This is an optimization exercise on Yosys and OpenROAD, whose aim is small area, not a production implementation.
Function was checked by simulation only, so behaviour that the tests miss may differ from the original.
The series may have gaps, and a smaller design here may also do less where the tests do not look.
Power and IR-drop figures of this design are not reliable: the tool's default activity estimate is inflated in some of its runs.

==> design/flow/design.v <==
module  debounce(
        input                   clk                     ,
        input                   rst_n                   ,
        input                   key_in                  ,
        output  wire            key_out 
);
parameter   TIME_20MS   =       10_000                          ; 
reg     [ 1: 0]                 key_r                           ;
reg     [13: 0]                 cnt                             ;
wire                            add_cnt                         ;
wire                            end_cnt                         ;
wire                            flag_20ms                       ;
reg                             flag_20ms_r                     ; 
always  @(posedge clk or negedge rst_n)begin
    if(rst_n==1'b0)begin
        key_r   <=      'd0;
    end
    else begin
        key_r   <=      {key_r[0],key_in};
    end
end
always @(posedge clk or negedge rst_n)begin
    if(!rst_n)begin
        cnt <= 0;
    end
    else if(add_cnt)begin
        if(end_cnt)
            cnt <= cnt; 
        else
            cnt <= cnt + 1'b1;
    end
    else
        cnt <= 0;
end
assign add_cnt      =       key_r[1] == 0;       
assign end_cnt      =       add_cnt && cnt== TIME_20MS-1;   
assign flag_20ms    =       end_cnt;
always  @(posedge clk or negedge rst_n)begin
    if(rst_n==1'b0)begin
        flag_20ms_r     <=      0;
    end
    else begin
        flag_20ms_r     <=      flag_20ms;
    end
end
assign key_out  =   flag_20ms & (!flag_20ms_r);
endmodule
module  key(
        input                   clk                     ,
        input                   rst_n                   ,
        input                   key3                    ,
        input                   key2                    ,
        input                   key1                    ,
        input                   key0                    ,
        output  wire            key_left                ,
        output  wire            key_right               ,
        output  wire            key_up                  ,
        output  wire            key_down 
);
debounce    debounce_left_inst(
        .clk                    (clk                    ),
        .rst_n                  (rst_n                  ),
        .key_in                 (key3                   ),
        .key_out                (key_left               )
);
debounce    debounce_right_inst(
        .clk                    (clk                    ),
        .rst_n                  (rst_n                  ),
        .key_in                 (key2                   ),
        .key_out                (key_right              )
);
debounce    debounce_up_inst(
        .clk                    (clk                    ),
        .rst_n                  (rst_n                  ),
        .key_in                 (key1                   ),
        .key_out                (key_up                 )
);
debounce    debounce_down_inst(
        .clk                    (clk                    ),
        .rst_n                  (rst_n                  ),
        .key_in                 (key0                   ),
        .key_out                (key_down               )
);
endmodule
module  snake_ctrl(
        input                   clk                     ,
        input                   rst_n                   ,
        input                   key_left                ,
        input                   key_right               ,
        input                   key_up                  ,
        input                   key_down                ,
        input         [ 9: 0]   pixel_x                 ,
        input         [ 9: 0]   pixel_y                 ,
        input         [ 2: 0]   game_status             ,
        input                   body_add_sig            ,
        output  wire  [ 5: 0]   head_x                  ,
        output  wire  [ 4: 0]   head_y                  ,
        output  reg             hit_body                ,
        output  reg             hit_wall                ,
        output  reg   [ 1: 0]   object 
);
parameter   TIME_250MS  =       25_000                          ;
localparam  PLAY    =           3'b010                          ;
parameter   IDLE        =       3'd0                            ; 
parameter   LETF        =       3'd1                            ;
parameter   RIGHT       =       3'd2                            ;
parameter   UP          =       3'd3                            ;
parameter   DOWN        =       3'd4                            ;
reg     [ 2: 0]                 status_c                        ;
reg     [ 2: 0]                 status_n                        ;
parameter   NONE        =       2'b00                           ;
parameter   HEAD        =       2'b01                           ;
parameter   BODY        =       2'b10                           ; 
wire    [ 5: 0]                 block_x                         ;
wire    [ 5: 0]                 block_y                         ;
reg     [14: 0]                 cnt0                            ;
wire                            add_cnt0                        ;
wire                            end_cnt0                        ;
reg     [ 5: 0]                 body_x[15: 0]                   ;
reg     [ 4: 0]                 body_y[15: 0]                   ;
reg     [15: 0]                 snake_light                     ;
reg     [ 3: 0]                 body_num                        ; 
assign  head_x      =       body_x[0];
assign  head_y      =       body_y[0];
always @(posedge clk or negedge rst_n)begin
    if(!rst_n)begin
        cnt0 <= 0;
    end
    else if(add_cnt0)begin
        if(end_cnt0)
            cnt0 <= 0;
        else
            cnt0 <= cnt0 + 1'b1;
    end
end
assign add_cnt0     =       1'b1;       
assign end_cnt0     =       add_cnt0 && cnt0 == TIME_250MS;
parameter   D_RIGHT     =       3'd0                           ;
parameter   D_LEFT      =       3'd1                           ;
parameter   D_UP        =       3'd2                           ;
parameter   D_DOWN      =       3'd3                           ;
parameter   D_NONE      =       3'd4                           ;
reg     [ 2: 0]                 direct                          ; 
always  @(posedge clk or negedge rst_n)begin
    if(rst_n==1'b0)begin
        direct  <=  D_NONE;
    end
    else if(key_left)begin
        direct  <=  D_LEFT;
    end
    else if(key_right)begin
        direct  <=  D_RIGHT;
    end
    else if(key_up)begin
        direct  <=  D_UP;
    end
    else if(key_down)begin
        direct  <=  D_DOWN;
    end
    else 
        direct  <=  D_NONE;
end
always@(posedge clk or negedge rst_n)begin
    if(!rst_n)begin
        status_c <= IDLE;
    end
    else begin
        status_c <= status_n;
    end
end
always@(*)begin
    if(game_status == PLAY)
        case(status_c)
            IDLE:begin 
                if(direct == D_UP)begin
                    status_n = UP;
                end
                else if(direct == D_DOWN)begin
                    status_n = DOWN;
                end
                else if(direct == D_RIGHT)begin
                    status_n = RIGHT;
                end
                else begin
                    status_n = status_c;
                end
            end
            RIGHT:begin
                if(direct == D_UP)begin
                    status_n = UP;
                end
                else if(direct == D_DOWN)begin
                    status_n = DOWN;
                end
                else begin
                    status_n = status_c;
                end
            end
            LETF:begin
                if(direct == D_UP)begin
                    status_n = UP;
                end
                else if(direct == D_DOWN)begin
                    status_n = DOWN;
                end
                else begin
                    status_n = status_c;
                end
            end
            UP:begin
                if(direct == D_RIGHT)begin
                    status_n = RIGHT;
                end
                else if(direct == D_LEFT)begin
                    status_n = LETF;
                end
                else begin
                    status_n = status_c;
                end
            end
            DOWN:begin
                if(direct == D_RIGHT)begin
                    status_n = RIGHT;
                end
                else if(direct == D_LEFT)begin
                    status_n = LETF;
                end
                else begin
                    status_n = status_c;
                end
            end
            default:begin
                status_n = IDLE;
            end
        endcase
    else
        status_n    <=      IDLE;
end
always  @(posedge clk or negedge rst_n)begin
    if(rst_n==1'b0)begin
        hit_wall    <=      1'b0;
    end
    else if(game_status == PLAY)begin
        case(status_c)
            UP:if(body_y[0] == 5'd0)
                    hit_wall    <=      1'b1;
                else
                    hit_wall    <=      1'b0;
            DOWN:if(body_y[0] == 5'd29)
                    hit_wall    <=      1'b1;
                else
                    hit_wall    <=      1'b0;
            RIGHT:if(body_x[0] == 6'd39)
                    hit_wall    <=      1'b1;
                else
                    hit_wall    <=      1'b0;
            LETF:if(body_x[0] == 6'd0)
                    hit_wall    <=      1'b1;
                else
                    hit_wall    <=      1'b0;
            default:
                hit_wall    <=      1'b0;
        endcase
    end
    else
        hit_wall    <=      1'b0;
end
always  @(posedge clk or negedge rst_n)begin
    if(rst_n==1'b0)begin
        hit_body    <=      1'b0; 
    end
    else if((body_x[0] == body_x[ 1] && body_y[0] == body_y[ 1] && snake_light[ 1] == 1'b1)|
            (body_x[0] == body_x[ 2] && body_y[0] == body_y[ 2] && snake_light[ 2] == 1'b1)|
            (body_x[0] == body_x[ 3] && body_y[0] == body_y[ 3] && snake_light[ 3] == 1'b1)|
            (body_x[0] == body_x[ 4] && body_y[0] == body_y[ 4] && snake_light[ 4] == 1'b1)|
            (body_x[0] == body_x[ 5] && body_y[0] == body_y[ 5] && snake_light[ 5] == 1'b1)|
            (body_x[0] == body_x[ 6] && body_y[0] == body_y[ 6] && snake_light[ 6] == 1'b1)|
            (body_x[0] == body_x[ 7] && body_y[0] == body_y[ 7] && snake_light[ 7] == 1'b1)|
            (body_x[0] == body_x[ 8] && body_y[0] == body_y[ 8] && snake_light[ 8] == 1'b1)|
            (body_x[0] == body_x[ 9] && body_y[0] == body_y[ 9] && snake_light[ 9] == 1'b1)|
            (body_x[0] == body_x[10] && body_y[0] == body_y[10] && snake_light[10] == 1'b1)|
            (body_x[0] == body_x[11] && body_y[0] == body_y[11] && snake_light[11] == 1'b1)|
            (body_x[0] == body_x[12] && body_y[0] == body_y[12] && snake_light[12] == 1'b1)|
            (body_x[0] == body_x[13] && body_y[0] == body_y[13] && snake_light[13] == 1'b1)|
            (body_x[0] == body_x[14] && body_y[0] == body_y[14] && snake_light[14] == 1'b1)|
            (body_x[0] == body_x[15] && body_y[0] == body_y[15] && snake_light[15] == 1'b1)
            )begin
        hit_body    <=      1'b1;
    end
    else
        hit_body    <=      1'b0;
end
always  @(posedge clk or negedge rst_n)begin
    if(rst_n==1'b0)begin
        body_x[0]    <=      'd10;
        body_y[0]    <=      'd5;
    end
    else if(game_status == PLAY)begin
        case(status_c)
            UP:     if(end_cnt0)    
                        body_y[0]   <=  body_y[0] - 1'b1;
            DOWN:   if(end_cnt0)   
                        body_y[0]   <=  body_y[0] + 1'b1;
            RIGHT:  if(end_cnt0)
                        body_x[0]   <=  body_x[0] + 1'b1;
            LETF:   if(end_cnt0)
                        body_x[0]   <=  body_x[0] - 1'b1;            
            default:begin
                body_x[0]    <=      'd10;
                body_y[0]    <=      'd5;
            end
        endcase
    end
    else begin
        body_x[0]    <=      'd10;
        body_y[0]    <=      'd5;
    end
end
always  @(posedge clk or negedge rst_n)begin
    if(rst_n==1'b0)begin
        body_x[ 1]   <=      6'd9;
        body_y[ 1]   <=      5'd5;
        body_x[ 2]   <=      6'd8;
        body_y[ 2]   <=      5'd5;
        body_x[ 3]   <=      6'd0;
        body_y[ 3]   <=      5'd0;
        body_x[ 4]   <=      6'd0;
        body_y[ 4]   <=      5'd0;
        body_x[ 5]   <=      6'd0;
        body_y[ 5]   <=      5'd0;
        body_x[ 6]   <=      6'd0;
        body_y[ 6]   <=      5'd0;
        body_x[ 7]   <=      6'd0;
        body_y[ 7]   <=      5'd0;
        body_x[ 8]   <=      6'd0;
        body_y[ 8]   <=      5'd0;
        body_x[ 9]   <=      6'd0;
        body_y[ 9]   <=      5'd0;
        body_x[10]   <=      6'd0;
        body_y[10]   <=      5'd0;
        body_x[11]   <=      6'd0;
        body_y[11]   <=      5'd0;
        body_x[12]   <=      6'd0;
        body_y[12]   <=      5'd0;
        body_x[13]   <=      6'd0;
        body_y[13]   <=      5'd0;
        body_x[14]   <=      6'd0;
        body_y[14]   <=      5'd0;
        body_x[15]   <=      6'd0;
        body_y[15]   <=      5'd0;
    end
    else if(status_c != IDLE && end_cnt0 && game_status == PLAY)begin
        body_x[ 1]   <=      body_x[ 0];   
        body_y[ 1]   <=      body_y[ 0];
        body_x[ 2]   <=      body_x[ 1];
        body_y[ 2]   <=      body_y[ 1];
        body_x[ 3]   <=      body_x[ 2];
        body_y[ 3]   <=      body_y[ 2];
        body_x[ 4]   <=      body_x[ 3];
        body_y[ 4]   <=      body_y[ 3];
        body_x[ 5]   <=      body_x[ 4];
        body_y[ 5]   <=      body_y[ 4];
        body_x[ 6]   <=      body_x[ 5];
        body_y[ 6]   <=      body_y[ 5];
        body_x[ 7]   <=      body_x[ 6];
        body_y[ 7]   <=      body_y[ 6];
        body_x[ 8]   <=      body_x[ 7];
        body_y[ 8]   <=      body_y[ 7];
        body_x[ 9]   <=      body_x[ 8];
        body_y[ 9]   <=      body_y[ 8];
        body_x[10]   <=      body_x[ 9];
        body_y[10]   <=      body_y[ 9];
        body_x[11]   <=      body_x[10];
        body_y[11]   <=      body_y[10];
        body_x[12]   <=      body_x[11];
        body_y[12]   <=      body_y[11];
        body_x[13]   <=      body_x[12];
        body_y[13]   <=      body_y[12];
        body_x[14]   <=      body_x[13];
        body_y[14]   <=      body_y[13];
        body_x[15]   <=      body_x[14];
        body_y[15]   <=      body_y[14];
    end
    else if(game_status != PLAY)begin
        body_x[ 1]   <=      6'd9;
        body_y[ 1]   <=      5'd5;
        body_x[ 2]   <=      6'd8;
        body_y[ 2]   <=      5'd5;
        body_x[ 3]   <=      6'd0;
        body_y[ 3]   <=      5'd0;
        body_x[ 4]   <=      6'd0;
        body_y[ 4]   <=      5'd0;
        body_x[ 5]   <=      6'd0;
        body_y[ 5]   <=      5'd0;
        body_x[ 6]   <=      6'd0;
        body_y[ 6]   <=      5'd0;
        body_x[ 7]   <=      6'd0;
        body_y[ 7]   <=      5'd0;
        body_x[ 8]   <=      6'd0;
        body_y[ 8]   <=      5'd0;
        body_x[ 9]   <=      6'd0;
        body_y[ 9]   <=      5'd0;
        body_x[10]   <=      6'd0;
        body_y[10]   <=      5'd0;
        body_x[11]   <=      6'd0;
        body_y[11]   <=      5'd0;
        body_x[12]   <=      6'd0;
        body_y[12]   <=      5'd0;
        body_x[13]   <=      6'd0;
        body_y[13]   <=      5'd0;
        body_x[14]   <=      6'd0;
        body_y[14]   <=      5'd0;
        body_x[15]   <=      6'd0;
        body_y[15]   <=      5'd0;
    end
end
always  @(posedge clk or negedge rst_n)begin
    if(rst_n==1'b0)begin
        snake_light             <=  16'h0007;
    end
    else if(body_add_sig && game_status == PLAY)begin
        snake_light[body_num]   <=  1'b1;
    end
    else if(game_status != PLAY)begin
        snake_light <=  16'h0007;
    end
end
always  @(posedge clk or negedge rst_n)begin
    if(rst_n==1'b0)begin
        body_num    <=      'd3;
    end
    else if(body_add_sig && game_status == PLAY)begin
        body_num    <=      body_num + 1'b1;
    end
    else if(game_status != PLAY)begin
        body_num    <=      'd3;
    end
end
assign  block_x    =       pixel_x[9:4];
assign  block_y    =       pixel_y[9:4];
always  @(posedge clk or negedge rst_n)begin
    if(rst_n==1'b0)begin
        object  <=  NONE;
    end
    else if(block_x == body_x[0] && block_y == body_y[0] && snake_light[0] == 1'b1)begin
        object  <=  HEAD;
    end
    else if((block_x == body_x[ 1] && block_y == body_y[ 1] && snake_light[ 1] == 1'b1)|
            (block_x == body_x[ 2] && block_y == body_y[ 2] && snake_light[ 2] == 1'b1)|
            (block_x == body_x[ 3] && block_y == body_y[ 3] && snake_light[ 3] == 1'b1)|
            (block_x == body_x[ 4] && block_y == body_y[ 4] && snake_light[ 4] == 1'b1)|
            (block_x == body_x[ 5] && block_y == body_y[ 5] && snake_light[ 5] == 1'b1)|
            (block_x == body_x[ 6] && block_y == body_y[ 6] && snake_light[ 6] == 1'b1)|
            (block_x == body_x[ 7] && block_y == body_y[ 7] && snake_light[ 7] == 1'b1)|
            (block_x == body_x[ 8] && block_y == body_y[ 8] && snake_light[ 8] == 1'b1)|
            (block_x == body_x[ 9] && block_y == body_y[ 9] && snake_light[ 9] == 1'b1)|
            (block_x == body_x[10] && block_y == body_y[10] && snake_light[10] == 1'b1)|
            (block_x == body_x[11] && block_y == body_y[11] && snake_light[11] == 1'b1)|
            (block_x == body_x[12] && block_y == body_y[12] && snake_light[12] == 1'b1)|
            (block_x == body_x[13] && block_y == body_y[13] && snake_light[13] == 1'b1)|
            (block_x == body_x[14] && block_y == body_y[14] && snake_light[14] == 1'b1)|
            (block_x == body_x[15] && block_y == body_y[15] && snake_light[15] == 1'b1)
            )begin
        object  <=  BODY;
    end
    else begin
        object  <=  NONE;
    end
end
endmodule
module  apple_generate(
        input                   clk                     ,
        input                   rst_n                   ,
        input         [ 5: 0]   head_x                  ,
        input         [ 4: 0]   head_y                  ,
        output  reg   [ 5: 0]   apple_x                 ,
        output  reg   [ 4: 0]   apple_y                 ,
        output  reg             body_add_sig 
);
parameter   TIME_5MS        =   2_500                           ; 
parameter   APPLE_X_MAX     =   38                              ;
parameter   APPLE_Y_MAX     =   28                              ; 
reg     [ 5: 0]                 cnt0                            ;
wire                            add_cnt0                        ;
wire                            end_cnt0                        ;
always @(posedge clk or negedge rst_n)begin
    if(!rst_n)begin
        cnt0 <= 0;
    end
    else if(add_cnt0)begin
        if(end_cnt0)
            cnt0 <= 0;
        else
            cnt0 <= cnt0 + 1'b1;
    end
end
assign add_cnt0     =       1'b1;       
assign end_cnt0     =       add_cnt0 && cnt0== APPLE_X_MAX-1;
reg     [ 4: 0]                 cnt1                            ;
wire                            add_cnt1                        ;
wire                            end_cnt1                        ;
always @(posedge clk or negedge rst_n)begin
    if(!rst_n)begin
        cnt1 <= 0;
    end
    else if(add_cnt1)begin
        if(end_cnt1)
            cnt1 <= 0;
        else
            cnt1 <= cnt1 + 1'b1;
    end
end
assign add_cnt1     =       1'b1;       
assign end_cnt1     =       add_cnt1 && cnt1== APPLE_Y_MAX-1;
reg     [11: 0]                 cnt2                            ;
wire                            add_cnt2                        ;
wire                            end_cnt2                        ;
always @(posedge clk or negedge rst_n)begin
    if(!rst_n)begin
        cnt2 <= 0;
    end
    else if(add_cnt2)begin
        if(end_cnt2)
            cnt2 <= 0;
        else
            cnt2 <= cnt2 + 1'b1;
    end
end
assign add_cnt2     =       1'b1;       
assign end_cnt2     =       add_cnt2 && cnt2== TIME_5MS;
always  @(posedge clk or negedge rst_n)begin
    if(rst_n==1'b0)begin
        apple_x     <=      6'd10; 
        apple_y     <=      5'd13;
    end
    else if(end_cnt2 && apple_x == head_x && apple_y == head_y)begin
        apple_x     <=      cnt0;
        apple_y     <=      cnt1;
    end
end
always  @(posedge clk or negedge rst_n)begin
    if(rst_n==1'b0)begin
        body_add_sig    <=      1'b0;
    end
    else if(end_cnt2 && apple_x == head_x && apple_y == head_y)begin
        body_add_sig    <=      1'b1;
    end
    else begin
        body_add_sig    <=      1'b0;
    end
end
endmodule
module  vga_play(
        input                   clk                     ,
        input                   rst_n                   ,
        input         [ 1: 0]   object                  ,
        input         [ 5: 0]   apple_x                 ,
        input         [ 4: 0]   apple_y                 ,
        output  reg   [ 9: 0]   pixel_x                 ,
        output  reg   [ 9: 0]   pixel_y                 ,
        output  reg   [ 7: 0]   play_vga_r              ,
        output  reg   [ 7: 0]   play_vga_g              ,
        output  reg   [ 7: 0]   play_vga_b              ,
        output  wire            play_hs                 ,
        output  wire            play_vs 
);
parameter   LinePeriod      =       800                         ;
parameter   H_SyncPulse     =       96                          ;
parameter   H_BackPorch     =       48                          ;
parameter   H_ActivePix     =       640                         ;
parameter   H_FrontPorch    =       16                          ;
parameter   Hde_start       =       H_SyncPulse + H_BackPorch   ; 
parameter   Hde_end         =       Hde_start + H_ActivePix     ; 
parameter   FramePeriod     =       525                         ;
parameter   V_SyncPulse     =       2                           ;
parameter   V_BackPorch     =       33                          ;
parameter   V_ActivePix     =       480                         ;
parameter   V_FrontPorch    =       10                          ;
parameter   Vde_start       =       V_SyncPulse + V_BackPorch   ; 
parameter   Vde_end         =       Vde_start + V_ActivePix     ; 
parameter   Red_Wide        =       16                          ;
parameter   NONE            =       2'b00                       ;
parameter   HEAD            =       2'b01                       ;
parameter   BODY            =       2'b10                       ;
reg                             hsync                           ;
reg                             vsync                           ;
reg     [ 9: 0]                 h_cnt                           ;
wire                            add_h_cnt                       ;
wire                            end_h_cnt                       ;
reg     [ 9: 0]                 v_cnt                           ;
wire                            add_v_cnt                       ; 
wire                            end_v_cnt                       ;
wire                            valid_area                      ; 
reg     [ 3: 0]                 snake_x                         ;
reg     [ 3: 0]                 snake_y                         ; 
wire                            wall_area                       ; 
assign  play_hs      =       hsync;
assign  play_vs      =       vsync;
always @(posedge clk or negedge rst_n)begin
    if(!rst_n)begin
        h_cnt <= 0;
    end
    else if(add_h_cnt)begin
        if(end_h_cnt)
            h_cnt <= 0;
        else
            h_cnt <= h_cnt + 1'b1;
    end
end
assign add_h_cnt     =       1'b1;
assign end_h_cnt     =       add_h_cnt && h_cnt== LinePeriod-1;
always @(posedge clk or negedge rst_n)begin 
    if(!rst_n)begin
        v_cnt <= 0;
    end
    else if(add_v_cnt)begin
        if(end_v_cnt)
            v_cnt <= 0;
        else
            v_cnt <= v_cnt + 1'b1;
    end
end
assign add_v_cnt     =       end_h_cnt;
assign end_v_cnt     =       add_v_cnt && v_cnt== FramePeriod-1;
always @(posedge clk or negedge rst_n)begin
    if(!rst_n)begin
        pixel_x <= 0;
        pixel_y <= 0;
    end
    else if(valid_area)begin
            pixel_x <= h_cnt - Hde_start + 2; 
            pixel_y <= v_cnt - Vde_start; 
    end
    else begin
        pixel_x <= 0;
        pixel_y <= 0;
    end
end
always  @(posedge clk or negedge rst_n)begin
    if(rst_n==1'b0)begin
        hsync   <=      1'b0;
    end
    else if(add_h_cnt && h_cnt == H_SyncPulse-1)begin
        hsync   <=      1'b1;
    end
    else if(end_h_cnt)begin
        hsync   <=      1'b0;
    end
end
always  @(posedge clk or negedge rst_n)begin
    if(rst_n==1'b0)begin
        vsync   <=      1'b0;
    end
    else if(add_v_cnt && v_cnt == V_SyncPulse-1)begin
        vsync   <=      1'b1;
    end
    else if(end_v_cnt)begin
        vsync   <=      1'b0;
    end
end
assign  valid_area        =   (h_cnt >= Hde_start - 1 && h_cnt < Hde_end - 1 && v_cnt >= Vde_start && v_cnt < Vde_end); 
assign  wall_area    =   (h_cnt >= Hde_start -1 && h_cnt < Hde_start - 1 + Red_Wide) || (h_cnt >= Hde_end - 1 - Red_Wide && h_cnt < Hde_end - 1) || (v_cnt >= Vde_start && v_cnt < Vde_start + Red_Wide) || (v_cnt >= Vde_end - Red_Wide && v_cnt < Vde_end);
always  @(posedge clk or negedge rst_n)begin
    if(rst_n==1'b0)begin
        play_vga_r   <=      8'h0;
        play_vga_g   <=      8'h0;
        play_vga_b   <=      8'h0;
    end
    else if(valid_area)begin
        if(wall_area)begin
            play_vga_r   <=      8'hff;
            play_vga_g   <=      8'h00;
            play_vga_b   <=      8'h00;
        end
        else if(pixel_x[9:4] == apple_x && pixel_y[9:4] == apple_y)begin 
            play_vga_r   <=      8'hff;
            play_vga_g   <=      8'hff;
            play_vga_b   <=      8'h00;
        end
        else if(object == NONE)begin
                play_vga_r   <=      8'h00;
                play_vga_g   <=      8'h00;
                play_vga_b   <=      8'h00;
            end
        else if(object == HEAD || object == BODY)begin
            case({snake_x,snake_y})
                8'b0000_0000,8'b0000_1111,8'b1111_0000,8'b1111_1111:begin
                    play_vga_r   <=      8'h00;
                    play_vga_g   <=      8'h00;
                    play_vga_b   <=      8'h00;
                end    
                default:begin
                    if(object == HEAD)begin
                        play_vga_r   <=      8'h00;
                        play_vga_g   <=      8'hff;
                        play_vga_b   <=      8'h00;
                    end
                    else begin
                        play_vga_r   <=      8'h00;
                        play_vga_g   <=      8'hff;
                        play_vga_b   <=      8'hff;
                    end
                end
            endcase
        end
    end
    else begin
        play_vga_r   <=      8'h0;
        play_vga_g   <=      8'h0;
        play_vga_b   <=      8'h0;
    end
end
always  @(posedge clk or negedge rst_n)begin
    if(rst_n==1'b0)begin
        snake_x     <=      'd0;
        snake_y     <=      'd0;
    end
    else if(valid_area)begin
        snake_x     <=      pixel_x[3:0];
        snake_y     <=      pixel_y[3:0];
    end
end
endmodule
module  start_end(
        input                   clk                     ,
        input                   rst_n                   ,
        output  reg   [ 7: 0]   vga_r                   ,
        output  reg   [ 7: 0]   vga_g                   ,
        output  reg   [ 7: 0]   vga_b                   ,
        output  wire            vga_hs                  ,
        output  wire            vga_vs                  ,
        input         [ 7: 0]   rom_data                ,
        output  reg             rom_rd_en 
);
parameter   LinePeriod      =       800                         ;
parameter   H_SyncPulse     =       96                          ;
parameter   H_BackPorch     =       48                          ;
parameter   H_ActivePix     =       640                         ;
parameter   H_FrontPorch    =       16                          ;
parameter   Hde_start       =       H_SyncPulse + H_BackPorch   ; 
parameter   Hde_end         =       Hde_start + H_ActivePix     ; 
parameter   FramePeriod     =       525                         ;
parameter   V_SyncPulse     =       2                           ;
parameter   V_BackPorch     =       33                          ;
parameter   V_ActivePix     =       480                         ;
parameter   V_FrontPorch    =       10                          ;
parameter   Vde_start       =       V_SyncPulse + V_BackPorch   ; 
parameter   Vde_end         =       Vde_start + V_ActivePix     ; 
parameter   Red_Wide        =       20                          ;
parameter   Red_Length      =       30                          ; 
reg                             hsync                           ;
reg                             vsync                           ;
reg     [ 9: 0]                 h_cnt                           ;
wire                            add_h_cnt                       ;
wire                            end_h_cnt                       ;
reg     [ 9: 0]                 v_cnt                           ;
wire                            add_v_cnt                       ; 
wire                            end_v_cnt                       ;
wire							start_area	                    ;
assign  vga_hs      =       hsync;
assign  vga_vs      =       vsync;
always @(posedge clk or negedge rst_n)begin
    if(!rst_n)begin
        h_cnt <= 0;
    end
    else if(add_h_cnt)begin
        if(end_h_cnt)
            h_cnt <= 0;
        else
            h_cnt <= h_cnt + 1'b1;
    end
end
assign add_h_cnt     =       1'b1;
assign end_h_cnt     =       add_h_cnt && h_cnt== LinePeriod-1;
always @(posedge clk or negedge rst_n)begin 
    if(!rst_n)begin
        v_cnt <= 0;
    end
    else if(add_v_cnt)begin
        if(end_v_cnt)
            v_cnt <= 0;
        else
            v_cnt <= v_cnt + 1'b1;
    end
end
assign add_v_cnt     =       end_h_cnt;
assign end_v_cnt     =       add_v_cnt && v_cnt== FramePeriod-1;
always  @(posedge clk or negedge rst_n)begin
    if(rst_n==1'b0)begin
        hsync   <=      1'b0;
    end
    else if(add_h_cnt && h_cnt == H_SyncPulse-1)begin
        hsync   <=      1'b1;
    end
    else if(end_h_cnt)begin
        hsync   <=      1'b0;
    end
end
always  @(posedge clk or negedge rst_n)begin
    if(rst_n==1'b0)begin
        vsync   <=      1'b0;
    end
    else if(add_v_cnt && v_cnt == V_SyncPulse-1)begin
        vsync   <=      1'b1;
    end
    else if(end_v_cnt)begin
        vsync   <=      1'b0;
    end
end
assign  start_area        =   (h_cnt >= Hde_start - 2 + 220 && h_cnt < Hde_start - 2 + 420 && v_cnt >= Vde_start + 140 && v_cnt < Vde_start + 340); 
always  @(posedge clk or negedge rst_n)begin
    if(rst_n==1'b0)begin
        vga_r   <=      8'h0;
        vga_g   <=      8'h0;
        vga_b   <=      8'h0;
    end
    else if(rom_rd_en)begin
        vga_r   <=      {rom_data[7:5],5'h0};
        vga_g   <=      {rom_data[4:2],5'h0};
        vga_b   <=      {rom_data[1:0],6'h0};
    end
    else begin
        vga_r   <=      8'h0;
        vga_g   <=      8'h0;
        vga_b   <=      8'h0;
    end
end
always  @(posedge clk or negedge rst_n)begin
    if(rst_n==1'b0)begin
        rom_rd_en   <=      1'b0;
    end
    else if(start_area)begin
        rom_rd_en   <=      1'b1;
    end
    else begin
        rom_rd_en   <=      1'b0;
    end
end
endmodule
module  rom_start_ctrl(
        input                   clk                     ,
        input                   rst_n                   ,
        input                   start_rd_en             ,
        output  wire  [ 7: 0]   start_data                 ,
        output  wire  [15: 0]   rom_addr_o              ,
        input         [ 7: 0]   rom_q 
);
localparam  ADDR_END    =       40000                           ;
reg     [15: 0]                 rom_addr                        ; 
wire                            add_rom_addr                    ;
wire                            end_rom_addr                    ; 
always @(posedge clk or negedge rst_n)begin
    if(!rst_n)begin
        rom_addr <= 0;
    end
    else if(add_rom_addr)begin
        if(end_rom_addr)
            rom_addr <= 0;
        else
            rom_addr <= rom_addr + 1'b1;
    end
end
assign add_rom_addr      =       start_rd_en;       
assign end_rom_addr      =       add_rom_addr && rom_addr== ADDR_END-1;   
assign  rom_addr_o   =       rom_addr;
assign  start_data    =       rom_q;
endmodule
module  rom_end_ctrl(
        input                   clk                     ,
        input                   rst_n                   ,
        input                   end_rd_en               ,
        output  wire  [ 7: 0]   end_data                 ,
        output  wire  [15: 0]   rom_addr_o              ,
        input         [ 7: 0]   rom_q 
);
localparam  ADDR_END    =       40000                           ;
reg     [15: 0]                 rom_addr                        ; 
wire                            add_rom_addr                    ;
wire                            end_rom_addr                    ; 
always @(posedge clk or negedge rst_n)begin
    if(!rst_n)begin
        rom_addr <= 0;
    end
    else if(add_rom_addr)begin
        if(end_rom_addr)
            rom_addr <= 0;
        else
            rom_addr <= rom_addr + 1'b1;
    end
end
assign add_rom_addr      =       end_rd_en;       
assign end_rom_addr      =       add_rom_addr && rom_addr== ADDR_END-1;   
assign  rom_addr_o   =       rom_addr;
assign  end_data    =       rom_q;
endmodule
module  game_ctrl(
        input                   clk                     ,
        input                   rst_n                   ,
        input                   key_left                ,
        input                   key_right               ,
        input                   key_up                  ,
        input                   key_down                ,
        input                   hit_wall                ,
        input                   hit_body                ,
        input         [ 7: 0]   play_vga_r              ,
        input         [ 7: 0]   play_vga_g              ,
        input         [ 7: 0]   play_vga_b              ,
        input                   play_hs                 ,
        input                   play_vs                 ,
        output  wire  [ 2: 0]   game_status             ,
        output  reg   [ 7: 0]   vga_r                   ,
        output  reg   [ 7: 0]   vga_g                   ,
        output  reg   [ 7: 0]   vga_b                   ,
        output  reg             vga_hs                  ,
        output  reg             vga_vs                  ,
        output  wire  [15: 0]   rom_start_addr          ,
        input         [ 7: 0]   rom_start_q             ,
        output  wire  [15: 0]   rom_end_addr            ,
        input         [ 7: 0]   rom_end_q 
);
localparam  START   =           3'b001                          ;
localparam  PLAY    =           3'b010                          ;
localparam  END     =           3'b100                          ;
reg     [ 2: 0]                 status_c                        ;
reg     [ 2: 0]                 status_n                        ; 
wire    [ 7: 0]                 start_vga_r                     ; 
wire    [ 7: 0]                 start_vga_g                     ;
wire    [ 7: 0]                 start_vga_b                     ;
wire                            start_hs                        ;
wire                            start_vs                        ;
wire    [ 7: 0]                 end_vga_r                       ;
wire    [ 7: 0]                 end_vga_g                       ;
wire    [ 7: 0]                 end_vga_b                       ;
wire                            end_hs                          ;
wire                            end_vs                          ;
wire    [ 7: 0]                 start_data                      ;
wire                            start_rd_en                     ;
wire    [ 7: 0]                 end_data                        ;
wire                            end_rd_en                       ; 
assign	game_status		=		status_c;
always@(posedge clk or negedge rst_n)begin
    if(!rst_n)begin
        status_c <= START;
    end
    else begin
        status_c <= status_n;
    end
end
always@(*)begin
    case(status_c)
        START:begin
            if(key_right||key_up||key_down)begin
                status_n = PLAY;
            end
            else begin
                status_n = status_c;
            end
        end
        PLAY:begin
            if(hit_body||hit_wall)begin
                status_n = END;
            end
            else begin
                status_n = status_c;
            end
        end
        END:begin
            if(key_left||key_right||key_up||key_down)begin
                status_n = START;
            end
            else begin
                status_n = status_c;
            end
        end
        default:begin
            status_n = START;
        end
    endcase
end
always  @(posedge clk or negedge rst_n)begin
    if(!rst_n)begin
        vga_r        <=     8'h0; 
        vga_g        <=     8'h0; 
        vga_b        <=     8'h0; 
        vga_hs       <=     1'b0; 
        vga_vs       <=     1'b0; 
    end
    else 
        case(status_c)
            START:begin
                vga_r        <=     start_vga_r; 
                vga_g        <=     start_vga_g; 
                vga_b        <=     start_vga_b; 
                vga_hs       <=     start_hs; 
                vga_vs       <=     start_vs; 
            end
            PLAY:begin
                vga_r        <=     play_vga_r; 
                vga_g        <=     play_vga_g; 
                vga_b        <=     play_vga_b; 
                vga_hs       <=     play_hs; 
                vga_vs       <=     play_vs; 
            end
            END:begin
                vga_r        <=     end_vga_r; 
                vga_g        <=     end_vga_g; 
                vga_b        <=     end_vga_b; 
                vga_hs       <=     end_hs; 
                vga_vs       <=     end_vs; 
            end
            default:begin
                vga_r        <=     start_vga_r; 
                vga_g        <=     start_vga_g; 
                vga_b        <=     start_vga_b; 
                vga_hs       <=     start_hs; 
                vga_vs       <=     start_vs; 
            end
        endcase
end
start_end   start_inst(
        .clk                    (clk                    ),
        .rst_n                  (rst_n                  ),
        .vga_r                  (start_vga_r            ),
        .vga_g                  (start_vga_g            ),
        .vga_b                  (start_vga_b            ),
        .vga_hs                 (start_hs               ),
        .vga_vs                 (start_vs               ),
        .rom_data               (start_data             ),
        .rom_rd_en              (start_rd_en            )
);
rom_start_ctrl  rom_start_ctrl_inst(
        .clk                    (clk                    ),
        .rst_n                  (rst_n                  ),
        .start_rd_en            (start_rd_en            ),
        .start_data             (start_data             ),
        .rom_addr_o             (rom_start_addr         ),
        .rom_q                  (rom_start_q            )
);
start_end   end_inst(
        .clk                    (clk                    ),
        .rst_n                  (rst_n                  ),
        .vga_r                  (end_vga_r              ),
        .vga_g                  (end_vga_g              ),
        .vga_b                  (end_vga_b              ),
        .vga_hs                 (end_hs                 ),
        .vga_vs                 (end_vs                 ),
        .rom_data               (end_data               ),
        .rom_rd_en              (end_rd_en              )
);
rom_end_ctrl    rom_end_ctrl_inst(
        .clk                    (clk                    ),
        .rst_n                  (rst_n                  ),
        .end_rd_en              (end_rd_en              ),
        .end_data               (end_data               ),
        .rom_addr_o             (rom_end_addr           ),
        .rom_q                  (rom_end_q              )
);
endmodule
module  Greedy_snake(
        input                   clk                     ,
        input                   rst_n                   ,
        input         [ 3: 0]   KEY                     ,
        output  wire            VGA_SYNC_N              ,
        output  wire            VGA_BLANK_N             ,
        output  wire            VGA_HS                  ,
        output  wire            VGA_VS                  ,
        output  wire  [ 7: 0]   VGA_R                   ,
        output  wire  [ 7: 0]   VGA_G                   ,
        output  wire  [ 7: 0]   VGA_B                   ,
        output  wire  [15: 0]   ROM_START_ADDR          ,
        input         [ 7: 0]   ROM_START_Q             ,
        output  wire  [15: 0]   ROM_END_ADDR            ,
        input         [ 7: 0]   ROM_END_Q 
);
wire                            clk_25m                         ;
wire                            rom_rd_en                       ;
wire    [ 7: 0]                 rom_data                        ; 
wire                            key_left                        ; 
wire                            key_right                       ;   
wire                            key_up                          ;
wire                            key_down                        ;
wire                            hit_wall                        ;
wire                            hit_body                        ;
wire    [ 7: 0]                 play_vga_r                      ;
wire    [ 7: 0]                 play_vga_g                      ;
wire    [ 7: 0]                 play_vga_b                      ;
wire                            play_hs                         ;
wire                            play_vs                         ;
wire    [ 1: 0]                 object                          ;
wire    [ 5: 0]                 apple_x                         ;
wire    [ 4: 0]                 apple_y                         ;
wire    [ 9: 0]                 pixel_x                         ;
wire    [ 9: 0]                 pixel_y                         ;
wire    [ 5: 0]                 head_x                          ;
wire    [ 4: 0]                 head_y                          ; 
wire    [ 2: 0]                 game_status                     ; 
wire                            body_add_sig                    ;
assign  clk_25m     =       clk;
assign  VGA_BLANK_N =       VGA_HS && VGA_VS;
assign  VGA_SYNC_N  =       1'b0;
game_ctrl   game_ctrl_inst(
        .clk                    (clk_25m                ),
        .rst_n                  (rst_n                  ),
        .key_left               (key_left               ),
        .key_right              (key_right              ),
        .key_up                 (key_up                 ),
        .key_down               (key_down               ),
        .hit_wall               (hit_wall               ),
        .hit_body               (hit_body               ),
        .game_status            (game_status            ),
        .play_vga_r             (play_vga_r             ),
        .play_vga_g             (play_vga_g             ),
        .play_vga_b             (play_vga_b             ),
        .play_hs                (play_hs                ),
        .play_vs                (play_vs                ),
        .vga_r                  (VGA_R                  ),
        .vga_g                  (VGA_G                  ),
        .vga_b                  (VGA_B                  ),
        .vga_hs                 (VGA_HS                 ),
        .vga_vs                 (VGA_VS                 ),
        .rom_start_addr         (ROM_START_ADDR         ),
        .rom_start_q            (ROM_START_Q            ),
        .rom_end_addr           (ROM_END_ADDR           ),
        .rom_end_q              (ROM_END_Q              )
);
vga_play    vga_play_inst(
        .clk                    (clk_25m                ),
        .rst_n                  (rst_n                  ),
        .object                 (object                 ),
        .apple_x                (apple_x                ),
        .apple_y                (apple_y                ),
        .pixel_x                (pixel_x                ),
        .pixel_y                (pixel_y                ),
        .play_vga_r             (play_vga_r             ),
        .play_vga_g             (play_vga_g             ),
        .play_vga_b             (play_vga_b             ),
        .play_hs                (play_hs                ),
        .play_vs                (play_vs                )
);
key key_inst(
        .clk                    (clk_25m                ),
        .rst_n                  (rst_n                  ),
        .key3                   (KEY[3]                 ),
        .key2                   (KEY[2]                 ),
        .key1                   (KEY[1]                 ),
        .key0                   (KEY[0]                 ),
        .key_left               (key_left               ),
        .key_right              (key_right              ),
        .key_up                 (key_up                 ),
        .key_down               (key_down               )
);
snake_ctrl  snake_ctrl_inst(
        .clk                    (clk_25m                ),
        .rst_n                  (rst_n                  ),
        .key_left               (key_left               ),
        .key_right              (key_right              ),
        .key_up                 (key_up                 ),
        .key_down               (key_down               ),
        .pixel_x                (pixel_x                ),
        .pixel_y                (pixel_y                ),
        .game_status            (game_status            ),
        .body_add_sig           (body_add_sig           ),
        .head_x                 (head_x                 ),
        .head_y                 (head_y                 ),
        .hit_body               (hit_body               ),
        .hit_wall               (hit_wall               ),
        .object                 (object                 )
);
apple_generate  apple_generate_inst(
        .clk                    (clk_25m                ),
        .rst_n                  (rst_n                  ),
        .head_x                 (head_x                 ),
        .head_y                 (head_y                 ),
        .apple_x                (apple_x                ),
        .apple_y                (apple_y                ),
        .body_add_sig           (body_add_sig           )
);
endmodule
==> design/flow/run.sh <==
#!/bin/bash
# synth_recipe.tcl (not shown) runs the flow's synth.tcl, then flattens the netlist and writes it again
# the make line also repeats each setting of config.mk as NAME=value (left out here)
make -C /OpenROAD-flow-scripts/flow DESIGN_CONFIG=/design/flow/config.mk WORK_HOME=/design/flow/orfs CLKGATE_MAP_FILE= SYNTH_SCRIPT=/design/flow/synth_recipe.tcl finish
==> design/flow/config.mk <==
export PLATFORM = sky130hd
export DESIGN_NAME = Greedy_snake
export DESIGN_NICKNAME = Greedy_snake
export VERILOG_FILES = /design/flow/design.v
export SDC_FILE = /design/flow/constraint.sdc
export NUM_CORES = 4
export LEC_CHECK = 0
export CAP_MARGIN = 20
export CORE_MARGIN = 2
export CORE_UTILIZATION = 40
export SLEW_MARGIN = 20
==> design/flow/constraint.sdc <==
create_clock -name core_clock -period 8.0 [get_ports {clk}]
set_input_delay 1.6000 -clock core_clock [delete_from_list [all_inputs] [get_ports {clk}]]
set_output_delay 1.6000 -clock core_clock [all_outputs]
set_load 0.01 [all_outputs]
==> notes.md, run 1 <==
status=timing/DRC/antenna clean; most common flop cell mapped by yosys=dfrtp_1; largest cells by area after synthesis=dfrtp_1 (46%), xnor2_1 (11%), xor2_1 (6.4%); largest net degree at the start of global routing=180; worst-skew pair later-pin latency=620 ps; non-clock inverter total of the final layout=48; Setup WS post-layout=4335 ps; Die Wd=255.3 microns; busiest grt layer=met2; Seq area share=0.4281; R2R Path End=snake_ctrl_inst.body_y[8][1]; clkbuf count=71; Worst Skew=36.73 ps; syn nets=2464; startpoint types=flip-flop; Worst Hold Path EP=key_inst.debounce_right_inst.key_r[1]; n_diodes=0; placed inst area=26640 sq um; Crit Path Category=flip-flop to flip-flop; first-pass GRT wire length=103.2 mm; register area share after synthesis=0.4835; vias per cell=5.444; Rel. slew slack=0.2548; initial antenna violation count=1; Iter 0 DRT Violations=1361; worst r2r path cells=7; slowest stage delay, CP=940 ps; ratio of cells with drive above 1 in the final layout=0.07811; Most common cell on crit path=buf_4; Initial Utilization=0.4027; met1 usage=0.2702; most frequent cells after synthesis=dfrtp_1 (464), xnor2_1 (330), nor2_1 (209), xor2_1 (185), a22o_1 (160); family with the most delay on the worst path=buffers and inverters; Worst-path clk slew=60 ps; Final Util=0.4548; number of global-route vias before repair=18064; wire length per cell=19.03 microns; Worst Min Path Start=key_inst.debounce_right_inst.key_r[0]; Fill cells=5829; bufs w/o clock=113; WHS=345.2 ps; Hold Crit Depth=0; Worst R2R Setup Slack=4330 ps; asr flop ratio synth=1.000; count of multi-input gates=1712; post_cts resized=0; Hold Vio Cnt, Final=0; H-Tree Depth=2; post-synth top area share=0.4596; Worst-Margin Slew=1118 ps; Slowest cell on crit path=buf_4; overall routing resource usage=0.1933; met2 global-route usage=0.3155; maximum clock frequency=about 270 MHz; hold_buf cts=0; DIE AREA=roughly 65000 sq um; dpl hpwl=40.43 mm; post-synth top area cell=dfrtp_1; #FFs+latches synth=a little under 500; fin crit period=~3700 ps; post-route clock period utilization=0.4582; CTS tree=yes; antenna-violating nets left=0; fin cells=3304; WP buf/inv=2; RR Startpoint=snake_ctrl_inst.cnt0[2]; Yosys cell types=79; fin area=28530 sq um; Area Overhead vs Synth=12.94%; die height=approximately 260 microns; syn avg cell area=10.52 sq um; Pins Over Slew Limit=0; Levels on crit path=7; synthesized cell area=between 20000 and 30000 sq um; setup TNS=0 ps; Layout Nets=2478; clock root cell=clkbuf_16; Clock-cell share=0.06451; area taken by multi-input logic gates=12120 sq um; dominant class by area=registers; post-CTS setup buffers=0; Final setup viols=0; # port buffers=80; Overflow after GRT=0; detailed-router iteration count before antenna repair=5; count leader, synth=dfrtp_1; YS warnings=10; Setup WS pre-CTS=about 4400 ps; CP arrival=around 4200 ps; storage element area=12220 sq um; most frequent cells in the layout=dfrtp_1 (464), xnor2_1 (330), nor2_1 (208), xor2_1 (185), a22o_1 (160); routability cong.=0.8509; Synth Instances=2401; Clock Sink Count=about 490; crit path capture=snake_ctrl_inst.body_y[8][1]; M3 GR Usage=0.02639; total I/O pin count=82; most common cell after layout, fill and taps aside=dfrtp_1; Placed Cells=between 3000 and 4000; num sequential=487; critical path peak fanout=100; Critical Path RT=roughly 8500 ps; # Max-Cap Violations=0; cts bufs inserted=53; Post-synth EDFFs=0; critical path endpoint category=flip-flop; crit-path cells=nor4bb_1, and4_1, nand2b_1, nor2_4, buf_4, buf_4, a22o_1; drc violations=0; core footprint=62740 sq um; RSZ-0062 raised after global routing=no; min-delay worst type=flip-flop to flip-flop; Critical Path Source=snake_ctrl_inst.cnt0[2]; fraction of area in multi-input gates=0.4247; clock buffer depth=3; n_taps=846; Signal buf overhead=0.03920; num rows=92
-- run 1: flip-flops by register name, summed over array words and instances, names as in the netlist, 15 cells and up --
register and cells:
game_ctrl_inst.rom_end_ctrl_inst.rom_addr 16, game_ctrl_inst.rom_start_ctrl_inst.rom_addr 16, snake_ctrl_inst.body_x 96, snake_ctrl_inst.body_y 80, snake_ctrl_inst.cnt0 15, snake_ctrl_inst.snake_light 16
-- run 1: cells by family after synthesis --
group,share of synthesized area
compound gates,0.1028
xor+xnor,0.1785
fa+ha+maj,0.02090
buf+inv,0.03764
flops,0.4835
mux,0.01268
other cells,0.0001484
simple gates,0.1638
-- run 1: per-layer routing --
metal	vias up	wire length, microns	share of wire
li1	8388	-	-
met3	111	2985	0.047
met1	9040	28880	0.46
met4	0	1416	0.023
met2	448	29590	0.47
met5	-	0	0
### Clock distribution, run 1

Scale bar: 100 microns.
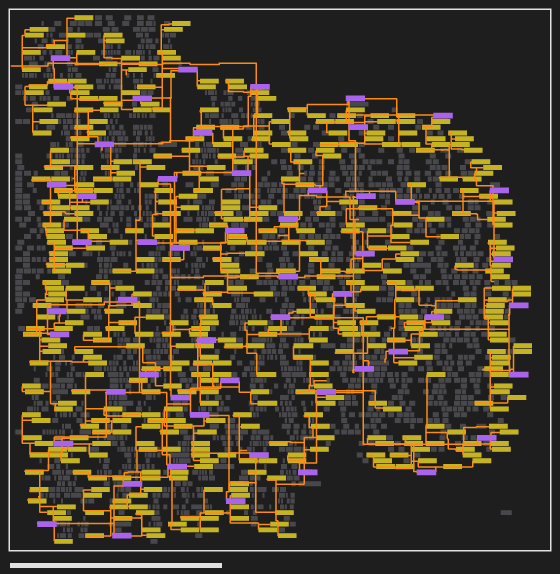
Key: yellow = flip-flops [count 487]; purple = cells driving clock nets [count 53]; orange = clock wires [length 6580 microns]
Position of the flops: all over the die.

### Metal 2, run 1

Scale bar: 100 microns. Cells faint in the background.
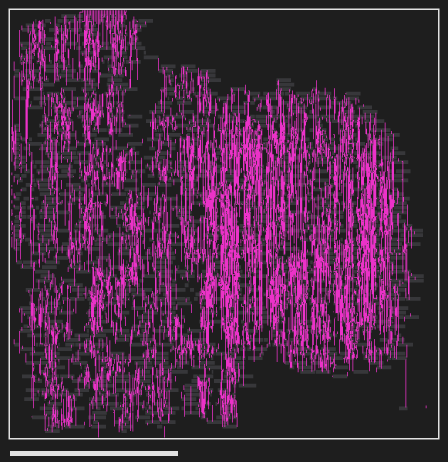
The longest straight run is 67.3 microns. The layer holds 47% of the routed length. The layer carries 29.6 mm of wire.

### Wire density map, run 1

26 x 26 tiles, from dark purple (low) to yellow (high), scaled to the fullest tile. Values are wire area over tile area, all layers added.
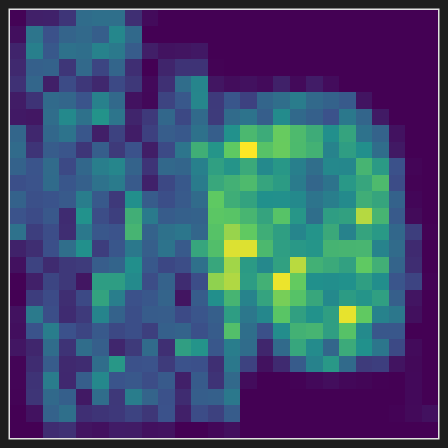
The mean over all tiles is 0.15. The fullest tile reaches 0.57. The densest ninth of the die: center. The emptiest ninth of the die: north-east. 17% of the tiles are over half the peak. 22% of the tiles are nearly empty.
via count: 17987
Routed Wire Length: 62.87 mm

### IR drop over the die, run 1

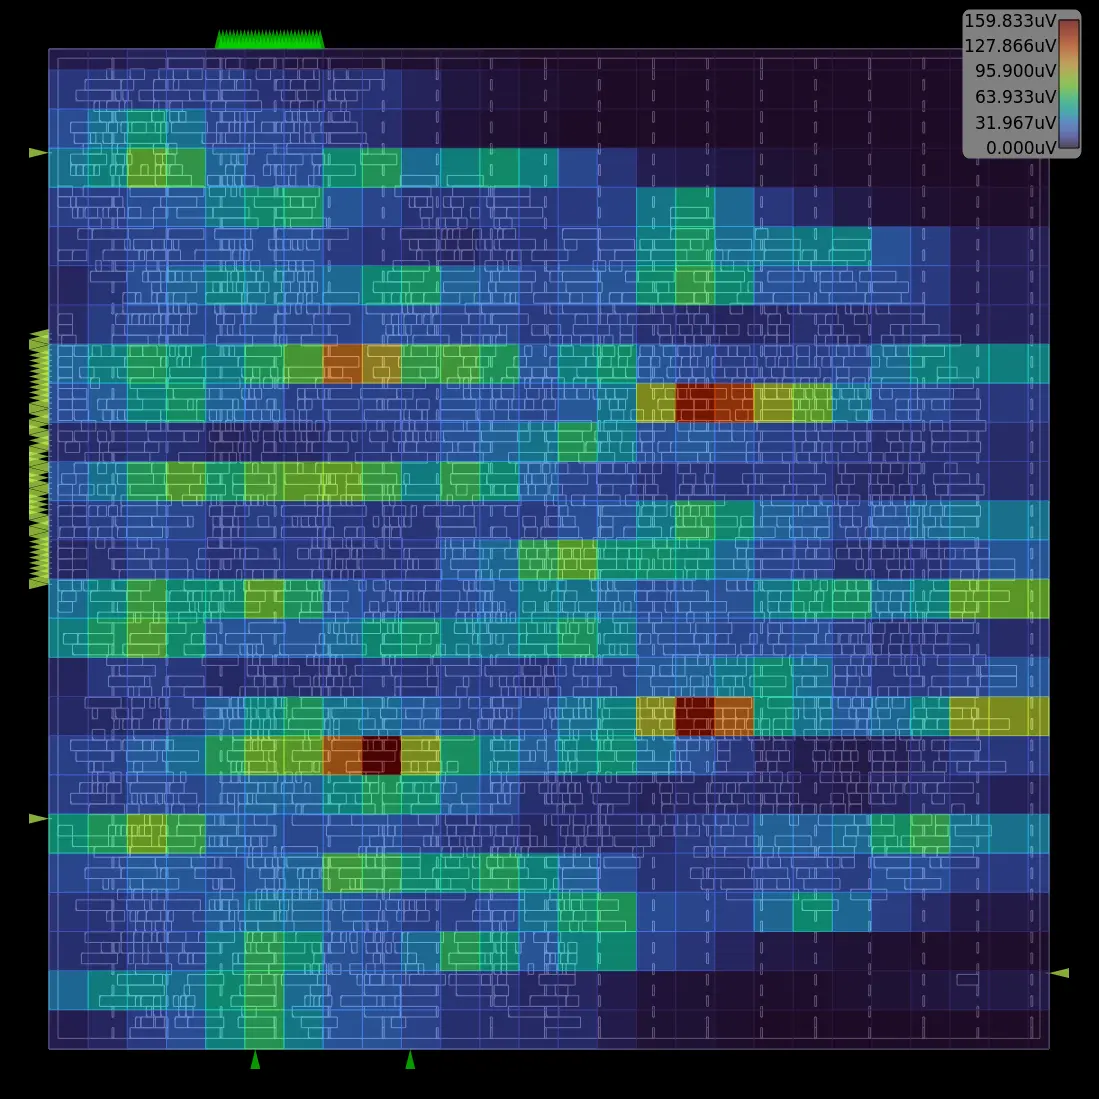

==> run 2: a larger rewrite; changed files in full <==
==> design/flow/design.v <==
module  debounce(
        input                   clk                     ,
        input                   rst_n                   ,
        input                   key_in                  ,
        output  wire            key_out
);
parameter   TIME_20MS   =       10_000                          ;
reg     [ 1: 0]                 key_r                           ;
reg     [13: 0]                 cnt                             ;
always  @(posedge clk or negedge rst_n)begin
    if(rst_n==1'b0)
        key_r   <=      2'd0;
    else
        key_r   <=      {key_r[0],key_in};
end
always  @(posedge clk or negedge rst_n)begin
    if(rst_n==1'b0)
        cnt     <=      14'd0;
    else if(key_r[1])
        cnt     <=      14'd0;
    else if(cnt != TIME_20MS)
        cnt     <=      cnt + 1'b1;
end
assign  key_out =       (key_r[1] == 1'b0) && (cnt == TIME_20MS-1);
endmodule
module  snake_core(
        input                   clk                     ,
        input                   rst_n                   ,
        input                   key_left                ,
        input                   key_right               ,
        input                   key_up                  ,
        input                   key_down                ,
        input                   play                    ,
        input                   body_add_sig            ,
        input         [ 5: 0]   bx                      ,
        input         [ 5: 0]   by                      ,
        output  wire  [ 5: 0]   head_x                  ,
        output  wire  [ 4: 0]   head_y                  ,
        output  reg             hit_body                ,
        output  reg             hit_wall                ,
        output  reg   [ 1: 0]   object
);
localparam  IDLE    =   3'd0;
localparam  LETF    =   3'd1;
localparam  RIGHT   =   3'd2;
localparam  UP      =   3'd3;
localparam  DOWN    =   3'd4;
localparam  D_RIGHT =   3'd0;
localparam  D_LEFT  =   3'd1;
localparam  D_UP    =   3'd2;
localparam  D_DOWN  =   3'd3;
localparam  D_NONE  =   3'd4;
reg     [14: 0]     cnt0;
wire                end_cnt0    =   (cnt0 == 15'd25000);
always  @(posedge clk or negedge rst_n)begin
    if(!rst_n)
        cnt0    <=  15'd0;
    else if(end_cnt0)
        cnt0    <=  15'd0;
    else
        cnt0    <=  cnt0 + 1'b1;
end
reg     [ 2: 0]     direct;
always  @(posedge clk or negedge rst_n)begin
    if(!rst_n)
        direct  <=  D_NONE;
    else if(key_left)
        direct  <=  D_LEFT;
    else if(key_right)
        direct  <=  D_RIGHT;
    else if(key_up)
        direct  <=  D_UP;
    else if(key_down)
        direct  <=  D_DOWN;
    else
        direct  <=  D_NONE;
end
reg     [ 2: 0]     status_c;
reg     [ 2: 0]     status_n;
always  @(*)begin
    status_n = status_c;
    if(!play)
        status_n = IDLE;
    else case(status_c)
        IDLE:   if(direct == D_UP) status_n = UP; else if(direct == D_DOWN) status_n = DOWN; else if(direct == D_RIGHT) status_n = RIGHT;
        RIGHT,
        LETF:   if(direct == D_UP) status_n = UP; else if(direct == D_DOWN) status_n = DOWN;
        UP,
        DOWN:   if(direct == D_RIGHT) status_n = RIGHT; else if(direct == D_LEFT) status_n = LETF;
        default: status_n = IDLE;
    endcase
end
always  @(posedge clk or negedge rst_n)begin
    if(!rst_n)
        status_c    <=  IDLE;
    else
        status_c    <=  status_n;
end
reg     [ 5: 0]     body_x[15: 0];
reg     [ 4: 0]     body_y[15: 0];
reg     [ 3: 0]     nlit;            
wire    [15: 0]     lit;
genvar  gi;
generate for(gi = 0; gi < 16; gi = gi + 1)begin: g_lit
    assign  lit[gi] =   (gi < 3) ? 1'b1 : (nlit > gi - 3);
end endgenerate
assign  head_x  =   body_x[0];
assign  head_y  =   body_y[0];
always  @(posedge clk or negedge rst_n)begin
    if(!rst_n)
        hit_wall    <=  1'b0;
    else if(play)
        case(status_c)
            UP:     hit_wall    <=  (body_y[0] == 5'd0);
            DOWN:   hit_wall    <=  (body_y[0] == 5'd29);
            RIGHT:  hit_wall    <=  (body_x[0] == 6'd39);
            LETF:   hit_wall    <=  (body_x[0] == 6'd0);
            default:hit_wall    <=  1'b0;
        endcase
    else
        hit_wall    <=  1'b0;
end
reg                 hb;
reg                 ob_body;
integer             k;
always  @(*)begin
    hb      = 1'b0;
    ob_body = 1'b0;
    for(k = 1; k < 16; k = k + 1)begin
        if(body_x[0] == body_x[k] && body_y[0] == body_y[k] && lit[k])
            hb = 1'b1;
        if(bx == body_x[k] && by == {1'b0, body_y[k]} && lit[k])
            ob_body = 1'b1;
    end
end
always  @(posedge clk or negedge rst_n)begin
    if(!rst_n)
        hit_body    <=  1'b0;
    else
        hit_body    <=  hb;
end
wire    moving  =   (status_c == LETF) || (status_c == RIGHT) || (status_c == UP) || (status_c == DOWN);
wire    step    =   play && moving && end_cnt0;
always  @(posedge clk or negedge rst_n)begin
    if(!rst_n)begin
        body_x[0]   <=  6'd10;
        body_y[0]   <=  5'd5;
    end
    else if(play && moving)begin
        if(end_cnt0)
            case(status_c)
                UP:     body_y[0]   <=  body_y[0] - 1'b1;
                DOWN:   body_y[0]   <=  body_y[0] + 1'b1;
                RIGHT:  body_x[0]   <=  body_x[0] + 1'b1;
                default:body_x[0]   <=  body_x[0] - 1'b1;
            endcase
    end
    else begin
        body_x[0]   <=  6'd10;
        body_y[0]   <=  5'd5;
    end
end
always  @(posedge clk or negedge rst_n)begin
    if(!rst_n)begin
        for(k = 1; k < 16; k = k + 1)begin
            body_x[k]   <=  (k == 1) ? 6'd9 : (k == 2) ? 6'd8 : 6'd0;
            body_y[k]   <=  (k < 3) ? 5'd5 : 5'd0;
        end
    end
    else if(step)begin
        for(k = 1; k < 16; k = k + 1)begin
            body_x[k]   <=  body_x[k-1];
            body_y[k]   <=  body_y[k-1];
        end
    end
    else if(!play)begin
        for(k = 1; k < 16; k = k + 1)begin
            body_x[k]   <=  (k == 1) ? 6'd9 : (k == 2) ? 6'd8 : 6'd0;
            body_y[k]   <=  (k < 3) ? 5'd5 : 5'd0;
        end
    end
end
always  @(posedge clk or negedge rst_n)begin
    if(!rst_n)
        nlit    <=  4'd0;
    else if(!play)
        nlit    <=  4'd0;
    else if(body_add_sig && nlit != 4'd13)
        nlit    <=  nlit + 1'b1;
end
always  @(posedge clk or negedge rst_n)begin
    if(!rst_n)
        object  <=  2'b00;
    else if(bx == body_x[0] && by == {1'b0, body_y[0]})
        object  <=  2'b01;
    else if(ob_body)
        object  <=  2'b10;
    else
        object  <=  2'b00;
end
endmodule
module  Greedy_snake(
        input                   clk                     ,
        input                   rst_n                   ,
        input         [ 3: 0]   KEY                     ,
        output  wire            VGA_SYNC_N              ,
        output  wire            VGA_BLANK_N             ,
        output  wire            VGA_HS                  ,
        output  wire            VGA_VS                  ,
        output  wire  [ 7: 0]   VGA_R                   ,
        output  wire  [ 7: 0]   VGA_G                   ,
        output  wire  [ 7: 0]   VGA_B                   ,
        output  wire  [15: 0]   ROM_START_ADDR          ,
        input         [ 7: 0]   ROM_START_Q             ,
        output  wire  [15: 0]   ROM_END_ADDR            ,
        input         [ 7: 0]   ROM_END_Q
);
localparam  G_START =   2'd0;
localparam  G_PLAY  =   2'd1;
localparam  G_END   =   2'd2;
wire    key_left, key_right, key_up, key_down;
debounce u_k3(.clk(clk), .rst_n(rst_n), .key_in(KEY[3]), .key_out(key_left ));
debounce u_k2(.clk(clk), .rst_n(rst_n), .key_in(KEY[2]), .key_out(key_right));
debounce u_k1(.clk(clk), .rst_n(rst_n), .key_in(KEY[1]), .key_out(key_up   ));
debounce u_k0(.clk(clk), .rst_n(rst_n), .key_in(KEY[0]), .key_out(key_down ));
reg     [ 9: 0]     px;
reg     [ 9: 0]     py;
wire                px_eol  =   (px == 10'd880);
always  @(posedge clk or negedge rst_n)begin
    if(!rst_n)
        px  <=  10'd881;
    else if(px == 10'd639)
        px  <=  10'd864;
    else
        px  <=  px + 1'b1;
end
always  @(posedge clk or negedge rst_n)begin
    if(!rst_n)
        py  <=  10'd490;
    else if(px_eol)begin
        if(py == 10'd524)
            py  <=  10'd0;
        else
            py  <=  py + 1'b1;
    end
end
wire    x_vis   =   ~(px[9] & px[8]);
wire    y_vis   =   (py < 10'd480);
wire    valid   =   x_vis & y_vis;
wire    [5:0]   bx  =   px[9:4];
wire    [5:0]   by  =   py[9:4];
wire    wall    =   (bx == 6'd0) || (bx == 6'd39) || (by == 6'd0) || (by == 6'd29);
wire    corner  =   (px[3:1] == 3'd0) && ((py[3:0] == 4'd0) || (py[3:0] == 4'd15));
wire    hs_d    =   ~((px >= 10'd881) && (px <= 10'd976));
wire    vs_d    =   ~((py == 10'd490) || (py == 10'd491));
wire    rd_en   =   (px >= 10'd220) && (px < 10'd420) && (py >= 10'd140) && (py < 10'd340);
reg     [15: 0]     rom_addr;
always  @(posedge clk or negedge rst_n)begin
    if(!rst_n)
        rom_addr    <=  16'd0;
    else if(rd_en)begin
        if(rom_addr == 16'd39999)
            rom_addr    <=  16'd0;
        else
            rom_addr    <=  rom_addr + 1'b1;
    end
end
assign  ROM_START_ADDR  =   rom_addr;
assign  ROM_END_ADDR    =   rom_addr;
reg     [ 1: 0]     gstat;
reg     [ 1: 0]     gstat_n;
wire                hit_wall, hit_body;
always  @(*)begin
    case(gstat)
        G_START:    gstat_n = (key_right | key_up | key_down) ? G_PLAY : G_START;
        G_PLAY:     gstat_n = (hit_body | hit_wall) ? G_END : G_PLAY;
        G_END:      gstat_n = (key_left | key_right | key_up | key_down) ? G_START : G_END;
        default:    gstat_n = G_START;
    endcase
end
always  @(posedge clk or negedge rst_n)begin
    if(!rst_n)
        gstat   <=  G_START;
    else
        gstat   <=  gstat_n;
end
wire    play    =   (gstat == G_PLAY);
reg     [ 5: 0]     cx;
reg     [ 4: 0]     cy;
reg     [11: 0]     ca;
wire                end_ca  =   (ca == 12'd2500);
reg     [ 5: 0]     apple_x;
reg     [ 4: 0]     apple_y;
reg                 body_add_sig;
wire    [ 5: 0]     head_x;
wire    [ 4: 0]     head_y;
wire                eat     =   end_ca && (apple_x == head_x) && (apple_y == head_y);
always  @(posedge clk or negedge rst_n)begin
    if(!rst_n)begin
        cx  <=  6'd0;
        cy  <=  5'd0;
        ca  <=  12'd0;
    end
    else begin
        cx  <=  (cx == 6'd37) ? 6'd0 : cx + 1'b1;
        cy  <=  (cy == 5'd27) ? 5'd0 : cy + 1'b1;
        ca  <=  end_ca ? 12'd0 : ca + 1'b1;
    end
end
always  @(posedge clk or negedge rst_n)begin
    if(!rst_n)begin
        apple_x         <=  6'd10;
        apple_y         <=  5'd13;
        body_add_sig    <=  1'b0;
    end
    else begin
        body_add_sig    <=  eat;
        if(eat)begin
            apple_x     <=  cx;
            apple_y     <=  cy;
        end
    end
end
wire    [ 1: 0]     object;
snake_core  u_snake(
        .clk            (clk            ),
        .rst_n          (rst_n          ),
        .key_left       (key_left       ),
        .key_right      (key_right      ),
        .key_up         (key_up         ),
        .key_down       (key_down       ),
        .play           (play           ),
        .body_add_sig   (body_add_sig   ),
        .bx             (bx             ),
        .by             (by             ),
        .head_x         (head_x         ),
        .head_y         (head_y         ),
        .hit_body       (hit_body       ),
        .hit_wall       (hit_wall       ),
        .object         (object         )
);
wire    apple_on    =   (bx == apple_x) && (by == {1'b0,apple_y});
wire    snake_on    =   (object != 2'b00) && !corner;
wire    c_r         =   valid & (wall | apple_on);
wire    c_g         =   valid & !wall & (apple_on | snake_on);
wire    c_b         =   valid & !wall & !apple_on & snake_on & (object == 2'b10);
reg     [ 7: 0]     mid;
reg     [ 7: 0]     outq;
reg                 out_play;
reg                 hs_q, vs_q;
wire    [ 7: 0]     rom_q   =   (gstat_n == G_END) ? ROM_END_Q : ROM_START_Q;
always  @(posedge clk or negedge rst_n)begin
    if(!rst_n)begin
        mid         <=  8'd0;
        outq        <=  8'd0;
        out_play    <=  1'b0;
        hs_q        <=  1'b0;
        vs_q        <=  1'b0;
    end
    else begin
        if(gstat_n == G_PLAY)
            mid     <=  {c_r, c_r, c_r, c_g, c_g, c_g, c_b, c_b};
        else if(rd_en)
            mid     <=  rom_q;
        else
            mid     <=  8'd0;
        outq        <=  mid;
        out_play    <=  play;
        hs_q        <=  hs_d;
        vs_q        <=  vs_d;
    end
end
assign  VGA_R       =   {outq[7:5], {5{outq[7] & out_play}}};
assign  VGA_G       =   {outq[4:2], {5{outq[4] & out_play}}};
assign  VGA_B       =   {outq[1:0], {6{outq[1] & out_play}}};
assign  VGA_HS      =   hs_q;
assign  VGA_VS      =   vs_q;
assign  VGA_BLANK_N =   hs_q & vs_q;
assign  VGA_SYNC_N  =   1'b0;
endmodule
==> run 2 against run 1 <==
Still clean on timing, DRC and antenna. Clock skew decreased by 17 ps. Cell count down 9.0%. Register-to-register slack worse by 20 ps. Hold slack improved by 3.2 ps. Global-route usage grew 2.3 points. Core utilization down 0.42 points. Critical path depth is 1 higher. Non-clock buffer count down 13. Synthesized cell count fell by 3.6%. Sequential cell count decreased by 126. Design area down 19%.
==> notes.md, run 2 <==
hold_buf cts=0; # port buffers=80; Overflow after GRT=0; routability cong.=0.8410; H-Tree Depth=2; post-synth top area cell=dfrtp_1; Pins Over Slew Limit=0; Layout Nets=2350; ratio of cells with drive above 1 in the final layout=0.05847; initial antenna violation count=0; WP buf/inv=3; die height=232.6 microns; Worst Skew=20.17 ps; Die Wd=232.6 microns; most frequent cells in the layout=nand2_1 (417), dfrtp_1 (332), xor2_1 (284), nand3_1 (230), xnor2_1 (180); Synth Area in Simple Gates=0.2506; uppermost routed layer=met4; syn nets=around 2400; Hold Vio Cnt, Final=0; clock root cell=clkbuf_16; Critical Path RT=8510 ps; compound-gate portion of the synthesized area=0.04681; crit-path cells=nand2b_1, buf_4, inv_4, o21a_1, and2_4, buf_4, nand2_1, nand2_1; vias per cell=~5.5; detailed-router iteration count before antenna repair=5; overall routing resource usage=0.2165; clock buffer depth=3; fin crit period=3683 ps; Clock Sink Count=361; Placed Cells=2930; startpoint types=flip-flop; min-delay worst type=flip-flop to flip-flop; CTS tree=yes; Final Util=0.4506; Largest register FFs=96; drc violations=0; antenna-violating nets left=0; fin cells=3006; Area Overhead vs Synth=11.04%; register area share after synthesis=0.4339; family with the most delay on the worst path=buffers and inverters; maximum clock frequency=between 200 and 300 MHz; critical path endpoint category=flip-flop; CP arrival=4190 ps; Worst Min Path Start=u_k2.key_r[0]; synthesized cell area=20900 sq um; largest net degree at the start of global routing=147; post-CTS setup buffers=0; DIE AREA=54110 sq um; number of global-route vias before repair=16345; main combinational cell family by area after synthesis=simple AND/OR/NAND/NOR gates; Slowest cell on crit path=and2_4; via count=16584; met3 WL=roughly 3.8 mm; M3 GR Usage=0.03199; busiest grt layer=met2; mux share of post-synthesis cell area=0.001018; most frequent cells after synthesis=nand2_1 (418), dfrtp_1 (332), xor2_1 (284), nand3_1 (230), xnor2_1 (180); status=timing/DRC/antenna clean; Regs by FF count=u_snake.body_x (96), u_snake.body_y (80), rom_addr (16); Final setup viols=0; met1 usage=0.3041; Worst-path clk slew=roughly 60 ps; wire length per cell=19.28 microns; Critical Path Source=gstat[1]; RSZ-0062 raised after global routing=no; setup TNS=0 ps; first-pass GRT wire length=93.00 mm; YS warnings=5; count leader, synth=nand2_1; RR Startpoint=gstat[1]; # Max-Cap Violations=0; most common flop cell mapped by yosys=dfrtp_1; cts bufs inserted=a little over 40; met2 wire length=26.32 mm; Top reg by flops=u_snake.body_x; Fill cells=approximately 5000; most common cell after layout, fill and taps aside=nand2_1; slowest stage delay, CP=~800 ps; total I/O pin count=82; n_diodes=0; asr flop ratio synth=1.000; Yosys cell types=77; Post-synth EDFFs=0; dpl hpwl=36.33 mm; post_cts resized=0; #FFs+latches synth=361; Worst-Margin Slew=roughly 1000 ps; num rows=83; Iter 0 DRT Violations=1517; Initial Utilization=0.4058; largest cells by area after synthesis=dfrtp_1 (40%), xor2_1 (12%), xnor2_1 (7.5%); worst-skew pair later-pin latency=580 ps; Synth Instances=2315; core footprint=51510 sq um; critical path peak fanout=86; post-route clock period utilization=0.4604; Rel. slew slack=0.3201; Crit Path Category=flip-flop to flip-flop; XOR/XNOR Fraction of Synth Area=0.1944; syn avg cell area=about 9 sq um; met1 wire length=26.06 mm; post-synthesis adder-cell area fraction=0.02215; post-synth top area share=0.3974
## run 2: cell count changes after synthesis, moves of 99 or more
cell     before  now
a22o_1      160    0
xor2_1      185  284
nand2_1     114  418
xnor2_1     330  180
dfrtp_1     464  332
nand3_1      76  230
## run 2: through the flow
stage	cell area (sq um)	setup WS [ps]	hold WS (ps)
after global routing	23210	4001	353.0
after floorplan	20900	5610	331.2
after detailed placement	21830	4330	337.9
final	23210	4317	348.4
after CTS	23210	4305	352.0
after global placement	21830	4453	332.7
## run 2: final cells by class
class	instances	area [sq um]	share of cell area
clock buffer	61	1181	0.05088
inverter	42	160.2	0.006900
sequential	361	9070	0.3907
clock inverter	15	203.9	0.008786
tap	680	850.8	0.03665
multi-input combinational	1747	10780	0.4643
timing repair buffer	100	968.4	0.04172
## run 2: final timing paths
path | endpoint | slack [ps] | cells after the start
max | u_snake.body_y[14][0] | 4320 | 8
min | u_k2.key_r[1] | 350 | 0
max reg2reg | u_snake.body_y[14][0] | 4320 | 8
min reg2reg | u_k2.key_r[1] | 350 | 0
max in group asynchronous | u_k0.key_r[1] | 5500 | 2
min in group asynchronous | u_snake.body_y[15][1] | 1100 | 1
### Hierarchy map of the flops, run 2

Scale bar: 50 microns.
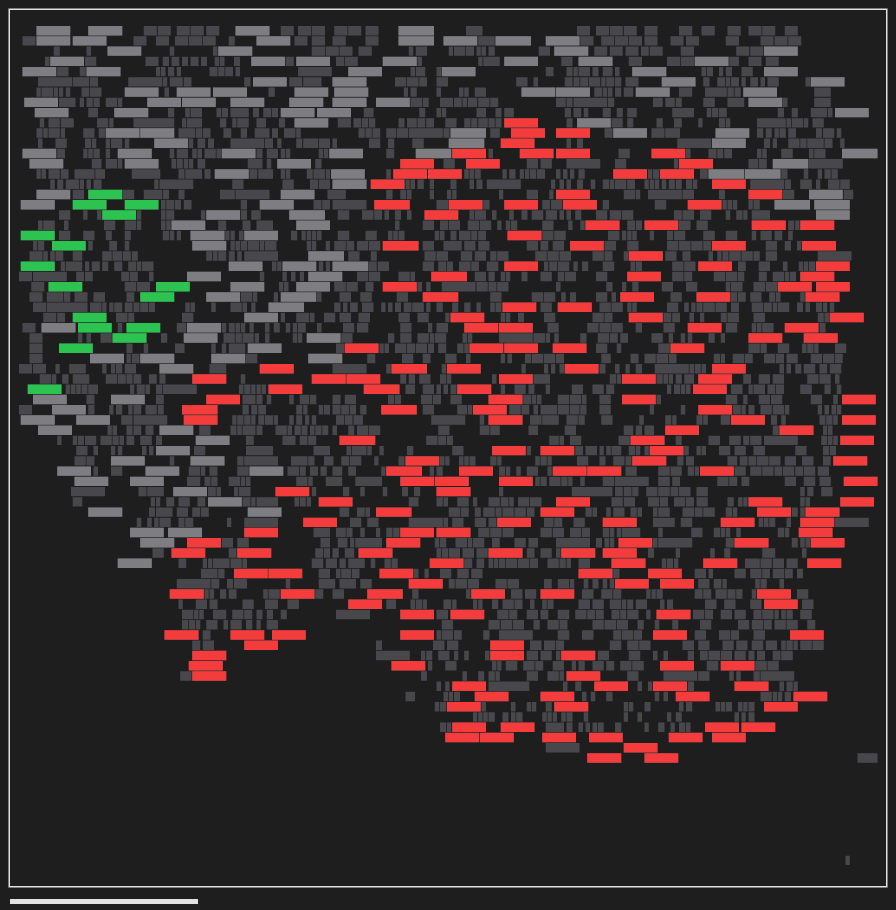
Key: red = `u_snake` [sequential cells 205]; green = `u_k1` [sequential cells 16]

### Metal 2, run 2

Scale bar: 50 microns. Cells faint in the background.
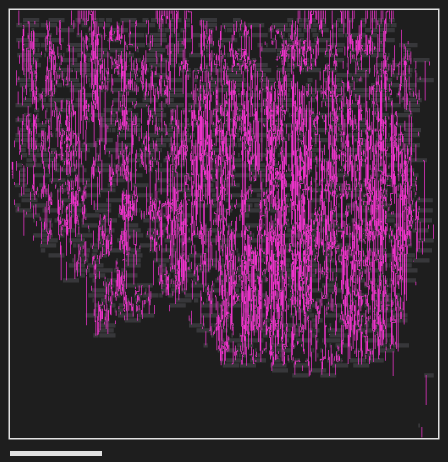
The longest straight run is 57.3 microns. The layer holds 45% of the routed length. 1862 nets have wire on it. The layer carries 26.3 mm of wire.
Routed Wire Length: 57.96 mm
met2 global-route usage: 0.3402

### Wire density map, run 2

23 x 23 tiles, from dark purple (low) to yellow (high), scaled to the fullest tile. Values are wire area over tile area, all layers added.
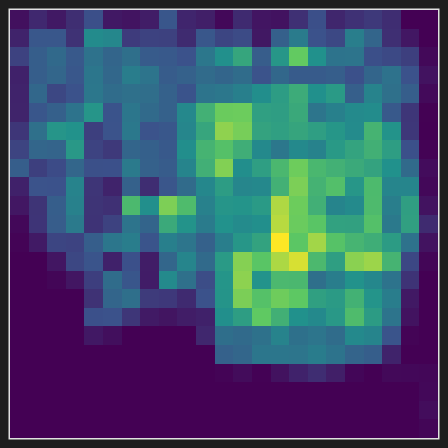
21% of the tiles are over half the peak. The mean over all tiles is 0.17. 25% of the tiles are nearly empty. The fullest tile reaches 0.61. The emptiest ninth of the die: south-west.

## Run 3: files that changed since run 2, shown whole
==> design/flow/design.v <==
module  debounce(
        input                   clk                     ,
        input                   rst_n                   ,
        input                   key_in                  ,
        output  wire            key_out
);
parameter   TIME_20MS   =       10_000                          ;
reg     [ 1: 0]                 key_r                           ;
reg     [13: 0]                 cnt                             ;
always  @(posedge clk or negedge rst_n)begin
    if(rst_n==1'b0)
        key_r   <=      2'd0;
    else
        key_r   <=      {key_r[0],key_in};
end
always  @(posedge clk or negedge rst_n)begin
    if(rst_n==1'b0)
        cnt     <=      14'd0;
    else if(key_r[1])
        cnt     <=      14'd0;
    else if(cnt != TIME_20MS)
        cnt     <=      cnt + 1'b1;
end
assign  key_out =       (key_r[1] == 1'b0) && (cnt == TIME_20MS-1);
endmodule
module  snake_core(
        input                   clk                     ,
        input                   rst_n                   ,
        input                   key_left                ,
        input                   key_right               ,
        input                   key_up                  ,
        input                   key_down                ,
        input                   play                    ,
        input                   body_add_sig            ,
        input         [ 3: 0]   phase                   ,    
        input         [ 5: 0]   bx                      ,    
        input         [ 5: 0]   by                      ,
        input         [ 5: 0]   tx                      ,    
        output  reg   [ 5: 0]   head_x                  ,
        output  reg   [ 4: 0]   head_y                  ,
        output  reg             hit_body                ,
        output  reg             hit_wall                ,
        output  reg   [ 1: 0]   object
);
localparam  D_R     =   2'b00;
localparam  D_L     =   2'b01;
localparam  D_D     =   2'b10;
localparam  D_U     =   2'b11;
reg     [14: 0]     cnt0;
wire                end_cnt0    =   (cnt0 == 15'd25000);
always  @(posedge clk or negedge rst_n)begin
    if(!rst_n)
        cnt0    <=  15'd0;
    else if(end_cnt0)
        cnt0    <=  15'd0;
    else
        cnt0    <=  cnt0 + 1'b1;
end
reg     [ 2: 0]     direct;
always  @(posedge clk)begin
    if(key_left)
        direct  <=  {1'b1, D_L};
    else if(key_right)
        direct  <=  {1'b1, D_R};
    else if(key_up)
        direct  <=  {1'b1, D_U};
    else if(key_down)
        direct  <=  {1'b1, D_D};
    else
        direct  <=  3'b000;
end
reg     [ 2: 0]     status;
always  @(posedge clk)begin
    if(!play)
        status  <=  3'b000;
    else if(direct[2])begin
        if(!status[2])begin
            if(direct[1:0] != D_L)
                status  <=  direct;
        end
        else if(direct[1] != status[1])
            status  <=  direct;
    end
end
wire                moving  =   status[2];
wire    [ 1: 0]     sdir    =   status[1:0];
wire                step    =   play && moving && end_cnt0;
reg     [ 1: 0]     d   [15: 1];
reg     [ 3: 0]     n;               
reg     [ 3: 0]     nlit;            
integer             k;
wire    [ 5: 0]     hx_p    =   head_x + 1'b1;
wire    [ 5: 0]     hx_m    =   head_x - 1'b1;
wire    [ 4: 0]     hy_p    =   head_y + 1'b1;
wire    [ 4: 0]     hy_m    =   head_y - 1'b1;
always  @(posedge clk)begin
    if(!play || !moving)begin
        head_x  <=  6'd10;
        head_y  <=  5'd5;
    end
    else if(end_cnt0)begin
        case(sdir)
            D_R:    head_x  <=  hx_p;
            D_L:    head_x  <=  hx_m;
            D_D:    head_y  <=  hy_p;
            default:head_y  <=  hy_m;
        endcase
    end
end
always  @(posedge clk)begin
    if(!play)begin
        d[1]    <=  D_R;
        d[2]    <=  D_R;
    end
    else if(step)begin
        d[1]    <=  sdir;
        d[2]    <=  d[1];
    end
end
always  @(posedge clk)begin
    if(step)
        for(k = 3; k < 16; k = k + 1)
            d[k]    <=  d[k-1];
end
always  @(posedge clk)begin
    if(!play)
        n   <=  4'd2;
    else if(step && n != 4'd15)
        n   <=  n + 1'b1;
end
always  @(posedge clk)begin
    if(!play)
        nlit    <=  4'd0;
    else if(body_add_sig && nlit != 4'd13)
        nlit    <=  nlit + 1'b1;
end
function automatic lit_k(input [3:0] kk, input [3:0] nl);
    lit_k   =   (kk <= 4'd2) || ((kk - 4'd3) < nl);
endfunction
always  @(posedge clk)begin
    hit_wall    <=  play && moving && (
                    (sdir == D_R && head_x == 6'd39) ||
                    (sdir == D_L && head_x == 6'd0 ) ||
                    (sdir == D_D && head_y == 5'd29) ||
                    (sdir == D_U && head_y == 5'd0 ));
end
reg     [ 5: 0]     p_x;
reg     [ 4: 0]     p_y;
reg                 mvw;             
reg                 wdone;           
reg     [ 4: 0]     kacc;            
reg     [ 4: 0]     kcur;            
wire                ph15    =   (phase == 4'd15);
wire    [ 4: 0]     iota    =   {1'b0, phase} + mvw;
wire                ival    =   (iota <= {1'b0, n});
wire    [ 3: 0]     dix     =   phase + mvw + 1'b1;
reg     [ 1: 0]     dsel;
always  @(*)begin
    dsel    =   2'b00;
    for(k = 1; k < 16; k = k + 1)
        if(dix == k)
            dsel    =   d[k];
end
wire                pm      =   (p_x == tx) && ({1'b0, p_y} == by);
wire                m_disp  =   !wdone && ival && pm;
function automatic [4:0] kinc(input [4:0] kv);
    kinc    =   (kv[4] && kv[3:0] != 4'd15) ? {1'b1, kv[3:0] + 4'd1} : 5'd0;
endfunction
wire    [ 4: 0]     kacc_0  =   kacc[4] ? kacc : (m_disp ? {1'b1, iota[3:0]} : 5'd0);
wire    [ 4: 0]     kacc_u  =   step ? kinc(kacc_0) : kacc_0;
function automatic [4:0] kinit(input [5:0] xx, input [5:0] yy);
    if(yy != 6'd5)
        kinit   =   5'd0;
    else if(xx == 6'd10)
        kinit   =   5'b10000;
    else if(xx == 6'd9)
        kinit   =   5'b10001;
    else if(xx == 6'd8)
        kinit   =   5'b10010;
    else
        kinit   =   5'd0;
endfunction
wire    [ 5: 0]     bx_n    =   ph15 ? tx : bx;
wire    [ 5: 0]     tx_n    =   ph15 ? tx + 1'b1 : tx;
always  @(posedge clk)begin
    if(!play)begin
        kacc    <=  kinit(tx_n, by);
        kcur    <=  kinit(bx_n, by);
        wdone   <=  1'b1;
    end
    else if(ph15)begin
        kcur    <=  kacc_u;
        kacc    <=  5'd0;
        wdone   <=  1'b0;
    end
    else begin
        kacc    <=  kacc_u;
        if(step)
            kcur    <=  kinc(kcur);
    end
end
always  @(posedge clk)begin
    mvw     <=  ph15 ? step : (mvw | step);
    if(ph15)begin
        p_x     <=  head_x;
        p_y     <=  head_y;
    end
    else begin
        case(dsel)
            D_R:    p_x <=  p_x - 1'b1;
            D_L:    p_x <=  p_x + 1'b1;
            D_D:    p_y <=  p_y - 1'b1;
            default:p_y <=  p_y + 1'b1;
        endcase
    end
end
wire                head_on =   (head_x == bx) && ({1'b0, head_y} == by);
always  @(posedge clk)begin
    if(head_on)
        object  <=  2'b01;
    else if(kcur[4] && kcur[3:0] != 4'd0 && lit_k(kcur[3:0], nlit))
        object  <=  2'b10;
    else
        object  <=  2'b00;
end
reg     [ 2: 0]     kd  [ 3: 0];
reg                 hdone;
reg     [ 2: 0]     kmin_hit;
wire                hacc    =   !hdone && !wdone && !mvw;
wire                hv      =   (iota != 5'd0) && (iota <= 5'd13) && ival;
wire                ex0     =   (p_x == head_x);
wire                eyz     =   (p_y == head_y);
wire    [ 3: 0]     hm;
assign  hm[D_R]     =   (p_x == hx_p) && eyz;
assign  hm[D_L]     =   (p_x == hx_m) && eyz;
assign  hm[D_D]     =   ex0 && (p_y == hy_p);
assign  hm[D_U]     =   ex0 && (p_y == hy_m);
wire    [ 2: 0]     kval    =   iota[3:1] + 3'd1;
integer             j;
always  @(posedge clk)begin
    if(ph15 && !hdone && (wdone || mvw || step))begin
        for(j = 0; j < 4; j = j + 1)
            kd[j]   <=  3'd0;
    end
    else begin
        for(j = 0; j < 4; j = j + 1)
            if(hacc && hv && hm[j] && kd[j] == 3'd0)
                kd[j]   <=  kval;
    end
end
always  @(posedge clk)begin
    if(!play || step)
        hdone   <=  1'b0;
    else if(ph15 && !wdone && !mvw)
        hdone   <=  1'b1;
end
always  @(posedge clk)begin
    if(!play)
        kmin_hit    <=  3'd0;
    else if(step)begin
        if(n == 4'd2)
            kmin_hit    <=  (sdir == D_L) ? 3'd1 : 3'd0;
        else
            kmin_hit    <=  kd[sdir];
    end
end
wire                hit_chain   =   (kmin_hit != 3'd0) && lit_k({kmin_hit, 1'b0}, nlit);
always  @(posedge clk)begin
    hit_body    <=  hit_chain;
end
endmodule
module  Greedy_snake(
        input                   clk                     ,
        input                   rst_n                   ,
        input         [ 3: 0]   KEY                     ,
        output  wire            VGA_SYNC_N              ,
        output  wire            VGA_BLANK_N             ,
        output  wire            VGA_HS                  ,
        output  wire            VGA_VS                  ,
        output  wire  [ 7: 0]   VGA_R                   ,
        output  wire  [ 7: 0]   VGA_G                   ,
        output  wire  [ 7: 0]   VGA_B                   ,
        output  wire  [15: 0]   ROM_START_ADDR          ,
        input         [ 7: 0]   ROM_START_Q             ,
        output  wire  [15: 0]   ROM_END_ADDR            ,
        input         [ 7: 0]   ROM_END_Q
);
localparam  G_START =   2'd0;
localparam  G_PLAY  =   2'd1;
localparam  G_END   =   2'd2;
wire    key_left, key_right, key_up, key_down;
debounce u_k3(.clk(clk), .rst_n(rst_n), .key_in(KEY[3]), .key_out(key_left ));
debounce u_k2(.clk(clk), .rst_n(rst_n), .key_in(KEY[2]), .key_out(key_right));
debounce u_k1(.clk(clk), .rst_n(rst_n), .key_in(KEY[1]), .key_out(key_up   ));
debounce u_k0(.clk(clk), .rst_n(rst_n), .key_in(KEY[0]), .key_out(key_down ));
reg     [ 9: 0]     px;
reg     [ 9: 0]     py;
wire                px_eol  =   (px == 10'd880);
always  @(posedge clk or negedge rst_n)begin
    if(!rst_n)
        px  <=  10'd881;
    else if(px == 10'd639)
        px  <=  10'd864;
    else
        px  <=  px + 1'b1;
end
always  @(posedge clk or negedge rst_n)begin
    if(!rst_n)
        py  <=  10'd490;
    else if(px_eol)begin
        if(py == 10'd524)
            py  <=  10'd0;
        else
            py  <=  py + 1'b1;
    end
end
wire    x_vis   =   ~(px[9] & px[8]);
wire    y_vis   =   (py < 10'd480);
wire    valid   =   x_vis & y_vis;
wire    [5:0]   bx  =   px[9:4];
wire    [5:0]   by  =   py[9:4];
wire    wall    =   (bx == 6'd0) || (bx == 6'd39) || (by == 6'd0) || (by == 6'd29);
wire    corner  =   (px[3:1] == 3'd0) && ((py[3:0] == 4'd0) || (py[3:0] == 4'd15));
wire    hs_d    =   ~((px >= 10'd881) && (px <= 10'd976));
wire    vs_d    =   ~((py == 10'd490) || (py == 10'd491));
wire    rd_en   =   (px >= 10'd220) && (px < 10'd420) && (py >= 10'd140) && (py < 10'd340);
reg     [15: 0]     rom_addr;
always  @(posedge clk or negedge rst_n)begin
    if(!rst_n)
        rom_addr    <=  16'd0;
    else if(rd_en)begin
        if(rom_addr == 16'd39999)
            rom_addr    <=  16'd0;
        else
            rom_addr    <=  rom_addr + 1'b1;
    end
end
assign  ROM_START_ADDR  =   rom_addr;
assign  ROM_END_ADDR    =   rom_addr;
reg     [ 1: 0]     gstat;
reg     [ 1: 0]     gstat_n;
wire                hit_wall, hit_body;
always  @(*)begin
    case(gstat)
        G_START:    gstat_n = (key_right | key_up | key_down) ? G_PLAY : G_START;
        G_PLAY:     gstat_n = (hit_body | hit_wall) ? G_END : G_PLAY;
        G_END:      gstat_n = (key_left | key_right | key_up | key_down) ? G_START : G_END;
        default:    gstat_n = G_START;
    endcase
end
always  @(posedge clk or negedge rst_n)begin
    if(!rst_n)
        gstat   <=  G_START;
    else
        gstat   <=  gstat_n;
end
wire    play    =   (gstat == G_PLAY);
reg     [ 5: 0]     cx;
reg     [ 4: 0]     cy;
reg     [11: 0]     ca;
wire                end_ca  =   (ca == 12'd2500);
reg     [ 5: 0]     apple_x;
reg     [ 4: 0]     apple_y;
reg                 body_add_sig;
wire    [ 5: 0]     head_x;
wire    [ 4: 0]     head_y;
wire                eat     =   end_ca && (apple_x == head_x) && (apple_y == head_y);
always  @(posedge clk or negedge rst_n)begin
    if(!rst_n)begin
        cx  <=  6'd0;
        cy  <=  5'd0;
        ca  <=  12'd0;
    end
    else begin
        cx  <=  (cx == 6'd37) ? 6'd0 : cx + 1'b1;
        cy  <=  (cy == 5'd27) ? 5'd0 : cy + 1'b1;
        ca  <=  end_ca ? 12'd0 : ca + 1'b1;
    end
end
always  @(posedge clk or negedge rst_n)begin
    if(!rst_n)begin
        apple_x         <=  6'd10;
        apple_y         <=  5'd13;
        body_add_sig    <=  1'b0;
    end
    else begin
        body_add_sig    <=  eat;
        if(eat)begin
            apple_x     <=  cx;
            apple_y     <=  cy;
        end
    end
end
wire    [ 1: 0]     object;
snake_core  u_snake(
        .clk            (clk            ),
        .rst_n          (rst_n          ),
        .key_left       (key_left       ),
        .key_right      (key_right      ),
        .key_up         (key_up         ),
        .key_down       (key_down       ),
        .play           (play           ),
        .body_add_sig   (body_add_sig   ),
        .phase          (px[3:0]        ),
        .bx             (bx             ),
        .tx             (bx + 6'd1      ),
        .by             (by             ),
        .head_x         (head_x         ),
        .head_y         (head_y         ),
        .hit_body       (hit_body       ),
        .hit_wall       (hit_wall       ),
        .object         (object         )
);
wire    apple_on    =   (bx == apple_x) && (by == {1'b0,apple_y});
wire    snake_on    =   (object != 2'b00) && !corner;
wire    c_r         =   valid & (wall | apple_on);
wire    c_g         =   valid & !wall & (apple_on | snake_on);
wire    c_b         =   valid & !wall & !apple_on & snake_on & (object == 2'b10);
reg     [ 7: 0]     mid;
reg     [ 7: 0]     outq;
reg                 out_play;
reg                 hs_q, vs_q;
wire    [ 7: 0]     rom_q   =   (gstat_n == G_END) ? ROM_END_Q : ROM_START_Q;
always  @(posedge clk or negedge rst_n)begin
    if(!rst_n)begin
        mid         <=  8'd0;
        outq        <=  8'd0;
        out_play    <=  1'b0;
        hs_q        <=  1'b0;
        vs_q        <=  1'b0;
    end
    else begin
        if(gstat_n == G_PLAY)
            mid     <=  {c_r, c_r, c_r, c_g, c_g, c_g, c_b, c_b};
        else if(rd_en)
            mid     <=  rom_q;
        else
            mid     <=  8'd0;
        outq        <=  mid;
        out_play    <=  play;
        hs_q        <=  hs_d;
        vs_q        <=  vs_d;
    end
end
assign  VGA_R       =   {outq[7:5], {5{outq[7] & out_play}}};
assign  VGA_G       =   {outq[4:2], {5{outq[4] & out_play}}};
assign  VGA_B       =   {outq[1:0], {6{outq[1] & out_play}}};
assign  VGA_HS      =   hs_q;
assign  VGA_VS      =   vs_q;
assign  VGA_BLANK_N =   hs_q & vs_q;
assign  VGA_SYNC_N  =   1'b0;
endmodule
==> run 3 against run 2 <==
Still clean. Area after synthesis decreased by 28%. Wire length down 41%. Die area down 27%. Design area fell by 26%. Sequential cell count decreased by 92. First-iteration DRC count down 58%. Worst setup slack lost 1200 ps. Non-clock buffer count is 9 lower. Via count fell by 31%. Largest cell class unchanged.
==> notes.md, run 3 <==
Synth Area in Simple Gates=0.2056; Synth Instances=1601; busiest grt layer=met2; Clock Sink Count=269; Fill cells=3576; critical path peak fanout=25; Worst-path clk slew=60 ps; most frequent cells after synthesis=nor2_1 (156), dfrtp_1 (154), nand2_1 (138), xnor2_1 (106), o21ai_0 (84); vias per cell=5.278; most frequent cells in the layout=nor2_1 (156), dfrtp_1 (154), nand2_1 (138), xnor2_1 (106), o21ai_0 (84); # Max-Cap Violations=0; most common cell after layout, fill and taps aside=nor2_1; ratio of cells with drive above 1 in the final layout=0.07809; most common flop cell mapped by yosys=dfrtp_1; die height=198.5 microns; CP arrival=5160 ps; Yosys cell types=a little under 90; Largest register FFs=30; YS warnings=5; CTS tree=yes; # port buffers=80; core footprint=37490 sq um; Pins Over Slew Limit=0; Worst-Margin Slew=1005 ps; post-synth top area share=0.2547; Die Wd=between 150 and 200 microns; H-Tree Depth=1; drc violations=0; Crit Path Category=flip-flop to flip-flop; worst-skew pair later-pin latency=around 570 ps; register area share after synthesis=0.4417; first-pass GRT wire length=between 50 and 60 mm; XOR/XNOR Fraction of Synth Area=0.1061; Regs by FF count=u_snake.d (30), rom_addr (16), u_snake.cnt0 (15); critical path endpoint category=flip-flop; compound-gate portion of the synthesized area=0.1083; met2 wire length=15.74 mm; Area Overhead vs Synth=13.89%; syn avg cell area=9.449 sq um; family with the most delay on the worst path=adder cells; slowest stage delay, CP=~840 ps; area taken by multi-input logic gates=7705 sq um; DIE AREA=39390 sq um; largest cells by area after synthesis=dfrtp_1 (25%), edfxtp_1 (8.3%), dfxtp_1 (7.4%); Top reg by flops=u_snake.d; routability cong.=0.8493; fin cells=2163; met1 usage=0.2493; post-route clock period utilization=0.6045; Worst Skew=around 13 ps; Initial Utilization=0.4035; clock buffer depth=3; detailed-router iteration count before antenna repair=5; startpoint types=flip-flop; min-delay worst type=flip-flop to flip-flop; syn nets=1691; maximum clock frequency=roughly 210 MHz; Layout Nets=around 1700; Iter 0 DRT Violations=roughly 640; clock root cell=clkbuf_16; status=timing/DRC/antenna clean; dpl hpwl=24.54 mm; Overflow after GRT=0; asr flop ratio synth=0.6357; num rows=71; Final setup viols=0; fin crit period=4836 ps; setup TNS=0 ps; crit-path cells=inv_1, ha_1, mux4_2, and3_1, a41oi_1, nand4_1, o32a_1, nor2_1, ha_1, a21o_1, a21oi_1, xnor2_1, nand2_1, nor2_1, mux2i_1, o211a_1; Critical Path RT=between 8000 and 9000 ps; Rel. slew slack=0.3283; post-synthesis adder-cell area fraction=0.05723; #FFs+latches synth=between 200 and 300; antenna-violating nets left=0; mux share of post-synthesis cell area=0.03101; hold_buf cts=0; initial antenna violation count=0; Placed Cells=2107; Slowest cell on crit path=ha_1; synthesized cell area=15130 sq um; Hold Vio Cnt, Final=0; WP buf/inv=1; Post-synth EDFFs=42; post-CTS setup buffers=0; met1 wire length=16.34 mm; storage element area=6684 sq um; count leader, synth=nor2_1; RSZ-0062 raised after global routing=no; largest net degree at the start of global routing=63; post-synth top area cell=dfrtp_1; number of global-route vias before repair=11027; met3 WL=1.371 mm; M3 GR Usage=0.02153; total I/O pin count=between 80 and 90; main combinational cell family by area after synthesis=simple AND/OR/NAND/NOR gates; n_diodes=0; cts bufs inserted=30; uppermost routed layer=met4; overall routing resource usage=0.1776; post_cts resized=0
[run 3: through the flow]
| step | area [sq um] | hold slack, ps | worst slack, ps | util |
|---|---|---|---|---|
| global placement | 16160 | 332.9 | 3314 | 0.4310 |
| CTS | 17230 | 347.9 | 3174 | 0.4596 |
| finish | 17230 | 344.7 | 3164 | 0.4596 |
| detailed placement | 16160 | 334.7 | 3180 | 0.4310 |
| global route | 17230 | 354.4 | 2791 | 0.4596 |
| floorplan | 15130 | 331.2 | 4072 | - |
[run 3: path summary, 6_finish.rpt]
check | startpoint | end | slack, ps | cells after the start
worst min-delay path | mid[1] | outq[1] | 340 | 0
min in group asynchronous | rst_n | u_k3.cnt[1] | 1020 | 1
max in group asynchronous | rst_n | px[3] | 5840 | 2
worst max-delay path | px[0] | u_snake.p_y[4] | 3160 | 16
worst min register to register | mid[1] | outq[1] | 340 | 0
worst max register to register | px[0] | u_snake.p_y[4] | 3160 | 16
[run 3: cell type report]
type,instances,area share
clock buffer,48,0.05773
sequential,269,0.3879
multi-input combinational,1170,0.4472
timing repair buffer,91,0.05134
clock inverter,8,0.004357
inverter,66,0.01438
tap,511,0.03711
### Wire density map, run 3

40 x 40 tiles, from dark purple (low) to yellow (high), scaled to the fullest tile. Values are wire area over tile area, all layers added.
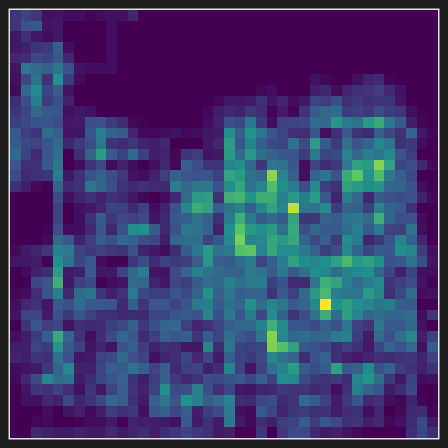
wire length per cell: 15.91 microns
via count: 11416

### IR drop over the die, run 3

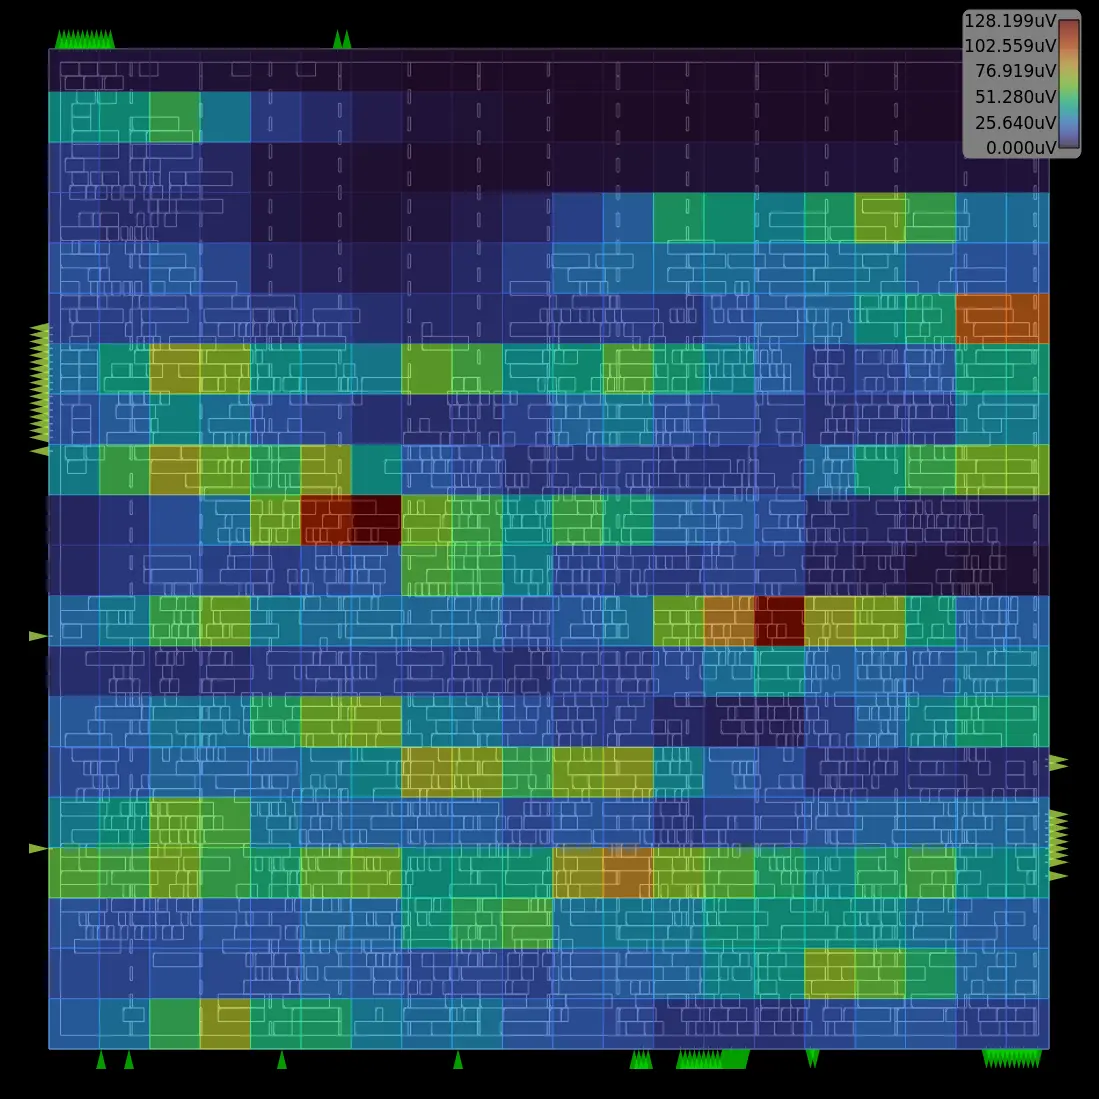

### Metal 2, run 3

Scale bar: 50 microns. Cells faint in the background.
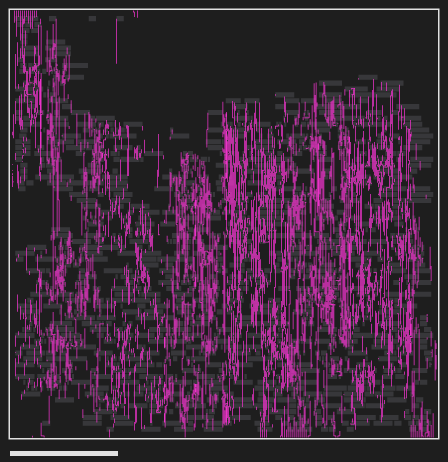
The layer holds 46% of the routed length. The wires run mostly vertical. The layer carries 15700 microns of wire. The longest straight run is 63.1 microns. 1386 nets have wire on it.
Routed Wire Length: 34.41 mm
met2 global-route usage: 0.2878

## Run 4: what changed since run 3
--- a/design/flow/design.v
+++ b/design/flow/design.v
@@ -5,22 +5,26 @@
         output  wire            key_out
 );
-parameter   TIME_20MS   =       10_000                          ;
-reg     [ 1: 0]                 key_r                           ;
+localparam  [13: 0]     DB_B    =   14'h36a;
+reg                             key_r                           ;
 reg     [13: 0]                 cnt                             ;
+wire                            at_b    =   (cnt == DB_B);
+wire    [13: 0]                 stp     =   {cnt[12:0], ~(cnt[13] ^ cnt[12] ^ cnt[11] ^ cnt[1])};
 always  @(posedge clk or negedge rst_n)begin
     if(rst_n==1'b0)
-        key_r   <=      2'd0;
+        key_r   <=      1'b0;
     else
-        key_r   <=      {key_r[0],key_in};
+        key_r   <=      key_in;
 end
 always  @(posedge clk or negedge rst_n)begin
     if(rst_n==1'b0)
+        cnt     <=      14'd1;
+    else if(key_r)
         cnt     <=      14'd0;
-    else if(key_r[1])
-        cnt     <=      14'd0;
-    else if(cnt != TIME_20MS)
-        cnt     <=      cnt + 1'b1;
+    else if(at_b)
+        cnt     <=      14'h3fff;
+    else
+        cnt     <=      stp;
 end
-assign  key_out =       (key_r[1] == 1'b0) && (cnt == TIME_20MS-1);
+assign  key_out =       at_b;
 endmodule
 module  snake_core(
@@ -47,13 +51,13 @@
 localparam  D_D     =   2'b10;
 localparam  D_U     =   2'b11;
+localparam  [14: 0]     MV_A    =   15'h393a;
+localparam  [14: 0]     MV_R    =   15'h7275;
 reg     [14: 0]     cnt0;
-wire                end_cnt0    =   (cnt0 == 15'd25000);
+wire                end_cnt0    =   (cnt0 == MV_A);
 always  @(posedge clk or negedge rst_n)begin
     if(!rst_n)
-        cnt0    <=  15'd0;
-    else if(end_cnt0)
-        cnt0    <=  15'd0;
+        cnt0    <=  MV_R;
     else
-        cnt0    <=  cnt0 + 1'b1;
+        cnt0    <=  {cnt0[13:0], ~(cnt0[14] ^ cnt0[13]) ^ end_cnt0};
 end
 reg     [ 2: 0]     direct;
@@ -356,8 +360,13 @@
 end
 wire    play    =   (gstat == G_PLAY);
-reg     [ 5: 0]     cx;
-reg     [ 4: 0]     cy;
+reg     [ 4: 0]     cx_hi;           
+reg     [ 2: 0]     cy_hi;           
+wire    [ 1: 0]     t_lo    =   px[1:0] - 2'd1;
+wire    [ 5: 0]     cx      =   {cx_hi, t_lo[0]};
+wire    [ 4: 0]     cy      =   {cy_hi, t_lo};
+localparam  [11: 0]     AP_A    =   12'hdb6;
+localparam  [11: 0]     AP_R    =   12'hb6c;
 reg     [11: 0]     ca;
-wire                end_ca  =   (ca == 12'd2500);
+wire                end_ca  =   (ca == AP_A);
 reg     [ 5: 0]     apple_x;
 reg     [ 4: 0]     apple_y;
@@ -368,12 +377,14 @@
 always  @(posedge clk or negedge rst_n)begin
     if(!rst_n)begin
-        cx  <=  6'd0;
-        cy  <=  5'd0;
-        ca  <=  12'd0;
+        cx_hi   <=  5'd0;
+        cy_hi   <=  3'd0;
+        ca  <=  AP_R;
     end
     else begin
-        cx  <=  (cx == 6'd37) ? 6'd0 : cx + 1'b1;
-        cy  <=  (cy == 5'd27) ? 5'd0 : cy + 1'b1;
-        ca  <=  end_ca ? 12'd0 : ca + 1'b1;
+        if(t_lo[0])
+            cx_hi   <=  (cx_hi == 5'd18) ? 5'd0 : cx_hi + 1'b1;
+        if(t_lo == 2'd3)
+            cy_hi   <=  (cy_hi == 3'd6) ? 3'd0 : cy_hi + 1'b1;
+        ca  <=  {ca[10:0], ~(ca[11] ^ ca[10] ^ ca[9] ^ ca[3]) ^ end_ca};
     end
 end
--- a/design/flow/config.mk
+++ b/design/flow/config.mk
@@ -6,6 +6,7 @@
 export NUM_CORES = 4
 export LEC_CHECK = 0
+export ABC_AREA = 1
 export CAP_MARGIN = 20
 export CORE_MARGIN = 2
-export CORE_UTILIZATION = 40
+export CORE_UTILIZATION = 60
 export SLEW_MARGIN = 20
==> run 4 against run 3 <==
Still clean. Sequential share of layout area rose by 3.1 points. Worst setup slack better by 180 ps. Cell count is 8.6% lower. Global-route usage rose by 8.8 points. Via count down 3.1%. Design area is 9.5% lower. Non-clock buffer count shrank 6. Hold slack lost 0.66 ps. Wire length is 6.5% lower. Clock skew about the same. Critical path type unchanged. Critical endpoint is now u_snake.p_x[5]. Highest routed layer unchanged.
==> notes.md, run 4 <==
detailed-router iteration count before antenna repair=5; WHS=344.0 ps; clock buffer depth=3; DIE AREA=24350 sq um; startpoint types=flip-flop; met2 wire length=~15 mm; via count=between 10000 and 15000; Pins Over Slew Limit=0; CTS tree=yes; Synth Area in Simple Gates=0.2141; syn nets=1710; met1 usage=0.3526; Synth Instances=roughly 1600; busiest grt layer=met2; clock root cell=clkbuf_16; XOR/XNOR Fraction of Synth Area=0.06043; #FFs+latches synth=262; syn avg cell area=8.527 sq um; Iter 0 DRT Violations=852; non-clock inverter total of the final layout=248; area taken by multi-input logic gates=5995 sq um; most common cell after layout, fill and taps aside=inv_1; dpl hpwl=23.28 mm; initial antenna violation count=0; most frequent cells in the layout=inv_1 (238), nand2_1 (234), nor2_1 (160), dfrtp_1 (127), a21oi_1 (91); met1 wire length=14.06 mm; compound-gate portion of the synthesized area=0.1006; post-CTS setup buffers=0; met3 WL=1.849 mm; Clock Sink Count=roughly 260; die height=156.1 microns; main combinational cell family by area after synthesis=simple AND/OR/NAND/NOR gates; Die Wd=156.1 microns; wire length per cell=16.27 microns; n_taps=285; critical path peak fanout=9; Yosys cell types=62; routability cong.=0.9087; dominant class by area=registers; post_cts resized=0; Final setup viols=0; post-synth top area share=0.2291; antenna-violating nets left=0; cts bufs inserted=29; Hold Vio Cnt, Final=0; # Max-Cap Violations=0; clkbuf count=40; post-route clock period utilization=0.5824; CP arrival=4970 ps; Overflow after GRT=0; count of multi-input gates=1044; Fill cells=between 1500 and 2000; Signal buf overhead=0.05382; storage element area=6533 sq um; min-delay worst type=flip-flop to flip-flop; bufs w/o clock=85; vias per cell=5.592; H-Tree Depth=1; fin crit period=roughly 4700 ps; num rows=55; Worst-path clk slew=60 ps; post-synth top area cell=dfrtp_1; first-pass GRT wire length=52.27 mm; Crit Path Category=flip-flop to flip-flop; total I/O pin count=82; Initial Utilization=0.6128; core footprint=22640 sq um; count leader, synth=inv_1; Clock-cell share=0.06040; synthesized cell area=13870 sq um; fraction of area in multi-input gates=0.3843; asr flop ratio synth=0.6260; hold_buf cts=0; number of global-route vias before repair=10572; most common flop cell mapped by yosys=dfrtp_1; M3 GR Usage=0.04056; Routed Wire Length=32.18 mm; Largest register FFs=30; # port buffers=80; Area Overhead vs Synth=12.44%; critical path endpoint category=flip-flop; status=timing/DRC/antenna clean; Post-synth EDFFs=42; num sequential=262; ratio of cells with drive above 1 in the final layout=0.07561; RSZ-0062 raised after global routing=no; Layout Nets=1753; largest cells by area after synthesis=dfrtp_1 (23%), edfxtp_1 (9.1%), dfxtp_1 (8.1%); post-synthesis adder-cell area fraction=0.05610; Critical Path RT=8320 ps; uppermost routed layer=met4; Top reg by flops=u_snake.d; drc violations=0; Regs by FF count=u_snake.d (30), rom_addr (16), u_snake.cnt0 (15); Worst-Margin Slew=910.3 ps; met2 global-route usage=0.4452; maximum clock frequency=214.6 MHz; register area share after synthesis=0.4709; slowest stage delay, CP=640 ps; most frequent cells after synthesis=inv_1 (238), nand2_1 (234), nor2_1 (161), dfrtp_1 (127), a21oi_1 (91); Slowest cell on crit path=dfstp_2; mux share of post-synthesis cell area=0; Rel. slew slack=0.3931; Most common cell on crit path=inv_1; n_diodes=0; overall routing resource usage=0.2658; largest net degree at the start of global routing=103; setup TNS=0 ps; Seq area share=0.4188; YS warnings=5
-- run 4: per-stage QoR --
step / util / instances / setup slack [ps] / instance area [sq um]
6_report: 0.6890 / 1978 / 3341 / 15600
5_1_grt: 0.6890 / 1978 / 2971 / 15600
4_1_cts: 0.6890 / 1978 / 3359 / 15600
3_5_place_dp: 0.6474 / 1924 / 3387 / 14660
3_3_place_gp: 0.6474 / 1924 / 3535 / 14660
2_1_floorplan: - / 1627 / 4059 / 13870
-- run 4: critical path: cells and delay by family (launching register included) --
family	cells	cell delay, ps
buffers and inverters	6	720
DFF	1	640
xor gates and xnor gates	2	370
and+or+nand+nor	13	1370
AOI/OAI and AO/OA	3	500
adders and majority gates	3	830
-- run 4: worst paths after layout --
check | from | endpoint | slack [ps] | cells past startpoint
max in group asynchronous | rst_n | outq[7] | 5520 | 2
setup reg to reg | px[0] | u_snake.p_x[5] | 3340 | 27
min in group asynchronous | rst_n | u_k0.cnt[9] | 1140 | 1
hold / removal | mid[5] | outq[5] | 340 | 0
hold reg to reg | mid[5] | outq[5] | 340 | 0
setup / recovery | px[0] | u_snake.p_x[5] | 3340 | 27
### Hierarchy map of the flops, run 4

Scale bar: 50 microns.
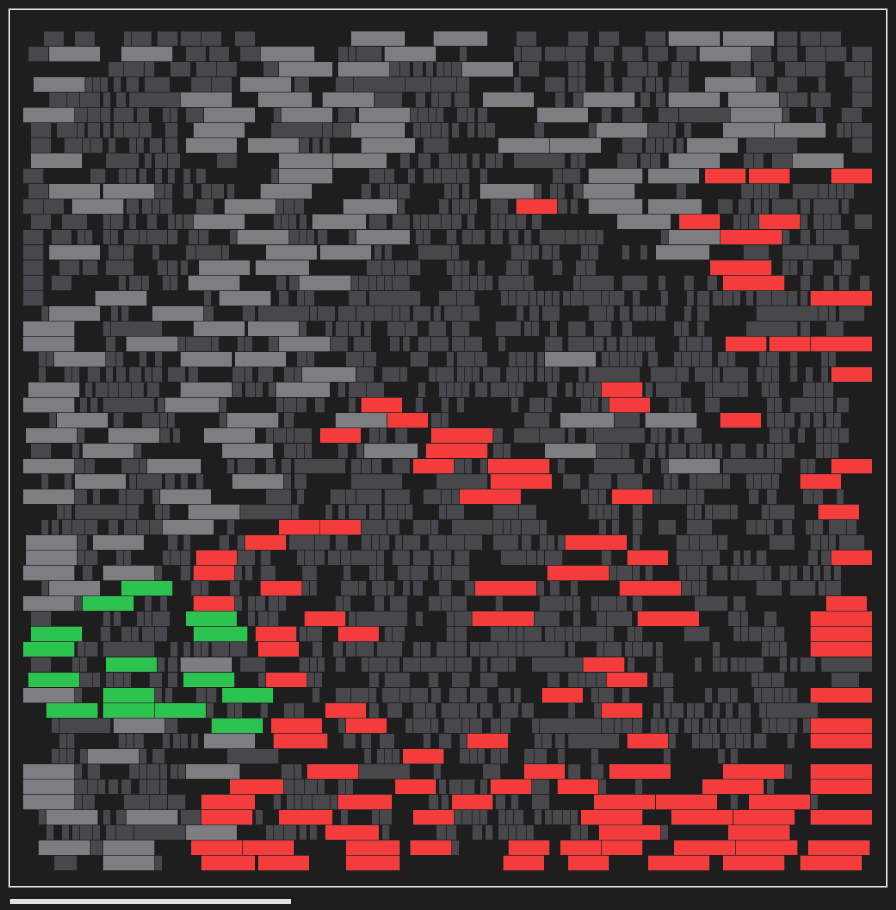
Key: red = `u_snake` [sequential cells 113]; green = `u_k1` [sequential cells 15, where south-west]

### Clock distribution, run 4

Scale bar: 50 microns.
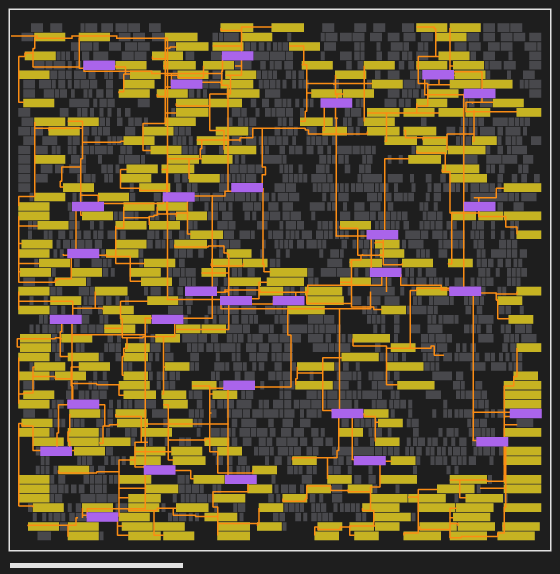
Worst Skew: 13.44 ps
worst-skew pair later-pin latency: 560 ps

### IR drop over the die, run 4

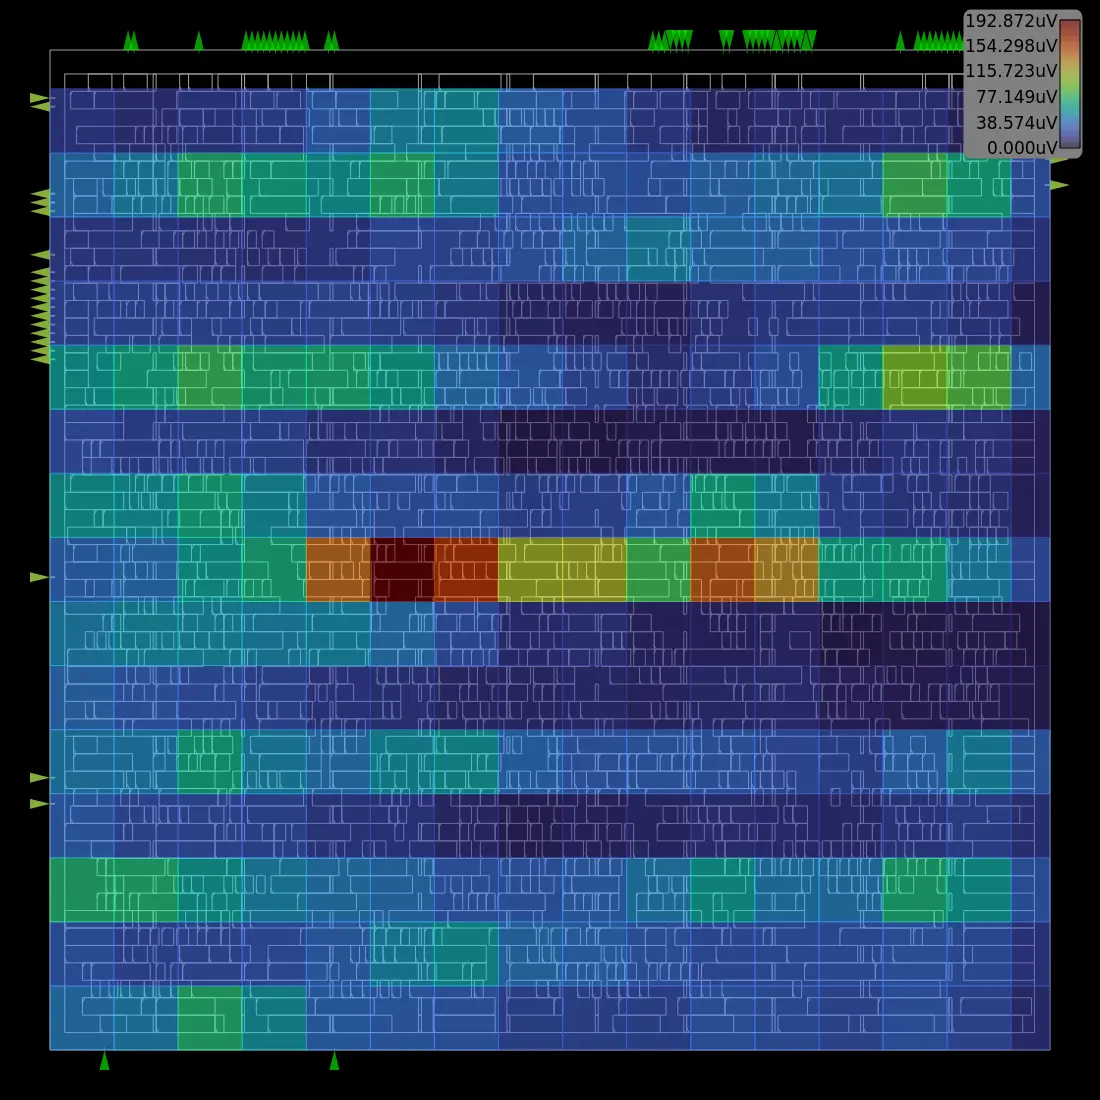

## Run 5: what changed since run 4
==> design/flow/flow/run.sh (new file) <==
#!/bin/bash
# Own layout flow: the standard flow, with two changes.
#  1. After the standard synthesis, the gates between the flip-flops are
#     mapped again by ABC with an area script (flow/resynth.tcl); the
#     flip-flops keep their instances, names and cell types.
#  2. Port buffers use the smallest buffer cell (buf_1).
# Each tool's output goes to a log file of its own in the work folder.
set -euo pipefail
W=$PWD
R=$W/orfs/results/$FLOW_PLATFORM/Greedy_snake/base
LIB=$FLOW_HOME/platforms/$FLOW_PLATFORM/lib/sky130_fd_sc_hd__tt_025C_1v80.lib
YOSYS=$(command -v yosys || echo "$FLOW_HOME/../tools/install/yosys/bin/yosys")

bash standard.sh synth > $W/log_1_standard_synth.log 2>&1
cp $R/1_2_yosys.v $W/standard_1_2_yosys.v

RS_LIB=$LIB RS_IN=$W/standard_1_2_yosys.v RS_OUT=$W/resynth.v \
RS_ABC=$W/flow/area.abc RS_TOP=$FLOW_TOP \
  "$YOSYS" -c $W/flow/resynth.tcl > $W/log_2_resynth.log 2>&1

cp $W/resynth.v $R/1_2_yosys.v
rm -f $R/1_synth.odb $R/1_synth.sdc
bash standard.sh "BUFFER_PORTS_ARGS=-buffer_cell sky130_fd_sc_hd__buf_1" finish \
  > $W/log_3_standard_finish.log 2>&1
==> design/flow/flow/area.abc (new file) <==
strash
&get -n
&fraig -x
&put
scorr
dc2
strash
&get -n
&dch -f
&nf -R 1000
&put
==> design/flow/flow/resynth.tcl (new file) <==
# Re-map the combinational logic of the standard synthesis netlist for area.
# Every flip-flop stays as it is: same instance, name and cell type; only the
# gates between them are mapped again, by ABC with an area-oriented script.
yosys -import
set lib    $::env(RS_LIB)
set in     $::env(RS_IN)
set out    $::env(RS_OUT)
set script $::env(RS_ABC)
read_liberty -ignore_miss_func $lib
# sequential and tie cells stay opaque instances
foreach m [list sky130_fd_sc_hd__df* sky130_fd_sc_hd__edf* sky130_fd_sc_hd__sdf* \
             sky130_fd_sc_hd__sedf* sky130_fd_sc_hd__dl* sky130_fd_sc_hd__sdl* \
             sky130_fd_sc_hd__conb_1] {
  catch { blackbox $m }
}
read_verilog -overwrite $in
hierarchy -top $::env(RS_TOP)
flatten
opt -purge
set dont {}
foreach p {sky130_fd_sc_hd__lpflow_* sky130_fd_sc_hd__probe* sky130_fd_sc_hd__bleeder*} {
  lappend dont -dont_use $p
}
abc -liberty $lib {*}$dont -script $script
opt_clean -purge
hilomap -singleton -hicell sky130_fd_sc_hd__conb_1 HI -locell sky130_fd_sc_hd__conb_1 LO
opt_clean -purge
tee -o $out.stat stat -liberty $lib
write_verilog -noattr -noexpr -nohex -nodec $out
==> design/flow/standard.sh (new file) <==
#!/bin/bash
# synth_recipe.tcl (not shown) runs the flow's synth.tcl, then flattens the netlist and writes it again
# the make line also repeats each setting of config.mk as NAME=value (left out here)
make -C /OpenROAD-flow-scripts/flow DESIGN_CONFIG=/design/flow/config.mk WORK_HOME=/design/flow/orfs CLKGATE_MAP_FILE= SYNTH_SCRIPT=/design/flow/synth_recipe.tcl "${@:-finish}"
--- a/design/flow/config.mk
+++ b/design/flow/config.mk
@@ -10,3 +10,6 @@
 export CORE_MARGIN = 2
 export CORE_UTILIZATION = 60
+export CTS_BUF_LIST = sky130_fd_sc_hd__clkbuf_16
+export CTS_CLUSTER_DIAMETER = 100
+export CTS_CLUSTER_SIZE = 25
 export SLEW_MARGIN = 20
removed: design/flow/run.sh
==> run 5 against run 4 <==
Design area shrank 17%. Core utilization shrank 2.1 points. Hold slack gained 12 ps. Critical path depth shrank 12. Register-to-register slack lost 770 ps.
==> notes.md, run 5 <==
status=timing/DRC/antenna clean; Iter 0 DRT Violations=755; crit-path cells=a21oi_1, or2_0, and2_0, a222oi_1, a21oi_1, a211oi_1, nand4_1, or2_0, a21o_1, o21a_1, maj3_1, maj3_1, maj3_1, xnor2_1, a21oi_1; setup TNS=0 ps; family with the most delay on the worst path=simple AND/OR/NAND/NOR gates; Levels on crit path=15; RSZ-0062 raised after global routing=no; vias per cell=5.946; Worst Skew=26.31 ps; drc violations=0; via count=9186; n_diodes=0; Rel. slew slack=0.2903; Worst-Margin Slew=1038 ps; Critical Path Source=px[0]; Worst R2R Setup Slack=approximately 2600 ps; RR Startpoint=px[0]; maximum clock frequency=184.1 MHz; met1 usage=0.3870; Area Overhead vs Synth=9.942%; Pins Over Slew Limit=0; Largest register FFs=30; die height=about 140 microns; clock buffer depth=3; ratio of cells with drive above 1 in the final layout=0.05469; M3 GR Usage=0.03865; total I/O pin count=slightly above 80; worst r2r path cells=15; Die Wd=143.9 microns; post_cts resized=0; Overflow after GRT=0; worst-skew pair later-pin latency=around 500 ps; YS warnings=5; number of global-route vias before repair=8653; Final setup viols=0; most common cell after layout, fill and taps aside=nor2_1; # port buffers=80; wire length per cell=17.72 microns; Slowest cell on crit path=dfstp_2; routability cong.=0.8815; post-route clock period utilization=0.6789; syn nets=1185; dpl hpwl=19.47 mm; initial antenna violation count=0; syn avg cell area=10.10 sq um; critical path peak fanout=14; CP arrival=5670 ps; Critical Path RT=8240 ps; crit path capture=u_snake.p_x[5]; Routed Wire Length=27.38 mm; hold_buf cts=0; critical path endpoint category=flip-flop; Synth Instances=1163; largest net degree at the start of global routing=84; busiest grt layer=met2; synthesized cell area=11740 sq um; most frequent cells in the layout=nor2_1 (179), dfrtp_1 (127), nand2_1 (85), buf_1 (79), a21oi_1 (78); detailed-router iteration count before antenna repair=6; cts bufs inserted=14; # Max-Cap Violations=0; num rows=51; Regs by FF count=u_snake.d (30), rom_addr (16), u_snake.cnt0 (15); overall routing resource usage=0.2683; fin crit period=5431 ps; post-CTS setup buffers=0; slowest stage delay, CP=between 700 and 800 ps; CTS tree=yes; WP buf/inv=0; Clock Sink Count=between 200 and 300; H-Tree Depth=1; Crit Path Category=flip-flop to flip-flop; clock root cell=clkbuf_16; Layout Nets=1294; startpoint types=flip-flop; core footprint=19330 sq um; min-delay worst type=flip-flop to flip-flop; met2 global-route usage=0.4263; Initial Utilization=0.6073; Worst-path clk slew=100 ps; first-pass GRT wire length=~44 mm; antenna-violating nets left=0; R2R Path End=u_snake.p_x[5]; Top reg by flops=u_snake.d; Hold Vio Cnt, Final=0
## run 5: area by class of cell
class / count / area (sq um)
flip-flops and latches: 262 / 6533
fillers: 1533 / 6425
multi-input cells: 858 / 5061
repair buffers: 93 / 405.4
clock buffers: 15 / 375.4
well taps: 265 / 331.6
inverters: 43 / 161.4
clock inverters: 9 / 42.54
## run 5: per-stage QoR
step	cell area [sq um]	hold slack [ps]	worst slack, ps	std cells
6_report	12910	356.2	2569	1545
5_1_grt	12910	370.6	2237	1545
4_1_cts	12910	359.8	2588	1545
3_5_place_dp	12490	334.7	2593	1521
3_3_place_gp	12490	331.5	2810	1521
2_1_floorplan	11740	331.2	3319	1163
## run 5: worst min-delay path by stage
stage	startpoint	cells after the start	to	slack (ps)
after detailed placement	mid[7]	0	outq[7]	330
after global placement	mid[0]	0	outq[0]	330
after CTS	mid[3]	0	outq[3]	360
after global routing	mid[6]	0	outq[6]	370
after floorplan	mid[0]	0	outq[0]	330
final	mid[3]	0	outq[3]	360
## run 5: metal layers
metal	share of wire	routed length, microns
met1	0.44	12180
met2	0.47	12850
met3	0.059	1604
met4	0.027	747
met5	0	0
### Clock distribution, run 5

Scale bar: 50 microns.
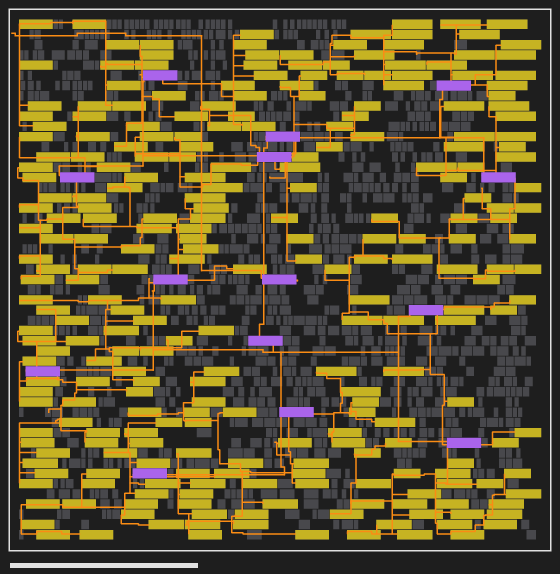
Key: purple = cells driving clock nets [count 14]; orange = clock wires [length 2750 microns]; yellow = flip-flops [count 262]
Position of the flops: all over the die.

### Hierarchy map of the flops, run 5

Scale bar: 50 microns.
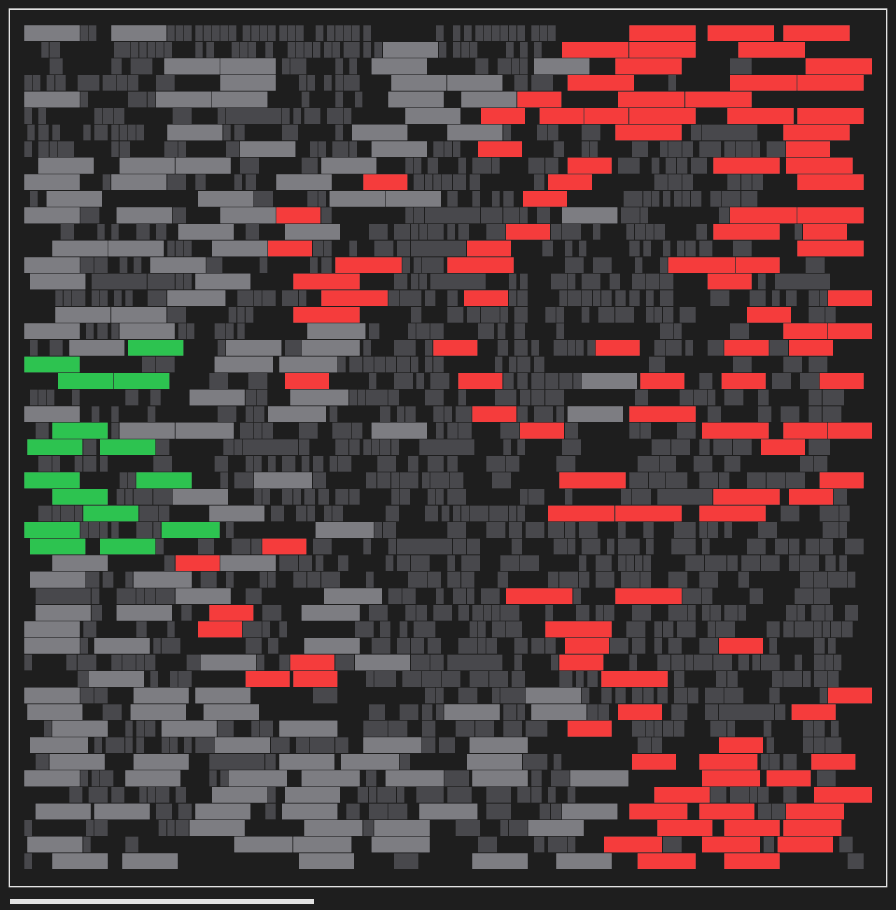
Final Util: 0.6677
fin cells: 1545
DIE AREA: 20710 sq um

### IR drop over the die, run 5

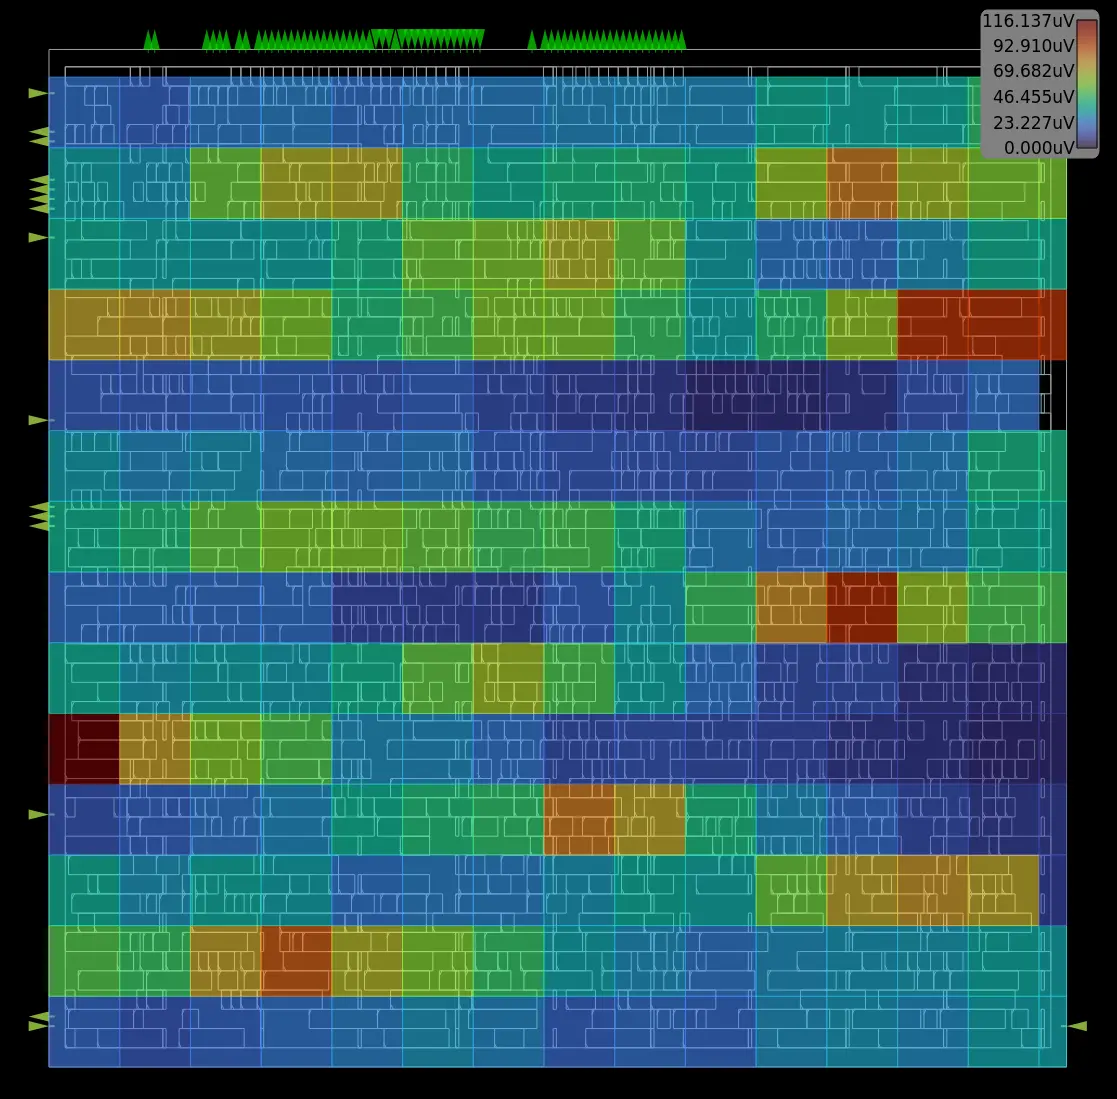

## Run 6: what changed since run 5
--- a/design/flow/design.v
+++ b/design/flow/design.v
@@ -92,5 +92,5 @@
 reg     [ 1: 0]     d   [15: 1];
 reg     [ 3: 0]     n;               
-reg     [ 3: 0]     nlit;            
+reg     [ 3: 0]     llit;            
 integer             k;
 wire    [ 5: 0]     hx_p    =   head_x + 1'b1;
@@ -135,10 +135,10 @@
 always  @(posedge clk)begin
     if(!play)
-        nlit    <=  4'd0;
-    else if(body_add_sig && nlit != 4'd13)
-        nlit    <=  nlit + 1'b1;
+        llit    <=  4'd2;
+    else if(body_add_sig && llit != 4'd15)
+        llit    <=  llit + 1'b1;
 end
-function automatic lit_k(input [3:0] kk, input [3:0] nl);
-    lit_k   =   (kk <= 4'd2) || ((kk - 4'd3) < nl);
+function automatic lit_k(input [3:0] kk, input [3:0] ll);
+    lit_k   =   (kk <= ll);
 endfunction
 always  @(posedge clk)begin
@@ -223,5 +223,5 @@
     if(head_on)
         object  <=  2'b01;
-    else if(kcur[4] && kcur[3:0] != 4'd0 && lit_k(kcur[3:0], nlit))
+    else if(kcur[4] && kcur[3:0] != 4'd0 && lit_k(kcur[3:0], llit))
         object  <=  2'b10;
     else
@@ -233,11 +233,13 @@
 wire                hacc    =   !hdone && !wdone && !mvw;
 wire                hv      =   (iota != 5'd0) && (iota <= 5'd13) && ival;
-wire                ex0     =   (p_x == head_x);
-wire                eyz     =   (p_y == head_y);
+wire    [ 5: 0]     rdx     =   p_x - head_x;
+wire    [ 4: 0]     rdy     =   p_y - head_y;
+wire                ex0     =   (rdx == 6'd0);
+wire                eyz     =   (rdy == 5'd0);
 wire    [ 3: 0]     hm;
-assign  hm[D_R]     =   (p_x == hx_p) && eyz;
-assign  hm[D_L]     =   (p_x == hx_m) && eyz;
-assign  hm[D_D]     =   ex0 && (p_y == hy_p);
-assign  hm[D_U]     =   ex0 && (p_y == hy_m);
+assign  hm[D_R]     =   (rdx == 6'd1) && eyz;
+assign  hm[D_L]     =   (rdx == 6'h3f) && eyz;
+assign  hm[D_D]     =   ex0 && (rdy == 5'd1);
+assign  hm[D_U]     =   ex0 && (rdy == 5'h1f);
 wire    [ 2: 0]     kval    =   iota[3:1] + 3'd1;
 integer             j;
@@ -269,5 +271,5 @@
     end
 end
-wire                hit_chain   =   (kmin_hit != 3'd0) && lit_k({kmin_hit, 1'b0}, nlit);
+wire                hit_chain   =   (kmin_hit != 3'd0) && (kmin_hit <= llit[3:1]);
 always  @(posedge clk)begin
     hit_body    <=  hit_chain;
@@ -389,12 +391,13 @@
     end
 end
+always  @(posedge clk)begin
+    body_add_sig    <=  eat;
+end
 always  @(posedge clk or negedge rst_n)begin
     if(!rst_n)begin
         apple_x         <=  6'd10;
         apple_y         <=  5'd13;
-        body_add_sig    <=  1'b0;
     end
     else begin
-        body_add_sig    <=  eat;
         if(eat)begin
             apple_x     <=  cx;
==> run 6 against run 5 <==
Critical path depth shrank 3. Clock skew is essentially flat. Synthesized cell count grew 1.6%. Count of clock-buffer cells in the layout is the same. Critical path type unchanged. Highest routed layer unchanged.
==> notes.md, run 6 <==
antenna-violating nets left=0; Routed Wire Length=26.33 mm; slowest stage delay, CP=slightly below 800 ps; Worst Min Path Start=mid[1]; drc violations=0; Setup WS pre-CTS=3724 ps; critical path peak fanout=17; Largest register FFs=30; YS warnings=5; CP arrival=4620 ps; Levels on crit path=12; syn nets=1204; Placed Cells=1538; RR Startpoint=px[0]; dominant class by area=registers; fin crit period=4379 ps; min-delay worst type=flip-flop to flip-flop; synthesized cell area=11730 sq um; Worst-path clk slew=approximately 110 ps; Critical Path RT=8240 ps; initial antenna violation count=0; post-CTS setup buffers=0; placed inst area=~12000 sq um; number of global-route vias before repair=between 8000 and 9000; Seq area share=0.5071; Fill cells=1637; Layout Nets=1311; largest net degree at the start of global routing=79; non-clock inverter total of the final layout=49; most common cell after layout, fill and taps aside=nor2_1; vias per cell=5.766; dpl hpwl=18.79 mm; fraction of area in multi-input gates=0.3903; post-route clock period utilization=0.5474; Pins Over Slew Limit=0; crit-path cells=o21ai_0, xnor2_1, nor2_1, a32oi_1, nand3_1, o22ai_1, nor2_1, maj3_1, maj3_1, o21ai_0, xnor2_1, a21oi_1; total I/O pin count=slightly above 80; H-Tree Depth=1; # port buffers=80; Worst Hold Path EP=outq[1]; routability cong.=~0.9; Worst-Margin Slew=around 950 ps; hold_buf cts=0; area taken by multi-input logic gates=5024 sq um; Hold Vio Cnt, Final=0; critical path endpoint category=flip-flop; wire length per cell=16.86 microns; die height=143.8 microns; # Max-Cap Violations=0; num rows=51; n_taps=265; n_diodes=0; fin area=12870 sq um; Crit Path Category=flip-flop to flip-flop; first-pass GRT wire length=42.21 mm; WP buf/inv=0; ratio of cells with drive above 1 in the final layout=0.05089; maximum clock frequency=roughly 230 MHz; startpoint types=flip-flop; Iter 0 DRT Violations=just over 700; most frequent cells in the layout=nor2_1 (171), dfrtp_1 (126), nand2_1 (107), buf_1 (79), o21ai_0 (71); Critical Path Source=px[0]; worst r2r path cells=12; clock root cell=clkbuf_16; family with the most delay on the worst path=compound AO/OA/AOI/OAI gates; WHS=354.3 ps; Final setup viols=0; Regs by FF count=u_snake.d (30), rom_addr (16), u_snake.cnt0 (15); Rel. slew slack=0.3625; Area Overhead vs Synth=9.703%; Overflow after GRT=0; status=timing/DRC/antenna clean; Signal buf overhead=0.03004; clkbuf count=15; worst-skew pair later-pin latency=500 ps; Clock-cell share=0.03256; via count=about 9000; Synth Instances=1182; core footprint=19330 sq um; clock buffer depth=3; count of multi-input gates=871; Worst Skew=26.56 ps; Slowest cell on crit path=dfstp_2; Hold Crit Depth=0; bufs w/o clock=91; cts bufs inserted=14; Clock Sink Count=262; CTS tree=yes; Die Wd=~140 microns; R2R Path End=u_snake.p_y[4]; RSZ-0062 raised after global routing=no; Top reg by flops=u_snake.d; Setup WS post-layout=approximately 3600 ps; overall routing resource usage=0.2574; post_cts resized=0; setup TNS=0 ps; num sequential=roughly 260; Worst R2R Setup Slack=3620 ps; detailed-router iteration count before antenna repair=6; Initial Utilization=0.6069; syn avg cell area=about 9.9 sq um; storage element area=6528 sq um
[run 6: routing by layer]
metal  routed length [microns]  part of all wire  vias up  track usage
met2                     11990              0.46      257       0.4075
met4                       690             0.026        0      0.07482
met3                      1339             0.051       49      0.02966
li1                          -                 -     4430            -
met1                     12310              0.47     4270       0.3769
met5                         0                 0        -            0
[run 6: worst max-delay path by stage]
stage                      endpoint  slack [ps]
floorplan           u_snake.kcur[0]        3270
global placement     u_snake.p_y[4]        3860
detailed placement   u_snake.p_y[4]        3720
CTS                  u_snake.p_y[4]        3650
global route         u_snake.p_y[4]        3230
finish               u_snake.p_y[4]        3620
[run 6: worst register-to-register path, delay by kind of cell (launching register included)]
kind	cells	cell delay, ps
flops	1	770
xor+xnor	2	680
compound gates	5	1250
fa+ha+maj	2	850
simple gates	3	580
### IR drop over the die, run 6

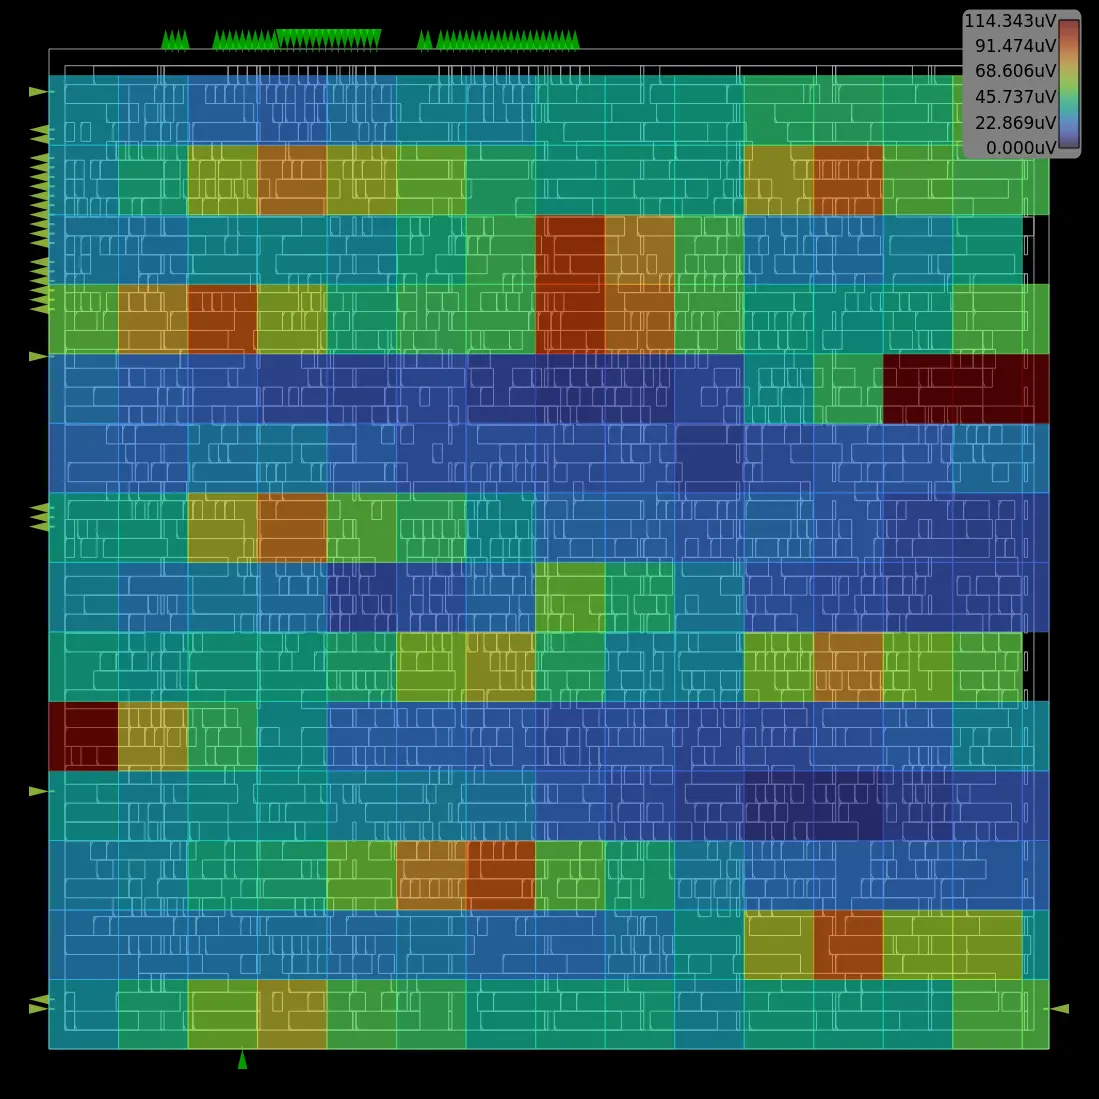

### Metal 2, run 6

Scale bar: 50 microns. Cells faint in the background.
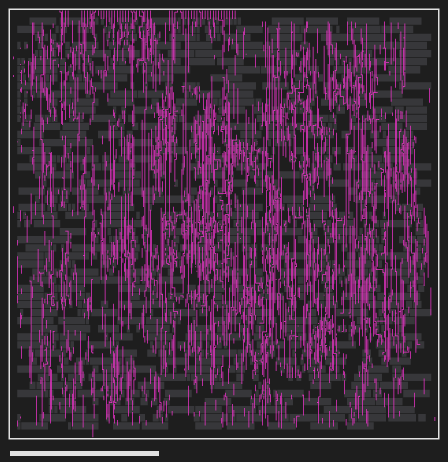
The longest straight run is 59.7 microns. The layer holds 46% of the routed length. The wires run mostly vertical.

### Hierarchy map of the flops, run 6

Scale bar: 50 microns.
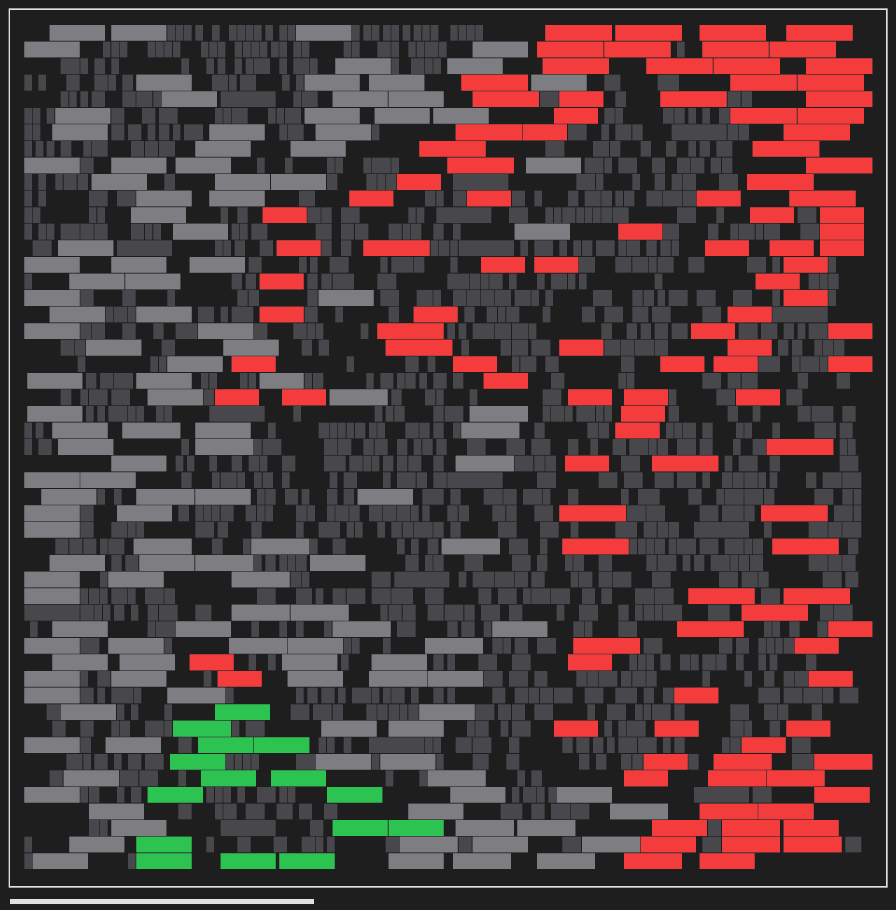
Key: red = `u_snake` [sequential cells 113]; green = `u_k1` [sequential cells 15, where south-west]
Another 134 sequential cells are not colored.
Final Util: 0.6658
DIE AREA: 20690 sq um
fin cells: 1562

## Run 7: what changed since run 6
--- a/design/flow/design.v
+++ b/design/flow/design.v
@@ -5,9 +5,9 @@
         output  wire            key_out
 );
-localparam  [13: 0]     DB_B    =   14'h36a;
+localparam  [13: 0]     DB_B    =   14'h184b;
 reg                             key_r                           ;
 reg     [13: 0]                 cnt                             ;
 wire                            at_b    =   (cnt == DB_B);
-wire    [13: 0]                 stp     =   {cnt[12:0], ~(cnt[13] ^ cnt[12] ^ cnt[11] ^ cnt[1])};
+wire    [13: 0]                 stp     =   {cnt[12:0], ~(cnt[13] ^ cnt[12])};
 always  @(posedge clk or negedge rst_n)begin
     if(rst_n==1'b0)
@@ -166,5 +166,13 @@
             dsel    =   d[k];
 end
-wire                pm      =   (p_x == tx) && ({1'b0, p_y} == by);
+wire                hitwin  =   (bx[5:2] == 4'b1110) && (bx[1:0] != 2'd3);
+wire    [ 1: 0]     hj      =   (bx[1:0] == 2'd0) ? d[1] : {~d[1][1], bx[1]};
+wire    [ 5: 0]     t_x     =   !hitwin         ? tx    :
+                                (hj == D_R)     ? hx_p  :
+                                (hj == D_L)     ? hx_m  : head_x;
+wire    [ 5: 0]     t_y     =   !hitwin         ? by    :
+                                (hj == D_D)     ? {1'b0, hy_p} :
+                                (hj == D_U)     ? {1'b0, hy_m} : {1'b0, head_y};
+wire                pm      =   (p_x == t_x) && ({1'b0, p_y} == t_y);
 wire                m_disp  =   !wdone && ival && pm;
 function automatic [4:0] kinc(input [4:0] kv);
@@ -228,36 +236,10 @@
         object  <=  2'b00;
 end
-reg     [ 2: 0]     kd  [ 3: 0];
-reg                 hdone;
+reg     [ 2: 0]     kd  [ 2: 0];
 reg     [ 2: 0]     kmin_hit;
-wire                hacc    =   !hdone && !wdone && !mvw;
-wire                hv      =   (iota != 5'd0) && (iota <= 5'd13) && ival;
-wire    [ 5: 0]     rdx     =   p_x - head_x;
-wire    [ 4: 0]     rdy     =   p_y - head_y;
-wire                ex0     =   (rdx == 6'd0);
-wire                eyz     =   (rdy == 5'd0);
-wire    [ 3: 0]     hm;
-assign  hm[D_R]     =   (rdx == 6'd1) && eyz;
-assign  hm[D_L]     =   (rdx == 6'h3f) && eyz;
-assign  hm[D_D]     =   ex0 && (rdy == 5'd1);
-assign  hm[D_U]     =   ex0 && (rdy == 5'h1f);
-wire    [ 2: 0]     kval    =   iota[3:1] + 3'd1;
-integer             j;
-always  @(posedge clk)begin
-    if(ph15 && !hdone && (wdone || mvw || step))begin
-        for(j = 0; j < 4; j = j + 1)
-            kd[j]   <=  3'd0;
-    end
-    else begin
-        for(j = 0; j < 4; j = j + 1)
-            if(hacc && hv && hm[j] && kd[j] == 3'd0)
-                kd[j]   <=  kval;
-    end
-end
+wire    [ 2: 0]     kval    =   (kacc_u[4] && kacc_u[3:0] != 4'd15) ? kacc_u[3:1] + 3'd1 : 3'd0;
 always  @(posedge clk)begin
-    if(!play || step)
-        hdone   <=  1'b0;
-    else if(ph15 && !wdone && !mvw)
-        hdone   <=  1'b1;
+    if(ph15 && hitwin)
+        kd[bx[1:0]] <=  kval;
 end
 always  @(posedge clk)begin
@@ -267,6 +249,10 @@
         if(n == 4'd2)
             kmin_hit    <=  (sdir == D_L) ? 3'd1 : 3'd0;
+        else if(sdir == d[1])
+            kmin_hit    <=  kd[0];
+        else if(sdir[1] != d[1][1])
+            kmin_hit    <=  sdir[0] ? kd[2] : kd[1];
         else
-            kmin_hit    <=  kd[sdir];
+            kmin_hit    <=  3'd1;
     end
 end
==> run 7 against run 6 <==
Critical path depth is 6 higher. Sequential cell count is 4 lower. Count of clock-buffer cells in the layout is 1 lower. Largest cell class unchanged. Critical path type unchanged. Still clean on timing, DRC and antenna.
==> notes.md, run 7 <==
status=timing/DRC/antenna clean; clock root cell=clkbuf_16; Regs by FF count=u_snake.d (30), rom_addr (16), u_snake.cnt0 (15); fin crit period=between 5000 and 6000 ps; n_taps=260; post-CTS setup buffers=0; Fill cells=1492; YS warnings=4; n_diodes=0; Setup WS pre-CTS=~2900 ps; min-delay worst type=flip-flop to flip-flop; num rows=50; # Max-Cap Violations=0; antenna-violating nets left=0; Setup WS post-layout=roughly 2800 ps; Overflow after GRT=0; slowest stage delay, CP=~800 ps; Initial Utilization=0.6148; busiest grt layer=met2; Routed Wire Length=27.44 mm; Seq area share=0.5135; CP arrival=5450 ps; ratio of cells with drive above 1 in the final layout=0.05442; worst-skew pair later-pin latency=500 ps; clock buffer depth=3; total I/O pin count=82; via count=between 9000 and 10000; WP buf/inv=0; drc violations=0; number of global-route vias before repair=8525; synthesized cell area=11580 sq um; H-Tree Depth=1; Crit Path Category=flip-flop to flip-flop; family with the most delay on the worst path=compound AO/OA/AOI/OAI gates; Clock-cell share=0.03273; DIE AREA=just over 20000 sq um; Final Util=0.6761; critical path peak fanout=14; count of multi-input gates=848; # port buffers=80; M3 GR Usage=0.02985; num sequential=258; storage element area=6538 sq um; Rel. slew slack=0.3170; RSZ-0062 raised after global routing=no; startpoint types=flip-flop; met2 wire length=12.73 mm; Placed Cells=1504; Signal buf overhead=0.03214; core footprint=roughly 19000 sq um; most common cell after layout, fill and taps aside=nor2_1; Layout Nets=1282; Final setup viols=0; placed inst area=12310 sq um; Worst-path clk slew=around 100 ps; fin cells=1528; vias per cell=roughly 5.9; hold_buf cts=0; syn nets=roughly 1200; first-pass GRT wire length=44.27 mm; dpl hpwl=19.72 mm; Slowest cell on crit path=a2111oi_0; overall routing resource usage=0.2745; Clock Sink Count=258; Worst-Margin Slew=998.6 ps; setup TNS=0 ps; wire length per cell=17.96 microns; fraction of area in multi-input gates=0.3831; fin area=12730 sq um; syn avg cell area=10.07 sq um; Area Overhead vs Synth=9.965%; Iter 0 DRT Violations=752; initial antenna violation count=0; met2 global-route usage=0.4339; post-route clock period utilization=0.6538; clkbuf count=14; crit-path cells=nor2_1, xnor2_1, nor2_1, a21oi_1, a21oi_1, xnor2_1, nor4_1, nand4_1, a2111oi_0, or2_0, nand3_1, a21oi_1, nand2b_1, o21ai_0, nand2_1, nand2_1, o22a_1, nor2_1; met1 usage=0.4024; die height=142.9 microns; met3 WL=1.480 mm; Largest register FFs=30; Hold Vio Cnt, Final=0; dominant class by area=registers; area taken by multi-input logic gates=4877 sq um; Top reg by flops=u_snake.d; CTS tree=yes; Die Wd=about 140 microns; non-clock inverter total of the final layout=44; largest net degree at the start of global routing=65; WHS=335.0 ps; met1 wire length=12.39 mm; Worst Skew=28.39 ps; Pins Over Slew Limit=0; maximum clock frequency=191.2 MHz; Critical Path RT=slightly above 8000 ps; Synth Instances=1150; detailed-router iteration count before antenna repair=7; post_cts resized=0; bufs w/o clock=between 90 and 100; cts bufs inserted=14; most frequent cells in the layout=nor2_1 (172), dfrtp_1 (126), nand2_1 (116), buf_1 (79), xnor2_1 (66); uppermost routed layer=met4; routability cong.=0.9742; critical path endpoint category=flip-flop
-- run 7: cell types whose count changed in the layout (fill, tap and decap cells not counted), moves of 6 or more --
cell      before  now
xor2_1        51   29
o21ai_0       71   57
dfxtp_1       57   44
a22o_1        15    4
edfxtp_1      42   51
nand2_1      107  116
nor4_1        18   11
a31oi_1       11   17
nand3_1       37   43
o22ai_1       15    9
xnor2_1       60   66
-- run 7: final timing paths --
| path | from | endpoint | slack, ps | depth (start not counted) |
|---|---|---|---|---|
| max in group asynchronous | rst_n | u_snake.cnt0[1] | 5500 | 2 |
| hold reg to reg | mid[7] | outq[7] | 330 | 0 |
| min in group asynchronous | rst_n | outq[2] | 1180 | 1 |
| hold / removal | mid[7] | outq[7] | 330 | 0 |
| setup reg to reg | px[5] | u_snake.kcur[3] | 2770 | 18 |
| setup / recovery | px[5] | u_snake.kcur[3] | 2770 | 18 |
### Wire density map, run 7

29 x 29 tiles, from dark purple (low) to yellow (high), scaled to the fullest tile. Values are wire area over tile area, all layers added.
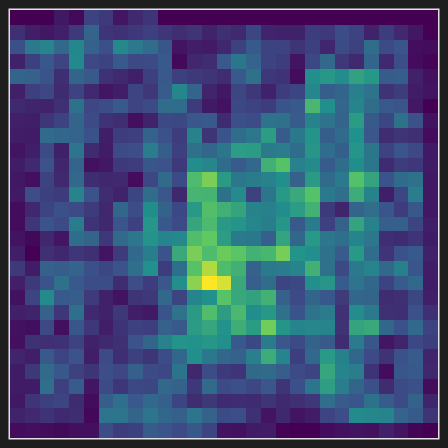
The mean over all tiles is 0.22. 3.7% of the tiles are nearly empty. 11% of the tiles are over half the peak. The densest ninth of the die: center. The emptiest ninth of the die: south-west.

### Metal 2, run 7

Scale bar: 50 microns. Cells faint in the background.
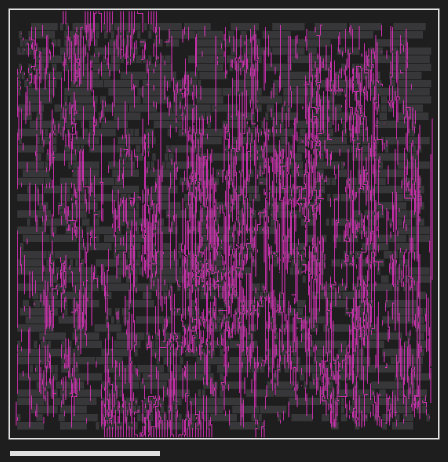
The wires run mostly vertical. 1080 nets have wire on it. The layer holds 46% of the routed length. The layer carries 12700 microns of wire. The longest straight run is 84.7 microns.

### IR drop over the die, run 7

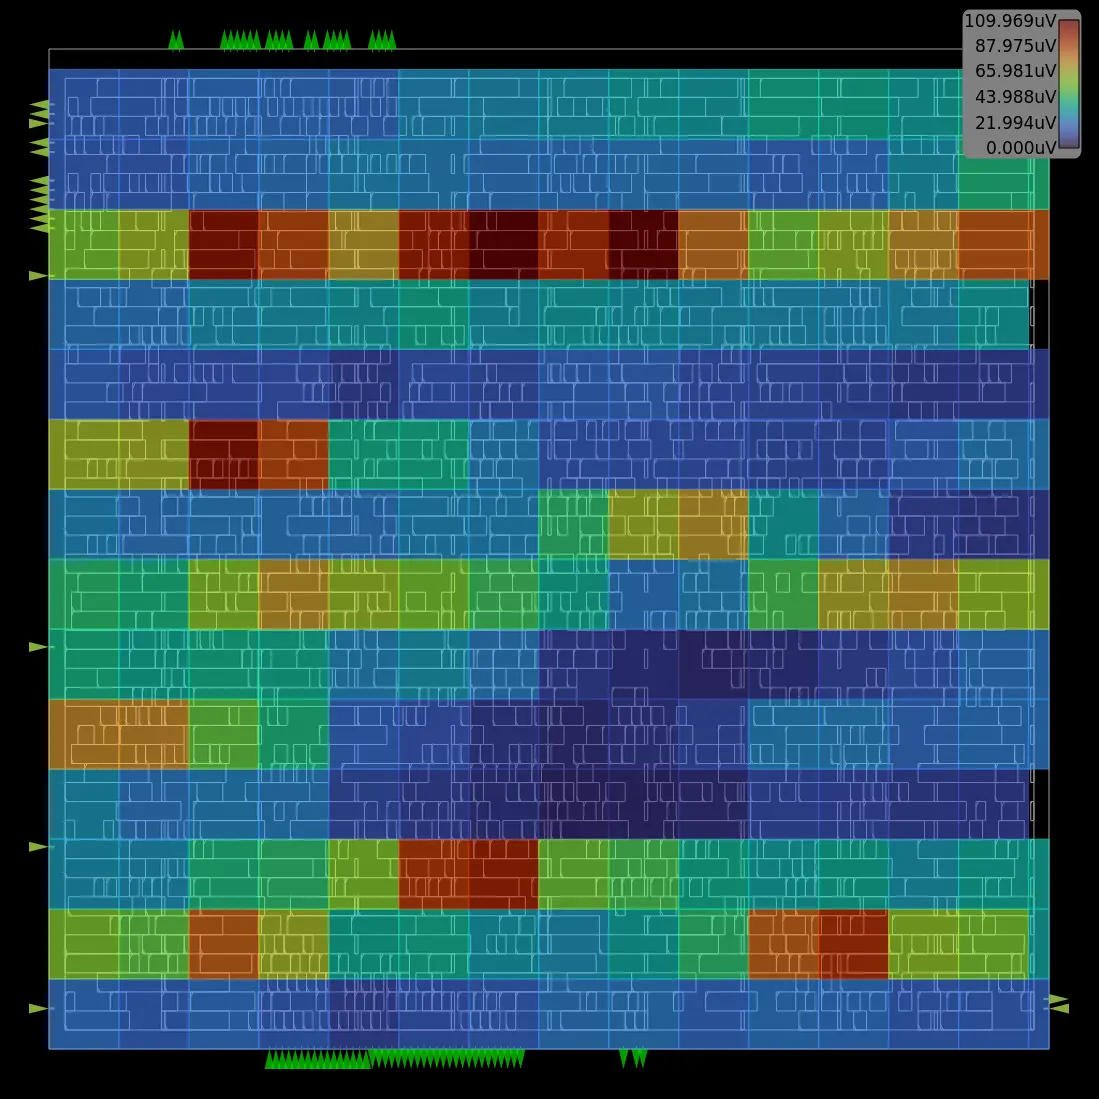

## Run 8: what changed since run 7
--- a/design/flow/design.v
+++ b/design/flow/design.v
@@ -214,16 +214,6 @@
 always  @(posedge clk)begin
     mvw     <=  ph15 ? step : (mvw | step);
-    if(ph15)begin
-        p_x     <=  head_x;
-        p_y     <=  head_y;
-    end
-    else begin
-        case(dsel)
-            D_R:    p_x <=  p_x - 1'b1;
-            D_L:    p_x <=  p_x + 1'b1;
-            D_D:    p_y <=  p_y - 1'b1;
-            default:p_y <=  p_y + 1'b1;
-        endcase
-    end
+    p_x     <=  ph15 ? head_x : p_x + {{5{dsel == D_R}}, !dsel[1]};
+    p_y     <=  ph15 ? head_y : p_y + {{4{dsel == D_D}}, dsel[1]};
 end
 wire                head_on =   (head_x == bx) && ({1'b0, head_y} == by);
==> run 8 against run 7 <==
Maximum frequency shrank 0.96%. Wire length decreased by 3.8%.
==> notes.md, run 8 <==
Rel. slew slack=0.3081; cts bufs inserted=14; antenna-violating nets left=0; Layout Nets=~1300; fin cells=1527; Critical Path RT=8250 ps; setup TNS=0 ps; maximum clock frequency=189.3 MHz; core footprint=between 15000 and 20000 sq um; routability cong.=0.9690; Worst Skew=between 20 and 30 ps; Worst Hold Path EP=u_snake.cnt0[6]; Routed Wire Length=26.41 mm; DIE AREA=between 20000 and 25000 sq um; detailed-router iteration count before antenna repair=5; # port buffers=80; Area Overhead vs Synth=9.974%; via count=between 9000 and 10000; post-CTS setup buffers=0; min-delay worst type=flip-flop to flip-flop; Clock Sink Count=about 260; H-Tree Depth=1; Setup WS pre-CTS=3053 ps; most common cell after layout, fill and taps aside=nor2_1; CP arrival=5530 ps; total I/O pin count=82; clock buffer depth=3; first-pass GRT wire length=43.10 mm; Largest register FFs=30; initial antenna violation count=0; Initial Utilization=0.6136; post-route clock period utilization=0.6602; Setup WS post-layout=2719 ps; Hold Crit Depth=0; RR Startpoint=px[5]; drc violations=0; CTS tree=yes; wire length per cell=approximately 17 microns; crit path capture=u_snake.kcur[4]; Crit Path Category=flip-flop to flip-flop; status=timing/DRC/antenna clean; Regs by FF count=u_snake.d (30), rom_addr (16), u_snake.cnt0 (15); synthesized cell area=11550 sq um; fin area=12710 sq um; R2R Path End=u_snake.kcur[4]; syn nets=1176; number of global-route vias before repair=8478; Iter 0 DRT Violations=~700; worst r2r path cells=17; Worst R2R Setup Slack=2720 ps; Hold Vio Cnt, Final=0; dpl hpwl=18.55 mm; die height=142.8 microns; critical path peak fanout=20; # Max-Cap Violations=0; post_cts resized=0; largest net degree at the start of global routing=82; Placed Cells=between 1500 and 2000; Worst-path clk slew=100 ps; Final setup viols=0; clock root cell=clkbuf_16; Worst Min Path Start=u_snake.cnt0[5]; RSZ-0062 raised after global routing=no; Overflow after GRT=0; Die Wd=142.8 microns; placed inst area=about 12000 sq um
==> run 8: layer usage <==
metal,up-vias,GRT usage,share of wire
li1,4380,-,-
met1,4299,0.3736,0.45
met2,262,0.4228,0.46
met3,60,0.04460,0.060
met4,0,0.08286,0.029
met5,-,0,0
==> run 8: worst max-delay path, stage by stage (launching register included) <==
cell and delay (ps):
dfstp_2 780, nor2_1 190, xnor2_1 680, nor2_1 240
o21ai_0 250, a22o_1 200, nor2_1 50, a2111oi_0 430
nand4_1 140, a2111oi_0 410, nand3_1 230, nor2b_1 210
nor3_1 450, nand3_1 210, nand2b_1 190, nor2_1 50
o21ai_0 240, nand2_1 80
==> run 8: layout make-up <==
type	count	area, sq um
sequential	258	6427
fill	1516	6125
multi-input combinational	854	4981
clock buffer	16	400.4
timing repair buffer	89	371.6
tap	260	325.3
inverter	42	157.7
clock inverter	8	42.54
### Hierarchy map of the flops, run 8

Scale bar: 50 microns.
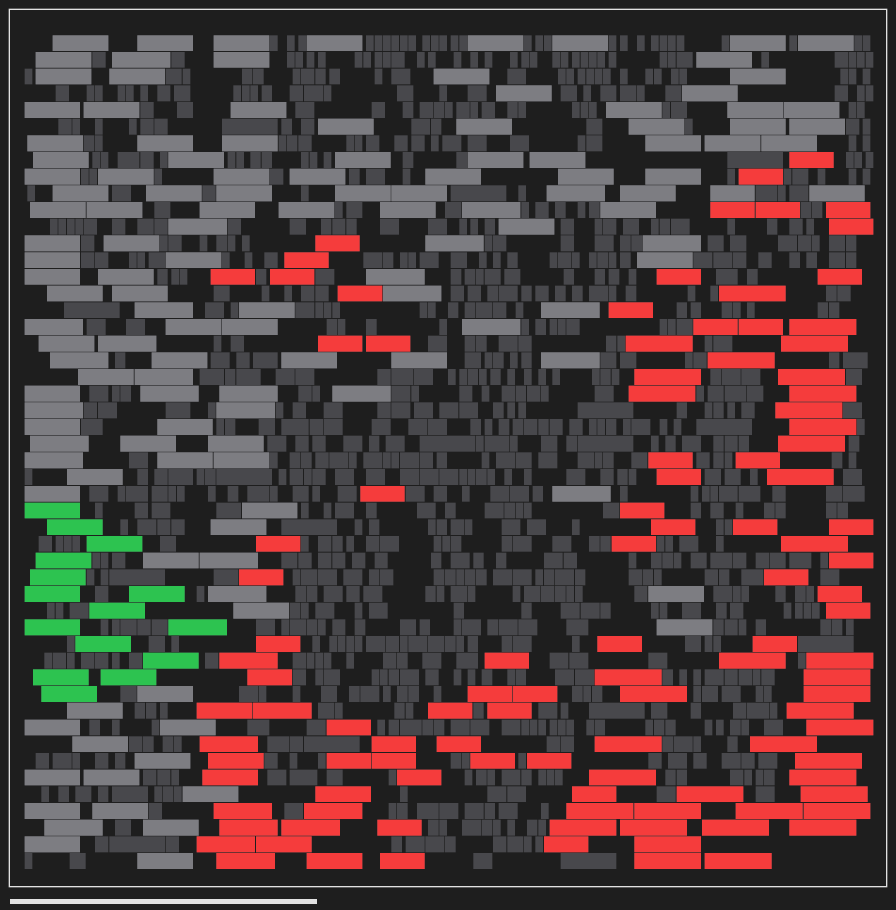
Key: green = `u_k1` [sequential cells 15]; red = `u_snake` [sequential cells 109, where all over the die]
Another 134 sequential cells are not colored.

### Wire density map, run 8

29 x 29 tiles, from dark purple (low) to yellow (high), scaled to the fullest tile. Values are wire area over tile area, all layers added.
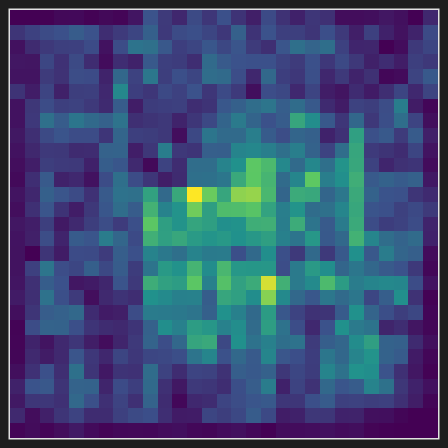
The fullest tile reaches 0.82. The densest ninth of the die: center. The mean over all tiles is 0.21.

### Clock distribution, run 8

Scale bar: 50 microns.
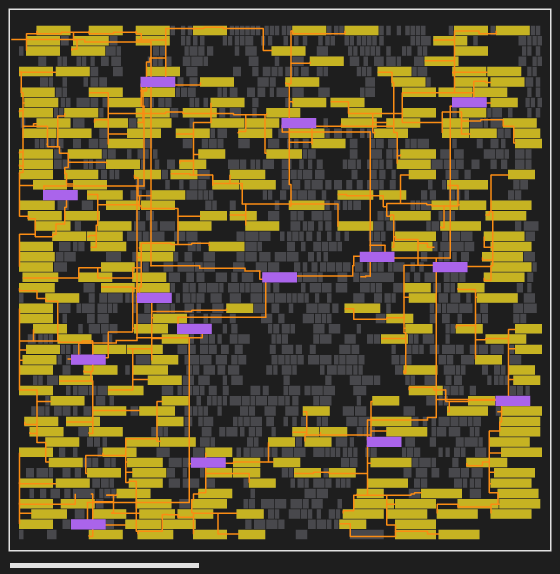
Key: yellow = flip-flops [count 258]; purple = cells driving clock nets [count 14]; orange = clock wires [length 2670 microns]
There are 15 routed clock nets.

## Run 9: what changed since run 8
==> design/flow/flow/area.abc (replaced) <==
strash
&get -n
&fraig -x
&put
scorr
dc2
strash
dch -f
amap
==> run 9 against run 8 <==
Still clean. Sequential share of layout area rose by 0.19 points. Worst setup slack got worse by 270 ps. Design area fell by 0.36%. First-iteration DRC count rose by 21%. Cell count rose by 5.0%. Wire length rose by 11%. Clock skew rose by 12 ps. Largest cell class unchanged.
==> notes.md, run 9 <==
first-pass GRT wire length=roughly 47 mm; clock buffer depth=3; clock root cell=clkbuf_16; antenna-violating nets left=0; most frequent cells in the layout=nor2_1 (223), clkinv_1 (185), dfrtp_1 (126), buf_1 (79); # port buffers=80; vias per cell=6.090; Clock Sink Count=258; fin crit period=5552 ps; die height=roughly 140 microns; WHS=355.7 ps; Synth Instances=between 1000 and 1500; # Max-Cap Violations=0; initial antenna violation count=1; CP arrival=5810 ps; total I/O pin count=between 80 and 90; Critical Path RT=8260 ps; maximum clock frequency=180.1 MHz; drc violations=0; count of multi-input gates=813; family with the most delay on the worst path=simple AND/OR/NAND/NOR gates; synthesized cell area=11550 sq um; Crit Path Category=flip-flop to flip-flop; n_taps=234; cts bufs inserted=14; startpoint types=flip-flop; clkbuf count=15; fin area=12660 sq um; post_cts resized=0; num rows=50; Initial Utilization=0.6155; DIE AREA=~20000 sq um; routability cong.=1.085; Area Overhead vs Synth=9.597%; YS warnings=4; RSZ-0062 raised after global routing=no; placed inst area=12230 sq um; Regs by FF count=u_snake.d (30), rom_addr (16), u_snake.cnt0 (15); Top reg by flops=u_snake.d; Fill cells=between 1500 and 2000; CTS tree=yes; WP buf/inv=5; core footprint=18770 sq um; crit-path cells=clkinv_1, nor2_1, clkinv_1, nor2_1, clkinv_1, nor2_2, buf_4, a22oi_1, nor2_1, a211oi_1, a2111o_1, a211oi_1, o2111ai_1, or4_1, a2111oi_0, buf_4, nor2_1, nor3_1, nand2_1, o22ai_1, nor2_1, o21ai_0, o41ai_1; Most common cell on crit path=nor2_1; fin cells=1604; bufs w/o clock=90; syn nets=1278; syn avg cell area=9.197 sq um; critical path endpoint category=flip-flop; Final setup viols=0; number of global-route vias before repair=just over 9000; fraction of area in multi-input gates=0.3508; storage element area=approximately 6400 sq um; slowest stage delay, CP=650 ps; min-delay worst type=flip-flop to flip-flop; Slowest cell on crit path=dfstp_2; Placed Cells=1580; hold_buf cts=0; ratio of cells with drive above 1 in the final layout=0.04891; dominant class by area=registers; Die Wd=142.8 microns; worst-skew pair later-pin latency=510 ps; post-CTS setup buffers=0; Final Util=0.6745; post-route clock period utilization=0.6940; Setup WS pre-CTS=2555 ps; area taken by multi-input logic gates=4441 sq um; Largest register FFs=30; Worst-path clk slew=100 ps; non-clock inverter total of the final layout=185; status=timing/DRC/antenna clean; largest net degree at the start of global routing=66; Rel. slew slack=0.2621; Iter 0 DRT Violations=between 800 and 900; Pins Over Slew Limit=0; Overflow after GRT=0; Worst-Margin Slew=1107 ps; most common cell after layout, fill and taps aside=nor2_1; Hold Vio Cnt, Final=0; n_diodes=0; detailed-router iteration count before antenna repair=8; Clock-cell share=0.03360; Setup WS post-layout=2448 ps; setup TNS=0 ps; num sequential=between 200 and 300; Seq area share=0.5077; H-Tree Depth=1; critical path peak fanout=19; dpl hpwl=21.65 mm; Signal buf overhead=0.02995; Worst Skew=38.03 ps; Layout Nets=1384
-- run 9: final timing paths --
path,depth (start not counted),end,slack (ps),from
max in group asynchronous,2,u_snake.cnt0[11],5630,rst_n
worst max register to register,23,u_snake.kcur[4],2450,px[0]
worst min-delay path,0,outq[7],360,mid[7]
worst min register to register,0,outq[7],360,mid[7]
worst max-delay path,23,u_snake.kcur[4],2450,px[0]
min in group asynchronous,1,u_k1.cnt[8],1140,rst_n
-- run 9: routing by layer --
layer / GRT usage / up-vias / part of all wire / wire, microns
met4: 0.1027 / 2 / 0.042 / 1242
met5: 0 / - / 0.00044 / 13
met1: 0.3962 / 4583 / 0.42 / 12480
met3: 0.04795 / 97 / 0.072 / 2118
li1: - / 4723 / - / -
met2: 0.4780 / 363 / 0.46 / 13540
### Metal 2, run 9

Scale bar: 50 microns. Cells faint in the background.
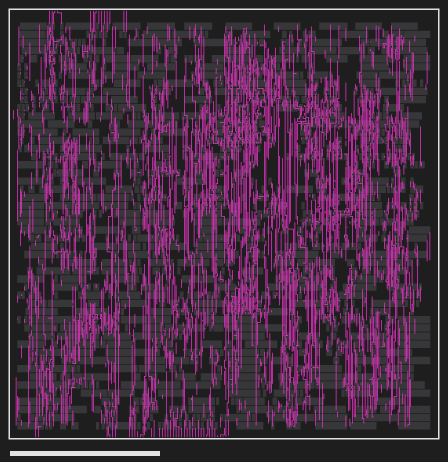
The layer carries 13500 microns of wire. 1179 nets have wire on it. The longest straight run is 59.2 microns. The layer holds 46% of the routed length.

### Hierarchy map of the flops, run 9

Scale bar: 50 microns.
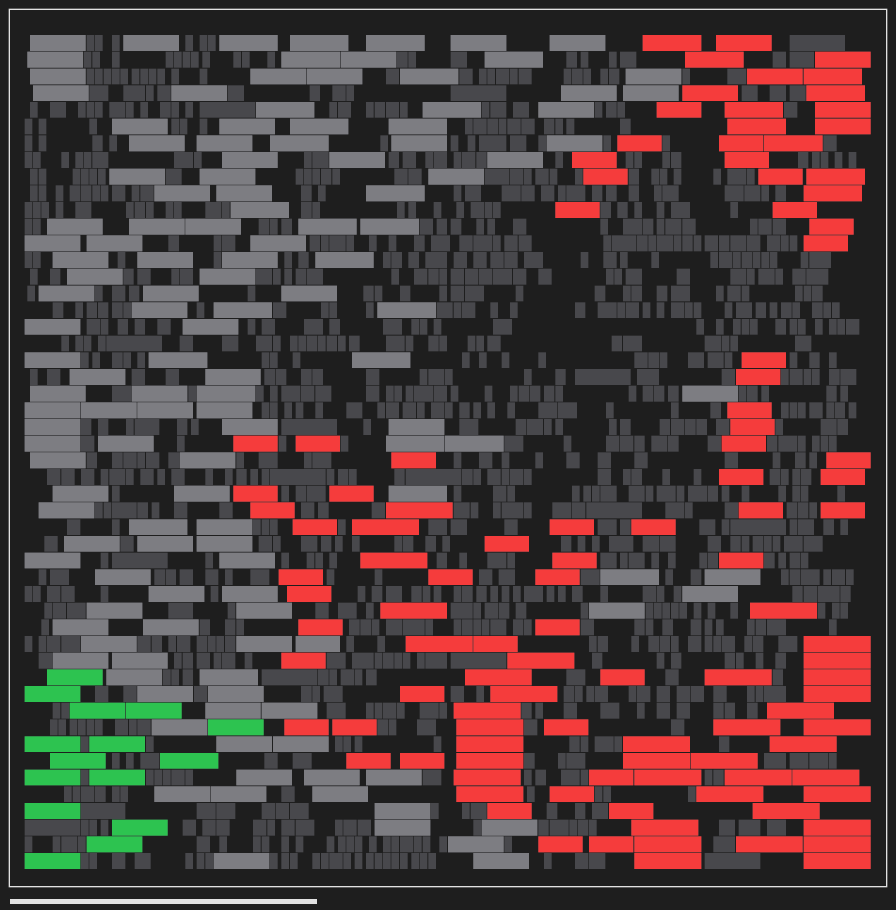
Key: green = `u_k1` [sequential cells 15, where south-west]; red = `u_snake` [sequential cells 109]

### Wire density map, run 9

29 x 29 tiles, from dark purple (low) to yellow (high), scaled to the fullest tile. Values are wire area over tile area, all layers added.
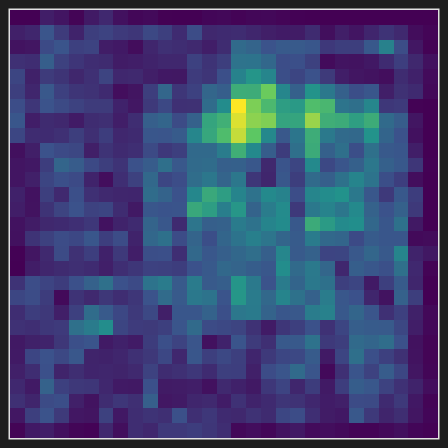
The fullest tile reaches 1.1. 5.0% of the tiles are over half the peak. The mean over all tiles is 0.24. 6.1% of the tiles are nearly empty.
Routed Wire Length: 29.39 mm
overall routing resource usage: 0.2913
via count: 9768
wire length per cell: 18.32 microns

## Run 10: what changed since run 9
--- a/design/flow/design.v
+++ b/design/flow/design.v
@@ -8,5 +8,6 @@
 reg                             key_r                           ;
 reg     [13: 0]                 cnt                             ;
-wire                            at_b    =   (cnt == DB_B);
+localparam  [13: 0]     DB_M    =   14'h1feb;
+wire                            at_b    =   ((cnt & DB_M) == (DB_B & DB_M));
 wire    [13: 0]                 stp     =   {cnt[12:0], ~(cnt[13] ^ cnt[12])};
 always  @(posedge clk or negedge rst_n)begin
@@ -54,5 +55,6 @@
 localparam  [14: 0]     MV_R    =   15'h7275;
 reg     [14: 0]     cnt0;
-wire                end_cnt0    =   (cnt0 == MV_A);
+localparam  [14: 0]     MV_M    =   15'h7dfb;
+wire                end_cnt0    =   ((cnt0 & MV_M) == (MV_A & MV_M));
 always  @(posedge clk or negedge rst_n)begin
     if(!rst_n)
@@ -312,5 +314,5 @@
         rom_addr    <=  16'd0;
     else if(rd_en)begin
-        if(rom_addr == 16'd39999)
+        if(&(rom_addr | ~16'd39999))
             rom_addr    <=  16'd0;
         else
@@ -346,5 +348,6 @@
 localparam  [11: 0]     AP_R    =   12'hb6c;
 reg     [11: 0]     ca;
-wire                end_ca  =   (ca == AP_A);
+localparam  [11: 0]     AP_M    =   12'hbfd;
+wire                end_ca  =   ((ca & AP_M) == (AP_A & AP_M));
 reg     [ 5: 0]     apple_x;
 reg     [ 4: 0]     apple_y;
==> design/flow/flow/area.abc (replaced) <==
strash
&get -n
&fraig -x
&put
scorr
dc2
strash
&get -n
&dch -f
&nf -R 1000
&put
==> run 10 against run 9 <==
Clock skew down 18 ps. Still clean on timing, DRC and antenna.
==> notes.md, run 10 <==
Final setup viols=0; fin crit period=a little over 5000 ps; Iter 0 DRT Violations=between 700 and 800; Worst-path clk slew=around 100 ps; startpoint types=flip-flop; CP arrival=5430 ps; synthesized cell area=11390 sq um; initial antenna violation count=0; Pins Over Slew Limit=0; Critical Path Source=px[5]; post-route clock period utilization=0.6473; post_cts resized=0; critical path peak fanout=19; placed inst area=12050 sq um; n_diodes=0; Top reg by flops=u_snake.d; antenna-violating nets left=0; most frequent cells in the layout=nor2_1 (140), dfrtp_1 (126), nand2_1 (95), a21oi_1 (87), buf_1 (79); crit path capture=u_snake.kcur[4]; Worst Min Path Start=mid[7]; vias per cell=6.019; slowest stage delay, CP=760 ps; largest net degree at the start of global routing=83; Levels on crit path=16; # Max-Cap Violations=0; syn avg cell area=just over 10 sq um; dpl hpwl=18.25 mm; Worst-Margin Slew=986.9 ps; Synth Instances=1114; Layout Nets=~1200; Slowest cell on crit path=dfstp_2; WHS=354.3 ps; Routed Wire Length=26.02 mm; Critical Path RT=about 8300 ps; overall routing resource usage=0.2603; fin area=12480 sq um; routability cong.=between 0.9 and 1; WP buf/inv=0; first-pass GRT wire length=around 42 mm; setup TNS=0 ps; die height=approximately 140 microns; Area Overhead vs Synth=9.553%; wire length per cell=17.84 microns; Overflow after GRT=0; CTS tree=yes; num rows=50; Largest register FFs=30; drc violations=0; Worst Hold Path EP=outq[7]; Regs by FF count=u_snake.d (30), rom_addr (16), u_snake.cnt0 (15); crit-path cells=nor2_1, xor2_1, nor2_1, a222oi_1, o21ai_0, xor2_1, a2111oi_0, nand4_1, nor4_1, nor2_1, or3_1, nor3_1, or2_0, nor2_1, o21ai_0, nand2_1; R2R Path End=u_snake.kcur[4]; Final Util=0.6696; total I/O pin count=82; clock root cell=clkbuf_16; status=timing/DRC/antenna clean; Die Wd=141.8 microns; cts bufs inserted=14; RR Startpoint=px[5]; via count=a little under 9000; Clock Sink Count=258; Worst R2R Setup Slack=between 2000 and 3000 ps; worst r2r path cells=16; Fill cells=1464; ratio of cells with drive above 1 in the final layout=0.05065; post-CTS setup buffers=0; # port buffers=80; maximum clock frequency=193.1 MHz; Hold Crit Depth=0; Hold Vio Cnt, Final=0; core footprint=18640 sq um; min-delay worst type=flip-flop to flip-flop; Initial Utilization=0.6112; YS warnings=4; critical path endpoint category=flip-flop; most common cell after layout, fill and taps aside=nor2_1; RSZ-0062 raised after global routing=no; hold_buf cts=0; clock buffer depth=3; Rel. slew slack=0.3251; Crit Path Category=flip-flop to flip-flop; H-Tree Depth=1; family with the most delay on the worst path=simple AND/OR/NAND/NOR gates; number of global-route vias before repair=approximately 8100; Most common cell on crit path=nor2_1; detailed-router iteration count before antenna repair=6; syn nets=1136
-- run 10: per-stage QoR --
stage               setup slack [ps]  instances
detailed placement              3148       1434
global placement                3270       1434
floorplan                       2233       1114
CTS                             3001       1458
global route                    2358       1458
finish                          2822       1458
-- run 10: layout make-up --
type,count,area (sq um),share of cell area
Sequential cell,258,6427,0.5149
Timing Repair Buffer,86,352.8,0.02827
Clock inverter,9,50.05,0.004009
Tap cell,234,292.8,0.02345
Clock buffer,15,375.4,0.03007
Inverter,39,146.4,0.01173
Multi-Input combinational cell,817,4838,0.3876
-- run 10: worst register-to-register path, cell delays in order, from the launching register on --
cell and delay (ps):
dfstp_2 760, nor2_1 200, xor2_1 590, nor2_1 180
a222oi_1 280, o21ai_0 150, xor2_1 190, a2111oi_0 480
nand4_1 150, nor4_1 590, nor2_1 190, or3_1 490
nor3_1 190, or2_0 210, nor2_1 50, o21ai_0 140
nand2_1 70
-- run 10: routing by layer --
metal | GRT usage | share of wire
met1 | 0.3900 | 0.47
met3 | 0.03510 | 0.057
met5 | 0 | 0
met2 | 0.4050 | 0.45
met4 | 0.06842 | 0.025
### Metal 2, run 10

Scale bar: 50 microns. Cells faint in the background.
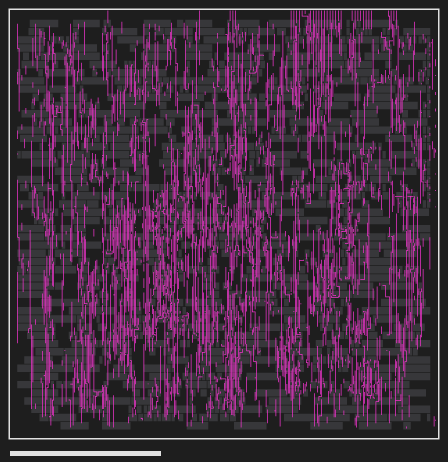
The layer holds 45% of the routed length. 1042 nets have wire on it. The longest straight run is 54.2 microns. The layer carries 11700 microns of wire. The wires run mostly vertical.

### Clock distribution, run 10

Scale bar: 50 microns.
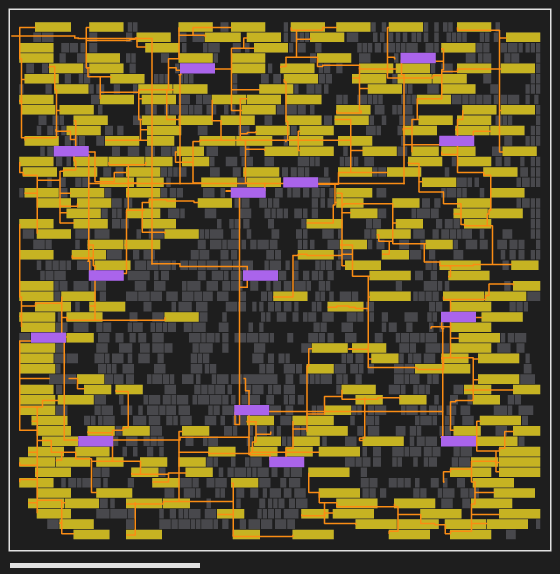
Key: purple = cells driving clock nets [count 14]; yellow = flip-flops [count 258]; orange = clock wires [length 2650 microns]
There are 15 routed clock nets.
worst-skew pair later-pin latency: 490 ps
Worst Skew: 20.07 ps

### Hierarchy map of the flops, run 10

Scale bar: 50 microns.
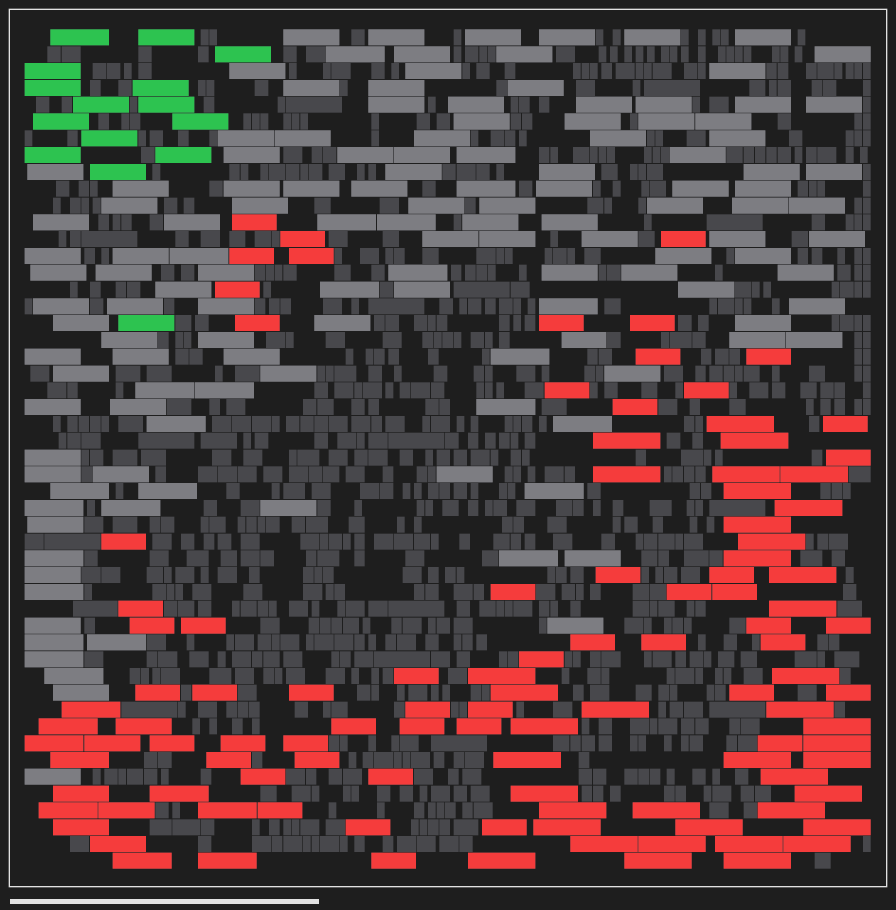
Key: green = `u_k1` [sequential cells 15, where north-west]; red = `u_snake` [sequential cells 109]
fin cells: 1458
DIE AREA: 20110 sq um

## Run 11: what changed since run 10
==> design/flow/flow/area.abc (replaced) <==
strash
&get -n
&fraig -x
&put
scorr
dc2
strash
dch -f
amap
==> run 11 against run 10 <==
Hold slack lost 20 ps. Still clean on timing, DRC and antenna. Critical path type unchanged. Critical endpoint is now u_snake.kd[0][2]. First-iteration DRC count is 5.2% lower. Clock skew is 14 ps higher.
==> notes.md, run 11 <==
# Max-Cap Violations=0; WP buf/inv=4; Worst-Margin Slew=~1000 ps; RR Startpoint=px[5]; worst r2r path cells=18; status=timing/DRC/antenna clean; post-route clock period utilization=0.7004; clock buffer depth=3; most frequent cells in the layout=nor2_1 (257), clkinv_1 (157), dfrtp_1 (126), buf_1 (79); Most common cell on crit path=nor2_1; Worst Skew=34.52 ps; Top reg by flops=u_snake.d; Synth Instances=1240; maximum clock frequency=178.5 MHz; Critical Path Source=px[5]; Placed Cells=1564; post_cts resized=0; CTS tree=yes; Largest register FFs=30; setup TNS=0 ps; CP arrival=between 5000 and 6000 ps; initial antenna violation count=1; Worst-path clk slew=about 100 ps; startpoint types=flip-flop; M3 GR Usage=0.04590; vias per cell=between 6 and 7; family with the most delay on the worst path=compound AO/OA/AOI/OAI gates; Initial Utilization=0.6096; number of global-route vias before repair=9022; cts bufs inserted=14; Slowest cell on crit path=o22ai_1; YS warnings=4; # port buffers=80; met1 usage=0.3939; met2 wire length=13.25 mm; overall routing resource usage=0.2870; most common cell after layout, fill and taps aside=nor2_1; min-delay worst type=flip-flop to flip-flop; core footprint=18710 sq um; routability cong.=0.9863; critical path endpoint category=flip-flop; wire length per cell=about 18 microns; dpl hpwl=21.17 mm; Clock Sink Count=258; clock root cell=clkbuf_16; busiest grt layer=met2; met3 WL=2.192 mm; Iter 0 DRT Violations=698; uppermost routed layer=met4; die height=roughly 140 microns; n_diodes=0; RSZ-0062 raised after global routing=no; Regs by FF count=u_snake.d (30), rom_addr (16), u_snake.cnt0 (15); post-CTS setup buffers=0; Layout Nets=1368; Hold Vio Cnt, Final=0; worst-skew pair later-pin latency=490 ps; syn nets=1262; total I/O pin count=between 80 and 90; detailed-router iteration count before antenna repair=5; via count=~9600; syn avg cell area=around 9 sq um; crit-path cells=nor2_1, clkinv_1, o22ai_1, clkinv_1, nor2_1, clkinv_1, nor2_1, a211oi_1, o21ai_0, nor2_1, a2111oi_0, nand4_1, nor3_1, nor2_1, a211oi_1, clkinv_1, nor2_1, o21ai_0; Area Overhead vs Synth=9.733%; Pins Over Slew Limit=0; first-pass GRT wire length=46.09 mm; slowest stage delay, CP=a little under 800 ps; Final setup viols=0; antenna-violating nets left=0; Die Wd=approximately 140 microns; met2 global-route usage=0.4699; met1 wire length=12.15 mm; ratio of cells with drive above 1 in the final layout=0.04874; drc violations=0; Levels on crit path=18; WHS=334.0 ps; H-Tree Depth=1; placed inst area=12090 sq um; Routed Wire Length=approximately 28 mm; fin area=12510 sq um; Setup WS post-layout=2397 ps; synthesized cell area=11400 sq um; Crit Path Category=flip-flop to flip-flop; num rows=50; hold_buf cts=0; largest net degree at the start of global routing=71; Critical Path RT=about 8200 ps; Rel. slew slack=0.3096; critical path peak fanout=14; Worst Min Path Start=mid[1]; Hold Crit Depth=0; Setup WS pre-CTS=approximately 2600 ps; Overflow after GRT=0; fin crit period=roughly 5600 ps
## run 11: changes by cell type in the layout (fill, tap and decap cells not counted), sizes merged, moves of 15 or more
cell | before | now
o22ai | 16 | 66
xnor2 | 54 | 2
nor2 | 140 | 257
nand3 | 31 | 14
nor3 | 30 | 58
clkinv | 39 | 157
nor2b | 33 | 18
a21oi | 87 | 65
nand2 | 95 | 66
xor2 | 46 | 0
or2 | 3 | 24
## run 11: worst paths after layout
kind | slack (ps) | endpoint
worst max-delay path | 2400 | u_snake.kd[0][2]
worst min-delay path | 330 | outq[1]
worst max register to register | 2400 | u_snake.kd[0][2]
worst min register to register | 330 | outq[1]
max in group asynchronous | 5360 | outq[5]
min in group asynchronous | 1280 | apple_x[5]
## run 11: layout make-up
cell class,instances,area (sq um)
sequential,258,6427
fill,1541,6192
multi-input combinational,825,4399
inverter,157,589.3
timing repair buffer,90,379.1
clock buffer,15,375.4
tap,234,292.8
clock inverter,9,50.05
### Hierarchy map of the flops, run 11

Scale bar: 50 microns.
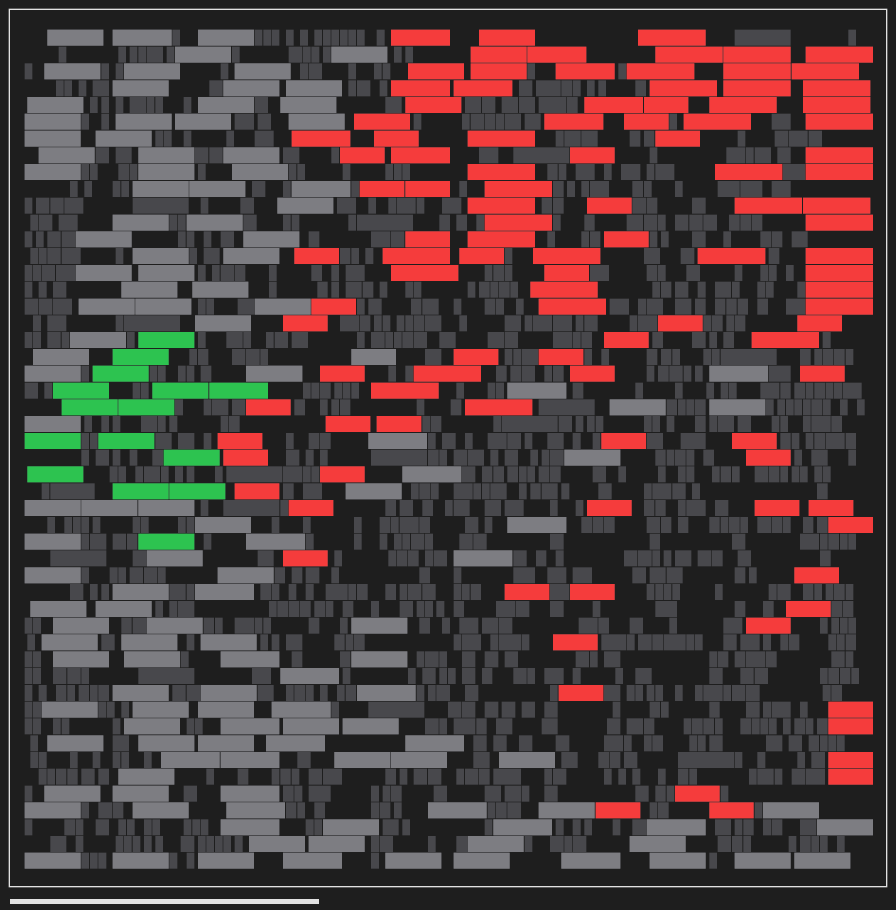
Key: red = `u_snake` [sequential cells 109]; green = `u_k1` [sequential cells 15, where west]
Final Util: 0.6690
fin cells: 1588
DIE AREA: 20120 sq um

### Clock distribution, run 11

Scale bar: 50 microns.
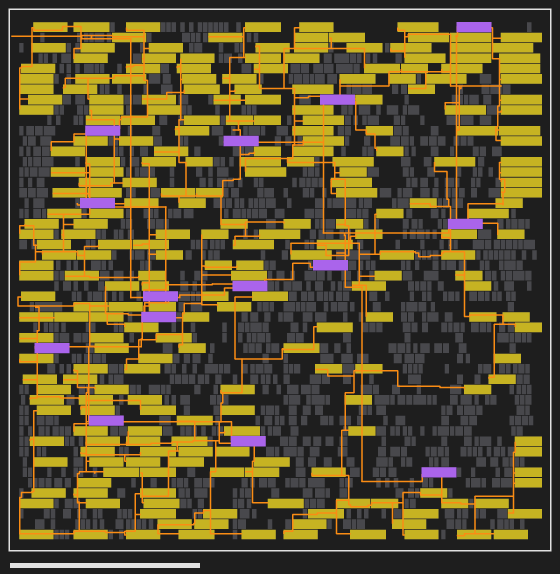
Key: yellow = flip-flops [count 258]; purple = cells driving clock nets [count 14]; orange = clock wires [length 2740 microns]
Position of the flops: all over the die. There are 15 routed clock nets.

### IR drop over the die, run 11

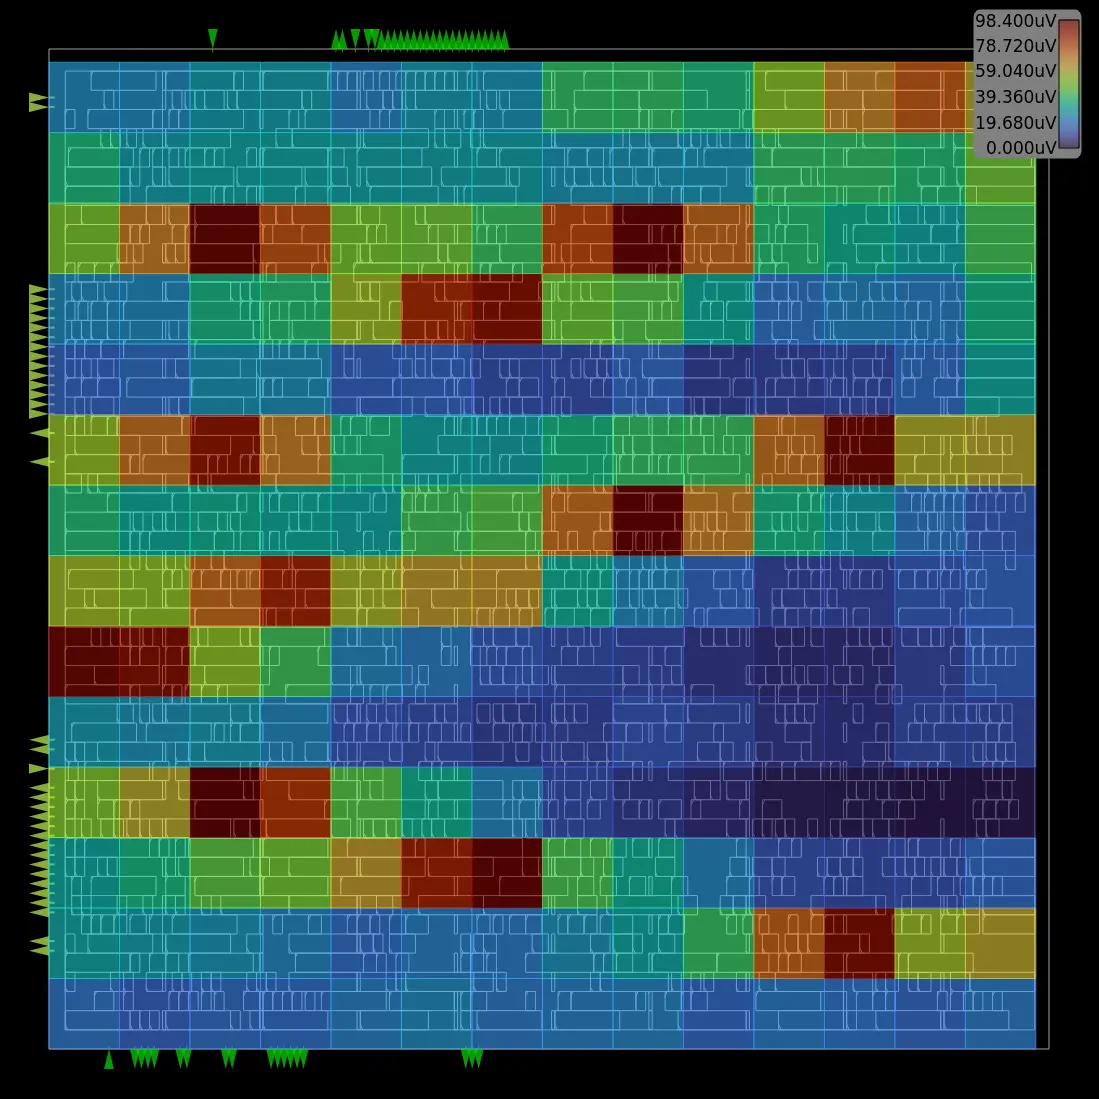


==> notes/layouts.md <==
Pictures saved along the way, in no particular order.

Wire density map.
panel A
28 x 28 tiles, from dark purple (low) to yellow (high), scaled to the fullest tile. Values are wire area over tile area, all layers added.
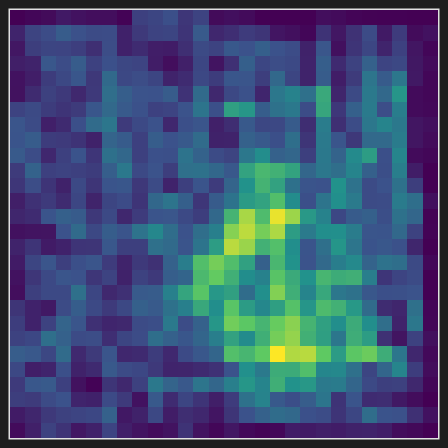
panel B
28 x 28 tiles, from dark purple (low) to yellow (high), scaled to the fullest tile. Values are wire area over tile area, all layers added.
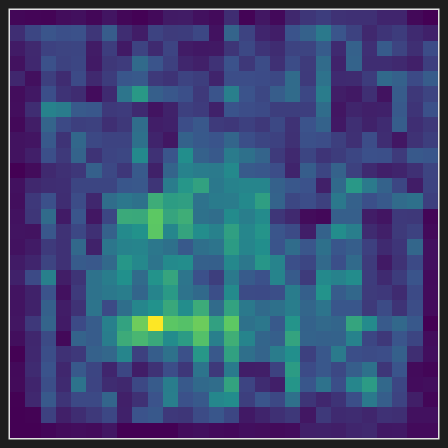
panel C
31 x 31 tiles, from dark purple (low) to yellow (high), scaled to the fullest tile. Values are wire area over tile area, all layers added.
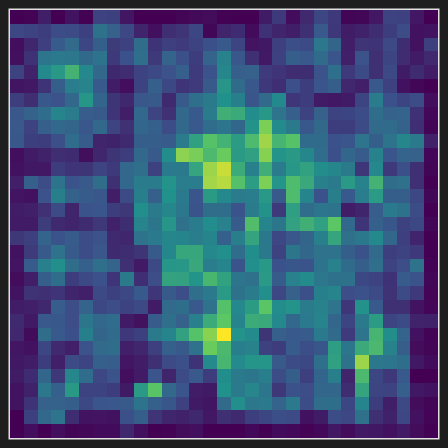
panel D
29 x 29 tiles, from dark purple (low) to yellow (high), scaled to the fullest tile. Values are wire area over tile area, all layers added.
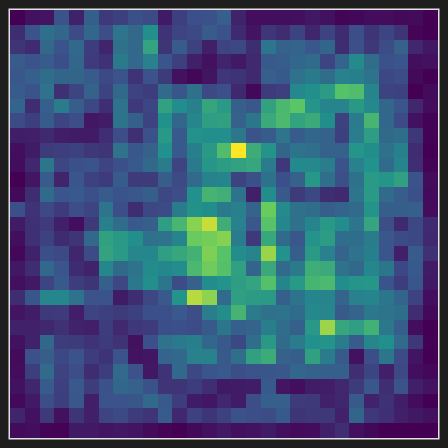
Panel B is run 10.
Panel C is run 4.
Panel A is run 11.
Panel D is run 6.

Key to panel C:
The fullest tile reaches 0.77. 11% of the tiles are over half the peak. 5.0% of the tiles are nearly empty. The densest ninth of the die: center. The mean over all tiles is 0.21.

[afterwards: timing with drivers on the ports]
How much do the figures lean on ideal ports? The routed layouts below were timed once more, with nothing changed but the port constraints.
Step 1 assumes that a clkbuf_16 drives the clock port and a buf_2 every other input.
Step 2 times the ports against the registers' clock, not the clock port: input delays grow and output delays shrink by t, the midpoint of the rising clock arrivals with the driver on.
Three values: no drivers, after step 1, after step 2; two values: the first two.
| run | shift t [ns] | setup slack, ns | worst setup path at the end | slew at the worst register clock pin (ns) | worst data-port slew with drivers (ns) |
|---|---|---|---|---|---|
| run 1 | 0.661 | 4.335 / 4.335 / 4.335 | register to register | 0.06 / 0.06 | 0.06 |
| run 2 | 0.623 | 4.317 / 4.317 / 4.317 | register to register | 0.06 / 0.06 | 0.06 |
| run 3 | 0.614 | 3.164 / 3.164 / 3.164 | register to register | 0.07 / 0.07 | 0.04 |
| run 4 | 0.607 | 3.341 / 3.341 / 3.341 | register to register | 0.06 / 0.06 | 0.04 |
| run 5 | 0.535 | 2.569 / 2.569 / 2.569 | register to register | 0.10 / 0.10 | 0.03 |
| run 6 | 0.539 | 3.621 / 3.621 / 3.621 | register to register | 0.11 / 0.11 | 0.03 |
| run 7 | 0.535 | 2.770 / 2.770 / 2.770 | register to register | 0.10 / 0.10 | 0.05 |
| run 8 | 0.526 | 2.719 / 2.719 / 2.719 | register to register | 0.10 / 0.10 | 0.03 |
| run 9 | 0.540 | 2.448 / 2.448 / 2.448 | register to register | 0.11 / 0.11 | 0.03 |
| run 10 | 0.527 | 2.822 / 2.822 / 2.822 | register to register | 0.10 / 0.10 | 0.04 |
| run 11 | 0.524 | 2.397 / 2.397 / 2.397 | register to register | 0.10 / 0.10 | 0.04 |
After both steps setup and hold are still met in every run listed.
